What follows belongs to an exercise in optimizing a design on an open flow for small area, a short achievable clock period and few clock cycles; a production flow would make more cautious choices.
In this exercise RTL edits were held to simulation tests only and were not proved equivalent to the original.
Some runs may be left out. An edit can pass the tests and still lose a function that they never use.
Power figures rest on the tool's default switching activity, not on a simulated workload.

**Run 1: cell area per tile**

Drawn at 1 px/um. The die is cut into 39 by 39 equal tiles; dark blue is low, red is high, 0 to 100% covered.
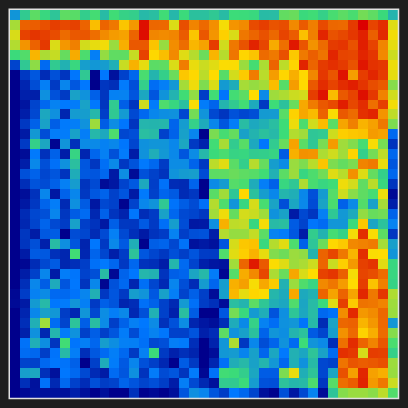
**Run 1: power grid**

Drawn at 1 px/um. Pins as bars on the die edge. Tap cells in grey.
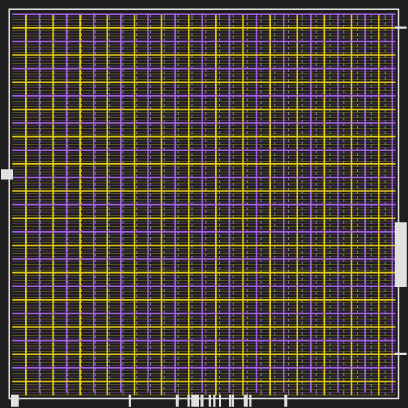
**Run 1: nets reached from selected ports**

Drawn at 1.5 px/um.
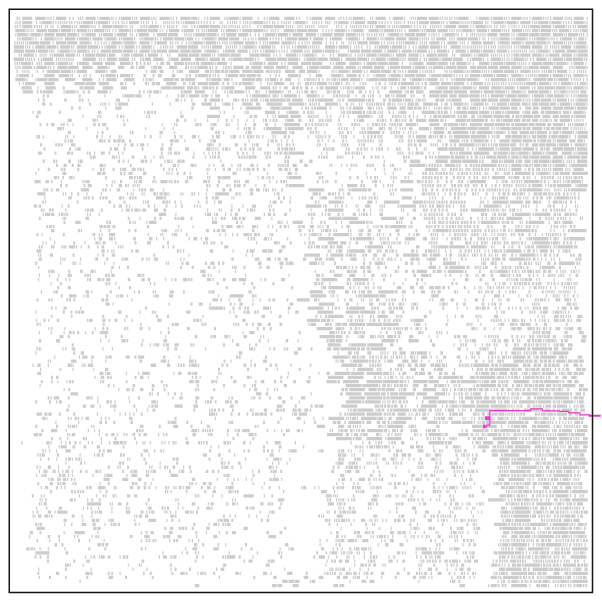
**Run 1: CTS result over the die**

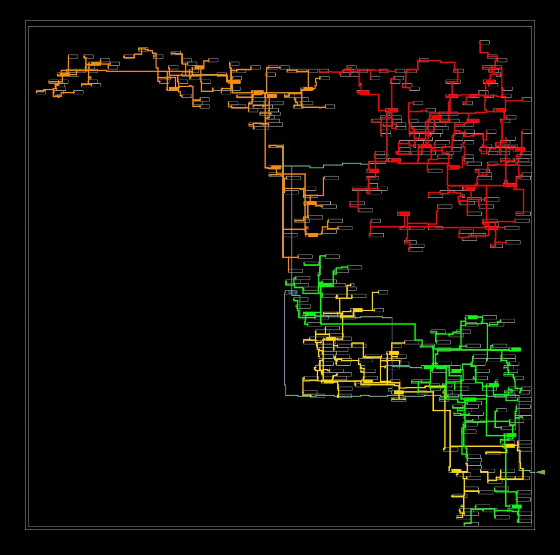
[run.sh]
#!/bin/bash
# synth_recipe.tcl (not shown) runs the flow's synth.tcl, then flattens the netlist and writes it again
# the make line also repeats each setting of config.mk as NAME=value (left out here)
make -C /OpenROAD-flow-scripts/flow DESIGN_CONFIG=/design/flow/config.mk WORK_HOME=/design/flow/orfs CLKGATE_MAP_FILE= SYNTH_SCRIPT=/design/flow/synth_recipe.tcl finish
[config.mk]
export PLATFORM = sky130hd
export DESIGN_NAME = xillybus_wrapper
export DESIGN_NICKNAME = xillybus_wrapper
export VERILOG_FILES = /design/flow/design.v
export SDC_FILE = /design/flow/constraint.sdc
export NUM_CORES = 4
export LEC_CHECK = 0
export ABC_AREA = 1
export CAP_MARGIN = 20
export CORE_MARGIN = 2
export CORE_UTILIZATION = 40
export SETUP_SLACK_MARGIN = 5
export SLEW_MARGIN = 20
export SYNTH_MEMORY_MAX_BITS = 16384
[constraint.sdc]
create_clock -name core_clock -period 10.0 [get_ports {ap_clk}]
set_input_delay 2.0000 -clock core_clock [delete_from_list [all_inputs] [get_ports {ap_clk}]]
set_output_delay 2.0000 -clock core_clock [all_outputs]
set_load 0.01 [all_outputs]
[design.v]
`timescale 1 ns / 1 ps
module sin_fopi_win(input [7:0] q, output [15:0] w);
  localparam [255:0] FOPI = 256'h000000000000028be60db9391054a7f09d5f47d4d377036d8a5664f10e417f94;
  assign w = FOPI >> q;
endmodule
`timescale 1 ns / 1 ps
module sin_coef_rom(input [7:0] a, output reg [28:0] t1, output reg [22:0] s6, output reg [14:0] s8);
  always @(*) begin
    case (a)
      8'd0: t1 = 29'h10000000;
      8'd1: t1 = 29'hfffec43;
      8'd2: t1 = 29'hfffb10b;
      8'd3: t1 = 29'hfff4e5a;
      8'd4: t1 = 29'hffec430;
      8'd5: t1 = 29'hffe128f;
      8'd6: t1 = 29'hffd3978;
      8'd7: t1 = 29'hffc38ed;
      8'd8: t1 = 29'hffb10f2;
      8'd9: t1 = 29'hff9c188;
      8'd10: t1 = 29'hff84ab3;
      8'd11: t1 = 29'hff6ac76;
      8'd12: t1 = 29'hff4e6d6;
      8'd13: t1 = 29'hff2f9d7;
      8'd14: t1 = 29'hff0e57e;
      8'd15: t1 = 29'hfeea9d0;
      8'd16: t1 = 29'hfec46d2;
      8'd17: t1 = 29'hfe9bc8a;
      8'd18: t1 = 29'hfe70aff;
      8'd19: t1 = 29'hfe43236;
      8'd20: t1 = 29'hfe13238;
      8'd21: t1 = 29'hfde0b0c;
      8'd22: t1 = 29'hfdabcb9;
      8'd23: t1 = 29'hfd74747;
      8'd24: t1 = 29'hfd3aabf;
      8'd25: t1 = 29'hfcfe72b;
      8'd26: t1 = 29'hfcbfc92;
      8'd27: t1 = 29'hfc7eb00;
      8'd28: t1 = 29'hfc3b27d;
      8'd29: t1 = 29'hfbf5315;
      8'd30: t1 = 29'hfbaccd2;
      8'd31: t1 = 29'hfb61fbf;
      8'd32: t1 = 29'hfb14be8;
      8'd33: t1 = 29'hfac5159;
      8'd34: t1 = 29'hfa7301d;
      8'd35: t1 = 29'hfa1e843;
      8'd36: t1 = 29'hf9c79d6;
      8'd37: t1 = 29'hf96e4e4;
      8'd38: t1 = 29'hf91297c;
      8'd39: t1 = 29'hf8b47aa;
      8'd40: t1 = 29'hf853f7e;
      8'd41: t1 = 29'hf7f1106;
      8'd42: t1 = 29'hf78bc52;
      8'd43: t1 = 29'hf724171;
      8'd44: t1 = 29'hf6ba074;
      8'd45: t1 = 29'hf64d96a;
      8'd46: t1 = 29'hf5dec64;
      8'd47: t1 = 29'hf56d974;
      8'd48: t1 = 29'hf4fa0ab;
      8'd49: t1 = 29'hf48421b;
      8'd50: t1 = 29'hf40bdd5;
      8'd51: t1 = 29'hf3913ee;
      8'd52: t1 = 29'hf314476;
      8'd53: t1 = 29'hf294f82;
      8'd54: t1 = 29'hf213525;
      8'd55: t1 = 29'hf18f574;
      8'd56: t1 = 29'hf109082;
      8'd57: t1 = 29'hf080665;
      8'd58: t1 = 29'heff5731;
      8'd59: t1 = 29'hef682fc;
      8'd60: t1 = 29'heed89db;
      8'd61: t1 = 29'hee46be5;
      8'd62: t1 = 29'hedb2931;
      8'd63: t1 = 29'hed1c1d5;
      8'd64: t1 = 29'hec835e7;
      8'd65: t1 = 29'hebe8581;
      8'd66: t1 = 29'heb4b0ba;
      8'd67: t1 = 29'heaab7a9;
      8'd68: t1 = 29'hea09a69;
      8'd69: t1 = 29'he965910;
      8'd70: t1 = 29'he8bf3ba;
      8'd71: t1 = 29'he816a7f;
      8'd72: t1 = 29'he76bd7a;
      8'd73: t1 = 29'he6becc5;
      8'd74: t1 = 29'he60f87a;
      8'd75: t1 = 29'he55e0b5;
      8'd76: t1 = 29'he4aa590;
      8'd77: t1 = 29'he3f4729;
      8'd78: t1 = 29'he33c59a;
      8'd79: t1 = 29'he282100;
      8'd80: t1 = 29'he1c5979;
      8'd81: t1 = 29'he106f20;
      8'd82: t1 = 29'he046213;
      8'd83: t1 = 29'hdf83271;
      8'd84: t1 = 29'hdebe056;
      8'd85: t1 = 29'hddf6be2;
      8'd86: t1 = 29'hdd2d534;
      8'd87: t1 = 29'hdc61c69;
      8'd88: t1 = 29'hdb941a2;
      8'd89: t1 = 29'hdac44ff;
      8'd90: t1 = 29'hd9f269f;
      8'd91: t1 = 29'hd91e6a3;
      8'd92: t1 = 29'hd84852c;
      8'd93: t1 = 29'hd77025a;
      8'd94: t1 = 29'hd695e4f;
      8'd95: t1 = 29'hd5b992c;
      8'd96: t1 = 29'hd4db314;
      8'd97: t1 = 29'hd3fac29;
      8'd98: t1 = 29'hd31848d;
      8'd99: t1 = 29'hd233c64;
      8'd100: t1 = 29'hd14d3d0;
      8'd101: t1 = 29'hd064af5;
      8'd102: t1 = 29'hcf7a1f8;
      8'd103: t1 = 29'hce8d8fb;
      8'd104: t1 = 29'hcd9f024;
      8'd105: t1 = 29'hccae797;
      8'd106: t1 = 29'hcbbbf7a;
      8'd107: t1 = 29'hcac77f2;
      8'd108: t1 = 29'hc9d1125;
      8'd109: t1 = 29'hc8d8b38;
      8'd110: t1 = 29'hc7de652;
      8'd111: t1 = 29'hc6e2299;
      8'd112: t1 = 29'hc5e4035;
      8'd113: t1 = 29'hc4e3f4d;
      8'd114: t1 = 29'hc3e2008;
      8'd115: t1 = 29'hc2de28d;
      8'd116: t1 = 29'hc1d8706;
      8'd117: t1 = 29'hc0d0d9a;
      8'd118: t1 = 29'hbfc7672;
      8'd119: t1 = 29'hbebc1b6;
      8'd120: t1 = 29'hbdaef91;
      8'd121: t1 = 29'hbca002c;
      8'd122: t1 = 29'hbb8f3af;
      8'd123: t1 = 29'hba7ca47;
      8'd124: t1 = 29'hb96841c;
      8'd125: t1 = 29'hb85215a;
      8'd126: t1 = 29'hb73a22a;
      8'd127: t1 = 29'hb6206ba;
      8'd128: t1 = 29'hc90fdaa;
      8'd129: t1 = 29'hc90f87f;
      8'd130: t1 = 29'hc90e8fe;
      8'd131: t1 = 29'hc90cf28;
      8'd132: t1 = 29'hc90aafc;
      8'd133: t1 = 29'hc907c7a;
      8'd134: t1 = 29'hc9043a4;
      8'd135: t1 = 29'hc900078;
      8'd136: t1 = 29'hc8fb2f8;
      8'd137: t1 = 29'hc8f5b25;
      8'd138: t1 = 29'hc8ef8fd;
      8'd139: t1 = 29'hc8e8c83;
      8'd140: t1 = 29'hc8e15b7;
      8'd141: t1 = 29'hc8d9499;
      8'd142: t1 = 29'hc8d092a;
      8'd143: t1 = 29'hc8c736c;
      8'd144: t1 = 29'hc8bd35e;
      8'd145: t1 = 29'hc8b2902;
      8'd146: t1 = 29'hc8a7458;
      8'd147: t1 = 29'hc89b563;
      8'd148: t1 = 29'hc88ec22;
      8'd149: t1 = 29'hc881898;
      8'd150: t1 = 29'hc873ac5;
      8'd151: t1 = 29'hc8652aa;
      8'd152: t1 = 29'hc856049;
      8'd153: t1 = 29'hc8463a4;
      8'd154: t1 = 29'hc835cbc;
      8'd155: t1 = 29'hc824b91;
      8'd156: t1 = 29'hc813027;
      8'd157: t1 = 29'hc800a7e;
      8'd158: t1 = 29'hc7eda98;
      8'd159: t1 = 29'hc7da078;
      8'd160: t1 = 29'hc7c5c1e;
      8'd161: t1 = 29'hc7b0d8d;
      8'd162: t1 = 29'hc79b4c6;
      8'd163: t1 = 29'hc7851cc;
      8'd164: t1 = 29'hc76e4a1;
      8'd165: t1 = 29'hc756d46;
      8'd166: t1 = 29'hc73ebbf;
      8'd167: t1 = 29'hc72600c;
      8'd168: t1 = 29'hc70ca31;
      8'd169: t1 = 29'hc6f2a30;
      8'd170: t1 = 29'hc6d800b;
      8'd171: t1 = 29'hc6bcbc4;
      8'd172: t1 = 29'hc6a0d5f;
      8'd173: t1 = 29'hc6844dd;
      8'd174: t1 = 29'hc667242;
      8'd175: t1 = 29'hc649590;
      8'd176: t1 = 29'hc62aeca;
      8'd177: t1 = 29'hc60bdf2;
      8'd178: t1 = 29'hc5ec30c;
      8'd179: t1 = 29'hc5cbe1a;
      8'd180: t1 = 29'hc5aaf20;
      8'd181: t1 = 29'hc589620;
      8'd182: t1 = 29'hc56731e;
      8'd183: t1 = 29'hc54461c;
      8'd184: t1 = 29'hc520f1e;
      8'd185: t1 = 29'hc4fce28;
      8'd186: t1 = 29'hc4d833c;
      8'd187: t1 = 29'hc4b2e5e;
      8'd188: t1 = 29'hc48cf91;
      8'd189: t1 = 29'hc4666da;
      8'd190: t1 = 29'hc43f43a;
      8'd191: t1 = 29'hc4177b7;
      8'd192: t1 = 29'hc3ef153;
      8'd193: t1 = 29'hc3c6113;
      8'd194: t1 = 29'hc39c6fa;
      8'd195: t1 = 29'hc37230c;
      8'd196: t1 = 29'hc34754d;
      8'd197: t1 = 29'hc31bdc1;
      8'd198: t1 = 29'hc2efc6b;
      8'd199: t1 = 29'hc2c3151;
      8'd200: t1 = 29'hc295c76;
      8'd201: t1 = 29'hc267dde;
      8'd202: t1 = 29'hc23958e;
      8'd203: t1 = 29'hc20a389;
      8'd204: t1 = 29'hc1da7d4;
      8'd205: t1 = 29'hc1aa275;
      8'd206: t1 = 29'hc17936e;
      8'd207: t1 = 29'hc147ac4;
      8'd208: t1 = 29'hc11587d;
      8'd209: t1 = 29'hc0e2c9c;
      8'd210: t1 = 29'hc0af726;
      8'd211: t1 = 29'hc07b821;
      8'd212: t1 = 29'hc046f91;
      8'd213: t1 = 29'hc011d7a;
      8'd214: t1 = 29'hbfdc1e1;
      8'd215: t1 = 29'hbfa5ccd;
      8'd216: t1 = 29'hbf6ee41;
      8'd217: t1 = 29'hbf37642;
      8'd218: t1 = 29'hbeff4d6;
      8'd219: t1 = 29'hbec6a02;
      8'd220: t1 = 29'hbe8d5cb;
      8'd221: t1 = 29'hbe53836;
      8'd222: t1 = 29'hbe19149;
      8'd223: t1 = 29'hbdde109;
      8'd224: t1 = 29'hbda277c;
      8'd225: t1 = 29'hbd664a6;
      8'd226: t1 = 29'hbd2988e;
      8'd227: t1 = 29'hbcec338;
      8'd228: t1 = 29'hbcae4ac;
      8'd229: t1 = 29'hbc6fcee;
      8'd230: t1 = 29'hbc30c04;
      8'd231: t1 = 29'hbbf11f3;
      8'd232: t1 = 29'hbbb0ec3;
      8'd233: t1 = 29'hbb70278;
      8'd234: t1 = 29'hbb2ed19;
      8'd235: t1 = 29'hbaeceab;
      8'd236: t1 = 29'hbaaa735;
      8'd237: t1 = 29'hba676bc;
      8'd238: t1 = 29'hba23d48;
      8'd239: t1 = 29'hb9dfadd;
      8'd240: t1 = 29'hb99af83;
      8'd241: t1 = 29'hb955b3f;
      8'd242: t1 = 29'hb90fe18;
      8'd243: t1 = 29'hb8c9815;
      8'd244: t1 = 29'hb88293b;
      8'd245: t1 = 29'hb83b192;
      8'd246: t1 = 29'hb7f3120;
      8'd247: t1 = 29'hb7aa7eb;
      8'd248: t1 = 29'hb7615fa;
      8'd249: t1 = 29'hb717b54;
      8'd250: t1 = 29'hb6cd7ff;
      8'd251: t1 = 29'hb682c03;
      8'd252: t1 = 29'hb637766;
      8'd253: t1 = 29'hb5eba2e;
      8'd254: t1 = 29'hb59f464;
      8'd255: t1 = 29'hb55260e;
      default: t1 = 29'h0;
    endcase
  end
  always @(*) begin
    case (a)
      8'd0: s6 = 23'h7fffff;
      8'd1: s6 = 23'h7fb109;
      8'd2: s6 = 23'h7f6216;
      8'd3: s6 = 23'h7f1325;
      8'd4: s6 = 23'h7ec432;
      8'd5: s6 = 23'h7e7547;
      8'd6: s6 = 23'h7e265d;
      8'd7: s6 = 23'h7dd779;
      8'd8: s6 = 23'h7d8896;
      8'd9: s6 = 23'h7d39bd;
      8'd10: s6 = 23'h7ceaeb;
      8'd11: s6 = 23'h7c9c21;
      8'd12: s6 = 23'h7c4d5f;
      8'd13: s6 = 23'h7bfea6;
      8'd14: s6 = 23'h7baff5;
      8'd15: s6 = 23'h7b6150;
      8'd16: s6 = 23'h7b12b7;
      8'd17: s6 = 23'h7ac42b;
      8'd18: s6 = 23'h7a75a7;
      8'd19: s6 = 23'h7a2736;
      8'd20: s6 = 23'h79d8d1;
      8'd21: s6 = 23'h798a7b;
      8'd22: s6 = 23'h793c36;
      8'd23: s6 = 23'h78ee03;
      8'd24: s6 = 23'h789fdf;
      8'd25: s6 = 23'h7851cd;
      8'd26: s6 = 23'h7803cf;
      8'd27: s6 = 23'h77b5e5;
      8'd28: s6 = 23'h77680e;
      8'd29: s6 = 23'h771a4e;
      8'd30: s6 = 23'h76cca3;
      8'd31: s6 = 23'h767f10;
      8'd32: s6 = 23'h763194;
      8'd33: s6 = 23'h75e42d;
      8'd34: s6 = 23'h7596e4;
      8'd35: s6 = 23'h7549b3;
      8'd36: s6 = 23'h74fc99;
      8'd37: s6 = 23'h74af9f;
      8'd38: s6 = 23'h7462bc;
      8'd39: s6 = 23'h7415fc;
      8'd40: s6 = 23'h73c953;
      8'd41: s6 = 23'h737ccc;
      8'd42: s6 = 23'h733063;
      8'd43: s6 = 23'h72e418;
      8'd44: s6 = 23'h7297ee;
      8'd45: s6 = 23'h724be7;
      8'd46: s6 = 23'h720001;
      8'd47: s6 = 23'h71b43d;
      8'd48: s6 = 23'h71689d;
      8'd49: s6 = 23'h711d22;
      8'd50: s6 = 23'h70d1cb;
      8'd51: s6 = 23'h708695;
      8'd52: s6 = 23'h703b8d;
      8'd53: s6 = 23'h6ff0a4;
      8'd54: s6 = 23'h6fa5e9;
      8'd55: s6 = 23'h6f5b50;
      8'd56: s6 = 23'h6f10e7;
      8'd57: s6 = 23'h6ec6a5;
      8'd58: s6 = 23'h6e7c8c;
      8'd59: s6 = 23'h6e329e;
      8'd60: s6 = 23'h6de8de;
      8'd61: s6 = 23'h6d9f4c;
      8'd62: s6 = 23'h6d55e5;
      8'd63: s6 = 23'h6d0ca9;
      8'd64: s6 = 23'h6cc3a3;
      8'd65: s6 = 23'h6c7ac5;
      8'd66: s6 = 23'h6c321b;
      8'd67: s6 = 23'h6be9a3;
      8'd68: s6 = 23'h6ba158;
      8'd69: s6 = 23'h6b5945;
      8'd70: s6 = 23'h6b115f;
      8'd71: s6 = 23'h6ac9b2;
      8'd72: s6 = 23'h6a8236;
      8'd73: s6 = 23'h6a3af1;
      8'd74: s6 = 23'h69f3e3;
      8'd75: s6 = 23'h69ad08;
      8'd76: s6 = 23'h696667;
      8'd77: s6 = 23'h691ffd;
      8'd78: s6 = 23'h68d9c8;
      8'd79: s6 = 23'h6893d1;
      8'd80: s6 = 23'h684e10;
      8'd81: s6 = 23'h68088b;
      8'd82: s6 = 23'h67c340;
      8'd83: s6 = 23'h677e32;
      8'd84: s6 = 23'h673961;
      8'd85: s6 = 23'h66f4cd;
      8'd86: s6 = 23'h66b075;
      8'd87: s6 = 23'h666c5d;
      8'd88: s6 = 23'h662887;
      8'd89: s6 = 23'h65e4eb;
      8'd90: s6 = 23'h65a194;
      8'd91: s6 = 23'h655e7c;
      8'd92: s6 = 23'h651ba7;
      8'd93: s6 = 23'h64d910;
      8'd94: s6 = 23'h6496c2;
      8'd95: s6 = 23'h6454b5;
      8'd96: s6 = 23'h6412ed;
      8'd97: s6 = 23'h63d166;
      8'd98: s6 = 23'h639029;
      8'd99: s6 = 23'h634f32;
      8'd100: s6 = 23'h630e7e;
      8'd101: s6 = 23'h62ce15;
      8'd102: s6 = 23'h628df0;
      8'd103: s6 = 23'h624e1a;
      8'd104: s6 = 23'h620e8b;
      8'd105: s6 = 23'h61cf44;
      8'd106: s6 = 23'h619048;
      8'd107: s6 = 23'h615197;
      8'd108: s6 = 23'h611332;
      8'd109: s6 = 23'h60d51b;
      8'd110: s6 = 23'h60974e;
      8'd111: s6 = 23'h6059d0;
      8'd112: s6 = 23'h601ca1;
      8'd113: s6 = 23'h5fdfbd;
      8'd114: s6 = 23'h5fa32d;
      8'd115: s6 = 23'h5f66ea;
      8'd116: s6 = 23'h5f2af9;
      8'd117: s6 = 23'h5eef57;
      8'd118: s6 = 23'h5eb407;
      8'd119: s6 = 23'h5e790b;
      8'd120: s6 = 23'h5e3e5f;
      8'd121: s6 = 23'h5e0407;
      8'd122: s6 = 23'h5dca07;
      8'd123: s6 = 23'h5d9058;
      8'd124: s6 = 23'h5d56fd;
      8'd125: s6 = 23'h5d1df5;
      8'd126: s6 = 23'h5ce54c;
      8'd127: s6 = 23'h5cacf3;
      8'd128: s6 = 23'h2;
      8'd129: s6 = 23'h7feb56;
      8'd130: s6 = 23'h7fd6a8;
      8'd131: s6 = 23'h7fc1fc;
      8'd132: s6 = 23'h7fad50;
      8'd133: s6 = 23'h7f98a7;
      8'd134: s6 = 23'h7f83fb;
      8'd135: s6 = 23'h7f6f53;
      8'd136: s6 = 23'h7f5aac;
      8'd137: s6 = 23'h7f4603;
      8'd138: s6 = 23'h7f315f;
      8'd139: s6 = 23'h7f1cba;
      8'd140: s6 = 23'h7f0816;
      8'd141: s6 = 23'h7ef372;
      8'd142: s6 = 23'h7eded3;
      8'd143: s6 = 23'h7eca33;
      8'd144: s6 = 23'h7eb596;
      8'd145: s6 = 23'h7ea0fb;
      8'd146: s6 = 23'h7e8c63;
      8'd147: s6 = 23'h7e77cc;
      8'd148: s6 = 23'h7e6336;
      8'd149: s6 = 23'h7e4ea3;
      8'd150: s6 = 23'h7e3a11;
      8'd151: s6 = 23'h7e2584;
      8'd152: s6 = 23'h7e10fa;
      8'd153: s6 = 23'h7dfc70;
      8'd154: s6 = 23'h7de7eb;
      8'd155: s6 = 23'h7dd36b;
      8'd156: s6 = 23'h7dbeed;
      8'd157: s6 = 23'h7daa70;
      8'd158: s6 = 23'h7d95fb;
      8'd159: s6 = 23'h7d8186;
      8'd160: s6 = 23'h7d6d16;
      8'd161: s6 = 23'h7d58a7;
      8'd162: s6 = 23'h7d443e;
      8'd163: s6 = 23'h7d2fda;
      8'd164: s6 = 23'h7d1b7a;
      8'd165: s6 = 23'h7d071c;
      8'd166: s6 = 23'h7cf2c3;
      8'd167: s6 = 23'h7cde6f;
      8'd168: s6 = 23'h7cca20;
      8'd169: s6 = 23'h7cb5d7;
      8'd170: s6 = 23'h7ca191;
      8'd171: s6 = 23'h7c8d52;
      8'd172: s6 = 23'h7c7918;
      8'd173: s6 = 23'h7c64e1;
      8'd174: s6 = 23'h7c50b0;
      8'd175: s6 = 23'h7c3c87;
      8'd176: s6 = 23'h7c2861;
      8'd177: s6 = 23'h7c1443;
      8'd178: s6 = 23'h7c0027;
      8'd179: s6 = 23'h7bec12;
      8'd180: s6 = 23'h7bd805;
      8'd181: s6 = 23'h7bc3fd;
      8'd182: s6 = 23'h7baff9;
      8'd183: s6 = 23'h7b9bfe;
      8'd184: s6 = 23'h7b880c;
      8'd185: s6 = 23'h7b741e;
      8'd186: s6 = 23'h7b6032;
      8'd187: s6 = 23'h7b4c52;
      8'd188: s6 = 23'h7b387b;
      8'd189: s6 = 23'h7b24a5;
      8'd190: s6 = 23'h7b10db;
      8'd191: s6 = 23'h7afd17;
      8'd192: s6 = 23'h7ae959;
      8'd193: s6 = 23'h7ad5a6;
      8'd194: s6 = 23'h7ac1f8;
      8'd195: s6 = 23'h7aae52;
      8'd196: s6 = 23'h7a9ab2;
      8'd197: s6 = 23'h7a871c;
      8'd198: s6 = 23'h7a738f;
      8'd199: s6 = 23'h7a6008;
      8'd200: s6 = 23'h7a4c8d;
      8'd201: s6 = 23'h7a3913;
      8'd202: s6 = 23'h7a25a8;
      8'd203: s6 = 23'h7a1247;
      8'd204: s6 = 23'h79feec;
      8'd205: s6 = 23'h79eb94;
      8'd206: s6 = 23'h79d84b;
      8'd207: s6 = 23'h79c50a;
      8'd208: s6 = 23'h79b1d4;
      8'd209: s6 = 23'h799ea8;
      8'd210: s6 = 23'h798b84;
      8'd211: s6 = 23'h797865;
      8'd212: s6 = 23'h796554;
      8'd213: s6 = 23'h79524f;
      8'd214: s6 = 23'h793f52;
      8'd215: s6 = 23'h792c5c;
      8'd216: s6 = 23'h791972;
      8'd217: s6 = 23'h790690;
      8'd218: s6 = 23'h78f3bd;
      8'd219: s6 = 23'h78e0f1;
      8'd220: s6 = 23'h78ce33;
      8'd221: s6 = 23'h78bb7b;
      8'd222: s6 = 23'h78a8cf;
      8'd223: s6 = 23'h78962e;
      8'd224: s6 = 23'h788399;
      8'd225: s6 = 23'h78710f;
      8'd226: s6 = 23'h785e8f;
      8'd227: s6 = 23'h784c1d;
      8'd228: s6 = 23'h7839b2;
      8'd229: s6 = 23'h782755;
      8'd230: s6 = 23'h781501;
      8'd231: s6 = 23'h7802bc;
      8'd232: s6 = 23'h77f082;
      8'd233: s6 = 23'h77de54;
      8'd234: s6 = 23'h77cc2e;
      8'd235: s6 = 23'h77ba18;
      8'd236: s6 = 23'h77a80c;
      8'd237: s6 = 23'h77960f;
      8'd238: s6 = 23'h77841c;
      8'd239: s6 = 23'h777239;
      8'd240: s6 = 23'h77605f;
      8'd241: s6 = 23'h774e94;
      8'd242: s6 = 23'h773cd3;
      8'd243: s6 = 23'h772b21;
      8'd244: s6 = 23'h77197b;
      8'd245: s6 = 23'h7707de;
      8'd246: s6 = 23'h76f653;
      8'd247: s6 = 23'h76e4d5;
      8'd248: s6 = 23'h76d366;
      8'd249: s6 = 23'h76c201;
      8'd250: s6 = 23'h76b0ac;
      8'd251: s6 = 23'h769f63;
      8'd252: s6 = 23'h768e27;
      8'd253: s6 = 23'h767cfd;
      8'd254: s6 = 23'h766bdc;
      8'd255: s6 = 23'h765acb;
      default: s6 = 23'h0;
    endcase
  end
  always @(*) begin
    case (a)
      8'd0: s8 = 15'h5887;
      8'd1: s8 = 15'h5888;
      8'd2: s8 = 15'h5887;
      8'd3: s8 = 15'h5888;
      8'd4: s8 = 15'h588b;
      8'd5: s8 = 15'h588b;
      8'd6: s8 = 15'h588e;
      8'd7: s8 = 15'h588f;
      8'd8: s8 = 15'h5896;
      8'd9: s8 = 15'h5899;
      8'd10: s8 = 15'h589c;
      8'd11: s8 = 15'h589f;
      8'd12: s8 = 15'h58a3;
      8'd13: s8 = 15'h58a8;
      8'd14: s8 = 15'h58ae;
      8'd15: s8 = 15'h58b4;
      8'd16: s8 = 15'h58b9;
      8'd17: s8 = 15'h58be;
      8'd18: s8 = 15'h58c8;
      8'd19: s8 = 15'h58ce;
      8'd20: s8 = 15'h58d6;
      8'd21: s8 = 15'h58df;
      8'd22: s8 = 15'h58e6;
      8'd23: s8 = 15'h58ee;
      8'd24: s8 = 15'h58f8;
      8'd25: s8 = 15'h5902;
      8'd26: s8 = 15'h590c;
      8'd27: s8 = 15'h5915;
      8'd28: s8 = 15'h5921;
      8'd29: s8 = 15'h592c;
      8'd30: s8 = 15'h5937;
      8'd31: s8 = 15'h5942;
      8'd32: s8 = 15'h594d;
      8'd33: s8 = 15'h595c;
      8'd34: s8 = 15'h5967;
      8'd35: s8 = 15'h5973;
      8'd36: s8 = 15'h5983;
      8'd37: s8 = 15'h598f;
      8'd38: s8 = 15'h59a0;
      8'd39: s8 = 15'h59ab;
      8'd40: s8 = 15'h59bd;
      8'd41: s8 = 15'h59cc;
      8'd42: s8 = 15'h59db;
      8'd43: s8 = 15'h59ec;
      8'd44: s8 = 15'h59fe;
      8'd45: s8 = 15'h5a0e;
      8'd46: s8 = 15'h5a1f;
      8'd47: s8 = 15'h5a31;
      8'd48: s8 = 15'h5a42;
      8'd49: s8 = 15'h5a53;
      8'd50: s8 = 15'h5a65;
      8'd51: s8 = 15'h5a7b;
      8'd52: s8 = 15'h5a8b;
      8'd53: s8 = 15'h5aa2;
      8'd54: s8 = 15'h5ab4;
      8'd55: s8 = 15'h5acc;
      8'd56: s8 = 15'h5ade;
      8'd57: s8 = 15'h5af3;
      8'd58: s8 = 15'h5b0a;
      8'd59: s8 = 15'h5b21;
      8'd60: s8 = 15'h5b36;
      8'd61: s8 = 15'h5b4b;
      8'd62: s8 = 15'h5b62;
      8'd63: s8 = 15'h5b7c;
      8'd64: s8 = 15'h5b90;
      8'd65: s8 = 15'h5bac;
      8'd66: s8 = 15'h5bc4;
      8'd67: s8 = 15'h5bdb;
      8'd68: s8 = 15'h5bf7;
      8'd69: s8 = 15'h5c0e;
      8'd70: s8 = 15'h5c2b;
      8'd71: s8 = 15'h5c43;
      8'd72: s8 = 15'h5c5e;
      8'd73: s8 = 15'h5c79;
      8'd74: s8 = 15'h5c92;
      8'd75: s8 = 15'h5caf;
      8'd76: s8 = 15'h5cca;
      8'd77: s8 = 15'h5ce5;
      8'd78: s8 = 15'h5d04;
      8'd79: s8 = 15'h5d1f;
      8'd80: s8 = 15'h5d3d;
      8'd81: s8 = 15'h5d5b;
      8'd82: s8 = 15'h5d7a;
      8'd83: s8 = 15'h5d98;
      8'd84: s8 = 15'h5db6;
      8'd85: s8 = 15'h5dd5;
      8'd86: s8 = 15'h5df5;
      8'd87: s8 = 15'h5e15;
      8'd88: s8 = 15'h5e32;
      8'd89: s8 = 15'h5e55;
      8'd90: s8 = 15'h5e74;
      8'd91: s8 = 15'h5e95;
      8'd92: s8 = 15'h5eb5;
      8'd93: s8 = 15'h5ed9;
      8'd94: s8 = 15'h5ef9;
      8'd95: s8 = 15'h5f1b;
      8'd96: s8 = 15'h5f3c;
      8'd97: s8 = 15'h5f62;
      8'd98: s8 = 15'h5f84;
      8'd99: s8 = 15'h5fa6;
      8'd100: s8 = 15'h5fcb;
      8'd101: s8 = 15'h5fef;
      8'd102: s8 = 15'h6016;
      8'd103: s8 = 15'h6038;
      8'd104: s8 = 15'h605b;
      8'd105: s8 = 15'h6081;
      8'd106: s8 = 15'h60a7;
      8'd107: s8 = 15'h60cd;
      8'd108: s8 = 15'h60f3;
      8'd109: s8 = 15'h6118;
      8'd110: s8 = 15'h6141;
      8'd111: s8 = 15'h6168;
      8'd112: s8 = 15'h618e;
      8'd113: s8 = 15'h61b7;
      8'd114: s8 = 15'h61dd;
      8'd115: s8 = 15'h6207;
      8'd116: s8 = 15'h622e;
      8'd117: s8 = 15'h6258;
      8'd118: s8 = 15'h6281;
      8'd119: s8 = 15'h62aa;
      8'd120: s8 = 15'h62d5;
      8'd121: s8 = 15'h6300;
      8'd122: s8 = 15'h6327;
      8'd123: s8 = 15'h6351;
      8'd124: s8 = 15'h637e;
      8'd125: s8 = 15'h63ac;
      8'd126: s8 = 15'h63d2;
      8'd127: s8 = 15'h63ff;
      8'd128: s8 = 15'h75a8;
      8'd129: s8 = 15'h75a9;
      8'd130: s8 = 15'h75ab;
      8'd131: s8 = 15'h75ac;
      8'd132: s8 = 15'h75ad;
      8'd133: s8 = 15'h75ab;
      8'd134: s8 = 15'h75ae;
      8'd135: s8 = 15'h75ad;
      8'd136: s8 = 15'h75ad;
      8'd137: s8 = 15'h75ae;
      8'd138: s8 = 15'h75ad;
      8'd139: s8 = 15'h75ad;
      8'd140: s8 = 15'h75af;
      8'd141: s8 = 15'h75b0;
      8'd142: s8 = 15'h75b0;
      8'd143: s8 = 15'h75b1;
      8'd144: s8 = 15'h75b2;
      8'd145: s8 = 15'h75b2;
      8'd146: s8 = 15'h75b2;
      8'd147: s8 = 15'h75b3;
      8'd148: s8 = 15'h75b5;
      8'd149: s8 = 15'h75b7;
      8'd150: s8 = 15'h75ba;
      8'd151: s8 = 15'h75ba;
      8'd152: s8 = 15'h75bc;
      8'd153: s8 = 15'h75bf;
      8'd154: s8 = 15'h75c0;
      8'd155: s8 = 15'h75c0;
      8'd156: s8 = 15'h75c2;
      8'd157: s8 = 15'h75c4;
      8'd158: s8 = 15'h75c4;
      8'd159: s8 = 15'h75c6;
      8'd160: s8 = 15'h75c8;
      8'd161: s8 = 15'h75cc;
      8'd162: s8 = 15'h75ce;
      8'd163: s8 = 15'h75cf;
      8'd164: s8 = 15'h75d1;
      8'd165: s8 = 15'h75d5;
      8'd166: s8 = 15'h75d8;
      8'd167: s8 = 15'h75db;
      8'd168: s8 = 15'h75dd;
      8'd169: s8 = 15'h75df;
      8'd170: s8 = 15'h75e2;
      8'd171: s8 = 15'h75e3;
      8'd172: s8 = 15'h75e5;
      8'd173: s8 = 15'h75e9;
      8'd174: s8 = 15'h75eb;
      8'd175: s8 = 15'h75ed;
      8'd176: s8 = 15'h75ef;
      8'd177: s8 = 15'h75f1;
      8'd178: s8 = 15'h75f6;
      8'd179: s8 = 15'h75f9;
      8'd180: s8 = 15'h75fb;
      8'd181: s8 = 15'h75ff;
      8'd182: s8 = 15'h7604;
      8'd183: s8 = 15'h7606;
      8'd184: s8 = 15'h7607;
      8'd185: s8 = 15'h760a;
      8'd186: s8 = 15'h7612;
      8'd187: s8 = 15'h7614;
      8'd188: s8 = 15'h7615;
      8'd189: s8 = 15'h761c;
      8'd190: s8 = 15'h761e;
      8'd191: s8 = 15'h7622;
      8'd192: s8 = 15'h7626;
      8'd193: s8 = 15'h7628;
      8'd194: s8 = 15'h762c;
      8'd195: s8 = 15'h7630;
      8'd196: s8 = 15'h7636;
      8'd197: s8 = 15'h7639;
      8'd198: s8 = 15'h763d;
      8'd199: s8 = 15'h7641;
      8'd200: s8 = 15'h7643;
      8'd201: s8 = 15'h764c;
      8'd202: s8 = 15'h764e;
      8'd203: s8 = 15'h7650;
      8'd204: s8 = 15'h7654;
      8'd205: s8 = 15'h765e;
      8'd206: s8 = 15'h7662;
      8'd207: s8 = 15'h7667;
      8'd208: s8 = 15'h766a;
      8'd209: s8 = 15'h766d;
      8'd210: s8 = 15'h7671;
      8'd211: s8 = 15'h767a;
      8'd212: s8 = 15'h767e;
      8'd213: s8 = 15'h7680;
      8'd214: s8 = 15'h7685;
      8'd215: s8 = 15'h768c;
      8'd216: s8 = 15'h7690;
      8'd217: s8 = 15'h7698;
      8'd218: s8 = 15'h769a;
      8'd219: s8 = 15'h76a0;
      8'd220: s8 = 15'h76a4;
      8'd221: s8 = 15'h76ab;
      8'd222: s8 = 15'h76b1;
      8'd223: s8 = 15'h76b7;
      8'd224: s8 = 15'h76bb;
      8'd225: s8 = 15'h76c1;
      8'd226: s8 = 15'h76c6;
      8'd227: s8 = 15'h76ca;
      8'd228: s8 = 15'h76d2;
      8'd229: s8 = 15'h76d6;
      8'd230: s8 = 15'h76de;
      8'd231: s8 = 15'h76e3;
      8'd232: s8 = 15'h76e8;
      8'd233: s8 = 15'h76ed;
      8'd234: s8 = 15'h76f6;
      8'd235: s8 = 15'h76fc;
      8'd236: s8 = 15'h7703;
      8'd237: s8 = 15'h7707;
      8'd238: s8 = 15'h770e;
      8'd239: s8 = 15'h7713;
      8'd240: s8 = 15'h7719;
      8'd241: s8 = 15'h771f;
      8'd242: s8 = 15'h7726;
      8'd243: s8 = 15'h772c;
      8'd244: s8 = 15'h7732;
      8'd245: s8 = 15'h773d;
      8'd246: s8 = 15'h7743;
      8'd247: s8 = 15'h7749;
      8'd248: s8 = 15'h774d;
      8'd249: s8 = 15'h7755;
      8'd250: s8 = 15'h775c;
      8'd251: s8 = 15'h7762;
      8'd252: s8 = 15'h776a;
      8'd253: s8 = 15'h776f;
      8'd254: s8 = 15'h7778;
      8'd255: s8 = 15'h777e;
      default: s8 = 15'h0;
    endcase
  end
endmodule
`timescale 1 ns / 1 ps
module sin_csa_mul(input [29:0] a, input [15:0] c, output [46:0] ps, output [46:0] pc);
  wire t0, t1, t2, t3, t4, t5, t6, t7, t8, t9, t10, t11, t12, t13, t14, t15, t16, t17, t18, t19, t20, t21, t22, t23, t24, t25, t26, t27, t28, t29, t30, t31, t32, t33, t34, t35, t36, t37, t38, t39, t40, t41, t42, t43, t44, t45, t46, t47, t48, t49, t50, t51, t52, t53, t54, t55, t56, t57, t58, t59, t60, t61, t62, t63, t64, t65, t66, t67, t68, t69, t70, t71, t72, t73, t74, t75, t76, t77, t78, t79, t80, t81, t82, t83, t84, t85, t86, t87, t88, t89, t90, t91, t92, t93, t94, t95, t96, t97, t98, t99, t100, t101, t102, t103, t104, t105, t106, t107, t108, t109, t110, t111, t112, t113, t114, t115, t116, t117, t118, t119, t120, t121, t122, t123, t124, t125, t126, t127, t128, t129, t130, t131, t132, t133, t134, t135, t136, t137, t138, t139, t140, t141, t142, t143, t144, t145, t146, t147, t148, t149, t150, t151, t152, t153, t154, t155, t156, t157, t158, t159, t160, t161, t162, t163, t164, t165, t166, t167, t168, t169, t170, t171, t172, t173, t174, t175, t176, t177, t178, t179, t180, t181, t182, t183, t184, t185, t186, t187, t188, t189, t190, t191, t192, t193, t194, t195, t196, t197, t198, t199, t200, t201, t202, t203, t204, t205, t206, t207, t208, t209, t210, t211, t212, t213, t214, t215, t216, t217, t218, t219, t220, t221, t222, t223, t224, t225, t226, t227, t228, t229, t230, t231, t232, t233, t234, t235, t236, t237, t238, t239, t240, t241, t242, t243, t244, t245, t246, t247, t248, t249, t250, t251, t252, t253, t254, t255, t256, t257, t258, t259, t260, t261, t262, t263, t264, t265, t266, t267, t268, t269, t270, t271, t272, t273, t274, t275, t276, t277, t278, t279, t280, t281, t282, t283, t284, t285, t286, t287, t288, t289, t290, t291, t292, t293, t294, t295, t296, t297, t298, t299, t300, t301, t302, t303, t304, t305, t306, t307, t308, t309, t310, t311, t312, t313, t314, t315, t316, t317, t318, t319, t320, t321, t322, t323, t324, t325, t326, t327, t328, t329, t330, t331, t332, t333, t334, t335, t336, t337, t338, t339, t340, t341, t342, t343, t344, t345, t346, t347, t348, t349, t350, t351, t352, t353, t354, t355, t356, t357, t358, t359, t360, t361, t362, t363, t364, t365, t366, t367, t368, t369, t370, t371, t372, t373, t374, t375, t376, t377, t378, t379, t380, t381, t382, t383, t384, t385, t386, t387, t388, t389, t390, t391, t392, t393, t394, t395, t396, t397, t398, t399, t400, t401, t402, t403, t404, t405, t406, t407, t408, t409, t410, t411, t412, t413, t414, t415, t416, t417, t418, t419, t420, t421, t422, t423, t424, t425, t426, t427, t428, t429, t430, t431, t432, t433, t434, t435, t436, t437, t438, t439, t440, t441, t442, t443, t444, t445, t446, t447, t448, t449, t450, t451, t452, t453, t454, t455, t456, t457, t458, t459, t460, t461, t462, t463, t464, t465, t466, t467, t468, t469, t470, t471, t472, t473, t474, t475, t476, t477, t478, t479, t480, t481, t482, t483, t484, t485, t486, t487, t488, t489, t490, t491, t492, t493, t494, t495, t496, t497, t498, t499, t500, t501, t502, t503, t504, t505, t506, t507, t508, t509, t510, t511, t512, t513, t514, t515, t516, t517, t518, t519, t520, t521, t522, t523, t524, t525, t526, t527, t528, t529, t530, t531, t532, t533, t534, t535, t536, t537, t538, t539, t540, t541, t542, t543, t544, t545, t546, t547, t548, t549, t550, t551, t552, t553, t554, t555, t556, t557, t558, t559, t560, t561, t562, t563, t564, t565, t566, t567, t568, t569, t570, t571, t572, t573, t574, t575, t576, t577, t578, t579, t580, t581, t582, t583, t584, t585, t586, t587, t588, t589, t590, t591, t592, t593, t594, t595, t596, t597, t598, t599, t600, t601, t602, t603, t604, t605, t606, t607, t608, t609, t610, t611, t612, t613, t614, t615, t616, t617, t618, t619, t620, t621, t622, t623, t624, t625, t626, t627, t628, t629, t630, t631, t632, t633, t634, t635, t636, t637, t638, t639, t640, t641, t642, t643, t644, t645, t646, t647, t648, t649, t650, t651, t652, t653, t654, t655, t656, t657, t658, t659, t660, t661, t662, t663, t664, t665, t666, t667, t668, t669, t670, t671, t672, t673, t674, t675, t676, t677, t678, t679, t680, t681, t682, t683, t684, t685, t686, t687, t688, t689, t690, t691, t692, t693, t694, t695, t696, t697, t698, t699, t700, t701, t702, t703, t704, t705, t706, t707, t708, t709, t710, t711, t712, t713, t714, t715, t716, t717, t718, t719, t720, t721, t722, t723, t724, t725, t726, t727, t728, t729, t730, t731, t732, t733, t734, t735, t736, t737, t738, t739, t740, t741, t742, t743, t744, t745, t746, t747, t748, t749, t750, t751, t752, t753, t754, t755, t756, t757, t758, t759, t760, t761, t762, t763, t764, t765, t766, t767, t768, t769, t770, t771, t772, t773, t774, t775, t776, t777, t778, t779, t780, t781, t782, t783, t784, t785, t786, t787, t788, t789, t790, t791, t792, t793, t794, t795, t796, t797, t798, t799, t800, t801, t802, t803, t804, t805, t806, t807, t808, t809, t810, t811, t812, t813, t814, t815, t816, t817, t818, t819, t820, t821, t822, t823, t824, t825, t826, t827, t828, t829, t830, t831, t832, t833, t834, t835, t836, t837, t838, t839, t840, t841, t842, t843, t844, t845, t846, t847, t848, t849, t850, t851, t852, t853, t854, t855, t856, t857, t858, t859, t860, t861, t862, t863, t864, t865, t866, t867, t868, t869, t870, t871, t872, t873, t874, t875, t876, t877, t878, t879, t880, t881, t882, t883, t884, t885, t886, t887, t888, t889, t890, t891, t892, t893, t894, t895, t896, t897, t898, t899, t900, t901, t902, t903, t904, t905, t906, t907, t908, t909, t910, t911, t912, t913, t914, t915, t916, t917, t918, t919, t920, t921, t922, t923, t924, t925, t926, t927, t928, t929, t930, t931, t932, t933, t934, t935, t936, t937, t938, t939, t940, t941, t942, t943, t944, t945, t946, t947, t948, t949, t950, t951, t952, t953, t954, t955, t956, t957, t958, t959, t960, t961, t962, t963, t964, t965, t966, t967, t968, t969, t970, t971, t972, t973, t974, t975, t976, t977, t978, t979, t980, t981, t982, t983, t984, t985, t986, t987, t988, t989, t990, t991, t992, t993, t994, t995, t996, t997, t998, t999, t1000, t1001, t1002, t1003, t1004, t1005, t1006, t1007, t1008, t1009, t1010, t1011, t1012, t1013, t1014, t1015, t1016, t1017, t1018, t1019, t1020, t1021, t1022, t1023, t1024, t1025, t1026, t1027, t1028, t1029, t1030, t1031, t1032, t1033, t1034, t1035, t1036, t1037, t1038, t1039, t1040, t1041, t1042, t1043, t1044, t1045, t1046, t1047, t1048, t1049, t1050, t1051, t1052, t1053, t1054, t1055, t1056, t1057, t1058, t1059, t1060, t1061, t1062, t1063, t1064, t1065, t1066, t1067, t1068, t1069, t1070, t1071, t1072, t1073, t1074, t1075, t1076, t1077, t1078, t1079, t1080, t1081, t1082, t1083, t1084, t1085, t1086, t1087, t1088, t1089, t1090, t1091, t1092, t1093, t1094, t1095, t1096, t1097, t1098, t1099, t1100, t1101, t1102, t1103, t1104, t1105, t1106, t1107, t1108, t1109, t1110, t1111, t1112, t1113, t1114, t1115, t1116, t1117, t1118, t1119, t1120, t1121, t1122, t1123, t1124, t1125, t1126, t1127, t1128, t1129, t1130, t1131, t1132, t1133, t1134, t1135, t1136, t1137, t1138, t1139, t1140, t1141, t1142, t1143, t1144, t1145, t1146, t1147, t1148, t1149, t1150, t1151, t1152, t1153, t1154, t1155, t1156, t1157, t1158, t1159, t1160, t1161, t1162, t1163, t1164, t1165, t1166, t1167, t1168, t1169, t1170, t1171, t1172, t1173, t1174, t1175, t1176, t1177, t1178, t1179, t1180, t1181, t1182, t1183, t1184, t1185, t1186, t1187, t1188, t1189, t1190, t1191, t1192, t1193, t1194, t1195, t1196, t1197, t1198, t1199, t1200, t1201, t1202, t1203, t1204, t1205, t1206, t1207, t1208, t1209, t1210, t1211, t1212, t1213, t1214, t1215, t1216, t1217, t1218, t1219, t1220, t1221, t1222, t1223, t1224, t1225, t1226, t1227, t1228, t1229, t1230, t1231, t1232, t1233, t1234, t1235, t1236, t1237, t1238, t1239, t1240, t1241, t1242, t1243, t1244, t1245, t1246, t1247, t1248, t1249, t1250, t1251, t1252, t1253, t1254, t1255, t1256, t1257, t1258, t1259, t1260, t1261, t1262, t1263, t1264, t1265, t1266, t1267, t1268, t1269, t1270, t1271, t1272, t1273, t1274, t1275, t1276, t1277, t1278, t1279, t1280, t1281, t1282, t1283, t1284, t1285, t1286, t1287, t1288, t1289, t1290, t1291, t1292, t1293;
  assign t0 = (a[0] & c[0]);
  assign t1 = (a[1] & c[0]);
  assign t2 = (a[0] & c[1]);
  assign t3 = (a[2] & c[0]);
  assign t4 = (a[1] & c[1]);
  assign t5 = (a[0] & c[2]);
  assign t6 = (a[3] & c[0]);
  assign t7 = (a[2] & c[1]);
  assign t8 = (a[1] & c[2]);
  assign t9 = (a[0] & c[3]);
  assign t10 = (a[4] & c[0]);
  assign t11 = (a[3] & c[1]);
  assign t12 = (a[2] & c[2]);
  assign t13 = (a[1] & c[3]);
  assign t14 = (a[0] & c[4]);
  assign t15 = (a[5] & c[0]);
  assign t16 = (a[4] & c[1]);
  assign t17 = (a[3] & c[2]);
  assign t18 = (a[2] & c[3]);
  assign t19 = (a[1] & c[4]);
  assign t20 = (a[0] & c[5]);
  assign t21 = (a[6] & c[0]);
  assign t22 = (a[5] & c[1]);
  assign t23 = (a[4] & c[2]);
  assign t24 = (a[3] & c[3]);
  assign t25 = (a[2] & c[4]);
  assign t26 = (a[1] & c[5]);
  assign t27 = (a[0] & c[6]);
  assign t28 = (a[7] & c[0]);
  assign t29 = (a[6] & c[1]);
  assign t30 = (a[5] & c[2]);
  assign t31 = (a[4] & c[3]);
  assign t32 = (a[3] & c[4]);
  assign t33 = (a[2] & c[5]);
  assign t34 = (a[1] & c[6]);
  assign t35 = (a[0] & c[7]);
  assign t36 = (a[8] & c[0]);
  assign t37 = (a[7] & c[1]);
  assign t38 = (a[6] & c[2]);
  assign t39 = (a[5] & c[3]);
  assign t40 = (a[4] & c[4]);
  assign t41 = (a[3] & c[5]);
  assign t42 = (a[2] & c[6]);
  assign t43 = (a[1] & c[7]);
  assign t44 = (a[0] & c[8]);
  assign t45 = (a[9] & c[0]);
  assign t46 = (a[8] & c[1]);
  assign t47 = (a[7] & c[2]);
  assign t48 = (a[6] & c[3]);
  assign t49 = (a[5] & c[4]);
  assign t50 = (a[4] & c[5]);
  assign t51 = (a[3] & c[6]);
  assign t52 = (a[2] & c[7]);
  assign t53 = (a[1] & c[8]);
  assign t54 = (a[0] & c[9]);
  assign t55 = (a[10] & c[0]);
  assign t56 = (a[9] & c[1]);
  assign t57 = (a[8] & c[2]);
  assign t58 = (a[7] & c[3]);
  assign t59 = (a[6] & c[4]);
  assign t60 = (a[5] & c[5]);
  assign t61 = (a[4] & c[6]);
  assign t62 = (a[3] & c[7]);
  assign t63 = (a[2] & c[8]);
  assign t64 = (a[1] & c[9]);
  assign t65 = (a[0] & c[10]);
  assign t66 = (a[11] & c[0]);
  assign t67 = (a[10] & c[1]);
  assign t68 = (a[9] & c[2]);
  assign t69 = (a[8] & c[3]);
  assign t70 = (a[7] & c[4]);
  assign t71 = (a[6] & c[5]);
  assign t72 = (a[5] & c[6]);
  assign t73 = (a[4] & c[7]);
  assign t74 = (a[3] & c[8]);
  assign t75 = (a[2] & c[9]);
  assign t76 = (a[1] & c[10]);
  assign t77 = (a[0] & c[11]);
  assign t78 = (a[12] & c[0]);
  assign t79 = (a[11] & c[1]);
  assign t80 = (a[10] & c[2]);
  assign t81 = (a[9] & c[3]);
  assign t82 = (a[8] & c[4]);
  assign t83 = (a[7] & c[5]);
  assign t84 = (a[6] & c[6]);
  assign t85 = (a[5] & c[7]);
  assign t86 = (a[4] & c[8]);
  assign t87 = (a[3] & c[9]);
  assign t88 = (a[2] & c[10]);
  assign t89 = (a[1] & c[11]);
  assign t90 = (a[0] & c[12]);
  assign t91 = (a[13] & c[0]);
  assign t92 = (a[12] & c[1]);
  assign t93 = (a[11] & c[2]);
  assign t94 = (a[10] & c[3]);
  assign t95 = (a[9] & c[4]);
  assign t96 = (a[8] & c[5]);
  assign t97 = (a[7] & c[6]);
  assign t98 = (a[6] & c[7]);
  assign t99 = (a[5] & c[8]);
  assign t100 = (a[4] & c[9]);
  assign t101 = (a[3] & c[10]);
  assign t102 = (a[2] & c[11]);
  assign t103 = (a[1] & c[12]);
  assign t104 = (a[0] & c[13]);
  assign t105 = (a[14] & c[0]);
  assign t106 = (a[13] & c[1]);
  assign t107 = (a[12] & c[2]);
  assign t108 = (a[11] & c[3]);
  assign t109 = (a[10] & c[4]);
  assign t110 = (a[9] & c[5]);
  assign t111 = (a[8] & c[6]);
  assign t112 = (a[7] & c[7]);
  assign t113 = (a[6] & c[8]);
  assign t114 = (a[5] & c[9]);
  assign t115 = (a[4] & c[10]);
  assign t116 = (a[3] & c[11]);
  assign t117 = (a[2] & c[12]);
  assign t118 = (a[1] & c[13]);
  assign t119 = (a[0] & c[14]);
  assign t120 = (a[15] & c[0]);
  assign t121 = (a[14] & c[1]);
  assign t122 = (a[13] & c[2]);
  assign t123 = (a[12] & c[3]);
  assign t124 = (a[11] & c[4]);
  assign t125 = (a[10] & c[5]);
  assign t126 = (a[9] & c[6]);
  assign t127 = (a[8] & c[7]);
  assign t128 = (a[7] & c[8]);
  assign t129 = (a[6] & c[9]);
  assign t130 = (a[5] & c[10]);
  assign t131 = (a[4] & c[11]);
  assign t132 = (a[3] & c[12]);
  assign t133 = (a[2] & c[13]);
  assign t134 = (a[1] & c[14]);
  assign t135 = (a[0] & c[15]);
  assign t136 = (a[16] & c[0]);
  assign t137 = (a[15] & c[1]);
  assign t138 = (a[14] & c[2]);
  assign t139 = (a[13] & c[3]);
  assign t140 = (a[12] & c[4]);
  assign t141 = (a[11] & c[5]);
  assign t142 = (a[10] & c[6]);
  assign t143 = (a[9] & c[7]);
  assign t144 = (a[8] & c[8]);
  assign t145 = (a[7] & c[9]);
  assign t146 = (a[6] & c[10]);
  assign t147 = (a[5] & c[11]);
  assign t148 = (a[4] & c[12]);
  assign t149 = (a[3] & c[13]);
  assign t150 = (a[2] & c[14]);
  assign t151 = (a[1] & c[15]);
  assign t152 = (a[17] & c[0]);
  assign t153 = (a[16] & c[1]);
  assign t154 = (a[15] & c[2]);
  assign t155 = (a[14] & c[3]);
  assign t156 = (a[13] & c[4]);
  assign t157 = (a[12] & c[5]);
  assign t158 = (a[11] & c[6]);
  assign t159 = (a[10] & c[7]);
  assign t160 = (a[9] & c[8]);
  assign t161 = (a[8] & c[9]);
  assign t162 = (a[7] & c[10]);
  assign t163 = (a[6] & c[11]);
  assign t164 = (a[5] & c[12]);
  assign t165 = (a[4] & c[13]);
  assign t166 = (a[3] & c[14]);
  assign t167 = (a[2] & c[15]);
  assign t168 = (a[18] & c[0]);
  assign t169 = (a[17] & c[1]);
  assign t170 = (a[16] & c[2]);
  assign t171 = (a[15] & c[3]);
  assign t172 = (a[14] & c[4]);
  assign t173 = (a[13] & c[5]);
  assign t174 = (a[12] & c[6]);
  assign t175 = (a[11] & c[7]);
  assign t176 = (a[10] & c[8]);
  assign t177 = (a[9] & c[9]);
  assign t178 = (a[8] & c[10]);
  assign t179 = (a[7] & c[11]);
  assign t180 = (a[6] & c[12]);
  assign t181 = (a[5] & c[13]);
  assign t182 = (a[4] & c[14]);
  assign t183 = (a[3] & c[15]);
  assign t184 = (a[19] & c[0]);
  assign t185 = (a[18] & c[1]);
  assign t186 = (a[17] & c[2]);
  assign t187 = (a[16] & c[3]);
  assign t188 = (a[15] & c[4]);
  assign t189 = (a[14] & c[5]);
  assign t190 = (a[13] & c[6]);
  assign t191 = (a[12] & c[7]);
  assign t192 = (a[11] & c[8]);
  assign t193 = (a[10] & c[9]);
  assign t194 = (a[9] & c[10]);
  assign t195 = (a[8] & c[11]);
  assign t196 = (a[7] & c[12]);
  assign t197 = (a[6] & c[13]);
  assign t198 = (a[5] & c[14]);
  assign t199 = (a[4] & c[15]);
  assign t200 = (a[20] & c[0]);
  assign t201 = (a[19] & c[1]);
  assign t202 = (a[18] & c[2]);
  assign t203 = (a[17] & c[3]);
  assign t204 = (a[16] & c[4]);
  assign t205 = (a[15] & c[5]);
  assign t206 = (a[14] & c[6]);
  assign t207 = (a[13] & c[7]);
  assign t208 = (a[12] & c[8]);
  assign t209 = (a[11] & c[9]);
  assign t210 = (a[10] & c[10]);
  assign t211 = (a[9] & c[11]);
  assign t212 = (a[8] & c[12]);
  assign t213 = (a[7] & c[13]);
  assign t214 = (a[6] & c[14]);
  assign t215 = (a[5] & c[15]);
  assign t216 = (a[21] & c[0]);
  assign t217 = (a[20] & c[1]);
  assign t218 = (a[19] & c[2]);
  assign t219 = (a[18] & c[3]);
  assign t220 = (a[17] & c[4]);
  assign t221 = (a[16] & c[5]);
  assign t222 = (a[15] & c[6]);
  assign t223 = (a[14] & c[7]);
  assign t224 = (a[13] & c[8]);
  assign t225 = (a[12] & c[9]);
  assign t226 = (a[11] & c[10]);
  assign t227 = (a[10] & c[11]);
  assign t228 = (a[9] & c[12]);
  assign t229 = (a[8] & c[13]);
  assign t230 = (a[7] & c[14]);
  assign t231 = (a[6] & c[15]);
  assign t232 = (a[22] & c[0]);
  assign t233 = (a[21] & c[1]);
  assign t234 = (a[20] & c[2]);
  assign t235 = (a[19] & c[3]);
  assign t236 = (a[18] & c[4]);
  assign t237 = (a[17] & c[5]);
  assign t238 = (a[16] & c[6]);
  assign t239 = (a[15] & c[7]);
  assign t240 = (a[14] & c[8]);
  assign t241 = (a[13] & c[9]);
  assign t242 = (a[12] & c[10]);
  assign t243 = (a[11] & c[11]);
  assign t244 = (a[10] & c[12]);
  assign t245 = (a[9] & c[13]);
  assign t246 = (a[8] & c[14]);
  assign t247 = (a[7] & c[15]);
  assign t248 = (a[23] & c[0]);
  assign t249 = (a[22] & c[1]);
  assign t250 = (a[21] & c[2]);
  assign t251 = (a[20] & c[3]);
  assign t252 = (a[19] & c[4]);
  assign t253 = (a[18] & c[5]);
  assign t254 = (a[17] & c[6]);
  assign t255 = (a[16] & c[7]);
  assign t256 = (a[15] & c[8]);
  assign t257 = (a[14] & c[9]);
  assign t258 = (a[13] & c[10]);
  assign t259 = (a[12] & c[11]);
  assign t260 = (a[11] & c[12]);
  assign t261 = (a[10] & c[13]);
  assign t262 = (a[9] & c[14]);
  assign t263 = (a[8] & c[15]);
  assign t264 = (a[24] & c[0]);
  assign t265 = (a[23] & c[1]);
  assign t266 = (a[22] & c[2]);
  assign t267 = (a[21] & c[3]);
  assign t268 = (a[20] & c[4]);
  assign t269 = (a[19] & c[5]);
  assign t270 = (a[18] & c[6]);
  assign t271 = (a[17] & c[7]);
  assign t272 = (a[16] & c[8]);
  assign t273 = (a[15] & c[9]);
  assign t274 = (a[14] & c[10]);
  assign t275 = (a[13] & c[11]);
  assign t276 = (a[12] & c[12]);
  assign t277 = (a[11] & c[13]);
  assign t278 = (a[10] & c[14]);
  assign t279 = (a[9] & c[15]);
  assign t280 = (a[25] & c[0]);
  assign t281 = (a[24] & c[1]);
  assign t282 = (a[23] & c[2]);
  assign t283 = (a[22] & c[3]);
  assign t284 = (a[21] & c[4]);
  assign t285 = (a[20] & c[5]);
  assign t286 = (a[19] & c[6]);
  assign t287 = (a[18] & c[7]);
  assign t288 = (a[17] & c[8]);
  assign t289 = (a[16] & c[9]);
  assign t290 = (a[15] & c[10]);
  assign t291 = (a[14] & c[11]);
  assign t292 = (a[13] & c[12]);
  assign t293 = (a[12] & c[13]);
  assign t294 = (a[11] & c[14]);
  assign t295 = (a[10] & c[15]);
  assign t296 = (a[26] & c[0]);
  assign t297 = (a[25] & c[1]);
  assign t298 = (a[24] & c[2]);
  assign t299 = (a[23] & c[3]);
  assign t300 = (a[22] & c[4]);
  assign t301 = (a[21] & c[5]);
  assign t302 = (a[20] & c[6]);
  assign t303 = (a[19] & c[7]);
  assign t304 = (a[18] & c[8]);
  assign t305 = (a[17] & c[9]);
  assign t306 = (a[16] & c[10]);
  assign t307 = (a[15] & c[11]);
  assign t308 = (a[14] & c[12]);
  assign t309 = (a[13] & c[13]);
  assign t310 = (a[12] & c[14]);
  assign t311 = (a[11] & c[15]);
  assign t312 = (a[27] & c[0]);
  assign t313 = (a[26] & c[1]);
  assign t314 = (a[25] & c[2]);
  assign t315 = (a[24] & c[3]);
  assign t316 = (a[23] & c[4]);
  assign t317 = (a[22] & c[5]);
  assign t318 = (a[21] & c[6]);
  assign t319 = (a[20] & c[7]);
  assign t320 = (a[19] & c[8]);
  assign t321 = (a[18] & c[9]);
  assign t322 = (a[17] & c[10]);
  assign t323 = (a[16] & c[11]);
  assign t324 = (a[15] & c[12]);
  assign t325 = (a[14] & c[13]);
  assign t326 = (a[13] & c[14]);
  assign t327 = (a[12] & c[15]);
  assign t328 = (a[28] & c[0]);
  assign t329 = (a[27] & c[1]);
  assign t330 = (a[26] & c[2]);
  assign t331 = (a[25] & c[3]);
  assign t332 = (a[24] & c[4]);
  assign t333 = (a[23] & c[5]);
  assign t334 = (a[22] & c[6]);
  assign t335 = (a[21] & c[7]);
  assign t336 = (a[20] & c[8]);
  assign t337 = (a[19] & c[9]);
  assign t338 = (a[18] & c[10]);
  assign t339 = (a[17] & c[11]);
  assign t340 = (a[16] & c[12]);
  assign t341 = (a[15] & c[13]);
  assign t342 = (a[14] & c[14]);
  assign t343 = (a[13] & c[15]);
  assign t344 = ~(a[29] & c[0]);
  assign t345 = (a[28] & c[1]);
  assign t346 = (a[27] & c[2]);
  assign t347 = (a[26] & c[3]);
  assign t348 = (a[25] & c[4]);
  assign t349 = (a[24] & c[5]);
  assign t350 = (a[23] & c[6]);
  assign t351 = (a[22] & c[7]);
  assign t352 = (a[21] & c[8]);
  assign t353 = (a[20] & c[9]);
  assign t354 = (a[19] & c[10]);
  assign t355 = (a[18] & c[11]);
  assign t356 = (a[17] & c[12]);
  assign t357 = (a[16] & c[13]);
  assign t358 = (a[15] & c[14]);
  assign t359 = (a[14] & c[15]);
  assign t360 = ~(a[29] & c[1]);
  assign t361 = (a[28] & c[2]);
  assign t362 = (a[27] & c[3]);
  assign t363 = (a[26] & c[4]);
  assign t364 = (a[25] & c[5]);
  assign t365 = (a[24] & c[6]);
  assign t366 = (a[23] & c[7]);
  assign t367 = (a[22] & c[8]);
  assign t368 = (a[21] & c[9]);
  assign t369 = (a[20] & c[10]);
  assign t370 = (a[19] & c[11]);
  assign t371 = (a[18] & c[12]);
  assign t372 = (a[17] & c[13]);
  assign t373 = (a[16] & c[14]);
  assign t374 = (a[15] & c[15]);
  assign t375 = ~(a[29] & c[2]);
  assign t376 = (a[28] & c[3]);
  assign t377 = (a[27] & c[4]);
  assign t378 = (a[26] & c[5]);
  assign t379 = (a[25] & c[6]);
  assign t380 = (a[24] & c[7]);
  assign t381 = (a[23] & c[8]);
  assign t382 = (a[22] & c[9]);
  assign t383 = (a[21] & c[10]);
  assign t384 = (a[20] & c[11]);
  assign t385 = (a[19] & c[12]);
  assign t386 = (a[18] & c[13]);
  assign t387 = (a[17] & c[14]);
  assign t388 = (a[16] & c[15]);
  assign t389 = ~(a[29] & c[3]);
  assign t390 = (a[28] & c[4]);
  assign t391 = (a[27] & c[5]);
  assign t392 = (a[26] & c[6]);
  assign t393 = (a[25] & c[7]);
  assign t394 = (a[24] & c[8]);
  assign t395 = (a[23] & c[9]);
  assign t396 = (a[22] & c[10]);
  assign t397 = (a[21] & c[11]);
  assign t398 = (a[20] & c[12]);
  assign t399 = (a[19] & c[13]);
  assign t400 = (a[18] & c[14]);
  assign t401 = (a[17] & c[15]);
  assign t402 = ~(a[29] & c[4]);
  assign t403 = (a[28] & c[5]);
  assign t404 = (a[27] & c[6]);
  assign t405 = (a[26] & c[7]);
  assign t406 = (a[25] & c[8]);
  assign t407 = (a[24] & c[9]);
  assign t408 = (a[23] & c[10]);
  assign t409 = (a[22] & c[11]);
  assign t410 = (a[21] & c[12]);
  assign t411 = (a[20] & c[13]);
  assign t412 = (a[19] & c[14]);
  assign t413 = (a[18] & c[15]);
  assign t414 = ~(a[29] & c[5]);
  assign t415 = (a[28] & c[6]);
  assign t416 = (a[27] & c[7]);
  assign t417 = (a[26] & c[8]);
  assign t418 = (a[25] & c[9]);
  assign t419 = (a[24] & c[10]);
  assign t420 = (a[23] & c[11]);
  assign t421 = (a[22] & c[12]);
  assign t422 = (a[21] & c[13]);
  assign t423 = (a[20] & c[14]);
  assign t424 = (a[19] & c[15]);
  assign t425 = ~(a[29] & c[6]);
  assign t426 = (a[28] & c[7]);
  assign t427 = (a[27] & c[8]);
  assign t428 = (a[26] & c[9]);
  assign t429 = (a[25] & c[10]);
  assign t430 = (a[24] & c[11]);
  assign t431 = (a[23] & c[12]);
  assign t432 = (a[22] & c[13]);
  assign t433 = (a[21] & c[14]);
  assign t434 = (a[20] & c[15]);
  assign t435 = ~(a[29] & c[7]);
  assign t436 = (a[28] & c[8]);
  assign t437 = (a[27] & c[9]);
  assign t438 = (a[26] & c[10]);
  assign t439 = (a[25] & c[11]);
  assign t440 = (a[24] & c[12]);
  assign t441 = (a[23] & c[13]);
  assign t442 = (a[22] & c[14]);
  assign t443 = (a[21] & c[15]);
  assign t444 = ~(a[29] & c[8]);
  assign t445 = (a[28] & c[9]);
  assign t446 = (a[27] & c[10]);
  assign t447 = (a[26] & c[11]);
  assign t448 = (a[25] & c[12]);
  assign t449 = (a[24] & c[13]);
  assign t450 = (a[23] & c[14]);
  assign t451 = (a[22] & c[15]);
  assign t452 = ~(a[29] & c[9]);
  assign t453 = (a[28] & c[10]);
  assign t454 = (a[27] & c[11]);
  assign t455 = (a[26] & c[12]);
  assign t456 = (a[25] & c[13]);
  assign t457 = (a[24] & c[14]);
  assign t458 = (a[23] & c[15]);
  assign t459 = ~(a[29] & c[10]);
  assign t460 = (a[28] & c[11]);
  assign t461 = (a[27] & c[12]);
  assign t462 = (a[26] & c[13]);
  assign t463 = (a[25] & c[14]);
  assign t464 = (a[24] & c[15]);
  assign t465 = ~(a[29] & c[11]);
  assign t466 = (a[28] & c[12]);
  assign t467 = (a[27] & c[13]);
  assign t468 = (a[26] & c[14]);
  assign t469 = (a[25] & c[15]);
  assign t470 = ~(a[29] & c[12]);
  assign t471 = (a[28] & c[13]);
  assign t472 = (a[27] & c[14]);
  assign t473 = (a[26] & c[15]);
  assign t474 = ~(a[29] & c[13]);
  assign t475 = (a[28] & c[14]);
  assign t476 = (a[27] & c[15]);
  assign t477 = ~(a[29] & c[14]);
  assign t478 = (a[28] & c[15]);
  assign t479 = ~(a[29] & c[15]);
  assign t480 = t91 ^ t92;
  assign t481 = t91 & t92;
  assign t482 = t105 ^ t106 ^ t107;
  assign t483 = (t105 & t106) | (t105 & t107) | (t106 & t107);
  assign t484 = t108 ^ t109;
  assign t485 = t108 & t109;
  assign t486 = t120 ^ t121 ^ t122;
  assign t487 = (t120 & t121) | (t120 & t122) | (t121 & t122);
  assign t488 = t123 ^ t124 ^ t125;
  assign t489 = (t123 & t124) | (t123 & t125) | (t124 & t125);
  assign t490 = t126 ^ t127;
  assign t491 = t126 & t127;
  assign t492 = t136 ^ t137 ^ t138;
  assign t493 = (t136 & t137) | (t136 & t138) | (t137 & t138);
  assign t494 = t139 ^ t140 ^ t141;
  assign t495 = (t139 & t140) | (t139 & t141) | (t140 & t141);
  assign t496 = t142 ^ t143 ^ t144;
  assign t497 = (t142 & t143) | (t142 & t144) | (t143 & t144);
  assign t498 = t152 ^ t153 ^ t154;
  assign t499 = (t152 & t153) | (t152 & t154) | (t153 & t154);
  assign t500 = t155 ^ t156 ^ t157;
  assign t501 = (t155 & t156) | (t155 & t157) | (t156 & t157);
  assign t502 = t158 ^ t159 ^ t160;
  assign t503 = (t158 & t159) | (t158 & t160) | (t159 & t160);
  assign t504 = t168 ^ t169 ^ t170;
  assign t505 = (t168 & t169) | (t168 & t170) | (t169 & t170);
  assign t506 = t171 ^ t172 ^ t173;
  assign t507 = (t171 & t172) | (t171 & t173) | (t172 & t173);
  assign t508 = t174 ^ t175 ^ t176;
  assign t509 = (t174 & t175) | (t174 & t176) | (t175 & t176);
  assign t510 = t184 ^ t185 ^ t186;
  assign t511 = (t184 & t185) | (t184 & t186) | (t185 & t186);
  assign t512 = t187 ^ t188 ^ t189;
  assign t513 = (t187 & t188) | (t187 & t189) | (t188 & t189);
  assign t514 = t190 ^ t191 ^ t192;
  assign t515 = (t190 & t191) | (t190 & t192) | (t191 & t192);
  assign t516 = t200 ^ t201 ^ t202;
  assign t517 = (t200 & t201) | (t200 & t202) | (t201 & t202);
  assign t518 = t203 ^ t204 ^ t205;
  assign t519 = (t203 & t204) | (t203 & t205) | (t204 & t205);
  assign t520 = t206 ^ t207 ^ t208;
  assign t521 = (t206 & t207) | (t206 & t208) | (t207 & t208);
  assign t522 = t216 ^ t217 ^ t218;
  assign t523 = (t216 & t217) | (t216 & t218) | (t217 & t218);
  assign t524 = t219 ^ t220 ^ t221;
  assign t525 = (t219 & t220) | (t219 & t221) | (t220 & t221);
  assign t526 = t222 ^ t223 ^ t224;
  assign t527 = (t222 & t223) | (t222 & t224) | (t223 & t224);
  assign t528 = t232 ^ t233 ^ t234;
  assign t529 = (t232 & t233) | (t232 & t234) | (t233 & t234);
  assign t530 = t235 ^ t236 ^ t237;
  assign t531 = (t235 & t236) | (t235 & t237) | (t236 & t237);
  assign t532 = t238 ^ t239 ^ t240;
  assign t533 = (t238 & t239) | (t238 & t240) | (t239 & t240);
  assign t534 = t248 ^ t249 ^ t250;
  assign t535 = (t248 & t249) | (t248 & t250) | (t249 & t250);
  assign t536 = t251 ^ t252 ^ t253;
  assign t537 = (t251 & t252) | (t251 & t253) | (t252 & t253);
  assign t538 = t254 ^ t255 ^ t256;
  assign t539 = (t254 & t255) | (t254 & t256) | (t255 & t256);
  assign t540 = t264 ^ t265 ^ t266;
  assign t541 = (t264 & t265) | (t264 & t266) | (t265 & t266);
  assign t542 = t267 ^ t268 ^ t269;
  assign t543 = (t267 & t268) | (t267 & t269) | (t268 & t269);
  assign t544 = t270 ^ t271 ^ t272;
  assign t545 = (t270 & t271) | (t270 & t272) | (t271 & t272);
  assign t546 = t280 ^ t281 ^ t282;
  assign t547 = (t280 & t281) | (t280 & t282) | (t281 & t282);
  assign t548 = t283 ^ t284 ^ t285;
  assign t549 = (t283 & t284) | (t283 & t285) | (t284 & t285);
  assign t550 = t286 ^ t287 ^ t288;
  assign t551 = (t286 & t287) | (t286 & t288) | (t287 & t288);
  assign t552 = t296 ^ t297 ^ t298;
  assign t553 = (t296 & t297) | (t296 & t298) | (t297 & t298);
  assign t554 = t299 ^ t300 ^ t301;
  assign t555 = (t299 & t300) | (t299 & t301) | (t300 & t301);
  assign t556 = t302 ^ t303 ^ t304;
  assign t557 = (t302 & t303) | (t302 & t304) | (t303 & t304);
  assign t558 = t312 ^ t313 ^ t314;
  assign t559 = (t312 & t313) | (t312 & t314) | (t313 & t314);
  assign t560 = t315 ^ t316 ^ t317;
  assign t561 = (t315 & t316) | (t315 & t317) | (t316 & t317);
  assign t562 = t318 ^ t319 ^ t320;
  assign t563 = (t318 & t319) | (t318 & t320) | (t319 & t320);
  assign t564 = t328 ^ t329 ^ t330;
  assign t565 = (t328 & t329) | (t328 & t330) | (t329 & t330);
  assign t566 = t331 ^ t332 ^ t333;
  assign t567 = (t331 & t332) | (t331 & t333) | (t332 & t333);
  assign t568 = t334 ^ t335 ^ t336;
  assign t569 = (t334 & t335) | (t334 & t336) | (t335 & t336);
  assign t570 = t344 ^ t345 ^ t346;
  assign t571 = (t344 & t345) | (t344 & t346) | (t345 & t346);
  assign t572 = t347 ^ t348 ^ t349;
  assign t573 = (t347 & t348) | (t347 & t349) | (t348 & t349);
  assign t574 = t350 ^ t351 ^ t352;
  assign t575 = (t350 & t351) | (t350 & t352) | (t351 & t352);
  assign t576 = t353 ^ t354;
  assign t577 = t353 & t354;
  assign t578 = t360 ^ t361 ^ t362;
  assign t579 = (t360 & t361) | (t360 & t362) | (t361 & t362);
  assign t580 = t363 ^ t364 ^ t365;
  assign t581 = (t363 & t364) | (t363 & t365) | (t364 & t365);
  assign t582 = t366 ^ t367 ^ t368;
  assign t583 = (t366 & t367) | (t366 & t368) | (t367 & t368);
  assign t584 = t375 ^ t376 ^ t377;
  assign t585 = (t375 & t376) | (t375 & t377) | (t376 & t377);
  assign t586 = t378 ^ t379 ^ t380;
  assign t587 = (t378 & t379) | (t378 & t380) | (t379 & t380);
  assign t588 = t389 ^ t390 ^ t391;
  assign t589 = (t389 & t390) | (t389 & t391) | (t390 & t391);
  assign t590 = t45 ^ t46;
  assign t591 = t45 & t46;
  assign t592 = t55 ^ t56 ^ t57;
  assign t593 = (t55 & t56) | (t55 & t57) | (t56 & t57);
  assign t594 = t58 ^ t59;
  assign t595 = t58 & t59;
  assign t596 = t66 ^ t67 ^ t68;
  assign t597 = (t66 & t67) | (t66 & t68) | (t67 & t68);
  assign t598 = t69 ^ t70 ^ t71;
  assign t599 = (t69 & t70) | (t69 & t71) | (t70 & t71);
  assign t600 = t72 ^ t73;
  assign t601 = t72 & t73;
  assign t602 = t78 ^ t79 ^ t80;
  assign t603 = (t78 & t79) | (t78 & t80) | (t79 & t80);
  assign t604 = t81 ^ t82 ^ t83;
  assign t605 = (t81 & t82) | (t81 & t83) | (t82 & t83);
  assign t606 = t84 ^ t85 ^ t86;
  assign t607 = (t84 & t85) | (t84 & t86) | (t85 & t86);
  assign t608 = t87 ^ t88;
  assign t609 = t87 & t88;
  assign t610 = t480 ^ t93 ^ t94;
  assign t611 = (t480 & t93) | (t480 & t94) | (t93 & t94);
  assign t612 = t95 ^ t96 ^ t97;
  assign t613 = (t95 & t96) | (t95 & t97) | (t96 & t97);
  assign t614 = t98 ^ t99 ^ t100;
  assign t615 = (t98 & t99) | (t98 & t100) | (t99 & t100);
  assign t616 = t101 ^ t102 ^ t103;
  assign t617 = (t101 & t102) | (t101 & t103) | (t102 & t103);
  assign t618 = t482 ^ t484 ^ t110;
  assign t619 = (t482 & t484) | (t482 & t110) | (t484 & t110);
  assign t620 = t111 ^ t112 ^ t113;
  assign t621 = (t111 & t112) | (t111 & t113) | (t112 & t113);
  assign t622 = t114 ^ t115 ^ t116;
  assign t623 = (t114 & t115) | (t114 & t116) | (t115 & t116);
  assign t624 = t117 ^ t118 ^ t119;
  assign t625 = (t117 & t118) | (t117 & t119) | (t118 & t119);
  assign t626 = t486 ^ t488 ^ t490;
  assign t627 = (t486 & t488) | (t486 & t490) | (t488 & t490);
  assign t628 = t128 ^ t129 ^ t130;
  assign t629 = (t128 & t129) | (t128 & t130) | (t129 & t130);
  assign t630 = t131 ^ t132 ^ t133;
  assign t631 = (t131 & t132) | (t131 & t133) | (t132 & t133);
  assign t632 = t134 ^ t135 ^ t483;
  assign t633 = (t134 & t135) | (t134 & t483) | (t135 & t483);
  assign t634 = t492 ^ t494 ^ t496;
  assign t635 = (t492 & t494) | (t492 & t496) | (t494 & t496);
  assign t636 = t145 ^ t146 ^ t147;
  assign t637 = (t145 & t146) | (t145 & t147) | (t146 & t147);
  assign t638 = t148 ^ t149 ^ t150;
  assign t639 = (t148 & t149) | (t148 & t150) | (t149 & t150);
  assign t640 = t151 ^ t487 ^ t489;
  assign t641 = (t151 & t487) | (t151 & t489) | (t487 & t489);
  assign t642 = t498 ^ t500 ^ t502;
  assign t643 = (t498 & t500) | (t498 & t502) | (t500 & t502);
  assign t644 = t161 ^ t162 ^ t163;
  assign t645 = (t161 & t162) | (t161 & t163) | (t162 & t163);
  assign t646 = t164 ^ t165 ^ t166;
  assign t647 = (t164 & t165) | (t164 & t166) | (t165 & t166);
  assign t648 = t167 ^ t493 ^ t495;
  assign t649 = (t167 & t493) | (t167 & t495) | (t493 & t495);
  assign t650 = t504 ^ t506 ^ t508;
  assign t651 = (t504 & t506) | (t504 & t508) | (t506 & t508);
  assign t652 = t177 ^ t178 ^ t179;
  assign t653 = (t177 & t178) | (t177 & t179) | (t178 & t179);
  assign t654 = t180 ^ t181 ^ t182;
  assign t655 = (t180 & t181) | (t180 & t182) | (t181 & t182);
  assign t656 = t183 ^ t499 ^ t501;
  assign t657 = (t183 & t499) | (t183 & t501) | (t499 & t501);
  assign t658 = t510 ^ t512 ^ t514;
  assign t659 = (t510 & t512) | (t510 & t514) | (t512 & t514);
  assign t660 = t193 ^ t194 ^ t195;
  assign t661 = (t193 & t194) | (t193 & t195) | (t194 & t195);
  assign t662 = t196 ^ t197 ^ t198;
  assign t663 = (t196 & t197) | (t196 & t198) | (t197 & t198);
  assign t664 = t199 ^ t505 ^ t507;
  assign t665 = (t199 & t505) | (t199 & t507) | (t505 & t507);
  assign t666 = t516 ^ t518 ^ t520;
  assign t667 = (t516 & t518) | (t516 & t520) | (t518 & t520);
  assign t668 = t209 ^ t210 ^ t211;
  assign t669 = (t209 & t210) | (t209 & t211) | (t210 & t211);
  assign t670 = t212 ^ t213 ^ t214;
  assign t671 = (t212 & t213) | (t212 & t214) | (t213 & t214);
  assign t672 = t215 ^ t511 ^ t513;
  assign t673 = (t215 & t511) | (t215 & t513) | (t511 & t513);
  assign t674 = t522 ^ t524 ^ t526;
  assign t675 = (t522 & t524) | (t522 & t526) | (t524 & t526);
  assign t676 = t225 ^ t226 ^ t227;
  assign t677 = (t225 & t226) | (t225 & t227) | (t226 & t227);
  assign t678 = t228 ^ t229 ^ t230;
  assign t679 = (t228 & t229) | (t228 & t230) | (t229 & t230);
  assign t680 = t231 ^ t517 ^ t519;
  assign t681 = (t231 & t517) | (t231 & t519) | (t517 & t519);
  assign t682 = t528 ^ t530 ^ t532;
  assign t683 = (t528 & t530) | (t528 & t532) | (t530 & t532);
  assign t684 = t241 ^ t242 ^ t243;
  assign t685 = (t241 & t242) | (t241 & t243) | (t242 & t243);
  assign t686 = t244 ^ t245 ^ t246;
  assign t687 = (t244 & t245) | (t244 & t246) | (t245 & t246);
  assign t688 = t247 ^ t523 ^ t525;
  assign t689 = (t247 & t523) | (t247 & t525) | (t523 & t525);
  assign t690 = t534 ^ t536 ^ t538;
  assign t691 = (t534 & t536) | (t534 & t538) | (t536 & t538);
  assign t692 = t257 ^ t258 ^ t259;
  assign t693 = (t257 & t258) | (t257 & t259) | (t258 & t259);
  assign t694 = t260 ^ t261 ^ t262;
  assign t695 = (t260 & t261) | (t260 & t262) | (t261 & t262);
  assign t696 = t263 ^ t529 ^ t531;
  assign t697 = (t263 & t529) | (t263 & t531) | (t529 & t531);
  assign t698 = t540 ^ t542 ^ t544;
  assign t699 = (t540 & t542) | (t540 & t544) | (t542 & t544);
  assign t700 = t273 ^ t274 ^ t275;
  assign t701 = (t273 & t274) | (t273 & t275) | (t274 & t275);
  assign t702 = t276 ^ t277 ^ t278;
  assign t703 = (t276 & t277) | (t276 & t278) | (t277 & t278);
  assign t704 = t279 ^ t535 ^ t537;
  assign t705 = (t279 & t535) | (t279 & t537) | (t535 & t537);
  assign t706 = t546 ^ t548 ^ t550;
  assign t707 = (t546 & t548) | (t546 & t550) | (t548 & t550);
  assign t708 = t289 ^ t290 ^ t291;
  assign t709 = (t289 & t290) | (t289 & t291) | (t290 & t291);
  assign t710 = t292 ^ t293 ^ t294;
  assign t711 = (t292 & t293) | (t292 & t294) | (t293 & t294);
  assign t712 = t295 ^ t541 ^ t543;
  assign t713 = (t295 & t541) | (t295 & t543) | (t541 & t543);
  assign t714 = t552 ^ t554 ^ t556;
  assign t715 = (t552 & t554) | (t552 & t556) | (t554 & t556);
  assign t716 = t305 ^ t306 ^ t307;
  assign t717 = (t305 & t306) | (t305 & t307) | (t306 & t307);
  assign t718 = t308 ^ t309 ^ t310;
  assign t719 = (t308 & t309) | (t308 & t310) | (t309 & t310);
  assign t720 = t311 ^ t547 ^ t549;
  assign t721 = (t311 & t547) | (t311 & t549) | (t547 & t549);
  assign t722 = t558 ^ t560 ^ t562;
  assign t723 = (t558 & t560) | (t558 & t562) | (t560 & t562);
  assign t724 = t321 ^ t322 ^ t323;
  assign t725 = (t321 & t322) | (t321 & t323) | (t322 & t323);
  assign t726 = t324 ^ t325 ^ t326;
  assign t727 = (t324 & t325) | (t324 & t326) | (t325 & t326);
  assign t728 = t327 ^ t553 ^ t555;
  assign t729 = (t327 & t553) | (t327 & t555) | (t553 & t555);
  assign t730 = t564 ^ t566 ^ t568;
  assign t731 = (t564 & t566) | (t564 & t568) | (t566 & t568);
  assign t732 = t337 ^ t338 ^ t339;
  assign t733 = (t337 & t338) | (t337 & t339) | (t338 & t339);
  assign t734 = t340 ^ t341 ^ t342;
  assign t735 = (t340 & t341) | (t340 & t342) | (t341 & t342);
  assign t736 = t343 ^ t559 ^ t561;
  assign t737 = (t343 & t559) | (t343 & t561) | (t559 & t561);
  assign t738 = t570 ^ t572 ^ t574;
  assign t739 = (t570 & t572) | (t570 & t574) | (t572 & t574);
  assign t740 = t576 ^ t355 ^ t356;
  assign t741 = (t576 & t355) | (t576 & t356) | (t355 & t356);
  assign t742 = t357 ^ t358 ^ t359;
  assign t743 = (t357 & t358) | (t357 & t359) | (t358 & t359);
  assign t744 = 1'b1 ^ t565 ^ t567;
  assign t745 = (1'b1 & t565) | (1'b1 & t567) | (t565 & t567);
  assign t746 = t578 ^ t580 ^ t582;
  assign t747 = (t578 & t580) | (t578 & t582) | (t580 & t582);
  assign t748 = t369 ^ t370 ^ t371;
  assign t749 = (t369 & t370) | (t369 & t371) | (t370 & t371);
  assign t750 = t372 ^ t373 ^ t374;
  assign t751 = (t372 & t373) | (t372 & t374) | (t373 & t374);
  assign t752 = t571 ^ t573 ^ t575;
  assign t753 = (t571 & t573) | (t571 & t575) | (t573 & t575);
  assign t754 = t584 ^ t586 ^ t381;
  assign t755 = (t584 & t586) | (t584 & t381) | (t586 & t381);
  assign t756 = t382 ^ t383 ^ t384;
  assign t757 = (t382 & t383) | (t382 & t384) | (t383 & t384);
  assign t758 = t385 ^ t386 ^ t387;
  assign t759 = (t385 & t386) | (t385 & t387) | (t386 & t387);
  assign t760 = t388 ^ t579 ^ t581;
  assign t761 = (t388 & t579) | (t388 & t581) | (t579 & t581);
  assign t762 = t588 ^ t392 ^ t393;
  assign t763 = (t588 & t392) | (t588 & t393) | (t392 & t393);
  assign t764 = t394 ^ t395 ^ t396;
  assign t765 = (t394 & t395) | (t394 & t396) | (t395 & t396);
  assign t766 = t397 ^ t398 ^ t399;
  assign t767 = (t397 & t398) | (t397 & t399) | (t398 & t399);
  assign t768 = t400 ^ t401 ^ t585;
  assign t769 = (t400 & t401) | (t400 & t585) | (t401 & t585);
  assign t770 = t402 ^ t403 ^ t404;
  assign t771 = (t402 & t403) | (t402 & t404) | (t403 & t404);
  assign t772 = t405 ^ t406 ^ t407;
  assign t773 = (t405 & t406) | (t405 & t407) | (t406 & t407);
  assign t774 = t408 ^ t409 ^ t410;
  assign t775 = (t408 & t409) | (t408 & t410) | (t409 & t410);
  assign t776 = t411 ^ t412 ^ t413;
  assign t777 = (t411 & t412) | (t411 & t413) | (t412 & t413);
  assign t778 = t414 ^ t415 ^ t416;
  assign t779 = (t414 & t415) | (t414 & t416) | (t415 & t416);
  assign t780 = t417 ^ t418 ^ t419;
  assign t781 = (t417 & t418) | (t417 & t419) | (t418 & t419);
  assign t782 = t420 ^ t421 ^ t422;
  assign t783 = (t420 & t421) | (t420 & t422) | (t421 & t422);
  assign t784 = t425 ^ t426 ^ t427;
  assign t785 = (t425 & t426) | (t425 & t427) | (t426 & t427);
  assign t786 = t428 ^ t429 ^ t430;
  assign t787 = (t428 & t429) | (t428 & t430) | (t429 & t430);
  assign t788 = t435 ^ t436 ^ t437;
  assign t789 = (t435 & t436) | (t435 & t437) | (t436 & t437);
  assign t790 = t21 ^ t22;
  assign t791 = t21 & t22;
  assign t792 = t28 ^ t29 ^ t30;
  assign t793 = (t28 & t29) | (t28 & t30) | (t29 & t30);
  assign t794 = t31 ^ t32;
  assign t795 = t31 & t32;
  assign t796 = t36 ^ t37 ^ t38;
  assign t797 = (t36 & t37) | (t36 & t38) | (t37 & t38);
  assign t798 = t39 ^ t40 ^ t41;
  assign t799 = (t39 & t40) | (t39 & t41) | (t40 & t41);
  assign t800 = t42 ^ t43;
  assign t801 = t42 & t43;
  assign t802 = t590 ^ t47 ^ t48;
  assign t803 = (t590 & t47) | (t590 & t48) | (t47 & t48);
  assign t804 = t49 ^ t50 ^ t51;
  assign t805 = (t49 & t50) | (t49 & t51) | (t50 & t51);
  assign t806 = t52 ^ t53 ^ t54;
  assign t807 = (t52 & t53) | (t52 & t54) | (t53 & t54);
  assign t808 = t592 ^ t594 ^ t60;
  assign t809 = (t592 & t594) | (t592 & t60) | (t594 & t60);
  assign t810 = t61 ^ t62 ^ t63;
  assign t811 = (t61 & t62) | (t61 & t63) | (t62 & t63);
  assign t812 = t64 ^ t65 ^ t591;
  assign t813 = (t64 & t65) | (t64 & t591) | (t65 & t591);
  assign t814 = t596 ^ t598 ^ t600;
  assign t815 = (t596 & t598) | (t596 & t600) | (t598 & t600);
  assign t816 = t74 ^ t75 ^ t76;
  assign t817 = (t74 & t75) | (t74 & t76) | (t75 & t76);
  assign t818 = t77 ^ t593 ^ t595;
  assign t819 = (t77 & t593) | (t77 & t595) | (t593 & t595);
  assign t820 = t602 ^ t604 ^ t606;
  assign t821 = (t602 & t604) | (t602 & t606) | (t604 & t606);
  assign t822 = t608 ^ t89 ^ t90;
  assign t823 = (t608 & t89) | (t608 & t90) | (t89 & t90);
  assign t824 = t597 ^ t599 ^ t601;
  assign t825 = (t597 & t599) | (t597 & t601) | (t599 & t601);
  assign t826 = t610 ^ t612 ^ t614;
  assign t827 = (t610 & t612) | (t610 & t614) | (t612 & t614);
  assign t828 = t616 ^ t104 ^ t603;
  assign t829 = (t616 & t104) | (t616 & t603) | (t104 & t603);
  assign t830 = t605 ^ t607 ^ t609;
  assign t831 = (t605 & t607) | (t605 & t609) | (t607 & t609);
  assign t832 = t618 ^ t620 ^ t622;
  assign t833 = (t618 & t620) | (t618 & t622) | (t620 & t622);
  assign t834 = t624 ^ t481 ^ t611;
  assign t835 = (t624 & t481) | (t624 & t611) | (t481 & t611);
  assign t836 = t613 ^ t615 ^ t617;
  assign t837 = (t613 & t615) | (t613 & t617) | (t615 & t617);
  assign t838 = t626 ^ t628 ^ t630;
  assign t839 = (t626 & t628) | (t626 & t630) | (t628 & t630);
  assign t840 = t632 ^ t485 ^ t619;
  assign t841 = (t632 & t485) | (t632 & t619) | (t485 & t619);
  assign t842 = t621 ^ t623 ^ t625;
  assign t843 = (t621 & t623) | (t621 & t625) | (t623 & t625);
  assign t844 = t634 ^ t636 ^ t638;
  assign t845 = (t634 & t636) | (t634 & t638) | (t636 & t638);
  assign t846 = t640 ^ t491 ^ t627;
  assign t847 = (t640 & t491) | (t640 & t627) | (t491 & t627);
  assign t848 = t629 ^ t631 ^ t633;
  assign t849 = (t629 & t631) | (t629 & t633) | (t631 & t633);
  assign t850 = t642 ^ t644 ^ t646;
  assign t851 = (t642 & t644) | (t642 & t646) | (t644 & t646);
  assign t852 = t648 ^ t497 ^ t635;
  assign t853 = (t648 & t497) | (t648 & t635) | (t497 & t635);
  assign t854 = t637 ^ t639 ^ t641;
  assign t855 = (t637 & t639) | (t637 & t641) | (t639 & t641);
  assign t856 = t650 ^ t652 ^ t654;
  assign t857 = (t650 & t652) | (t650 & t654) | (t652 & t654);
  assign t858 = t656 ^ t503 ^ t643;
  assign t859 = (t656 & t503) | (t656 & t643) | (t503 & t643);
  assign t860 = t645 ^ t647 ^ t649;
  assign t861 = (t645 & t647) | (t645 & t649) | (t647 & t649);
  assign t862 = t658 ^ t660 ^ t662;
  assign t863 = (t658 & t660) | (t658 & t662) | (t660 & t662);
  assign t864 = t664 ^ t509 ^ t651;
  assign t865 = (t664 & t509) | (t664 & t651) | (t509 & t651);
  assign t866 = t653 ^ t655 ^ t657;
  assign t867 = (t653 & t655) | (t653 & t657) | (t655 & t657);
  assign t868 = t666 ^ t668 ^ t670;
  assign t869 = (t666 & t668) | (t666 & t670) | (t668 & t670);
  assign t870 = t672 ^ t515 ^ t659;
  assign t871 = (t672 & t515) | (t672 & t659) | (t515 & t659);
  assign t872 = t661 ^ t663 ^ t665;
  assign t873 = (t661 & t663) | (t661 & t665) | (t663 & t665);
  assign t874 = t674 ^ t676 ^ t678;
  assign t875 = (t674 & t676) | (t674 & t678) | (t676 & t678);
  assign t876 = t680 ^ t521 ^ t667;
  assign t877 = (t680 & t521) | (t680 & t667) | (t521 & t667);
  assign t878 = t669 ^ t671 ^ t673;
  assign t879 = (t669 & t671) | (t669 & t673) | (t671 & t673);
  assign t880 = t682 ^ t684 ^ t686;
  assign t881 = (t682 & t684) | (t682 & t686) | (t684 & t686);
  assign t882 = t688 ^ t527 ^ t675;
  assign t883 = (t688 & t527) | (t688 & t675) | (t527 & t675);
  assign t884 = t677 ^ t679 ^ t681;
  assign t885 = (t677 & t679) | (t677 & t681) | (t679 & t681);
  assign t886 = t690 ^ t692 ^ t694;
  assign t887 = (t690 & t692) | (t690 & t694) | (t692 & t694);
  assign t888 = t696 ^ t533 ^ t683;
  assign t889 = (t696 & t533) | (t696 & t683) | (t533 & t683);
  assign t890 = t685 ^ t687 ^ t689;
  assign t891 = (t685 & t687) | (t685 & t689) | (t687 & t689);
  assign t892 = t698 ^ t700 ^ t702;
  assign t893 = (t698 & t700) | (t698 & t702) | (t700 & t702);
  assign t894 = t704 ^ t539 ^ t691;
  assign t895 = (t704 & t539) | (t704 & t691) | (t539 & t691);
  assign t896 = t693 ^ t695 ^ t697;
  assign t897 = (t693 & t695) | (t693 & t697) | (t695 & t697);
  assign t898 = t706 ^ t708 ^ t710;
  assign t899 = (t706 & t708) | (t706 & t710) | (t708 & t710);
  assign t900 = t712 ^ t545 ^ t699;
  assign t901 = (t712 & t545) | (t712 & t699) | (t545 & t699);
  assign t902 = t701 ^ t703 ^ t705;
  assign t903 = (t701 & t703) | (t701 & t705) | (t703 & t705);
  assign t904 = t714 ^ t716 ^ t718;
  assign t905 = (t714 & t716) | (t714 & t718) | (t716 & t718);
  assign t906 = t720 ^ t551 ^ t707;
  assign t907 = (t720 & t551) | (t720 & t707) | (t551 & t707);
  assign t908 = t709 ^ t711 ^ t713;
  assign t909 = (t709 & t711) | (t709 & t713) | (t711 & t713);
  assign t910 = t722 ^ t724 ^ t726;
  assign t911 = (t722 & t724) | (t722 & t726) | (t724 & t726);
  assign t912 = t728 ^ t557 ^ t715;
  assign t913 = (t728 & t557) | (t728 & t715) | (t557 & t715);
  assign t914 = t717 ^ t719 ^ t721;
  assign t915 = (t717 & t719) | (t717 & t721) | (t719 & t721);
  assign t916 = t730 ^ t732 ^ t734;
  assign t917 = (t730 & t732) | (t730 & t734) | (t732 & t734);
  assign t918 = t736 ^ t563 ^ t723;
  assign t919 = (t736 & t563) | (t736 & t723) | (t563 & t723);
  assign t920 = t725 ^ t727 ^ t729;
  assign t921 = (t725 & t727) | (t725 & t729) | (t727 & t729);
  assign t922 = t738 ^ t740 ^ t742;
  assign t923 = (t738 & t740) | (t738 & t742) | (t740 & t742);
  assign t924 = t744 ^ t569 ^ t731;
  assign t925 = (t744 & t569) | (t744 & t731) | (t569 & t731);
  assign t926 = t733 ^ t735 ^ t737;
  assign t927 = (t733 & t735) | (t733 & t737) | (t735 & t737);
  assign t928 = t746 ^ t748 ^ t750;
  assign t929 = (t746 & t748) | (t746 & t750) | (t748 & t750);
  assign t930 = t752 ^ t577 ^ t739;
  assign t931 = (t752 & t577) | (t752 & t739) | (t577 & t739);
  assign t932 = t741 ^ t743 ^ t745;
  assign t933 = (t741 & t743) | (t741 & t745) | (t743 & t745);
  assign t934 = t754 ^ t756 ^ t758;
  assign t935 = (t754 & t756) | (t754 & t758) | (t756 & t758);
  assign t936 = t760 ^ t583 ^ t747;
  assign t937 = (t760 & t583) | (t760 & t747) | (t583 & t747);
  assign t938 = t749 ^ t751 ^ t753;
  assign t939 = (t749 & t751) | (t749 & t753) | (t751 & t753);
  assign t940 = t762 ^ t764 ^ t766;
  assign t941 = (t762 & t764) | (t762 & t766) | (t764 & t766);
  assign t942 = t768 ^ t587 ^ t755;
  assign t943 = (t768 & t587) | (t768 & t755) | (t587 & t755);
  assign t944 = t757 ^ t759 ^ t761;
  assign t945 = (t757 & t759) | (t757 & t761) | (t759 & t761);
  assign t946 = t770 ^ t772 ^ t774;
  assign t947 = (t770 & t772) | (t770 & t774) | (t772 & t774);
  assign t948 = t776 ^ t589 ^ t763;
  assign t949 = (t776 & t589) | (t776 & t763) | (t589 & t763);
  assign t950 = t765 ^ t767 ^ t769;
  assign t951 = (t765 & t767) | (t765 & t769) | (t767 & t769);
  assign t952 = t778 ^ t780 ^ t782;
  assign t953 = (t778 & t780) | (t778 & t782) | (t780 & t782);
  assign t954 = t423 ^ t424 ^ t771;
  assign t955 = (t423 & t424) | (t423 & t771) | (t424 & t771);
  assign t956 = t773 ^ t775 ^ t777;
  assign t957 = (t773 & t775) | (t773 & t777) | (t775 & t777);
  assign t958 = t784 ^ t786 ^ t431;
  assign t959 = (t784 & t786) | (t784 & t431) | (t786 & t431);
  assign t960 = t432 ^ t433 ^ t434;
  assign t961 = (t432 & t433) | (t432 & t434) | (t433 & t434);
  assign t962 = t779 ^ t781 ^ t783;
  assign t963 = (t779 & t781) | (t779 & t783) | (t781 & t783);
  assign t964 = t788 ^ t438 ^ t439;
  assign t965 = (t788 & t438) | (t788 & t439) | (t438 & t439);
  assign t966 = t440 ^ t441 ^ t442;
  assign t967 = (t440 & t441) | (t440 & t442) | (t441 & t442);
  assign t968 = t443 ^ t785 ^ t787;
  assign t969 = (t443 & t785) | (t443 & t787) | (t785 & t787);
  assign t970 = t444 ^ t445 ^ t446;
  assign t971 = (t444 & t445) | (t444 & t446) | (t445 & t446);
  assign t972 = t447 ^ t448 ^ t449;
  assign t973 = (t447 & t448) | (t447 & t449) | (t448 & t449);
  assign t974 = t450 ^ t451 ^ t789;
  assign t975 = (t450 & t451) | (t450 & t789) | (t451 & t789);
  assign t976 = t452 ^ t453 ^ t454;
  assign t977 = (t452 & t453) | (t452 & t454) | (t453 & t454);
  assign t978 = t455 ^ t456 ^ t457;
  assign t979 = (t455 & t456) | (t455 & t457) | (t456 & t457);
  assign t980 = t459 ^ t460 ^ t461;
  assign t981 = (t459 & t460) | (t459 & t461) | (t460 & t461);
  assign t982 = t10 ^ t11;
  assign t983 = t10 & t11;
  assign t984 = t15 ^ t16 ^ t17;
  assign t985 = (t15 & t16) | (t15 & t17) | (t16 & t17);
  assign t986 = t18 ^ t19;
  assign t987 = t18 & t19;
  assign t988 = t790 ^ t23 ^ t24;
  assign t989 = (t790 & t23) | (t790 & t24) | (t23 & t24);
  assign t990 = t25 ^ t26 ^ t27;
  assign t991 = (t25 & t26) | (t25 & t27) | (t26 & t27);
  assign t992 = t792 ^ t794 ^ t33;
  assign t993 = (t792 & t794) | (t792 & t33) | (t794 & t33);
  assign t994 = t34 ^ t35 ^ t791;
  assign t995 = (t34 & t35) | (t34 & t791) | (t35 & t791);
  assign t996 = t796 ^ t798 ^ t800;
  assign t997 = (t796 & t798) | (t796 & t800) | (t798 & t800);
  assign t998 = t44 ^ t793 ^ t795;
  assign t999 = (t44 & t793) | (t44 & t795) | (t793 & t795);
  assign t1000 = t802 ^ t804 ^ t806;
  assign t1001 = (t802 & t804) | (t802 & t806) | (t804 & t806);
  assign t1002 = t797 ^ t799 ^ t801;
  assign t1003 = (t797 & t799) | (t797 & t801) | (t799 & t801);
  assign t1004 = t808 ^ t810 ^ t812;
  assign t1005 = (t808 & t810) | (t808 & t812) | (t810 & t812);
  assign t1006 = t803 ^ t805 ^ t807;
  assign t1007 = (t803 & t805) | (t803 & t807) | (t805 & t807);
  assign t1008 = t814 ^ t816 ^ t818;
  assign t1009 = (t814 & t816) | (t814 & t818) | (t816 & t818);
  assign t1010 = t809 ^ t811 ^ t813;
  assign t1011 = (t809 & t811) | (t809 & t813) | (t811 & t813);
  assign t1012 = t820 ^ t822 ^ t824;
  assign t1013 = (t820 & t822) | (t820 & t824) | (t822 & t824);
  assign t1014 = t815 ^ t817 ^ t819;
  assign t1015 = (t815 & t817) | (t815 & t819) | (t817 & t819);
  assign t1016 = t826 ^ t828 ^ t830;
  assign t1017 = (t826 & t828) | (t826 & t830) | (t828 & t830);
  assign t1018 = t821 ^ t823 ^ t825;
  assign t1019 = (t821 & t823) | (t821 & t825) | (t823 & t825);
  assign t1020 = t832 ^ t834 ^ t836;
  assign t1021 = (t832 & t834) | (t832 & t836) | (t834 & t836);
  assign t1022 = t827 ^ t829 ^ t831;
  assign t1023 = (t827 & t829) | (t827 & t831) | (t829 & t831);
  assign t1024 = t838 ^ t840 ^ t842;
  assign t1025 = (t838 & t840) | (t838 & t842) | (t840 & t842);
  assign t1026 = t833 ^ t835 ^ t837;
  assign t1027 = (t833 & t835) | (t833 & t837) | (t835 & t837);
  assign t1028 = t844 ^ t846 ^ t848;
  assign t1029 = (t844 & t846) | (t844 & t848) | (t846 & t848);
  assign t1030 = t839 ^ t841 ^ t843;
  assign t1031 = (t839 & t841) | (t839 & t843) | (t841 & t843);
  assign t1032 = t850 ^ t852 ^ t854;
  assign t1033 = (t850 & t852) | (t850 & t854) | (t852 & t854);
  assign t1034 = t845 ^ t847 ^ t849;
  assign t1035 = (t845 & t847) | (t845 & t849) | (t847 & t849);
  assign t1036 = t856 ^ t858 ^ t860;
  assign t1037 = (t856 & t858) | (t856 & t860) | (t858 & t860);
  assign t1038 = t851 ^ t853 ^ t855;
  assign t1039 = (t851 & t853) | (t851 & t855) | (t853 & t855);
  assign t1040 = t862 ^ t864 ^ t866;
  assign t1041 = (t862 & t864) | (t862 & t866) | (t864 & t866);
  assign t1042 = t857 ^ t859 ^ t861;
  assign t1043 = (t857 & t859) | (t857 & t861) | (t859 & t861);
  assign t1044 = t868 ^ t870 ^ t872;
  assign t1045 = (t868 & t870) | (t868 & t872) | (t870 & t872);
  assign t1046 = t863 ^ t865 ^ t867;
  assign t1047 = (t863 & t865) | (t863 & t867) | (t865 & t867);
  assign t1048 = t874 ^ t876 ^ t878;
  assign t1049 = (t874 & t876) | (t874 & t878) | (t876 & t878);
  assign t1050 = t869 ^ t871 ^ t873;
  assign t1051 = (t869 & t871) | (t869 & t873) | (t871 & t873);
  assign t1052 = t880 ^ t882 ^ t884;
  assign t1053 = (t880 & t882) | (t880 & t884) | (t882 & t884);
  assign t1054 = t875 ^ t877 ^ t879;
  assign t1055 = (t875 & t877) | (t875 & t879) | (t877 & t879);
  assign t1056 = t886 ^ t888 ^ t890;
  assign t1057 = (t886 & t888) | (t886 & t890) | (t888 & t890);
  assign t1058 = t881 ^ t883 ^ t885;
  assign t1059 = (t881 & t883) | (t881 & t885) | (t883 & t885);
  assign t1060 = t892 ^ t894 ^ t896;
  assign t1061 = (t892 & t894) | (t892 & t896) | (t894 & t896);
  assign t1062 = t887 ^ t889 ^ t891;
  assign t1063 = (t887 & t889) | (t887 & t891) | (t889 & t891);
  assign t1064 = t898 ^ t900 ^ t902;
  assign t1065 = (t898 & t900) | (t898 & t902) | (t900 & t902);
  assign t1066 = t893 ^ t895 ^ t897;
  assign t1067 = (t893 & t895) | (t893 & t897) | (t895 & t897);
  assign t1068 = t904 ^ t906 ^ t908;
  assign t1069 = (t904 & t906) | (t904 & t908) | (t906 & t908);
  assign t1070 = t899 ^ t901 ^ t903;
  assign t1071 = (t899 & t901) | (t899 & t903) | (t901 & t903);
  assign t1072 = t910 ^ t912 ^ t914;
  assign t1073 = (t910 & t912) | (t910 & t914) | (t912 & t914);
  assign t1074 = t905 ^ t907 ^ t909;
  assign t1075 = (t905 & t907) | (t905 & t909) | (t907 & t909);
  assign t1076 = t916 ^ t918 ^ t920;
  assign t1077 = (t916 & t918) | (t916 & t920) | (t918 & t920);
  assign t1078 = t911 ^ t913 ^ t915;
  assign t1079 = (t911 & t913) | (t911 & t915) | (t913 & t915);
  assign t1080 = t922 ^ t924 ^ t926;
  assign t1081 = (t922 & t924) | (t922 & t926) | (t924 & t926);
  assign t1082 = t917 ^ t919 ^ t921;
  assign t1083 = (t917 & t919) | (t917 & t921) | (t919 & t921);
  assign t1084 = t928 ^ t930 ^ t932;
  assign t1085 = (t928 & t930) | (t928 & t932) | (t930 & t932);
  assign t1086 = t923 ^ t925 ^ t927;
  assign t1087 = (t923 & t925) | (t923 & t927) | (t925 & t927);
  assign t1088 = t934 ^ t936 ^ t938;
  assign t1089 = (t934 & t936) | (t934 & t938) | (t936 & t938);
  assign t1090 = t929 ^ t931 ^ t933;
  assign t1091 = (t929 & t931) | (t929 & t933) | (t931 & t933);
  assign t1092 = t940 ^ t942 ^ t944;
  assign t1093 = (t940 & t942) | (t940 & t944) | (t942 & t944);
  assign t1094 = t935 ^ t937 ^ t939;
  assign t1095 = (t935 & t937) | (t935 & t939) | (t937 & t939);
  assign t1096 = t946 ^ t948 ^ t950;
  assign t1097 = (t946 & t948) | (t946 & t950) | (t948 & t950);
  assign t1098 = t941 ^ t943 ^ t945;
  assign t1099 = (t941 & t943) | (t941 & t945) | (t943 & t945);
  assign t1100 = t952 ^ t954 ^ t956;
  assign t1101 = (t952 & t954) | (t952 & t956) | (t954 & t956);
  assign t1102 = t947 ^ t949 ^ t951;
  assign t1103 = (t947 & t949) | (t947 & t951) | (t949 & t951);
  assign t1104 = t958 ^ t960 ^ t962;
  assign t1105 = (t958 & t960) | (t958 & t962) | (t960 & t962);
  assign t1106 = t953 ^ t955 ^ t957;
  assign t1107 = (t953 & t955) | (t953 & t957) | (t955 & t957);
  assign t1108 = t964 ^ t966 ^ t968;
  assign t1109 = (t964 & t966) | (t964 & t968) | (t966 & t968);
  assign t1110 = t959 ^ t961 ^ t963;
  assign t1111 = (t959 & t961) | (t959 & t963) | (t961 & t963);
  assign t1112 = t970 ^ t972 ^ t974;
  assign t1113 = (t970 & t972) | (t970 & t974) | (t972 & t974);
  assign t1114 = t965 ^ t967 ^ t969;
  assign t1115 = (t965 & t967) | (t965 & t969) | (t967 & t969);
  assign t1116 = t976 ^ t978 ^ t458;
  assign t1117 = (t976 & t978) | (t976 & t458) | (t978 & t458);
  assign t1118 = t971 ^ t973 ^ t975;
  assign t1119 = (t971 & t973) | (t971 & t975) | (t973 & t975);
  assign t1120 = t980 ^ t462 ^ t463;
  assign t1121 = (t980 & t462) | (t980 & t463) | (t462 & t463);
  assign t1122 = t464 ^ t977 ^ t979;
  assign t1123 = (t464 & t977) | (t464 & t979) | (t977 & t979);
  assign t1124 = t465 ^ t466 ^ t467;
  assign t1125 = (t465 & t466) | (t465 & t467) | (t466 & t467);
  assign t1126 = t468 ^ t469 ^ t981;
  assign t1127 = (t468 & t469) | (t468 & t981) | (t469 & t981);
  assign t1128 = t470 ^ t471 ^ t472;
  assign t1129 = (t470 & t471) | (t470 & t472) | (t471 & t472);
  assign t1130 = t6 ^ t7;
  assign t1131 = t6 & t7;
  assign t1132 = t982 ^ t12 ^ t13;
  assign t1133 = (t982 & t12) | (t982 & t13) | (t12 & t13);
  assign t1134 = t984 ^ t986 ^ t20;
  assign t1135 = (t984 & t986) | (t984 & t20) | (t986 & t20);
  assign t1136 = t988 ^ t990 ^ t985;
  assign t1137 = (t988 & t990) | (t988 & t985) | (t990 & t985);
  assign t1138 = t992 ^ t994 ^ t989;
  assign t1139 = (t992 & t994) | (t992 & t989) | (t994 & t989);
  assign t1140 = t996 ^ t998 ^ t993;
  assign t1141 = (t996 & t998) | (t996 & t993) | (t998 & t993);
  assign t1142 = t1000 ^ t1002 ^ t997;
  assign t1143 = (t1000 & t1002) | (t1000 & t997) | (t1002 & t997);
  assign t1144 = t1004 ^ t1006 ^ t1001;
  assign t1145 = (t1004 & t1006) | (t1004 & t1001) | (t1006 & t1001);
  assign t1146 = t1008 ^ t1010 ^ t1005;
  assign t1147 = (t1008 & t1010) | (t1008 & t1005) | (t1010 & t1005);
  assign t1148 = t1012 ^ t1014 ^ t1009;
  assign t1149 = (t1012 & t1014) | (t1012 & t1009) | (t1014 & t1009);
  assign t1150 = t1016 ^ t1018 ^ t1013;
  assign t1151 = (t1016 & t1018) | (t1016 & t1013) | (t1018 & t1013);
  assign t1152 = t1020 ^ t1022 ^ t1017;
  assign t1153 = (t1020 & t1022) | (t1020 & t1017) | (t1022 & t1017);
  assign t1154 = t1024 ^ t1026 ^ t1021;
  assign t1155 = (t1024 & t1026) | (t1024 & t1021) | (t1026 & t1021);
  assign t1156 = t1028 ^ t1030 ^ t1025;
  assign t1157 = (t1028 & t1030) | (t1028 & t1025) | (t1030 & t1025);
  assign t1158 = t1032 ^ t1034 ^ t1029;
  assign t1159 = (t1032 & t1034) | (t1032 & t1029) | (t1034 & t1029);
  assign t1160 = t1036 ^ t1038 ^ t1033;
  assign t1161 = (t1036 & t1038) | (t1036 & t1033) | (t1038 & t1033);
  assign t1162 = t1040 ^ t1042 ^ t1037;
  assign t1163 = (t1040 & t1042) | (t1040 & t1037) | (t1042 & t1037);
  assign t1164 = t1044 ^ t1046 ^ t1041;
  assign t1165 = (t1044 & t1046) | (t1044 & t1041) | (t1046 & t1041);
  assign t1166 = t1048 ^ t1050 ^ t1045;
  assign t1167 = (t1048 & t1050) | (t1048 & t1045) | (t1050 & t1045);
  assign t1168 = t1052 ^ t1054 ^ t1049;
  assign t1169 = (t1052 & t1054) | (t1052 & t1049) | (t1054 & t1049);
  assign t1170 = t1056 ^ t1058 ^ t1053;
  assign t1171 = (t1056 & t1058) | (t1056 & t1053) | (t1058 & t1053);
  assign t1172 = t1060 ^ t1062 ^ t1057;
  assign t1173 = (t1060 & t1062) | (t1060 & t1057) | (t1062 & t1057);
  assign t1174 = t1064 ^ t1066 ^ t1061;
  assign t1175 = (t1064 & t1066) | (t1064 & t1061) | (t1066 & t1061);
  assign t1176 = t1068 ^ t1070 ^ t1065;
  assign t1177 = (t1068 & t1070) | (t1068 & t1065) | (t1070 & t1065);
  assign t1178 = t1072 ^ t1074 ^ t1069;
  assign t1179 = (t1072 & t1074) | (t1072 & t1069) | (t1074 & t1069);
  assign t1180 = t1076 ^ t1078 ^ t1073;
  assign t1181 = (t1076 & t1078) | (t1076 & t1073) | (t1078 & t1073);
  assign t1182 = t1080 ^ t1082 ^ t1077;
  assign t1183 = (t1080 & t1082) | (t1080 & t1077) | (t1082 & t1077);
  assign t1184 = t1084 ^ t1086 ^ t1081;
  assign t1185 = (t1084 & t1086) | (t1084 & t1081) | (t1086 & t1081);
  assign t1186 = t1088 ^ t1090 ^ t1085;
  assign t1187 = (t1088 & t1090) | (t1088 & t1085) | (t1090 & t1085);
  assign t1188 = t1092 ^ t1094 ^ t1089;
  assign t1189 = (t1092 & t1094) | (t1092 & t1089) | (t1094 & t1089);
  assign t1190 = t1096 ^ t1098 ^ t1093;
  assign t1191 = (t1096 & t1098) | (t1096 & t1093) | (t1098 & t1093);
  assign t1192 = t1100 ^ t1102 ^ t1097;
  assign t1193 = (t1100 & t1102) | (t1100 & t1097) | (t1102 & t1097);
  assign t1194 = t1104 ^ t1106 ^ t1101;
  assign t1195 = (t1104 & t1106) | (t1104 & t1101) | (t1106 & t1101);
  assign t1196 = t1108 ^ t1110 ^ t1105;
  assign t1197 = (t1108 & t1110) | (t1108 & t1105) | (t1110 & t1105);
  assign t1198 = t1112 ^ t1114 ^ t1109;
  assign t1199 = (t1112 & t1114) | (t1112 & t1109) | (t1114 & t1109);
  assign t1200 = t1116 ^ t1118 ^ t1113;
  assign t1201 = (t1116 & t1118) | (t1116 & t1113) | (t1118 & t1113);
  assign t1202 = t1120 ^ t1122 ^ t1117;
  assign t1203 = (t1120 & t1122) | (t1120 & t1117) | (t1122 & t1117);
  assign t1204 = t1124 ^ t1126 ^ t1121;
  assign t1205 = (t1124 & t1126) | (t1124 & t1121) | (t1126 & t1121);
  assign t1206 = t1128 ^ t473 ^ t1125;
  assign t1207 = (t1128 & t473) | (t1128 & t1125) | (t473 & t1125);
  assign t1208 = t474 ^ t475 ^ t476;
  assign t1209 = (t474 & t475) | (t474 & t476) | (t475 & t476);
  assign t1210 = t3 ^ t4;
  assign t1211 = t3 & t4;
  assign t1212 = t1130 ^ t8 ^ t9;
  assign t1213 = (t1130 & t8) | (t1130 & t9) | (t8 & t9);
  assign t1214 = t1132 ^ t14 ^ t1131;
  assign t1215 = (t1132 & t14) | (t1132 & t1131) | (t14 & t1131);
  assign t1216 = t1134 ^ t983 ^ t1133;
  assign t1217 = (t1134 & t983) | (t1134 & t1133) | (t983 & t1133);
  assign t1218 = t1136 ^ t987 ^ t1135;
  assign t1219 = (t1136 & t987) | (t1136 & t1135) | (t987 & t1135);
  assign t1220 = t1138 ^ t991 ^ t1137;
  assign t1221 = (t1138 & t991) | (t1138 & t1137) | (t991 & t1137);
  assign t1222 = t1140 ^ t995 ^ t1139;
  assign t1223 = (t1140 & t995) | (t1140 & t1139) | (t995 & t1139);
  assign t1224 = t1142 ^ t999 ^ t1141;
  assign t1225 = (t1142 & t999) | (t1142 & t1141) | (t999 & t1141);
  assign t1226 = t1144 ^ t1003 ^ t1143;
  assign t1227 = (t1144 & t1003) | (t1144 & t1143) | (t1003 & t1143);
  assign t1228 = t1146 ^ t1007 ^ t1145;
  assign t1229 = (t1146 & t1007) | (t1146 & t1145) | (t1007 & t1145);
  assign t1230 = t1148 ^ t1011 ^ t1147;
  assign t1231 = (t1148 & t1011) | (t1148 & t1147) | (t1011 & t1147);
  assign t1232 = t1150 ^ t1015 ^ t1149;
  assign t1233 = (t1150 & t1015) | (t1150 & t1149) | (t1015 & t1149);
  assign t1234 = t1152 ^ t1019 ^ t1151;
  assign t1235 = (t1152 & t1019) | (t1152 & t1151) | (t1019 & t1151);
  assign t1236 = t1154 ^ t1023 ^ t1153;
  assign t1237 = (t1154 & t1023) | (t1154 & t1153) | (t1023 & t1153);
  assign t1238 = t1156 ^ t1027 ^ t1155;
  assign t1239 = (t1156 & t1027) | (t1156 & t1155) | (t1027 & t1155);
  assign t1240 = t1158 ^ t1031 ^ t1157;
  assign t1241 = (t1158 & t1031) | (t1158 & t1157) | (t1031 & t1157);
  assign t1242 = t1160 ^ t1035 ^ t1159;
  assign t1243 = (t1160 & t1035) | (t1160 & t1159) | (t1035 & t1159);
  assign t1244 = t1162 ^ t1039 ^ t1161;
  assign t1245 = (t1162 & t1039) | (t1162 & t1161) | (t1039 & t1161);
  assign t1246 = t1164 ^ t1043 ^ t1163;
  assign t1247 = (t1164 & t1043) | (t1164 & t1163) | (t1043 & t1163);
  assign t1248 = t1166 ^ t1047 ^ t1165;
  assign t1249 = (t1166 & t1047) | (t1166 & t1165) | (t1047 & t1165);
  assign t1250 = t1168 ^ t1051 ^ t1167;
  assign t1251 = (t1168 & t1051) | (t1168 & t1167) | (t1051 & t1167);
  assign t1252 = t1170 ^ t1055 ^ t1169;
  assign t1253 = (t1170 & t1055) | (t1170 & t1169) | (t1055 & t1169);
  assign t1254 = t1172 ^ t1059 ^ t1171;
  assign t1255 = (t1172 & t1059) | (t1172 & t1171) | (t1059 & t1171);
  assign t1256 = t1174 ^ t1063 ^ t1173;
  assign t1257 = (t1174 & t1063) | (t1174 & t1173) | (t1063 & t1173);
  assign t1258 = t1176 ^ t1067 ^ t1175;
  assign t1259 = (t1176 & t1067) | (t1176 & t1175) | (t1067 & t1175);
  assign t1260 = t1178 ^ t1071 ^ t1177;
  assign t1261 = (t1178 & t1071) | (t1178 & t1177) | (t1071 & t1177);
  assign t1262 = t1180 ^ t1075 ^ t1179;
  assign t1263 = (t1180 & t1075) | (t1180 & t1179) | (t1075 & t1179);
  assign t1264 = t1182 ^ t1079 ^ t1181;
  assign t1265 = (t1182 & t1079) | (t1182 & t1181) | (t1079 & t1181);
  assign t1266 = t1184 ^ t1083 ^ t1183;
  assign t1267 = (t1184 & t1083) | (t1184 & t1183) | (t1083 & t1183);
  assign t1268 = t1186 ^ t1087 ^ t1185;
  assign t1269 = (t1186 & t1087) | (t1186 & t1185) | (t1087 & t1185);
  assign t1270 = t1188 ^ t1091 ^ t1187;
  assign t1271 = (t1188 & t1091) | (t1188 & t1187) | (t1091 & t1187);
  assign t1272 = t1190 ^ t1095 ^ t1189;
  assign t1273 = (t1190 & t1095) | (t1190 & t1189) | (t1095 & t1189);
  assign t1274 = t1192 ^ t1099 ^ t1191;
  assign t1275 = (t1192 & t1099) | (t1192 & t1191) | (t1099 & t1191);
  assign t1276 = t1194 ^ t1103 ^ t1193;
  assign t1277 = (t1194 & t1103) | (t1194 & t1193) | (t1103 & t1193);
  assign t1278 = t1196 ^ t1107 ^ t1195;
  assign t1279 = (t1196 & t1107) | (t1196 & t1195) | (t1107 & t1195);
  assign t1280 = t1198 ^ t1111 ^ t1197;
  assign t1281 = (t1198 & t1111) | (t1198 & t1197) | (t1111 & t1197);
  assign t1282 = t1200 ^ t1115 ^ t1199;
  assign t1283 = (t1200 & t1115) | (t1200 & t1199) | (t1115 & t1199);
  assign t1284 = t1202 ^ t1119 ^ t1201;
  assign t1285 = (t1202 & t1119) | (t1202 & t1201) | (t1119 & t1201);
  assign t1286 = t1204 ^ t1123 ^ t1203;
  assign t1287 = (t1204 & t1123) | (t1204 & t1203) | (t1123 & t1203);
  assign t1288 = t1206 ^ t1127 ^ t1205;
  assign t1289 = (t1206 & t1127) | (t1206 & t1205) | (t1127 & t1205);
  assign t1290 = t1208 ^ t1129 ^ t1207;
  assign t1291 = (t1208 & t1129) | (t1208 & t1207) | (t1129 & t1207);
  assign t1292 = t477 ^ t478 ^ t1209;
  assign t1293 = (t477 & t478) | (t477 & t1209) | (t478 & t1209);
  assign ps[0] = t0;
  assign pc[0] = 1'b0;
  assign ps[1] = t1;
  assign pc[1] = t2;
  assign ps[2] = t1210;
  assign pc[2] = t5;
  assign ps[3] = t1212;
  assign pc[3] = t1211;
  assign ps[4] = t1214;
  assign pc[4] = t1213;
  assign ps[5] = t1216;
  assign pc[5] = t1215;
  assign ps[6] = t1218;
  assign pc[6] = t1217;
  assign ps[7] = t1220;
  assign pc[7] = t1219;
  assign ps[8] = t1222;
  assign pc[8] = t1221;
  assign ps[9] = t1224;
  assign pc[9] = t1223;
  assign ps[10] = t1226;
  assign pc[10] = t1225;
  assign ps[11] = t1228;
  assign pc[11] = t1227;
  assign ps[12] = t1230;
  assign pc[12] = t1229;
  assign ps[13] = t1232;
  assign pc[13] = t1231;
  assign ps[14] = t1234;
  assign pc[14] = t1233;
  assign ps[15] = t1236;
  assign pc[15] = t1235;
  assign ps[16] = t1238;
  assign pc[16] = t1237;
  assign ps[17] = t1240;
  assign pc[17] = t1239;
  assign ps[18] = t1242;
  assign pc[18] = t1241;
  assign ps[19] = t1244;
  assign pc[19] = t1243;
  assign ps[20] = t1246;
  assign pc[20] = t1245;
  assign ps[21] = t1248;
  assign pc[21] = t1247;
  assign ps[22] = t1250;
  assign pc[22] = t1249;
  assign ps[23] = t1252;
  assign pc[23] = t1251;
  assign ps[24] = t1254;
  assign pc[24] = t1253;
  assign ps[25] = t1256;
  assign pc[25] = t1255;
  assign ps[26] = t1258;
  assign pc[26] = t1257;
  assign ps[27] = t1260;
  assign pc[27] = t1259;
  assign ps[28] = t1262;
  assign pc[28] = t1261;
  assign ps[29] = t1264;
  assign pc[29] = t1263;
  assign ps[30] = t1266;
  assign pc[30] = t1265;
  assign ps[31] = t1268;
  assign pc[31] = t1267;
  assign ps[32] = t1270;
  assign pc[32] = t1269;
  assign ps[33] = t1272;
  assign pc[33] = t1271;
  assign ps[34] = t1274;
  assign pc[34] = t1273;
  assign ps[35] = t1276;
  assign pc[35] = t1275;
  assign ps[36] = t1278;
  assign pc[36] = t1277;
  assign ps[37] = t1280;
  assign pc[37] = t1279;
  assign ps[38] = t1282;
  assign pc[38] = t1281;
  assign ps[39] = t1284;
  assign pc[39] = t1283;
  assign ps[40] = t1286;
  assign pc[40] = t1285;
  assign ps[41] = t1288;
  assign pc[41] = t1287;
  assign ps[42] = t1290;
  assign pc[42] = t1289;
  assign ps[43] = t1292;
  assign pc[43] = t1291;
  assign ps[44] = t479;
  assign pc[44] = t1293;
  assign ps[45] = 1'b1;
  assign pc[45] = 1'b0;
  assign ps[46] = 1'b1;
  assign pc[46] = 1'b0;
endmodule
`timescale 1 ns / 1 ps
module xillybus_wrapper (
    input  wire        ap_clk,
    input  wire        ap_rst,
    input  wire [31:0] in_r_dout,
    input  wire        in_r_empty_n,
    output wire        in_r_read,
    output wire [31:0] out_r_din,
    input  wire        out_r_full_n,
    output wire        out_r_write,
    input  wire [7:0]  debug_ready,
    output wire [7:0]  debug_out,
    output wire        debug_out_ap_vld
);
reg         inx2;      
reg         x1v;       
reg         ypend;     
reg         cpend;     
reg  [31:0] X1;
reg         osin;      
reg  [4:0]  sc;        
reg         respend;   
wire rd_x1 = ~inx2 & ~x1v;
wire rd_x2 = inx2 & (sc == 5'd0);
assign in_r_read = in_r_empty_n & (rd_x1 | rd_x2);
wire ld_x1 = in_r_read & ~inx2;
wire ld_x2 = in_r_read & inx2;
wire wr_y = ~osin & x1v & ypend;
wire wr_s = osin & respend;
assign out_r_write = out_r_full_n & (wr_y | wr_s);
wire y_done = out_r_full_n & wr_y;
wire s_done = out_r_full_n & wr_s;
reg  [57:0] R;
assign out_r_din = osin ? R[31:0] : X1 + 32'd1;
reg  [1:0]  cst;       
reg  [3:0]  cstep;
reg  [39:0] bcd;
reg  [3:0]  ptr;
function [3:0] add3;
    input [3:0] d;
    add3 = (d >= 4'd5) ? d + 4'd3 : d;
endfunction
function [39:0] dab1;
    input [39:0] b;
    input        bit_in;
    integer k;
    reg [39:0] t;
    begin
        for (k = 0; k < 10; k = k + 1) t[4*k +: 4] = add3(b[4*k +: 4]);
        dab1 = {t[38:0], bit_in};
    end
endfunction
reg  [2:0]  cb;        
reg  [2:0]  cb_n;
always @(*) begin
    case (cstep)
        4'd0: cb_n = X1[26:24]; 4'd1: cb_n = X1[23:21]; 4'd2: cb_n = X1[20:18];
        4'd3: cb_n = X1[17:15]; 4'd4: cb_n = X1[14:12]; 4'd5: cb_n = X1[11:9];
        4'd6: cb_n = X1[8:6];   4'd7: cb_n = X1[5:3];   default: cb_n = X1[2:0];
    endcase
end
wire [39:0] bcd_n = dab1(dab1(dab1(bcd, cb[2]), cb[1]), cb[0]);
reg  [3:0]  msd;
integer mi;
always @(*) begin
    msd = 4'd0;
    for (mi = 1; mi < 10; mi = mi + 1)
        if (bcd[4*mi +: 4] != 4'd0) msd = mi;
end
reg  [1:0]  dph;       
reg  [3:0]  dpos;
reg  [7:0]  ctext;
always @(*) begin
    case (dpos)
        4'd0:  ctext = 8'h48; 4'd1:  ctext = 8'h65; 4'd2:  ctext = 8'h6c;
        4'd3:  ctext = 8'h6c; 4'd4:  ctext = 8'h6f; 4'd5:  ctext = 8'h2c;
        4'd6:  ctext = 8'h20; 4'd7:  ctext = 8'h77; 4'd8:  ctext = 8'h6f;
        4'd9:  ctext = 8'h72; 4'd10: ctext = 8'h6c; 4'd11: ctext = 8'h64;
        4'd12: ctext = 8'h0a; 4'd13: ctext = 8'h78; 4'd14: ctext = 8'h31;
        default: ctext = 8'h3d;
    endcase
end
wire [3:0] digit = bcd[4*ptr +: 4];
wire dvalid = (dph != 2'd1) | (cst == 2'd3);
assign debug_out_ap_vld = debug_ready[0] & dvalid;
assign debug_out = (dph == 2'd0) ? ctext : (dph == 2'd1) ? {4'h3, digit} : 8'h0a;
wire d_emit = debug_out_ap_vld;
wire last_digit = d_emit & (dph == 2'd1) & (ptr == 4'd0);
always @(posedge ap_clk) begin
    if (ap_rst) begin
        inx2 <= 1'b0; x1v <= 1'b0; ypend <= 1'b0; cpend <= 1'b0; osin <= 1'b0;
        cst <= 2'd0; dph <= 2'd0; dpos <= 4'd0;
    end else begin
        if (ld_x1) inx2 <= 1'b1;
        if (ld_x2) inx2 <= 1'b0;
        if (y_done) osin <= 1'b1;
        if (s_done) osin <= 1'b0;
        if (ld_x1) begin
            X1 <= in_r_dout; x1v <= 1'b1; ypend <= 1'b1; cpend <= 1'b1;
        end else begin
            if (y_done) ypend <= 1'b0;
            if (cst == 2'd1 && cstep == 4'd9) cpend <= 1'b0;
            if ((~ypend | y_done) & (~cpend | (cst == 2'd1 && cstep == 4'd9))) x1v <= 1'b0;
        end
        case (cst)
            2'd0: if (x1v & cpend) begin
                bcd <= {38'd0, X1[31:30]}; cb <= X1[29:27]; cstep <= 4'd0; cst <= 2'd1;
            end
            2'd1: begin
                bcd <= bcd_n; cb <= cb_n; cstep <= cstep + 4'd1;
                if (cstep == 4'd9) cst <= 2'd2;
            end
            2'd2: begin ptr <= msd; cst <= 2'd3; end
            default: begin
                if (d_emit & (dph == 2'd1)) ptr <= ptr - 4'd1;
                if (last_digit) cst <= 2'd0;
            end
        endcase
        if (d_emit) begin
            case (dph)
                2'd0: begin dpos <= dpos + 4'd1; if (dpos == 4'd15) dph <= 2'd1; end
                2'd1: if (ptr == 4'd0) dph <= 2'd2;
                default: begin dph <= 2'd0; dpos <= 4'd0; end
            endcase
        end
    end
end
reg  signed [29:0] A;
reg         [15:0] C;
reg         [46:0] PS, PC;
reg  signed [46:0] S;
reg  [2:0]  K;
reg  [7:0]  E;
reg         SG, ZF, COSB;
reg  [7:0]  Q;
reg  signed [9:0] E9;
wire cp = (E < 8'd126);
wire [15:0] win;
sin_fopi_win u_win (.q(Q), .w(win));
wire [28:0] rt1;
wire [22:0] rs6;
wire [14:0] rs8;
sin_coef_rom u_rom (.a({~COSB, R[28:22]}), .t1(rt1), .s6(rs6), .s8(rs8));
wire [46:0] ps_n, pc_n;
sin_csa_mul u_mul (.a(A), .c(C), .ps(ps_n), .pc(pc_n));
reg  [4:0]  sc_n;
reg         acc_sh, acc_mk, acc_x, a_fwd;
wire signed [46:0] accin = acc_sh ? (S >>> 16) :
                           acc_mk ? $signed({S[46:16], 16'd0}) : 47'sd0;
wire signed [46:0] xadd  = acc_x ? $signed({{2{R[28]}}, R[28:0], 16'd0}) : 47'sd0;
wire signed [46:0] macc  = accin + xadd + $signed(PS) + $signed(PC);
wire [57:0] v58 = {S[12:0], R[47:3]};
wire [2:0]  kk = cp ? 3'd0 : S[15:13];
wire [57:0] p7 = kk[0] ? (58'd0 - v58) : v58;
function [4:0] clz29;
    input [28:0] x;
    integer i;
    begin
        clz29 = 5'd29;
        for (i = 0; i < 29; i = i + 1)
            if (x[i]) clz29 = 28 - i;
    end
endfunction
wire [28:0] hi  = R[57:29];
wire [4:0]  z   = clz29(hi);
wire [57:0] nsh = R << z;
wire [28:0] Mx  = nsh[57:29];
wire [7:0]  Ex  = (cp ? (E + 8'd131) : 8'd0) - {3'd0, z};
wire        cosb = K[0] ^ K[1];
wire [7:0]  ep  = 8'd125 - E;
wire [28:0] B   = ~cp ? hi : (ep >= 8'd29) ? 29'd0 : (hi >> ep[4:0]);
wire [28:0] mxs = cosb ? 29'h1fffffff : Mx;
wire [7:0]  Exs = cosb ? 8'd0 : Ex;
wire [28:0] rv   = S[44:16];
wire [4:0]  z2   = clz29(rv);
wire [28:0] val  = rv << z2;
wire signed [9:0] ne = E9 - $signed({5'd0, z2});
wire        uf   = ne[9] | (rv == 29'd0);
wire [7:0]  fexp = uf ? 8'd0 : ne[7:0];
wire [22:0] fman = uf ? 23'd0 : val[27:5];
wire        infn = (E == 8'hff);
reg         s271;
always @(*) begin
    case ({COSB, SG, K})
        5'h13, 5'h14, 5'h15, 5'h16, 5'h19, 5'h1a, 5'h1b, 5'h1c: s271 = 1'b1;    
        5'h02, 5'h04, 5'h05, 5'h07, 5'h08, 5'h0a, 5'h0b, 5'h0d: s271 = 1'b1;    
        default: s271 = 1'b0;
    endcase
end
wire [31:0] res = ZF   ? {SG, 31'd0} :
                  infn ? 32'h7fffffff :
                         {s271, fexp, fman};
always @(*) begin
    case (sc)
        5'd0: sc_n = ld_x2 ? 5'd1 : 5'd0;
        5'd1: sc_n = respend ? 5'd1 : 5'd2;
        5'd18: sc_n = 5'd0;
        default: sc_n = sc + 5'd1;
    endcase
end
always @(posedge ap_clk) begin
    if (ap_rst) begin
        sc <= 5'd0; respend <= 1'b0;
        acc_sh <= 1'b0; acc_mk <= 1'b0; acc_x <= 1'b0; a_fwd <= 1'b0;
    end else begin
        sc <= sc_n;
        if (s_done) respend <= 1'b0;
        if (sc == 5'd18) respend <= 1'b1;
        acc_sh <= (sc_n == 5'd4) | (sc_n == 5'd5) | (sc_n == 5'd6) | (sc_n == 5'd7) |
                  (sc_n == 5'd13) | (sc_n == 5'd17);
        acc_mk <= (sc_n == 5'd14);
        acc_x  <= (sc_n == 5'd14);
        a_fwd  <= (sc_n == 5'd14);
    end
end
always @(posedge ap_clk) begin
    PS <= ps_n;
    PC <= pc_n;
    S  <= macc;
    if (ld_x2) begin
        E  <= in_r_dout[30:23];
        SG <= in_r_dout[31];
        ZF <= (in_r_dout[30:0] == 31'd0);
        Q  <= (in_r_dout[30:23] < 8'd126) ? 8'd149 : (8'd18 - in_r_dout[30:23]);
    end else if ((sc == 5'd1 && ~respend) || sc == 5'd2 || sc == 5'd3 || sc == 5'd4) begin
        Q <= Q + 8'd16;
    end
    case (sc)
        5'd9:  C <= {1'b0, B[21:7]};
        5'd10: C <= {R[6:0], 9'd0};
        5'd11: C <= {1'b0, R[21:7]};
        5'd12: C <= {1'b0, S[29:15]};
        5'd14: C <= {R[41:29], 3'd0};
        5'd15: C <= R[57:42];
        default: C <= win;
    endcase
    if (ld_x2) A <= {6'd0, 1'b1, in_r_dout[22:0]};
    else case (sc)
        5'd9:  A <= {15'd0, B[21:7]};
        5'd10: A <= {{7{rs6[22]}}, rs6};
        5'd12: A <= {{15{rs8[14]}}, rs8};
        default: if (a_fwd) A <= macc[45:16];
    endcase
    case (sc)
        5'd5, 5'd6, 5'd7: R[47:0] <= {S[15:0], R[47:16]};
        5'd8: begin R <= p7; K <= kk; end
        5'd9: begin R <= {mxs, B}; COSB <= cosb; E9 <= 10'sd127 + $signed({{2{Exs[7]}}, Exs}); end
        5'd12: R[28:0] <= rt1;
        5'd18: R[31:0] <= res;
        default: ;
    endcase
end
endmodule
==> results.py, run 1 <==
metrics = {
    "synth": {
        "synth.mux.area_fraction": 0.00459,
        "postSynthCellCount": 9120,
        "async_flop_share": 0,
        "synth_top_area_cell": "fa_1",
        "synth_warnings": 2,
        "ys_types": 80,
        "synth_compound_area_frac": 0.210,
        "ys_ff_latch": 382,
        "synth-edff-count": 195,
        "yosysMostFrequentCell": "nand2_1",
        "synth.top_cells.by_count": "nand2_1, inv_1, o21ai_0",
        "synth_nets": 9862,
        "syn_avg_cell_area_um2": 6.46,
        "synth-main-ff-cell": "edfxtp_1",
        "netlist_area_um2": 58900,
        "synth_xor_area_frac": 0.0192,
        "yosys.area_share.adder": 0.208,
        "synthSimpleGateAreaFrac": 0.255,
        "seq_area_frac_synth": 0.163,
    },
    "setup_path": {
        "arrival_ns": 4.34,
        "rrSetupSlack_ns": 4.33,
        "crit_path_end": "out_r_din[31]",
        "critPathRequiredTime_ns": 8.00,
        "timing.critical_path.to_type": "primary output",
        "rr_endpoint": "A[4]$_DFFE_PP_",
    },
    "clocking": {
        "clkTransAtPathRegs_ns": 0.07,
        "worstSkewPairLatency_ns": 0.69,
        "cts_tree": "built",
        "cts_setup_buffers": 68,
    },
    "die": {
        "design.portCount": 87,
        "die_w_um": 388,
        "tapCellCount": 1917,
    },
    "global_route": {
        "gr-usage-met2": 0.744,
        "grt_pass1_vias": 71280,
        "track_usage": 0.543,
        "grtUsageMet1": 0.633,
        "grt_max_degree": 86,
        "antenna_found_initial": 60,
        "grt_pass1_wl_um": 573000,
        "grt_use_met3": 0.249,
        "busiest_layer": "met2",
    },
    "run_status": {
        "status": "failed layout checks",
        "failed_checks": "max-capacitance violations, max-slew violations",
    },
    "sta": {
        "fin_skew_ns": 0.0804,
        "fin_crit_sh": 0.634,
        "tns_ns": 0,
        "maxSlewViolCount": 2,
        "hold_ws_ns": 0.469,
        "fin_ws_ns": 3.66,
        "worstMarginPinSlew_ns": 2.28,
        "rsz0062_at_grt": "true",
    },
    "layout": {
        "most-common-layout-cells": "nand2_1, inv_1, o21ai_0",
        "area_growth_pct": 13.2,
        "largestClassByArea": "multi-input gates",
        "signal_buffers": 472,
        "inverters": 1685,
        "layout_commonest_cell": "nand2_1",
        "seqCellArea_um2": 9620,
        "clockNetworkAreaShare": 0.0253,
        "final_layout_size_suffix_gt1_frac": 0.0935,
        "finish.instance_area_um2": 66700,
        "final-nonclk-buf-share": 0.0591,
        "multi_input_area_share": 0.637,
        "insertedDiodeCount": 49,
        "fill_cells": 14578,
        "clkbuf_count": 62,
    },
    "detailed_routing": {
        "drt_iter0_markers": 13990,
        "drt-wirelength-per-cell_um": 38.0,
        "num_vias": 75564,
        "wl_met2_um": 166000,
        "routed.top_layer": "met5",
        "wl_met1_um": 144000,
        "firstDrtPassIters": 13,
    },
    "placed_design": {
        "place_ws_ns": 3.73,
        "gp_congestion": 1.18,
        "port_buffers": 78,
    },
    "power_and_ir_drop": {
        "p_comb_frac": 0.758,
        "switchingPower_mw": 11.0,
        "leakagePower_nw": 32.9,
        "peakVddDrop_mv": 0.515,
        "p_int_mw": 9.15,
    },
    "min_path": {
        "min_from": "PS[0]$_DFF_P_",
        "hold-path-endpoint": "S[0]$_DFF_P_",
        "whs_path_depth": 1,
    },
    "run": {
        "drv_cap": 1,
    },
}
Testbench counts for the RTL of run 1, summed over its fixed seeds: cycles 13,454.
About 'cell area per tile':
mean over tiles: 43%
nearly empty tiles: 4.0%
fullest tile: 100%
Final Core Density: 0.457
core area: 146000 um^2
Initial Utilization: 0.404

About 'power grid':
legend:
  yellow:
    net: VSS
  purple:
    net: VDD
met1 rails: 141
rows: 140
met4 straps: 28

About 'nets reached from selected ports':
legend:
  magenta:
    port: in_r_empty_n
    direction: input
    end_cells: 2
    buffers: 1
    wire: 86.9 um

About 'CTS result over the die':
cell chosen for the clock root: clkbuf_16
CTS H-tree lvls: 2
Seq Cell Count: 382
total CTS buffers: 47
CTS sink count: 382

-- run 1: flip-flops by register name, indices dropped and copies added (netlist names), 2 cells and up --
name and cells:
R 58, S 47, PS 45, PC 44, bcd 40, X1 32
A 30, C 16, E9 9, E 8, Q 8, ctext 7
sc 5, cstep 4, dpos 4, ptr 4, K 3, cb 3
cst 2, dph 2
-- run 1: worst max-delay path, cell delays in order (launching register included) --
cell,delay [ns]
edfxtp_1,0.48
buf_6,0.14
inv_4,0.03
nor2_2,0.11
inv_2,0.05
nor2_2,0.08
inv_2,0.06
nor2_4,0.11
nand3_4,0.09
nor3_4,0.17
nand4_1,0.17
nor3_2,0.21
nand4_1,0.21
nor3_4,0.28
nand4_1,0.22
nor2_1,0.18
nand2_2,0.10
nor3_4,0.17
nand4_1,0.21
o21ai_1,0.20
o21a_1,0.22
buf_2,0.16
-- run 1: power groups by stage --
stage               clock [mW]  sequential (mW)  combinational [mW]
floorplan                    0             2.69                9.96
global placement             0             2.94                13.2
finish                    1.91             2.98                15.3
global route              1.96             2.99                16.8
detailed placement           0             2.96                14.1
CTS                       1.89             2.93                14.4
## Run 2: large edit since run 1, in outline
design.v: 2436 -> 1909 lines; modules unchanged: 2
  sin_csa_mul: edited, 1391 -> 863 lines
  xillybus_wrapper: edited, 252 -> 253 lines
==> module xillybus_wrapper as of run 2 <==
module xillybus_wrapper (
    input  wire        ap_clk,
    input  wire        ap_rst,
    input  wire [31:0] in_r_dout,
    input  wire        in_r_empty_n,
    output wire        in_r_read,
    output wire [31:0] out_r_din,
    input  wire        out_r_full_n,
    output wire        out_r_write,
    input  wire [7:0]  debug_ready,
    output wire [7:0]  debug_out,
    output wire        debug_out_ap_vld
);
reg         inx2;      
reg         x1v;       
reg         ypend;     
reg         cpend;     
reg  [31:0] Y1;        
wire [31:0] X1 = Y1 - 32'd1;   
reg         osin;      
reg  [4:0]  sc;        
reg         respend;   
wire rd_x1 = ~inx2 & ~x1v;
wire rd_x2 = inx2 & (sc == 5'd0);
assign in_r_read = in_r_empty_n & (rd_x1 | rd_x2);
wire ld_x1 = in_r_read & ~inx2;
wire ld_x2 = in_r_read & inx2;
wire wr_y = ~osin & x1v & ypend;
wire wr_s = osin & respend;
assign out_r_write = out_r_full_n & (wr_y | wr_s);
wire y_done = out_r_full_n & wr_y;
wire s_done = out_r_full_n & wr_s;
reg  [57:0] R;
assign out_r_din = osin ? R[31:0] : Y1;
reg  [1:0]  cst;       
reg  [3:0]  cstep;
reg  [39:0] bcd;
reg  [3:0]  ptr;
function [3:0] add3;
    input [3:0] d;
    add3 = (d >= 4'd5) ? d + 4'd3 : d;
endfunction
function [39:0] dab1;
    input [39:0] b;
    input        bit_in;
    integer k;
    reg [39:0] t;
    begin
        for (k = 0; k < 10; k = k + 1) t[4*k +: 4] = add3(b[4*k +: 4]);
        dab1 = {t[38:0], bit_in};
    end
endfunction
reg  [2:0]  cb;        
reg  [2:0]  cb_n;
always @(*) begin
    case (cstep)
        4'd0: cb_n = X1[26:24]; 4'd1: cb_n = X1[23:21]; 4'd2: cb_n = X1[20:18];
        4'd3: cb_n = X1[17:15]; 4'd4: cb_n = X1[14:12]; 4'd5: cb_n = X1[11:9];
        4'd6: cb_n = X1[8:6];   4'd7: cb_n = X1[5:3];   default: cb_n = X1[2:0];
    endcase
end
wire [39:0] bcd_n = dab1(dab1(dab1(bcd, cb[2]), cb[1]), cb[0]);
reg  [3:0]  msd;
integer mi;
always @(*) begin
    msd = 4'd0;
    for (mi = 1; mi < 10; mi = mi + 1)
        if (bcd[4*mi +: 4] != 4'd0) msd = mi;
end
reg  [1:0]  dph;       
reg  [3:0]  dpos;
reg  [7:0]  ctext;
always @(*) begin
    case (dpos)
        4'd0:  ctext = 8'h48; 4'd1:  ctext = 8'h65; 4'd2:  ctext = 8'h6c;
        4'd3:  ctext = 8'h6c; 4'd4:  ctext = 8'h6f; 4'd5:  ctext = 8'h2c;
        4'd6:  ctext = 8'h20; 4'd7:  ctext = 8'h77; 4'd8:  ctext = 8'h6f;
        4'd9:  ctext = 8'h72; 4'd10: ctext = 8'h6c; 4'd11: ctext = 8'h64;
        4'd12: ctext = 8'h0a; 4'd13: ctext = 8'h78; 4'd14: ctext = 8'h31;
        default: ctext = 8'h3d;
    endcase
end
wire [3:0] digit = bcd[4*ptr +: 4];
wire dvalid = (dph != 2'd1) | (cst == 2'd3);
assign debug_out_ap_vld = debug_ready[0] & dvalid;
assign debug_out = (dph == 2'd0) ? ctext : (dph == 2'd1) ? {4'h3, digit} : 8'h0a;
wire d_emit = debug_out_ap_vld;
wire last_digit = d_emit & (dph == 2'd1) & (ptr == 4'd0);
always @(posedge ap_clk) begin
    if (ap_rst) begin
        inx2 <= 1'b0; x1v <= 1'b0; ypend <= 1'b0; cpend <= 1'b0; osin <= 1'b0;
        cst <= 2'd0; dph <= 2'd0; dpos <= 4'd0;
    end else begin
        if (ld_x1) inx2 <= 1'b1;
        if (ld_x2) inx2 <= 1'b0;
        if (y_done) osin <= 1'b1;
        if (s_done) osin <= 1'b0;
        if (ld_x1) begin
            Y1 <= in_r_dout + 32'd1; x1v <= 1'b1; ypend <= 1'b1; cpend <= 1'b1;
        end else begin
            if (y_done) ypend <= 1'b0;
            if (cst == 2'd1 && cstep == 4'd9) cpend <= 1'b0;
            if ((~ypend | y_done) & (~cpend | (cst == 2'd1 && cstep == 4'd9))) x1v <= 1'b0;
        end
        case (cst)
            2'd0: if (x1v & cpend) begin
                bcd <= {38'd0, X1[31:30]}; cb <= X1[29:27]; cstep <= 4'd0; cst <= 2'd1;
            end
            2'd1: begin
                bcd <= bcd_n; cb <= cb_n; cstep <= cstep + 4'd1;
                if (cstep == 4'd9) cst <= 2'd2;
            end
            2'd2: begin ptr <= msd; cst <= 2'd3; end
            default: begin
                if (d_emit & (dph == 2'd1)) ptr <= ptr - 4'd1;
                if (last_digit) cst <= 2'd0;
            end
        endcase
        if (d_emit) begin
            case (dph)
                2'd0: begin dpos <= dpos + 4'd1; if (dpos == 4'd15) dph <= 2'd1; end
                2'd1: if (ptr == 4'd0) dph <= 2'd2;
                default: begin dph <= 2'd0; dpos <= 4'd0; end
            endcase
        end
    end
end
reg  signed [29:0] A;
reg         [15:0] C;
reg         [46:0] PS, PC;
reg  signed [46:0] S;
reg  [2:0]  K;
reg  [7:0]  E;
reg         SG, ZF, COSB;
reg  [7:0]  Q;
reg  signed [9:0] E9;
wire cp = (E < 8'd126);
wire [15:0] win;
sin_fopi_win u_win (.q(Q), .w(win));
wire [28:0] rt1;
wire [22:0] rs6;
wire [14:0] rs8;
sin_coef_rom u_rom (.a({~COSB, R[28:22]}), .t1(rt1), .s6(rs6), .s8(rs8));
wire [46:0] ps_n, pc_n;
sin_csa_mul u_mul (.a(A), .c(C), .ps(ps_n), .pc(pc_n));
reg  [4:0]  sc_n;
reg         acc_sh, acc_mk, acc_x, a_fwd;
wire signed [46:0] accin = acc_sh ? (S >>> 16) :
                           acc_mk ? $signed({S[46:16], 16'd0}) : 47'sd0;
wire signed [46:0] xadd  = acc_x ? $signed({{2{R[28]}}, R[28:0], 16'd0}) : 47'sd0;
wire signed [46:0] macc  = accin + xadd + $signed(PS) + $signed(PC);
wire [57:0] v58 = {S[12:0], R[47:3]};
wire [2:0]  kk = cp ? 3'd0 : S[15:13];
wire [57:0] p7 = kk[0] ? (58'd0 - v58) : v58;
function [4:0] clz29;
    input [28:0] x;
    integer i;
    begin
        clz29 = 5'd29;
        for (i = 0; i < 29; i = i + 1)
            if (x[i]) clz29 = 28 - i;
    end
endfunction
wire [28:0] hi  = R[57:29];
wire [4:0]  z   = clz29(hi);
wire [57:0] nsh = R << z;
wire [28:0] Mx  = nsh[57:29];
wire [7:0]  Ex  = (cp ? (E + 8'd131) : 8'd0) - {3'd0, z};
wire        cosb = K[0] ^ K[1];
wire [7:0]  ep  = 8'd125 - E;
wire [28:0] B   = ~cp ? hi : (ep >= 8'd29) ? 29'd0 : (hi >> ep[4:0]);
wire [28:0] mxs = cosb ? 29'h1fffffff : Mx;
wire [7:0]  Exs = cosb ? 8'd0 : Ex;
wire [28:0] rv   = S[44:16];
wire [4:0]  z2   = clz29(rv);
wire [28:0] val  = rv << z2;
wire signed [9:0] ne = E9 - $signed({5'd0, z2});
wire        uf   = ne[9] | (rv == 29'd0);
wire [7:0]  fexp = uf ? 8'd0 : ne[7:0];
wire [22:0] fman = uf ? 23'd0 : val[27:5];
wire        infn = (E == 8'hff);
reg         s271;
always @(*) begin
    case ({COSB, SG, K})
        5'h13, 5'h14, 5'h15, 5'h16, 5'h19, 5'h1a, 5'h1b, 5'h1c: s271 = 1'b1;    
        5'h02, 5'h04, 5'h05, 5'h07, 5'h08, 5'h0a, 5'h0b, 5'h0d: s271 = 1'b1;    
        default: s271 = 1'b0;
    endcase
end
wire [31:0] res = ZF   ? {SG, 31'd0} :
                  infn ? 32'h7fffffff :
                         {s271, fexp, fman};
always @(*) begin
    case (sc)
        5'd0: sc_n = ld_x2 ? 5'd1 : 5'd0;
        5'd1: sc_n = respend ? 5'd1 : 5'd2;
        5'd18: sc_n = 5'd0;
        default: sc_n = sc + 5'd1;
    endcase
end
always @(posedge ap_clk) begin
    if (ap_rst) begin
        sc <= 5'd0; respend <= 1'b0;
        acc_sh <= 1'b0; acc_mk <= 1'b0; acc_x <= 1'b0; a_fwd <= 1'b0;
    end else begin
        sc <= sc_n;
        if (s_done) respend <= 1'b0;
        if (sc == 5'd18) respend <= 1'b1;
        acc_sh <= (sc_n == 5'd4) | (sc_n == 5'd5) | (sc_n == 5'd6) | (sc_n == 5'd7) |
                  (sc_n == 5'd13) | (sc_n == 5'd17);
        acc_mk <= (sc_n == 5'd14);
        acc_x  <= (sc_n == 5'd14);
        a_fwd  <= (sc_n == 5'd14);
    end
end
always @(posedge ap_clk) begin
    PS <= ps_n;
    PC <= pc_n;
    S  <= macc;
    if (ld_x2) begin
        E  <= in_r_dout[30:23];
        SG <= in_r_dout[31];
        ZF <= (in_r_dout[30:0] == 31'd0);
        Q  <= (in_r_dout[30:23] < 8'd126) ? 8'd149 : (8'd18 - in_r_dout[30:23]);
    end else if ((sc == 5'd1 && ~respend) || sc == 5'd2 || sc == 5'd3 || sc == 5'd4) begin
        Q <= Q + 8'd16;
    end
    case (sc)
        5'd9:  C <= {1'b0, B[21:7]};
        5'd10: C <= {R[6:0], 9'd0};
        5'd11: C <= {1'b0, R[21:7]};
        5'd12: C <= {1'b0, S[29:15]};
        5'd14: C <= {R[41:29], 3'd0};
        5'd15: C <= R[57:42];
        default: C <= win;
    endcase
    if (ld_x2) A <= {6'd0, 1'b1, in_r_dout[22:0]};
    else case (sc)
        5'd9:  A <= {15'd0, B[21:7]};
        5'd10: A <= {{7{rs6[22]}}, rs6};
        5'd12: A <= {{15{rs8[14]}}, rs8};
        default: if (a_fwd) A <= macc[45:16];
    endcase
    case (sc)
        5'd5, 5'd6, 5'd7: R[47:0] <= {S[15:0], R[47:16]};
        5'd8: begin R <= p7; K <= kk; end
        5'd9: begin R <= {mxs, B}; COSB <= cosb; E9 <= 10'sd127 + $signed({{2{Exs[7]}}, Exs}); end
        5'd12: R[28:0] <= rt1;
        5'd18: R[31:0] <= res;
        default: ;
    endcase
end
endmodule
--- a/config.mk
+++ b/config.mk
@@ -7,8 +7,8 @@
 export LEC_CHECK = 0
 export ABC_AREA = 1
-export CAP_MARGIN = 20
+export CAP_MARGIN = 35
 export CORE_MARGIN = 2
 export CORE_UTILIZATION = 40
 export SETUP_SLACK_MARGIN = 5
-export SLEW_MARGIN = 20
+export SLEW_MARGIN = 35
 export SYNTH_MEMORY_MAX_BITS = 16384
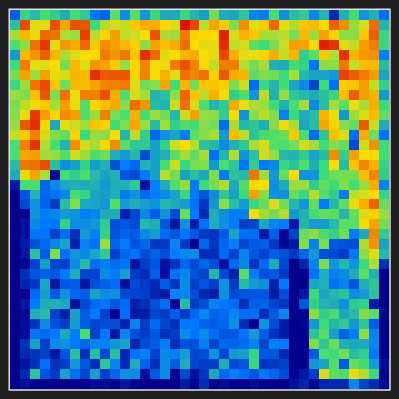
**Above:** run 2 (cell area per tile).
Drawn at 1 px/um. The die is cut into 38 by 38 equal tiles; dark blue is low, red is high, 0 to 100% covered.
core area: 140000 um^2
Initial Utilization: 0.403
Final Core Density: 0.448

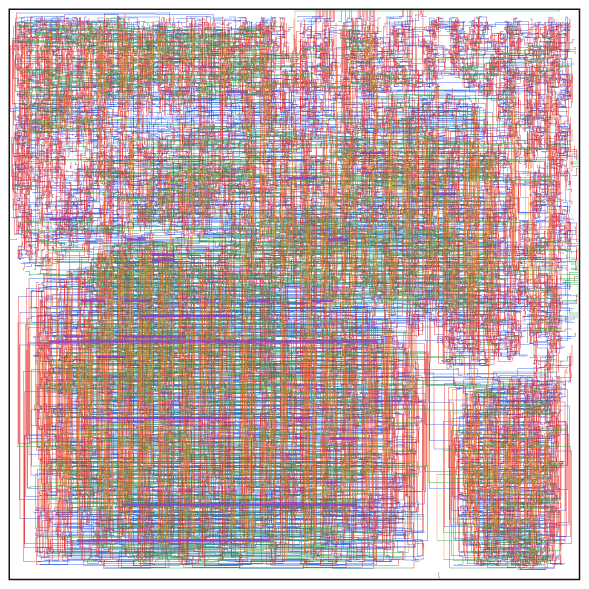
**Above:** run 2 (signal wires by layer).
Drawn at 1.5 px/um.
legend:
  orange:
    layer: M4
    wire_length: 32.3 mm
  blue:
    layer: M1
    wire_length: 139 mm
  purple:
    layer: M5
    wire_length: 929 um
  green:
    layer: M3
    wire_length: 64.6 mm
  red:
    layer: M2
    wire_length: 147 mm

==> run 2 against run 1 <==
  * Clock power shrank 9%
  * Synthesized cell count shrank 4.9%
  * Total power grew 30%
  * Via count shrank 3.7%
  * Global-route usage shrank 3.1 points
  * Hold slack gained 0.062 ns
  * Utilization shrank 0.86 points
  * The run now finishes clean
  * Largest power group unchanged
  * Setup slack gained 0.80 ns
  * First-iteration DRC count shrank 6.8%
  * Critical path type is now reg -> reg
  * Sequential power grew about 10%
  * Sequential share of layout area grew 1.0 points
  * Clock skew shrank 0.047 ns
==> results.py, run 2 <==
metrics = {
    "run_status": {
        "status": "no timing/DRC/antenna violations",
    },
    "global_route": {
        "grt_max_degree": 78,
        "gr-usage-met2": 0.698,
        "busiest_layer": "met2",
        "track_usage": 0.512,
        "grt_use_met3": 0.266,
        "antenna_found_initial": 45,
        "grtUsageMet1": 0.624,
        "grt_pass1_wl_um": 518000,
        "grt_pass1_vias": 66228,
    },
    "synth": {
        "ys_types": 85,
        "synth_nets": 9234,
        "ys_ff_latch": 385,
        "synth_top_area_cell": "edfxtp_1",
        "synth-main-ff-cell": "edfxtp_1",
        "synth_warnings": 2,
        "async_flop_share": 0,
        "synth.top_cells.by_count": "nand2_1, inv_1, o21ai_0",
        "netlist_area_um2": 56300,
        "synth-edff-count": 195,
        "syn_avg_cell_area_um2": 6.49,
        "postSynthCellCount": 8676,
        "seq_area_frac_synth": 0.172,
    },
    "die": {
        "tapCellCount": 1876,
        "design.portCount": 87,
        "die_w_um": 379,
    },
    "layout": {
        "insertedDiodeCount": 36,
        "fill_cells": 14487,
        "most-common-layout-cells": "nand2_1, inv_1, o21ai_0",
        "finish.instance_area_um2": 62600,
        "reg_top3": "R: 58 flops, S: 47 flops",
        "inverters": 1178,
        "area_growth_pct": 11.2,
        "signal_buffers": 393,
        "largestClassByArea": "multi-input gates",
        "layout_commonest_cell": "nand2_1",
        "final_layout_size_suffix_gt1_frac": 0.0848,
        "multi_input_area_share": 0.657,
        "design.seq.count": 385,
        "seqCellArea_um2": 9680,
        "largest_reg_flops": 58,
    },
    "detailed_routing": {
        "wl_met1_um": 139000,
        "drt_iter0_markers": 13037,
        "firstDrtPassIters": 15,
        "wl_met2_um": 147000,
        "drt-wirelength-per-cell_um": 36.4,
        "num_vias": 72779,
        "drcViolationCount": 0,
        "routed.top_layer": "met5",
    },
    "min_path": {
        "min_from": "ypend$_SDFFE_PP0P_",
        "hold-path-endpoint": "x1v$_SDFFE_PP0P_",
        "whs_path_depth": 2,
        "min_path_type": "reg -> reg",
    },
    "placed_design": {
        "port_buffers": 78,
        "gp_congestion": 1.16,
        "place_ws_ns": 3.93,
    },
    "clocking": {
        "htree_levels": 2,
        "clock_sinks": 385,
        "worstSkewPairLatency_ns": 0.64,
        "cts_tree": "built",
        "numCtsBuffers": 44,
        "clkTransAtPathRegs_ns": 0.08,
        "cts-root-buf": "clkbuf_16",
    },
    "sta": {
        "rsz0062_at_grt": "true",
        "hold_ws_ns": 0.531,
        "fin_ws_ns": 4.46,
        "worstMarginPinSlew_ns": 1.11,
        "fin_skew_ns": 0.0330,
        "fin_crit_sh": 0.554,
        "tns_ns": 0,
        "period_minus_slack_ns": 5.54,
        "maxSlewViolCount": 0,
    },
    "setup_path": {
        "critPathRequiredTime_ns": 10.37,
        "critPathBufInv": 5,
        "critPathTopFamily": "compound AO/OA/AOI/OAI gates",
        "path_class": "reg -> reg",
        "worst-path-max-fanout": 68,
        "rrSetupSlack_ns": 4.46,
        "crit_path_end": "R[13]$_DFFE_PP_",
        "cpMaxStageDelayCell": "a2111oi_2",
        "timing.critical_path.to_type": "flop",
        "crit_chain": "buf_12 > inv_4 > buf_12 > nand2_2 > inv_1 > buf_4 > nand2_1 > o21ai_0 > nand2_1 > a31oi_1 > o21ai_0 > a2111oi_2 > a21oi_1",
        "rr_endpoint": "R[13]$_DFFE_PP_",
        "crit_path_max_incr_delay_ns": 0.66,
    },
    "power_and_ir_drop": {
        "p_int_mw": 11.9,
        "switchingPower_mw": 14.3,
        "clockPowerShare": 0.066,
        "peakVddDrop_mv": 1.08,
        "pwr.group.clock_mw": 1.74,
        "leakagePower_nw": 27.9,
        "p_comb_frac": 0.808,
        "seq-power_mw": 3.28,
    },
}
Testbench counts for the RTL of run 2, summed over its fixed seeds: cycles 13,454.
==> run 2: cell types whose count changed after synthesis, moves of 34 or more <==
| cell | previous run | this run |
|---|---|---|
| inv_1 | 1647 | 1131 |
| o22ai_1 | 87 | 280 |
| xor2_1 | 99 | 329 |
| nand3_1 | 684 | 723 |
| fa_1 | 468 | 273 |
| nand2_1 | 1920 | 1538 |
| o21ai_0 | 757 | 791 |
| nor2_1 | 724 | 774 |
| clkbuf_1 | 434 | 395 |
==> run 2: logic make-up after synthesis <==
| logic type | count (synthesis) | share of synthesized area |
|---|---|---|
| buffers and inverters | 1698 | 0.116 |
| other | 1 | 0.0000666 |
| AO/OA/AOI/OAI | 2377 | 0.252 |
| multiplexers | 26 | 0.00465 |
| AND/OR/NAND/NOR | 3312 | 0.249 |
| flip-flops | 385 | 0.172 |
| XOR/XNOR | 363 | 0.0565 |
| adder cells (fa/ha/maj) | 514 | 0.151 |
==> run 2: what timing repair did <==
item,in CTS,in global routing
gates cloned,2,7
gates resized for setup,96,127
pin swaps,7,22
hold buffers,0,0
buffers inserted,15,56
endpoints found under the setup margin,96,93
==> inputs of run 3 (changes only) <==
--- a/design.v
+++ b/design.v
@@ -1,7 +1,48 @@
 `timescale 1 ns / 1 ps
 module sin_fopi_win(input [7:0] q, output [15:0] w);
-  localparam [255:0] FOPI = 256'h000000000000028be60db9391054a7f09d5f47d4d377036d8a5664f10e417f94;
-  assign w = FOPI >> q;
+  reg [15:0] lo, hi;
+  always @(*) begin
+    case (q[7:4])
+      4'd0: lo = 16'h7f94;
+      4'd1: lo = 16'h0e41;
+      4'd2: lo = 16'h64f1;
+      4'd3: lo = 16'h8a56;
+      4'd4: lo = 16'h036d;
+      4'd5: lo = 16'hd377;
+      4'd6: lo = 16'h47d4;
+      4'd7: lo = 16'h9d5f;
+      4'd8: lo = 16'ha7f0;
+      4'd9: lo = 16'h1054;
+      4'd10: lo = 16'hb939;
+      4'd11: lo = 16'he60d;
+      4'd12: lo = 16'h028b;
+      4'd13: lo = 16'h0000;
+      4'd14: lo = 16'h0000;
+      4'd15: lo = 16'h0000;
+    endcase
+  end
+  always @(*) begin
+    case (q[7:4])
+      4'd0: hi = 16'h0e41;
+      4'd1: hi = 16'h64f1;
+      4'd2: hi = 16'h8a56;
+      4'd3: hi = 16'h036d;
+      4'd4: hi = 16'hd377;
+      4'd5: hi = 16'h47d4;
+      4'd6: hi = 16'h9d5f;
+      4'd7: hi = 16'ha7f0;
+      4'd8: hi = 16'h1054;
+      4'd9: hi = 16'hb939;
+      4'd10: hi = 16'he60d;
+      4'd11: hi = 16'h028b;
+      4'd12: hi = 16'h0000;
+      4'd13: hi = 16'h0000;
+      4'd14: hi = 16'h0000;
+      4'd15: hi = 16'h0000;
+    endcase
+  end
+  wire [31:0] f = {hi, lo} >> q[3:0];
+  assign w = f[15:0];
 endmodule
 `timescale 1 ns / 1 ps
 module sin_coef_rom(input [7:0] a, output reg [28:0] t1, output reg [22:0] s6, output reg [14:0] s8);
@@ -1800,7 +1841,7 @@
 wire [46:0] ps_n, pc_n;
 sin_csa_mul u_mul (.a(A), .c(C), .ps(ps_n), .pc(pc_n));
 reg  [4:0]  sc_n;
-reg         acc_sh, acc_mk, acc_x, a_fwd;
+reg         acc_sh, acc_mk, acc_x;
 wire signed [46:0] accin = acc_sh ? (S >>> 16) :
                            acc_mk ? $signed({S[46:16], 16'd0}) : 47'sd0;
 wire signed [46:0] xadd  = acc_x ? $signed({{2{R[28]}}, R[28:0], 16'd0}) : 47'sd0;
@@ -1817,9 +1858,12 @@
             if (x[i]) clz29 = 28 - i;
     end
 endfunction
+wire        fin = (sc == 5'd19);
+wire [28:0] rv  = S[44:16];
+wire [57:0] nin = fin ? {rv, 29'd0} : R;
 wire [28:0] hi  = R[57:29];
-wire [4:0]  z   = clz29(hi);
-wire [57:0] nsh = R << z;
+wire [4:0]  z   = clz29(nin[57:29]);
+wire [57:0] nsh = nin << z;
 wire [28:0] Mx  = nsh[57:29];
 wire [7:0]  Ex  = (cp ? (E + 8'd131) : 8'd0) - {3'd0, z};
 wire        cosb = K[0] ^ K[1];
@@ -1827,9 +1871,8 @@
 wire [28:0] B   = ~cp ? hi : (ep >= 8'd29) ? 29'd0 : (hi >> ep[4:0]);
 wire [28:0] mxs = cosb ? 29'h1fffffff : Mx;
 wire [7:0]  Exs = cosb ? 8'd0 : Ex;
-wire [28:0] rv   = S[44:16];
-wire [4:0]  z2   = clz29(rv);
-wire [28:0] val  = rv << z2;
+wire [4:0]  z2   = z;
+wire [28:0] val  = Mx;
 wire signed [9:0] ne = E9 - $signed({5'd0, z2});
 wire        uf   = ne[9] | (rv == 29'd0);
 wire [7:0]  fexp = uf ? 8'd0 : ne[7:0];
@@ -1850,23 +1893,22 @@
     case (sc)
         5'd0: sc_n = ld_x2 ? 5'd1 : 5'd0;
         5'd1: sc_n = respend ? 5'd1 : 5'd2;
-        5'd18: sc_n = 5'd0;
+        5'd19: sc_n = 5'd0;
         default: sc_n = sc + 5'd1;
     endcase
 end
 always @(posedge ap_clk) begin
     if (ap_rst) begin
         sc <= 5'd0; respend <= 1'b0;
-        acc_sh <= 1'b0; acc_mk <= 1'b0; acc_x <= 1'b0; a_fwd <= 1'b0;
+        acc_sh <= 1'b0; acc_mk <= 1'b0; acc_x <= 1'b0;
     end else begin
         sc <= sc_n;
         if (s_done) respend <= 1'b0;
-        if (sc == 5'd18) respend <= 1'b1;
+        if (sc == 5'd19) respend <= 1'b1;
         acc_sh <= (sc_n == 5'd4) | (sc_n == 5'd5) | (sc_n == 5'd6) | (sc_n == 5'd7) |
-                  (sc_n == 5'd13) | (sc_n == 5'd17);
+                  (sc_n == 5'd13) | (sc_n == 5'd18);
         acc_mk <= (sc_n == 5'd14);
         acc_x  <= (sc_n == 5'd14);
-        a_fwd  <= (sc_n == 5'd14);
     end
 end
 always @(posedge ap_clk) begin
@@ -1886,8 +1928,8 @@
         5'd10: C <= {R[6:0], 9'd0};
         5'd11: C <= {1'b0, R[21:7]};
         5'd12: C <= {1'b0, S[29:15]};
-        5'd14: C <= {R[41:29], 3'd0};
-        5'd15: C <= R[57:42];
+        5'd15: C <= {R[41:29], 3'd0};
+        5'd16: C <= R[57:42];
         default: C <= win;
     endcase
     if (ld_x2) A <= {6'd0, 1'b1, in_r_dout[22:0]};
@@ -1895,14 +1937,15 @@
         5'd9:  A <= {15'd0, B[21:7]};
         5'd10: A <= {{7{rs6[22]}}, rs6};
         5'd12: A <= {{15{rs8[14]}}, rs8};
-        default: if (a_fwd) A <= macc[45:16];
+        5'd15: A <= S[45:16];
+        default: ;
     endcase
     case (sc)
         5'd5, 5'd6, 5'd7: R[47:0] <= {S[15:0], R[47:16]};
         5'd8: begin R <= p7; K <= kk; end
         5'd9: begin R <= {mxs, B}; COSB <= cosb; E9 <= 10'sd127 + $signed({{2{Exs[7]}}, Exs}); end
         5'd12: R[28:0] <= rt1;
-        5'd18: R[31:0] <= res;
+        5'd19: R[31:0] <= res;
         default: ;
     endcase
 end
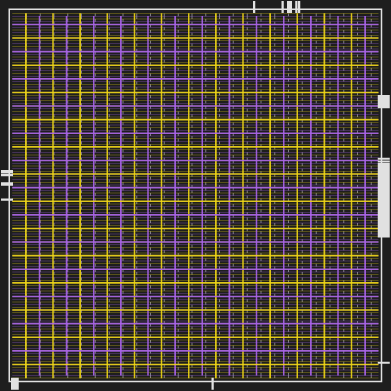
**Above:** run 3 (power grid).
Drawn at 1 px/um. Pins as bars on the die edge. Tap cells in grey.
legend:
  yellow:
    net: VSS
  purple:
    net: VDD
met5 straps: 26
signal pins: 87

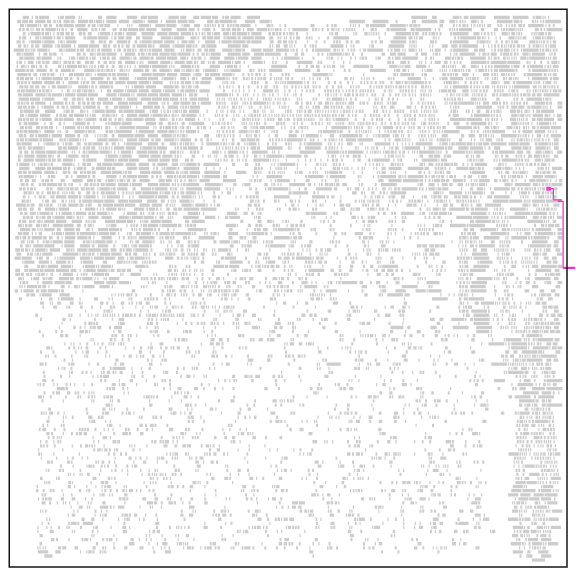
**Above:** run 3 (nets reached from selected ports).
Drawn at 1.5 px/um.
I/O Buffers: 78
# IOs: 87

==> run 3 against run 2 <==
  * Global-route usage increased by 1.5 points
  * Still clean on timing, DRC and antenna
  * Critical endpoint is now R[20]$_DFFE_PP_
  * Sequential share of layout area is 1.5 points higher
  * Hold slack improved by 0.0078 ns
  * Fmax grew 0.10%
==> results.py, run 3 <==
metrics = {
    "synth": {
        "synth_nets": 8698,
        "synth_warnings": 3,
        "netlist_area_um2": 53800,
        "seq_area_frac_synth": 0.191,
        "postSynthCellCount": 8153,
        "ys_ff_latch": 416,
        "syn_avg_cell_area_um2": 6.60,
        "synth.top_cells.by_count": "nand2_1, inv_1, o21ai_0",
        "synth_top_area_cell": "edfxtp_1",
        "synth-edff-count": 195,
        "synth-main-ff-cell": "dfxtp_1",
        "async_flop_share": 0,
        "yosysMostFrequentCell": "nand2_1",
        "ys_types": 72,
    },
    "layout": {
        "multi_input_area_share": 0.633,
        "reg_top3": "R: 58 flops, S: 47 flops",
        "area_growth_pct": 12.7,
        "inverters": 1123,
        "finish.instance_area_um2": 60600,
        "seqCellArea_um2": 10300,
        "fill_cells": 13740,
        "design.seq.count": 416,
        "clockNetworkAreaShare": 0.0313,
        "clkbuf_count": 71,
        "largestClassByArea": "multi-input gates",
        "top_register": "R",
        "most-common-layout-cells": "nand2_1, inv_1, o21ai_0",
        "postLayoutCoreUtil": 0.454,
        "insertedDiodeCount": 34,
        "largest_reg_flops": 58,
        "final-nonclk-buf-share": 0.0576,
        "layout_commonest_cell": "nand2_1",
        "final_layout_size_suffix_gt1_frac": 0.0828,
    },
    "detailed_routing": {
        "drt_iter0_markers": 13915,
        "drt-wirelength-per-cell_um": 37.9,
        "drcViolationCount": 0,
        "met3_length_um": 68400,
        "wl_met1_um": 138000,
        "firstDrtPassIters": 12,
        "wl_met2_um": 139000,
    },
    "sta": {
        "fin_crit_sh": 0.554,
        "setup_viol": 0,
        "fin_skew_ns": 0.0456,
        "tns_ns": 0,
        "hold_ws_ns": 0.539,
        "maxSlewViolCount": 0,
        "fin_ws_ns": 4.46,
        "worstMarginPinSlew_ns": 1.20,
        "rsz0062_at_grt": "true",
    },
    "global_route": {
        "grt_pass1_wl_um": 504000,
        "grt_pass1_vias": 62586,
        "gr-usage-met2": 0.694,
        "grt_max_degree": 80,
        "busiest_layer": "met2",
        "grt_use_met3": 0.316,
        "antenna_found_initial": 56,
        "grtUsageMet1": 0.639,
    },
    "setup_path": {
        "crit_path_frequent_cell": "nand3_1",
        "arrival_ns": 5.93,
        "reg2regPathDepth": 13,
        "crit_chain": "buf_6 > clkinv_1 > buf_4 > ha_1 > clkinvlp_4 > a21oi_1 > o21ai_0 > nand2_1 > nand3_1 > nand3_1 > a21oi_1 > a221oi_1 > nand3_1",
        "critPathBufInv": 4,
        "timing.critical_path.to_type": "flop",
        "cpMaxStageDelayCell": "ha_1",
        "path_depth": 13,
        "critPathRequiredTime_ns": 10.40,
        "crit_path_max_incr_delay_ns": 0.85,
        "path_class": "reg -> reg",
        "worst-path-max-fanout": 25,
        "critPathTopFamily": "compound AO/OA/AOI/OAI gates",
    },
    "power_and_ir_drop": {
        "peakVddDrop_mv": 1.09,
        "leakagePower_nw": 27.5,
        "total_power_mw": 20.3,
    },
    "run": {
        "drv_cap": 0,
    },
    "clocking": {
        "clock_sinks": 416,
        "clkTransAtPathRegs_ns": 0.07,
        "cts_resized": 98,
        "cts_setup_buffers": 17,
        "htree_levels": 2,
        "postCtsHoldBufs": 0,
        "cts_tree": "built",
        "worstSkewPairLatency_ns": 0.68,
        "numCtsBuffers": 53,
        "cts-root-buf": "clkbuf_16",
    },
    "placed_design": {
        "place_area_um2": 57100,
        "place_ws_ns": 3.12,
        "gp_congestion": 1.27,
    },
    "die": {
        "start_util": 0.403,
        "tapCellCount": 1768,
        "core_region_area_um2": 133000,
        "die_w_um": 371,
    },
    "run_status": {
        "status": "no timing/DRC/antenna violations",
    },
    "min_path": {
        "whs_path_depth": 2,
    },
}
Testbench counts for the RTL of run 3, summed over its fixed seeds: cycles 13,454.
## run 3: final timing paths
| kind | from | endpoint | slack (ns) |
|---|---|---|---|
| min reg2reg | cb[0]$_DFFE_PP_ | bcd[0]$_DFFE_PP_ | 0.54 |
| min | cb[0]$_DFFE_PP_ | bcd[0]$_DFFE_PP_ | 0.54 |
| max reg2reg | R[24]$_DFFE_PP_ | R[20]$_DFFE_PP_ | 4.46 |
| max | R[24]$_DFFE_PP_ | R[20]$_DFFE_PP_ | 4.46 |
## run 3: kinds of logic after synthesis
kind of cell             count (synthesis)  share of synthesized area
buffers and inverters                 1603                      0.114
XOR/XNOR                               366                     0.0596
flip-flops                             416                      0.191
multiplexers                            24                    0.00446
AND/OR/NAND/NOR                       3054                      0.237
AO/OA/AOI/OAI                         2188                      0.239
adder cells (fa/ha/maj)                501                      0.154
other                                    1                  0.0000697
## run 3: tightest hold or removal path: stages (launching register included)
cell      delay, ns
edfxtp_1       0.32
nand2_1        0.04
o21ai_0        0.06
## run 3: where the power goes
group | leakage, nW | internal, mW | switching [mW] | total, mW
Clock | 0.941 | 1.21 | 0.897 | 2.11
Sequential | 3.65 | 2.67 | 0.485 | 3.16
Combinational | 22.9 | 5.70 | 9.28 | 15.0
==> run 4: too many edits to list; what changed since run 3 <==
design.v: 1952 -> 2103 lines; modules unchanged: 0
  sin_fopi_win: edited, 45 -> 45 lines
  sin_coef_rom: edited, 785 -> 785 lines
  sin_csa_mul: edited, 863 -> 956 lines
  xillybus_wrapper: edited, 255 -> 313 lines
==> module xillybus_wrapper as of run 4 <==
module xillybus_wrapper (
    input  wire        ap_clk,
    input  wire        ap_rst,
    input  wire [31:0] in_r_dout,
    input  wire        in_r_empty_n,
    output wire        in_r_read,
    output wire [31:0] out_r_din,
    input  wire        out_r_full_n,
    output wire        out_r_write,
    input  wire [7:0]  debug_ready,
    output wire [7:0]  debug_out,
    output wire        debug_out_ap_vld
);
reg         inx2;      
reg         x1v;       
reg         ypend;     
reg         cpend;     
reg  [31:0] Y1;        
wire [31:0] X1 = Y1 - 32'd1;   
reg  [31:0] pand;
integer ai, al;
always @(*) begin
    pand = in_r_dout;
    for (al = 1; al < 32; al = al * 2)
        for (ai = 31; ai >= al; ai = ai - 1)
            pand[ai] = pand[ai] & pand[ai - al];
end
wire [31:0] y1_in = in_r_dout ^ {pand[30:0], 1'b1};
reg         osin;      
reg  [4:0]  sc;        
reg         respend;   
wire rd_x1 = ~inx2 & ~x1v;
wire rd_x2 = inx2 & (sc == 5'd0);
assign in_r_read = in_r_empty_n & (rd_x1 | rd_x2);
wire ld_x1 = in_r_read & ~inx2;
wire ld_x2 = in_r_read & inx2;
wire wr_y = ~osin & x1v & ypend;
wire wr_s = osin & respend;
assign out_r_write = out_r_full_n & (wr_y | wr_s);
wire y_done = out_r_full_n & wr_y;
wire s_done = out_r_full_n & wr_s;
reg  [57:0] R;
assign out_r_din = osin ? R[31:0] : Y1;
reg  [1:0]  cst;       
reg  [3:0]  cstep;
reg  [39:0] bcd;
reg  [3:0]  ptr;
function [3:0] add3;
    input [3:0] d;
    add3 = (d >= 4'd5) ? d + 4'd3 : d;
endfunction
function [39:0] dab1;
    input [39:0] b;
    input        bit_in;
    integer k;
    reg [39:0] t;
    begin
        for (k = 0; k < 10; k = k + 1) t[4*k +: 4] = add3(b[4*k +: 4]);
        dab1 = {t[38:0], bit_in};
    end
endfunction
reg  [1:0]  cb;        
wire [1:0]  cb_n = X1[27 - 2*cstep -: 2];
wire [39:0] bcd_n = dab1(dab1(bcd, cb[1]), cb[0]);
reg  [3:0]  msd;
integer mi;
always @(*) begin
    msd = 4'd0;
    for (mi = 1; mi < 10; mi = mi + 1)
        if (bcd[4*mi +: 4] != 4'd0) msd = mi;
end
reg  [1:0]  dph;       
reg  [3:0]  dpos;
reg  [7:0]  ctext;
always @(*) begin
    case (~dpos)    
        4'd15: ctext = 8'h48;
        4'd14: ctext = 8'h65;
        4'd13: ctext = 8'h6c;
        4'd12: ctext = 8'h6c;
        4'd11: ctext = 8'h6f;
        4'd10: ctext = 8'h2c;
        4'd9: ctext = 8'h20;
        4'd8: ctext = 8'h77;
        4'd7: ctext = 8'h6f;
        4'd6: ctext = 8'h72;
        4'd5: ctext = 8'h6c;
        4'd4: ctext = 8'h64;
        4'd3: ctext = 8'h0a;
        4'd2: ctext = 8'h78;
        4'd1: ctext = 8'h31;
        4'd0: ctext = 8'h3d;
        default: ctext = 8'h3d;
    endcase
end
wire [3:0] digit = bcd[4*ptr +: 4];
wire dvalid = (dph != 2'd1) | (cst == 2'd3);
assign debug_out_ap_vld = debug_ready[0] & dvalid;
assign debug_out = (dph == 2'd0) ? ctext : (dph == 2'd1) ? {4'h3, digit} : 8'h0a;
wire d_emit = debug_out_ap_vld;
wire last_digit = d_emit & (dph == 2'd1) & (ptr == 4'd0);
always @(posedge ap_clk) begin
    if (ap_rst) begin
        inx2 <= 1'b0; x1v <= 1'b0; ypend <= 1'b0; cpend <= 1'b0; osin <= 1'b0;
        cst <= 2'd0; dph <= 2'd0; dpos <= 4'd0;
    end else begin
        if (ld_x1) inx2 <= 1'b1;
        if (ld_x2) inx2 <= 1'b0;
        if (y_done) osin <= 1'b1;
        if (s_done) osin <= 1'b0;
        if (ld_x1) begin
            Y1 <= y1_in; x1v <= 1'b1; ypend <= 1'b1; cpend <= 1'b1;
        end else begin
            if (y_done) ypend <= 1'b0;
            if (cst == 2'd1 && cstep == 4'd14) cpend <= 1'b0;
            if ((~ypend | y_done) & (~cpend | (cst == 2'd1 && cstep == 4'd14))) x1v <= 1'b0;
        end
        case (cst)
            2'd0: if (x1v & cpend) begin
                bcd <= {38'd0, X1[31:30]}; cb <= X1[29:28]; cstep <= 4'd0; cst <= 2'd1;
            end
            2'd1: begin
                bcd <= bcd_n; cb <= cb_n; cstep <= cstep + 4'd1;
                if (cstep == 4'd14) cst <= 2'd2;
            end
            2'd2: begin ptr <= msd; cst <= 2'd3; end
            default: begin
                if (d_emit & (dph == 2'd1)) ptr <= ptr - 4'd1;
                if (last_digit) cst <= 2'd0;
            end
        endcase
        if (d_emit) begin
            case (dph)
                2'd0: begin dpos <= dpos + 4'd1; if (dpos == 4'd15) dph <= 2'd1; end
                2'd1: if (ptr == 4'd0) dph <= 2'd2;
                default: begin dph <= 2'd0; dpos <= 4'd0; end
            endcase
        end
    end
end
reg  signed [29:0] A;
reg         [15:0] c_n;   
reg         [26:0] CB;    
reg         [46:0] PS, PC;
reg  signed [46:0] S;
reg  [2:0]  K;
reg  [7:0]  E;         
reg         CP, INF;   
reg         SG, ZF, COSB;
reg  [7:0]  Q;
reg  signed [9:0] E9;
wire [15:0] win;
sin_fopi_win u_win (.q(Q), .w(win));
wire [28:0] rt1;
wire [22:0] rs6;
wire [14:0] rs8;
reg  [7:0]  RA1, RA2, RA3;
sin_coef_rom u_rom (.a1({~RA1[7], RA1[6:0]}), .a2({~RA2[7], RA2[6:0]}), .a3({~RA3[7], RA3[6:0]}),
                    .t1(rt1), .s6(rs6), .s8(rs8));
reg         acc_sh, acc_mk, acc_x;
wire [46:0] ps_n, pc_n;
wire [46:0] xadd = acc_x ? {{2{R[28]}}, R[28:0], 16'd0} : 47'd0;    
sin_csa_mul u_mul (.a(A), .cb(CB), .x(xadd), .ps(ps_n), .pc(pc_n));
reg  [4:0]  sc_n;
wire signed [46:0] accin = acc_sh ? (S >>> 16) :
                           acc_mk ? $signed({S[46:16], 16'd0}) : 47'sd0;
wire signed [46:0] macc  = accin + $signed(PS) + $signed(PC);
wire [57:0] v58 = {S[12:0], R[47:3]};
wire [2:0]  kk = CP ? 3'd0 : S[15:13];
reg  [57:0] por;
integer pi, pl;
always @(*) begin
    por = v58;
    for (pl = 1; pl < 64; pl = pl * 2)
        for (pi = 57; pi >= pl; pi = pi - 1)
            por[pi] = por[pi] | por[pi - pl];
end
wire [57:0] p7 = v58 ^ ({58{kk[0]}} & {por[56:0], 1'b0});
function [4:0] lzc32;
    input [31:0] x;
    reg   [15:0] y16;
    reg   [7:0]  y8;
    reg   [3:0]  y4;
    reg   [1:0]  y2;
    begin
        lzc32[4] = (x[31:16] == 16'd0);  y16 = lzc32[4] ? x[15:0]  : x[31:16];
        lzc32[3] = (y16[15:8] == 8'd0);  y8  = lzc32[3] ? y16[7:0] : y16[15:8];
        lzc32[2] = (y8[7:4] == 4'd0);    y4  = lzc32[2] ? y8[3:0]  : y8[7:4];
        lzc32[1] = (y4[3:2] == 2'd0);    y2  = lzc32[1] ? y4[1:0]  : y4[3:2];
        lzc32[0] = ~y2[1];
    end
endfunction
function [26:0] benc;
    input [15:0] c;
    reg   [18:0] e;
    integer j;
    begin
        e = {2'b00, c, 1'b0};
        for (j = 0; j < 9; j = j + 1) begin
            benc[3*j+2] = e[2*j+2];
            benc[3*j+1] = e[2*j+1] ^ e[2*j];
            benc[3*j]   = (e[2*j+2] & ~e[2*j+1] & ~e[2*j]) | (~e[2*j+2] & e[2*j+1] & e[2*j]);
        end
    end
endfunction
reg         fin;       
wire [28:0] rv  = S[44:16];
wire [57:0] nin = fin ? {rv, 29'd0} : R;
wire [28:0] hi  = R[57:29];
wire [4:0]  z   = lzc32({nin[57:29], 3'b111});
wire [57:0] ns1 = z[4] ? {nin[41:0], 16'd0} : nin;
wire [57:0] ns2 = z[3] ? {ns1[49:0], 8'd0}  : ns1;
wire [57:0] ns3 = z[2] ? {ns2[53:0], 4'd0}  : ns2;
wire [57:0] ns4 = z[1] ? {ns3[55:0], 2'd0}  : ns3;
wire [57:0] nsh = z[0] ? {ns4[56:0], 1'd0}  : ns4;
wire [28:0] Mx  = nsh[57:29];
wire [7:0]  Ex  = E - {3'd0, z};
wire        cosb = K[0] ^ K[1];
wire [28:0] B   = hi >> Q[4:0];    
wire [7:0]  ep  = 8'd0 - E;         
wire [4:0]  bsh = ~CP ? 5'd0 : (ep >= 8'd29) ? 5'd29 : ep[4:0];
wire [28:0] mxs = cosb ? 29'h1fffffff : Mx;
wire [7:0]  Exs = cosb ? 8'd0 : Ex;
wire [4:0]  z2   = z;
wire [28:0] val  = Mx;
wire signed [9:0] ne = E9 - $signed({5'd0, z2});
wire        uf   = ne[9] | (rv == 29'd0);
wire [7:0]  fexp = uf ? 8'd0 : ne[7:0];
wire [22:0] fman = uf ? 23'd0 : val[27:5];
wire        infn = INF;
reg         s271;
always @(*) begin
    case ({COSB, SG, K})
        5'h13, 5'h14, 5'h15, 5'h16, 5'h19, 5'h1a, 5'h1b, 5'h1c: s271 = 1'b1;    
        5'h02, 5'h04, 5'h05, 5'h07, 5'h08, 5'h0a, 5'h0b, 5'h0d: s271 = 1'b1;    
        default: s271 = 1'b0;
    endcase
end
wire [31:0] res = ZF   ? {SG, 31'd0} :
                  infn ? 32'h7fffffff :
                         {s271, fexp, fman};
always @(*) begin
    case (sc)
        5'd0: sc_n = ld_x2 ? 5'd1 : 5'd0;
        5'd1: sc_n = respend ? 5'd1 : 5'd2;
        5'd19: sc_n = 5'd0;
        default: sc_n = sc + 5'd1;
    endcase
end
always @(posedge ap_clk) begin
    if (ap_rst) begin
        sc <= 5'd0; respend <= 1'b0;
        acc_sh <= 1'b0; acc_mk <= 1'b0; acc_x <= 1'b0; fin <= 1'b0;
    end else begin
        sc <= sc_n;
        if (s_done) respend <= 1'b0;
        if (sc == 5'd19) respend <= 1'b1;
        acc_sh <= (sc_n == 5'd4) | (sc_n == 5'd5) | (sc_n == 5'd6) | (sc_n == 5'd7) |
                  (sc_n == 5'd13) | (sc_n == 5'd18);
        acc_mk <= (sc_n == 5'd14);
        acc_x  <= (sc_n == 5'd13);
        fin    <= (sc_n == 5'd19);
    end
end
always @(*) begin
    case (sc)
        5'd9:  c_n = {1'b0, B[21:7]};
        5'd10: c_n = {R[6:0], 9'd0};
        5'd11: c_n = {1'b0, R[21:7]};
        5'd12: c_n = {1'b0, S[29:15]};
        5'd15: c_n = {R[41:29], 3'd0};
        5'd16: c_n = R[57:42];
        default: c_n = win;
    endcase
end
always @(posedge ap_clk) begin
    PS <= ps_n;
    PC <= pc_n;
    S  <= macc;
    if (ld_x2) begin
        E  <= (in_r_dout[30:23] < 8'd126) ? in_r_dout[30:23] + 8'd131 : 8'd0;
        CP <= (in_r_dout[30:23] < 8'd126);
        INF <= (in_r_dout[30:23] == 8'hff);
        SG <= in_r_dout[31];
        ZF <= (in_r_dout[30:0] == 31'd0);
        Q  <= (in_r_dout[30:23] < 8'd126) ? 8'd149 : (8'd18 - in_r_dout[30:23]);
    end else if ((sc == 5'd1 && ~respend) || sc == 5'd2 || sc == 5'd3 || sc == 5'd4) begin
        Q <= Q + 8'd16;
    end else if (sc == 5'd7) begin
        Q <= {3'd0, bsh};
    end
    CB <= benc(c_n);
    if (ld_x2) A <= {6'd0, 1'b1, in_r_dout[22:0]};
    else case (sc)
        5'd9:  A <= {15'd0, B[21:7]};
        5'd10: A <= {{7{rs6[22]}}, rs6};
        5'd12: A <= {{15{rs8[14]}}, rs8};
        5'd15: A <= S[45:16];
        default: ;
    endcase
    case (sc)
        5'd5, 5'd6, 5'd7: R[47:0] <= {S[15:0], R[47:16]};
        5'd8: begin R <= p7; K <= kk; end
        5'd9: begin
            R <= {mxs, B}; COSB <= cosb; E9 <= 10'sd127 + $signed({{2{Exs[7]}}, Exs});
            RA1 <= {cosb, B[28:22]}; RA2 <= {~cosb, ~B[28:22]}; RA3 <= {cosb, ~B[28:22]};
        end
        5'd12: R[28:0] <= rt1;
        5'd19: R[31:0] <= res;
        default: ;
    endcase
end
endmodule
==> module sin_fopi_win as of run 4 <==
module sin_fopi_win(input [7:0] q, output [15:0] w);
  reg [15:0] lo, hi;
  always @(*) begin
    case (~q[7:4])
      4'd15: lo = 16'h7f94;
      4'd14: lo = 16'h0e41;
      4'd13: lo = 16'h64f1;
      4'd12: lo = 16'h8a56;
      4'd11: lo = 16'h036d;
      4'd10: lo = 16'hd377;
      4'd9: lo = 16'h47d4;
      4'd8: lo = 16'h9d5f;
      4'd7: lo = 16'ha7f0;
      4'd6: lo = 16'h1054;
      4'd5: lo = 16'hb939;
      4'd4: lo = 16'he60d;
      4'd3: lo = 16'h028b;
      4'd2: lo = 16'h0000;
      4'd1: lo = 16'h0000;
      4'd0: lo = 16'h0000;
    endcase
  end
  always @(*) begin
    case (~q[7:4])
      4'd15: hi = 16'h0e41;
      4'd14: hi = 16'h64f1;
      4'd13: hi = 16'h8a56;
      4'd12: hi = 16'h036d;
      4'd11: hi = 16'hd377;
      4'd10: hi = 16'h47d4;
      4'd9: hi = 16'h9d5f;
      4'd8: hi = 16'ha7f0;
      4'd7: hi = 16'h1054;
      4'd6: hi = 16'hb939;
      4'd5: hi = 16'he60d;
      4'd4: hi = 16'h028b;
      4'd3: hi = 16'h0000;
      4'd2: hi = 16'h0000;
      4'd1: hi = 16'h0000;
      4'd0: hi = 16'h0000;
    endcase
  end
  wire [31:0] f = {hi, lo} >> q[3:0];
  assign w = f[15:0];
endmodule
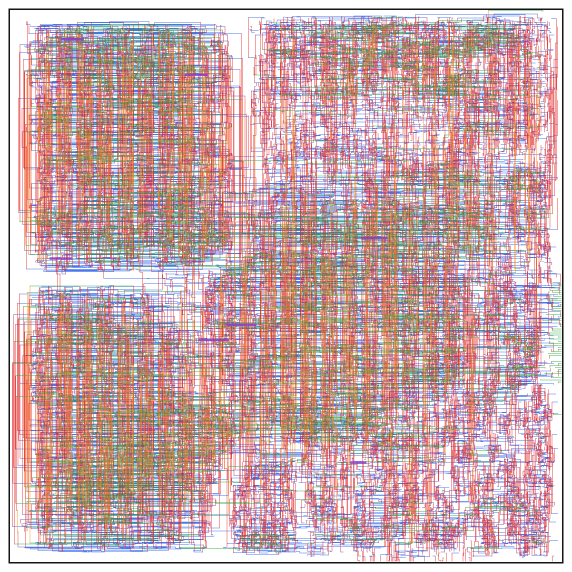
**Above:** run 4 (signal wires by layer).
Drawn at 1.5 px/um.
routed len/inst: 33.5 um
GRT Overall Usage: 0.461

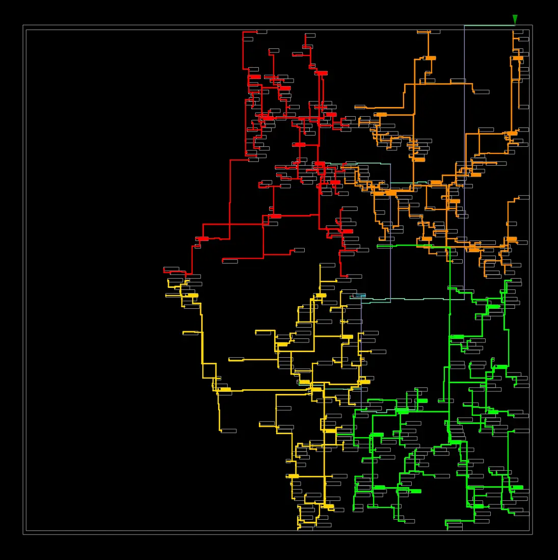
**Above:** run 4 (CTS result over the die).
total CTS buffers: 48
CTS sink count: 405

==> run 4 against run 3 <==
  * Still clean
  * Cell area is 3.1% lower
  * Sequential power fell by 3%
  * Critical path depth grew 1
  * Combinational power down about 10%
  * Final cell count is 2.4% lower
  * Die area is 1.5% lower
  * Clock power shrank 11%
  * Synthesized cell count decreased by 1.9%
  * Sequential share of layout area grew 0.43 points
  * Global-route usage is 6.6 points lower
  * Largest cell class unchanged
==> results.py, run 4 <==
metrics = {
    "run_status": {
        "status": "no timing/DRC/antenna violations",
    },
    "power_and_ir_drop": {
        "peakVddDrop_mv": 0.526,
        "leakagePower_nw": 26.0,
        "total_power_mw": 18.4,
        "power_per_cell_area_nw_per_um2": 313,
    },
    "placed_design": {
        "gp_congestion": 1.16,
        "place_area_um2": 55600,
        "place_ws_ns": 3.14,
        "dp_hpwl_um": 240000,
        "dp_cells": 9548,
        "port_buffers": 78,
    },
    "layout": {
        "num-multi-input-gates": 6099,
        "area_growth_pct": 10.8,
        "final_layout_size_suffix_gt1_frac": 0.0698,
        "largestClassByArea": "multi-input gates",
        "clockNetworkAreaShare": 0.0274,
        "final-nonclk-buf-share": 0.0511,
        "clkbuf_count": 63,
        "postLayoutCoreUtil": 0.447,
        "design.seq.count": 405,
        "reg_top3": "R: 58 flops, PS: 47 flops, S: 47 flops",
        "seqCellArea_um2": 10200,
        "insertedDiodeCount": 11,
        "inverters": 1046,
        "top_register": "R",
        "fill_cells": 13840,
        "layout_commonest_cell": "nand2_1",
        "finish.instance_area_um2": 58700,
        "sh_seq_area": 0.174,
        "most-common-layout-cells": "nand2_1, inv_1, o21ai_0",
        "signal_buffers": 341,
        "multi_input_area_share": 0.641,
        "largest_reg_flops": 58,
    },
    "min_path": {
        "min_path_type": "reg -> reg",
        "whs_path_depth": 0,
        "hold-path-endpoint": "PC[2]$_DFF_P_",
        "min_from": "CB[5]$_DFF_P_",
    },
    "sta": {
        "maxSlewViolCount": 0,
        "relSlewSlack": 0.247,
        "setup_viol": 0,
        "hold_ws_ns": 0.463,
        "period_minus_slack_ns": 5.10,
        "fin_skew_ns": 0.0333,
        "fmax_ghz": 0.196,
        "final_hold_viol_count": 0,
        "worstMarginPinSlew_ns": 1.12,
        "rsz0062_at_grt": "true",
        "tns_ns": 0,
        "fin_crit_sh": 0.510,
        "fin_ws_ns": 4.90,
    },
    "synth": {
        "yosysMostFrequentCell": "nand2_1",
        "synth_nets": 8525,
        "syn_avg_cell_area_um2": 6.62,
        "synth-main-ff-cell": "edfxtp_1",
        "synth-edff-count": 211,
        "postSynthCellCount": 8001,
        "seq_area_frac_synth": 0.193,
        "synth_warnings": 3,
        "netlist_area_um2": 53000,
        "ys_types": 72,
        "ys_ff_latch": 405,
        "synth_top_area_frac": 0.120,
        "synth.top_cells.by_count": "nand2_1, inv_1, o21ai_0",
        "synth_top_area_cell": "edfxtp_1",
        "async_flop_share": 0,
    },
    "die": {
        "core_region_area_um2": 131000,
        "design.portCount": 87,
        "die_w_um": 368,
        "tapCellCount": 1755,
        "dieArea_um2": 135000,
        "start_util": 0.403,
    },
    "detailed_routing": {
        "firstDrtPassIters": 10,
        "routed.top_layer": "met5",
        "drt_iter0_markers": 10993,
        "drcViolationCount": 0,
        "met3_length_um": 42200,
        "wl_met2_um": 134000,
        "num_vias": 64472,
        "wl_met1_um": 119000,
        "viasPerCell": 6.62,
    },
    "clocking": {
        "cts_setup_buffers": 24,
        "clkTransAtPathRegs_ns": 0.07,
        "cts-root-buf": "clkbuf_16",
        "postCtsHoldBufs": 0,
        "htree_levels": 2,
        "cts_tree": "built",
        "worstSkewPairLatency_ns": 0.65,
        "cts_resized": 59,
    },
    "run": {
        "drv_cap": 0,
    },
    "setup_path": {
        "rrSetupSlack_ns": 4.90,
        "path_class": "reg -> reg",
        "critPathRequiredTime_ns": 10.39,
        "rr_endpoint": "A[11]$_DFFE_PP_",
        "worst-path-max-fanout": 14,
        "worstReg2RegStart": "RA2[0]$_DFFE_PP_",
        "arrival_ns": 5.49,
        "reg2regPathDepth": 14,
        "cp-start-kind": "flop",
        "timing.critical_path.to_type": "flop",
        "crit_path_end": "A[11]$_DFFE_PP_",
        "startpoint": "RA2[0]$_DFFE_PP_",
    },
    "global_route": {
        "grt_pass1_wl_um": 450000,
        "grt_pass1_vias": 59841,
        "grt_max_degree": 76,
        "antenna_found_initial": 20,
        "overflow": 0,
    },
}
Testbench counts for the RTL of run 4, summed over its fixed seeds: cycles 13,466.
## run 4: cell families (layout without fill, tap and decap cells)
kind of cell,count (synthesis),after routing,synth area share
AO/OA/AOI/OAI,2254,2254,0.250
XOR/XNOR,391,391,0.0646
adder cells (fa/ha/maj),480,480,0.152
buffers and inverters,1503,1475,0.108
flip-flops,405,405,0.193
multiplexers,22,22,0.00418
other,1,12,0.0000708
AND/OR/NAND/NOR,2945,2951,0.229
## run 4: critical path, stage by stage, from the launching register on
cell and delay, ns:
edfxtp_1 0.35, buf_4 0.32, inv_1 0.33, ha_1 0.38
buf_4 0.26, nor2_1 0.07, buf_4 0.22, nor2_1 0.71
nand2_1 0.22, a21oi_1 0.44, o311ai_0 0.20, nand3_1 0.23
o221ai_1 0.39, o22ai_1 0.60, inv_1 0.09
## run 4: routing by layer
metal	track usage	vias to the layer above
li1	-	26971
met1	0.573	30557
met5	0	-
met4	0.339	14
met2	0.676	5456
met3	0.135	1474
## run 4: power by group
part / leakage [nW] / switching (mW) / internal, mW / total [mW]
sequential: 3.56 / 0.466 / 2.59 / 3.05
clock: 0.792 / 0.842 / 1.03 / 1.87
combinational: 21.6 / 8.22 / 5.24 / 13.5
==> inputs of run 5 (changes only) <==
--- a/config.mk
+++ b/config.mk
@@ -9,6 +9,7 @@
 export CAP_MARGIN = 35
 export CORE_MARGIN = 2
 export CORE_UTILIZATION = 40
+export CTS_BUF_LIST = sky130_fd_sc_hd__clkbuf_4 sky130_fd_sc_hd__clkbuf_8
 export SETUP_SLACK_MARGIN = 5
 export SLEW_MARGIN = 35
 export SYNTH_MEMORY_MAX_BITS = 16384
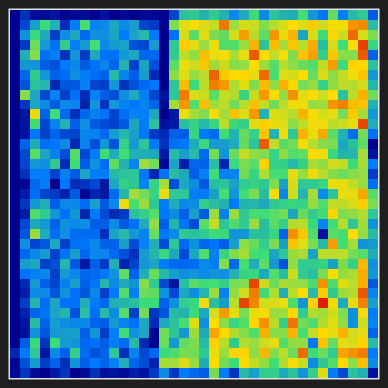
**Above:** run 5 (cell area per tile).
Drawn at 1 px/um. The die is cut into 37 by 37 equal tiles; dark blue is low, red is high, 0 to 100% covered.
tiles over 75% full: 7.9%
mean over tiles: 42%
nearly empty tiles: 4.5%
fullest tile: 97%
core area: 131000 um^2
Final Core Density: 0.447
Initial Utilization: 0.403

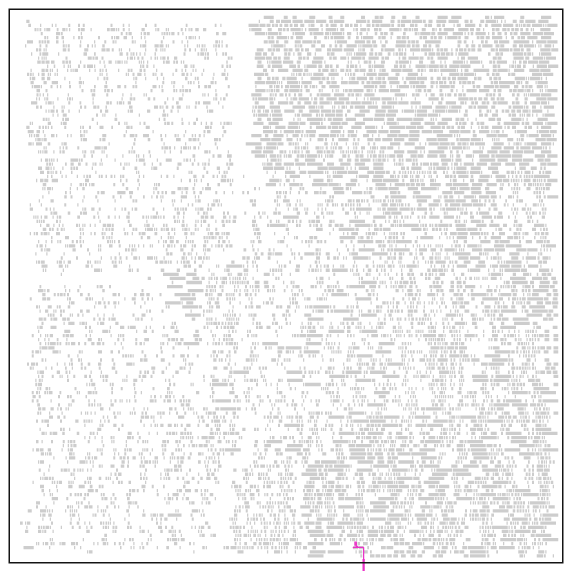
**Above:** run 5 (nets reached from selected ports).
Drawn at 1.5 px/um.
legend:
  magenta:
    port: in_r_empty_n
    direction: input
    end_cells: 1
    buffers: 1
    wire: 20.1 um

==> run 5 against run 4 <==
  * Sequential cell count unchanged
  * Setup slack lost 0.15 ns
  * Non-clock buffer count increased by 4
  * Final cell count up 0.51%
  * Register-to-register slack worse by 0.15 ns
  * Synthesized cell count stayed put
  * Global-route usage increased by 0.15 points
  * Combinational power hardly changed
  * Critical path type unchanged
  * Highest routed layer unchanged
==> results.py, run 5 <==
metrics = {
    "synth": {
        "synth-main-ff-cell": "edfxtp_1",
        "postSynthCellCount": 8001,
        "netlist_area_um2": 53000,
        "ys_types": 72,
        "synth.mux.area_fraction": 0.00418,
        "syn_avg_cell_area_um2": 6.62,
        "seq_area_frac_synth": 0.193,
        "yosys.area_share.adder": 0.152,
        "synth_top_area_frac": 0.120,
        "synth_xor_area_frac": 0.0646,
        "synth_warnings": 3,
        "synth_top_family_by_area": "compound AO/OA/AOI/OAI gates",
        "synthSimpleGateAreaFrac": 0.229,
        "async_flop_share": 0,
        "synth_top_area_cell": "edfxtp_1",
    },
    "placed_design": {
        "dp_cells": 9548,
        "dp_hpwl_um": 240000,
        "gp_congestion": 1.16,
        "port_buffers": 78,
        "place_area_um2": 55600,
        "place_ws_ns": 3.14,
    },
    "power_and_ir_drop": {
        "p_int_mw": 8.84,
        "switchingPower_mw": 9.53,
        "leakagePower_nw": 26.0,
        "power_leader": "combinational logic",
        "peakVddDrop_mv": 0.509,
        "p_comb_frac": 0.732,
        "combinationalPower_mw": 13.4,
        "power_per_cell_area_nw_per_um2": 313,
        "pwr.group.clock_mw": 1.86,
    },
    "sta": {
        "worstMarginPinSlew_ns": 1.05,
        "maxSlewViolCount": 0,
        "tns_ns": 0,
        "fin_crit_sh": 0.525,
        "fmax_ghz": 0.190,
        "fin_skew_ns": 0.0856,
        "rsz0062_at_grt": "true",
        "final_hold_viol_count": 0,
    },
    "setup_path": {
        "crit_path_frequent_cell": "inv_1",
        "critPathRequiredTime_ns": 10.64,
        "crit_chain": "buf_4 > inv_1 > ha_1 > nand2_1 > inv_1 > nor2_1 > inv_1 > nor2_1 > a311oi_4 > a2111oi_0 > o221ai_1 > o21ai_0 > nor3_1 > a21oi_1",
        "arrival_ns": 5.89,
        "worst-path-max-fanout": 15,
        "cp-start-kind": "flop",
        "cpMaxStageDelayCell": "inv_1",
        "path_class": "reg -> reg",
        "crit_path_max_incr_delay_ns": 0.64,
    },
    "layout": {
        "top_register": "R",
        "fill_cells": 13884,
        "area_growth_pct": 10.8,
        "final_layout_size_suffix_gt1_frac": 0.0746,
        "finish.instance_area_um2": 58700,
        "largest_reg_flops": 58,
        "layout_commonest_cell": "nand2_1",
    },
    "clocking": {
        "numCtsBuffers": 75,
        "cts-root-buf": "clkbuf_8",
        "clkTransAtPathRegs_ns": 0.07,
        "clock_sinks": 405,
        "postCtsHoldBufs": 0,
        "worstSkewPairLatency_ns": 0.80,
        "cts_resized": 57,
        "htree_levels": 3,
        "cts_tree": "built",
        "cts_setup_buffers": 33,
    },
    "global_route": {
        "busiest_layer": "met2",
        "antenna_found_initial": 18,
        "overflow": 0,
        "gr-usage-met2": 0.675,
        "grt_pass1_vias": 60047,
        "grt_max_degree": 76,
        "grt_pass1_wl_um": 451000,
    },
    "min_path": {
        "min_path_type": "reg -> reg",
    },
    "detailed_routing": {
        "wl_met1_um": 119000,
        "firstDrtPassIters": 7,
        "drt_iter0_markers": 10915,
        "drcViolationCount": 0,
        "met3_length_um": 42800,
        "num_vias": 64756,
        "routed.top_layer": "met5",
        "viasPerCell": 6.61,
    },
    "die": {
        "die_w_um": 368,
        "design.portCount": 87,
    },
    "run_status": {
        "status": "no timing/DRC/antenna violations",
    },
}
## run 5: cell counts after synthesis
No cell type changed its count.
## run 5: worst paths after layout
check / startpoint / slack [ns] / to / cells after the start
hold reg to reg: CB[5]$_DFF_P_ / 0.46 / PC[2]$_DFF_P_ / 0
setup reg to reg: RA1[1]$_DFFE_PP_ / 4.75 / R[17]$_DFFE_PP_ / 14
hold / removal: CB[5]$_DFF_P_ / 0.46 / PC[2]$_DFF_P_ / 0
setup / recovery: RA1[1]$_DFFE_PP_ / 4.75 / R[17]$_DFFE_PP_ / 14
## run 5: final cells by class
type / instances / share of cell area
diodes: 9 / 0.000383
clock buffers: 96 / 0.0208
repair buffers: 345 / 0.0511
multi-input cells: 6098 / 0.641
flip-flops and latches: 405 / 0.174
repair inverters: 1 / 0.000149
inverters: 1045 / 0.0679
clock inverters: 41 / 0.00701
well taps: 1755 / 0.0374
## run 5: per-stage QoR
stage / total power, mW / utilization
CTS: 18.2 / 0.440
global route: 20.0 / 0.447
floorplan: 11.8 / -
detailed placement: 16.2 / 0.423
global placement: 15.9 / 0.422
finish: 18.4 / 0.447
==> inputs of run 6 (changes only) <==
--- a/config.mk
+++ b/config.mk
@@ -6,10 +6,10 @@
 export NUM_CORES = 4
 export LEC_CHECK = 0
 export ABC_AREA = 1
-export CAP_MARGIN = 35
+export CAP_MARGIN = 28
 export CORE_MARGIN = 2
 export CORE_UTILIZATION = 40
 export CTS_BUF_LIST = sky130_fd_sc_hd__clkbuf_4 sky130_fd_sc_hd__clkbuf_8
 export SETUP_SLACK_MARGIN = 5
-export SLEW_MARGIN = 35
+export SLEW_MARGIN = 28
 export SYNTH_MEMORY_MAX_BITS = 16384
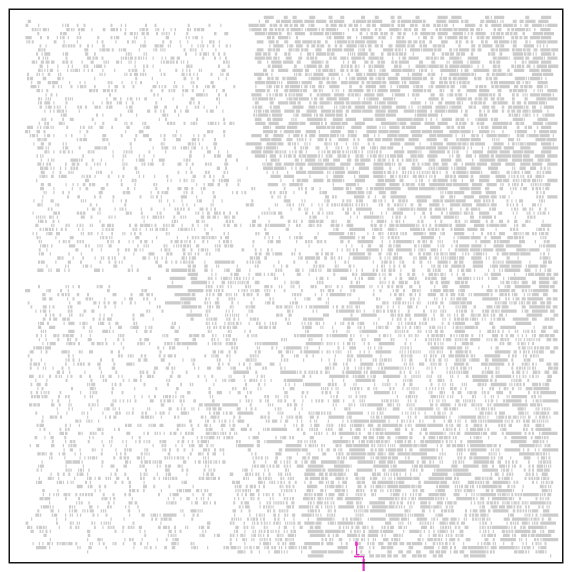
**Above:** run 6 (nets reached from selected ports).
Drawn at 1.5 px/um.
legend:
  magenta:
    port: in_r_empty_n
    direction: input
    end_cells: 1
    buffers: 1
    wire: 19.0 um

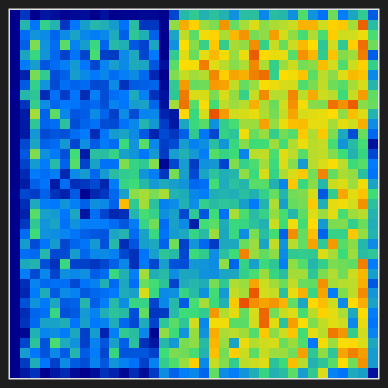
**Above:** run 6 (cell area per tile).
Drawn at 1 px/um. The die is cut into 37 by 37 equal tiles; dark blue is low, red is high, 0 to 100% covered.
fullest tile: 91%
mean over tiles: 42%
densest ninth of the die: upper right
nearly empty tiles: 4.3%

==> run 6 against run 5 <==
  * Still clean on timing, DRC and antenna
  * Final cell count grew 0.22%
  * Clock-buffer cell count rose by 4
  * Global-route usage increased by 0.20 points
  * Combinational power about the same
  * Total power shrank 0.46%
  * Clock power decreased by 4%
  * Setup slack got worse by 0.15 ns
  * Critical path depth rose by 1
  * Die area unchanged
  * Synthesized cell count stayed put
  * Register-to-register slack worse by 0.15 ns
  * Critical endpoint is now R[4]$_DFFE_PP_
  * Largest cell class unchanged
==> results.py, run 6 <==
metrics = {
    "run_status": {
        "status": "no timing/DRC/antenna violations",
    },
    "setup_path": {
        "crit_chain": "buf_4 > inv_1 > ha_1 > nor2_1 > buf_4 > inv_1 > nand2_1 > inv_1 > nand2_1 > nand2_1 > o211ai_1 > a21oi_1 > nor4_2 > nor3_1 > nand3_1",
        "critPathTopFamily": "simple AND/OR/NAND/NOR gates",
        "crit_path_max_incr_delay_ns": 0.66,
        "crit_path_end": "R[4]$_DFFE_PP_",
        "timing.critical_path.to_type": "flop",
        "arrival_ns": 5.90,
        "critPathRequiredTime_ns": 10.50,
        "critPathBufInv": 5,
        "worst-path-max-fanout": 15,
        "cpMaxStageDelayCell": "a21oi_1",
        "rr_endpoint": "R[4]$_DFFE_PP_",
        "worstReg2RegStart": "RA1[1]$_DFFE_PP_",
        "path_depth": 15,
        "reg2regPathDepth": 15,
    },
    "synth": {
        "ys_types": 72,
        "synth_top_family_by_area": "compound AO/OA/AOI/OAI gates",
        "synth_warnings": 3,
        "synth_top_area_frac": 0.120,
        "postSynthCellCount": 8001,
        "syn_avg_cell_area_um2": 6.62,
        "synth-main-ff-cell": "edfxtp_1",
        "seq_area_frac_synth": 0.193,
        "ys_ff_latch": 405,
        "synth_compound_area_frac": 0.250,
        "yosys.area_share.adder": 0.152,
        "async_flop_share": 0,
        "synth_area_leaders": "edfxtp_1, nand2_1, fa_1",
        "synth_xor_area_frac": 0.0646,
        "synth.mux.area_fraction": 0.00418,
        "synthSimpleGateAreaFrac": 0.229,
        "yosysMostFrequentCell": "nand2_1",
        "synth-edff-count": 211,
    },
    "power_and_ir_drop": {
        "peakVddDrop_mv": 0.486,
        "leakagePower_nw": 26.1,
        "total_power_mw": 18.3,
    },
    "die": {
        "core_region_area_um2": 131000,
        "design.portCount": 87,
        "dieArea_um2": 135000,
        "die_w_um": 368,
        "tapCellCount": 1755,
        "start_util": 0.403,
    },
    "detailed_routing": {
        "drcViolationCount": 0,
        "drt_iter0_markers": 11508,
        "num_vias": 64692,
        "drt-wirelength-per-cell_um": 33.3,
    },
    "layout": {
        "area_growth_pct": 11.4,
        "design.seq.count": 405,
        "postLayoutCoreUtil": 0.449,
        "largest_reg_flops": 58,
        "final-nonclk-buf-share": 0.0536,
        "signal_buffers": 360,
        "final_layout_size_suffix_gt1_frac": 0.0786,
        "multi_input_area_share": 0.641,
        "seqCellArea_um2": 10200,
        "clockNetworkAreaShare": 0.0264,
        "most-common-layout-cells": "nand2_1, inv_1, o21ai_0",
        "reg_top3": "R: 58 flops, PS: 47 flops, S: 47 flops",
        "clkbuf_count": 100,
        "num-multi-input-gates": 6098,
        "insertedDiodeCount": 19,
        "sh_seq_area": 0.173,
        "layout_commonest_cell": "nand2_1",
        "top_register": "R",
        "fill_cells": 13946,
        "finish.instance_area_um2": 59000,
    },
    "sta": {
        "final_hold_viol_count": 0,
        "worstMarginPinSlew_ns": 1.18,
        "period_minus_slack_ns": 5.40,
        "maxSlewViolCount": 0,
        "rsz0062_at_grt": "true",
        "setup_viol": 0,
        "relSlewSlack": 0.200,
        "fin_skew_ns": 0.0634,
        "fmax_ghz": 0.185,
        "tns_ns": 0,
    },
    "clocking": {
        "postCtsHoldBufs": 0,
        "clock_sinks": 405,
        "cts-root-buf": "clkbuf_8",
        "cts_tree": "built",
        "worstSkewPairLatency_ns": 0.78,
        "numCtsBuffers": 73,
    },
    "placed_design": {
        "place_area_um2": 55600,
        "dp_hpwl_um": 240000,
        "dp_cells": 9546,
        "gp_congestion": 1.16,
        "port_buffers": 78,
    },
    "global_route": {
        "overflow": 0,
        "grt_max_degree": 76,
        "grt_pass1_wl_um": 453000,
    },
    "min_path": {
        "whs_path_depth": 0,
        "min_path_type": "reg -> reg",
        "min_from": "CB[5]$_DFF_P_",
    },
}
run 6: cell types whose count changed in the layout (fill, tap and decap cells not counted), sizes merged, moves of 4 or more:
cell    change
buf        +14
bufinv      -4
clkbuf      +5
clkinv      -4
diode      +10
run 6: report_power, final:
part / switching (mW) / leakage [nW] / internal [mW]
combinational: 8.22 / 21.7 / 5.23
clock: 0.846 / 0.820 / 0.936
sequential: 0.465 / 3.56 / 2.59
run 6: what timing repair did:
item | 4_1_cts | 5_1_grt
gates resized for setup | 52 | 162
pin swaps | 13 | 72
setup endpoints to repair | 84 | 65
cloned | 6 | 5
buffers inserted | 40 | 66
run 6: per-layer routing:
| layer | vias up | global-route usage | wire, um |
|---|---|---|---|
| met4 | 16 | 0.327 | 29600 |
| met3 | 1444 | 0.140 | 43000 |
| li1 | 27091 | - | - |
| met1 | 30729 | 0.577 | 119000 |
| met5 | - | 0 | 95 |
| met2 | 5412 | 0.684 | 136000 |
run 6: metrics by stage:
step | setup slack [ns] | hold WS, ns
floorplan | 5.25 | 0.329
finish | 4.60 | 0.463
global placement | 3.12 | 0.448
detailed placement | 3.13 | 0.456
global route | 4.79 | 0.474
CTS | 4.99 | 0.463
==> inputs of run 7 (changes only) <==
--- a/config.mk
+++ b/config.mk
@@ -9,7 +9,6 @@
 export CAP_MARGIN = 28
 export CORE_MARGIN = 2
 export CORE_UTILIZATION = 40
-export CTS_BUF_LIST = sky130_fd_sc_hd__clkbuf_4 sky130_fd_sc_hd__clkbuf_8
 export SETUP_SLACK_MARGIN = 5
 export SLEW_MARGIN = 28
 export SYNTH_MEMORY_MAX_BITS = 16384
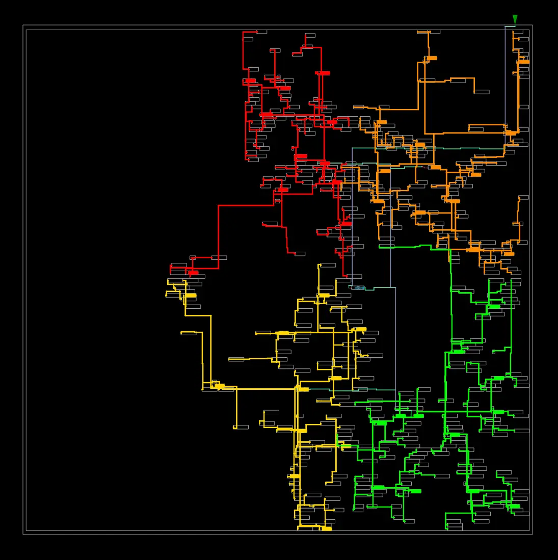
**Above:** run 7 (CTS result over the die).
Seq Cell Count: 405

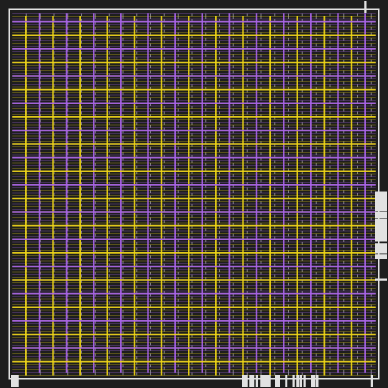
**Above:** run 7 (power grid).
Drawn at 1 px/um. Pins as bars on the die edge. Tap cells in grey.
legend:
  purple:
    net: VDD
  yellow:
    net: VSS
met5 straps: 26
rows: 133
tap cells: 1755
signal pins: 87
die height: 368 um
Die Width: 368 um
Max VDD drop: 0.493 mV

==> run 7 against run 6 <==
  * Still clean on timing, DRC and antenna
  * Fmax up 1.7%
  * Synthesized cell count stayed put
  * Hold slack lost 0.00099 ns
  * Clock power is 7% higher
  * Clock skew decreased by 0.030 ns
  * Routed wire length shrank 0.15%
  * Non-clock buffer count rose by 10
  * Global-route usage shrank 0.089 points
  * Setup slack better by 0.093 ns
  * Register-to-register slack improved by 0.09 ns
  * Area after synthesis is the same
==> results.py, run 7 <==
metrics = {
    "run_status": {
        "status": "no timing/DRC/antenna violations",
    },
    "synth": {
        "synth_nets": 8525,
        "synth_top_family_by_area": "compound AO/OA/AOI/OAI gates",
        "ys_types": 72,
        "synth-edff-count": 211,
        "synth.mux.area_fraction": 0.00418,
        "synth_warnings": 3,
        "yosysMostFrequentCell": "nand2_1",
        "seq_area_frac_synth": 0.193,
        "synth.top_cells.by_count": "nand2_1, inv_1, o21ai_0",
        "ys_ff_latch": 405,
        "synth_xor_area_frac": 0.0646,
        "synthSimpleGateAreaFrac": 0.229,
        "yosys.area_share.adder": 0.152,
        "synth-main-ff-cell": "edfxtp_1",
        "syn_avg_cell_area_um2": 6.62,
        "postSynthCellCount": 8001,
        "synth_top_area_frac": 0.120,
        "synth_area_leaders": "edfxtp_1, nand2_1, fa_1",
    },
    "setup_path": {
        "critPathRequiredTime_ns": 10.37,
        "path_class": "reg -> reg",
        "worst-path-max-fanout": 15,
        "crit_path_max_incr_delay_ns": 0.60,
        "cp-start-kind": "flop",
        "cpMaxStageDelayCell": "nor3_1",
        "arrival_ns": 5.67,
        "crit_chain": "buf_4 > inv_1 > ha_1 > nor2_1 > buf_4 > inv_1 > nand2_1 > inv_1 > nand2_1 > nand2_1 > o211ai_1 > a21oi_1 > nor4_2 > nor3_1 > nand3_1",
        "timing.critical_path.to_type": "flop",
    },
    "power_and_ir_drop": {
        "combinationalPower_mw": 13.5,
        "seqPwrFrac": 0.166,
        "pwr.group.clock_mw": 1.91,
        "leakagePower_nw": 26.1,
        "clockPowerShare": 0.104,
        "power_leader": "combinational logic",
        "sw_frac_of_total": 0.517,
        "p_comb_frac": 0.731,
        "power_per_cell_area_nw_per_um2": 311,
    },
    "layout": {
        "finish.instance_area_um2": 59200,
        "most-common-layout-cells": "nand2_1, inv_1, o21ai_0",
        "layout_commonest_cell": "nand2_1",
        "seqCellArea_um2": 10200,
        "final_layout_size_suffix_gt1_frac": 0.0769,
        "fill_cells": 13933,
        "postLayoutCoreUtil": 0.450,
        "area_growth_pct": 11.7,
    },
    "detailed_routing": {
        "met3_length_um": 43400,
        "wl_met1_um": 119000,
        "drcViolationCount": 0,
        "drt-wirelength-per-cell_um": 33.4,
        "drt_iter0_markers": 11015,
        "routed.top_layer": "met5",
        "num_vias": 64809,
        "viasPerCell": 6.63,
    },
    "placed_design": {
        "place_area_um2": 55600,
        "place_ws_ns": 3.13,
        "dp_hpwl_um": 240000,
        "gp_congestion": 1.16,
    },
    "global_route": {
        "grt_max_degree": 76,
        "antenna_found_initial": 19,
        "gr-usage-met2": 0.683,
        "overflow": 0,
        "grt_pass1_wl_um": 452000,
        "grtUsageMet1": 0.574,
        "grt_use_met3": 0.145,
    },
    "sta": {
        "relSlewSlack": 0.234,
        "setup_viol": 0,
        "worstMarginPinSlew_ns": 1.15,
        "fmax_ghz": 0.188,
        "maxSlewViolCount": 0,
        "hold_ws_ns": 0.462,
        "period_minus_slack_ns": 5.31,
        "fin_ws_ns": 4.69,
    },
    "clocking": {
        "cts_setup_buffers": 32,
        "cts_resized": 52,
        "numCtsBuffers": 48,
        "cts-root-buf": "clkbuf_16",
        "htree_levels": 2,
        "clkTransAtPathRegs_ns": 0.06,
        "postCtsHoldBufs": 0,
        "worstSkewPairLatency_ns": 0.65,
    },
    "min_path": {
        "min_path_type": "reg -> reg",
    },
    "die": {
        "start_util": 0.403,
        "design.portCount": 87,
    },
    "run": {
        "drv_cap": 0,
    },
}
-- run 7: path summary, 6_finish.rpt --
path               startpoint             end  slack (ns)  cells past startpoint
min             CB[5]$_DFF_P_   PC[2]$_DFF_P_        0.46                      0
max reg2reg  RA1[1]$_DFFE_PP_  R[4]$_DFFE_PP_        4.69                     15
max          RA1[1]$_DFFE_PP_  R[4]$_DFFE_PP_        4.69                     15
min reg2reg     CB[5]$_DFF_P_   PC[2]$_DFF_P_        0.46                      0
-- run 7: worst max-delay path, delay by kind of cell, from the launching register on --
kind / cells / cell delay, ns
compound gates: 2 / 0.68
fa+ha+maj: 1 / 0.44
buf+inv: 5 / 1.50
flops: 1 / 0.37
simple gates: 7 / 1.99
-- run 7: cell type report --
class,instances,share of cell area
Antenna cell,17,0.000718
Clock buffer,66,0.0233
Clock inverter,23,0.00429
Inverter,1045,0.0675
Multi-Input combinational cell,6098,0.640
Sequential cell,405,0.173
Tap cell,1755,0.0371
Timing Repair Buffer,370,0.0542
Timing Repair inverter,1,0.000148

## port drivers added, routing unchanged
The flow's constraints put no driver on any port. The routed layouts listed below were extracted and timed again, unchanged, in two steps. Step 1, drivers: a clkbuf_16 drives ap_clk and a buf_2 each remaining input, both assumed. Step 2 adds t to the input delays and takes it off the output delays; t is the mean of the earliest and latest rising clock arrival at the registers after step 1. Input paths then give back, and output paths get back, about the clock's delay inside the block. Three values: no drivers, after step 1, after step 2; two values: the first two.
| run | t (ns) | setup slack, ns | pins driven straight from the clock port |
|---|---|---|---|
| run 1 | 0.732 | 3.662 / 3.575 / 4.307 | 1 |
| run 2 | 0.683 | 4.459 / 4.459 / 4.459 | 1 |
| run 3 | 0.748 | 4.465 / 4.465 / 4.465 | 1 |
| run 4 | 0.717 | 4.900 / 4.900 / 4.453 | 1 |
| run 5 | 0.830 | 4.749 / 4.749 / 4.393 | 1 |
| run 6 | 0.826 | 4.600 / 4.600 / 4.300 | 1 |
| run 7 | 0.716 | 4.693 / 4.693 / 4.525 | 1 |
For run 4, which loses most, drivers alone change the setup slack by 0.000 ns; drivers and shift together by -0.447 ns.
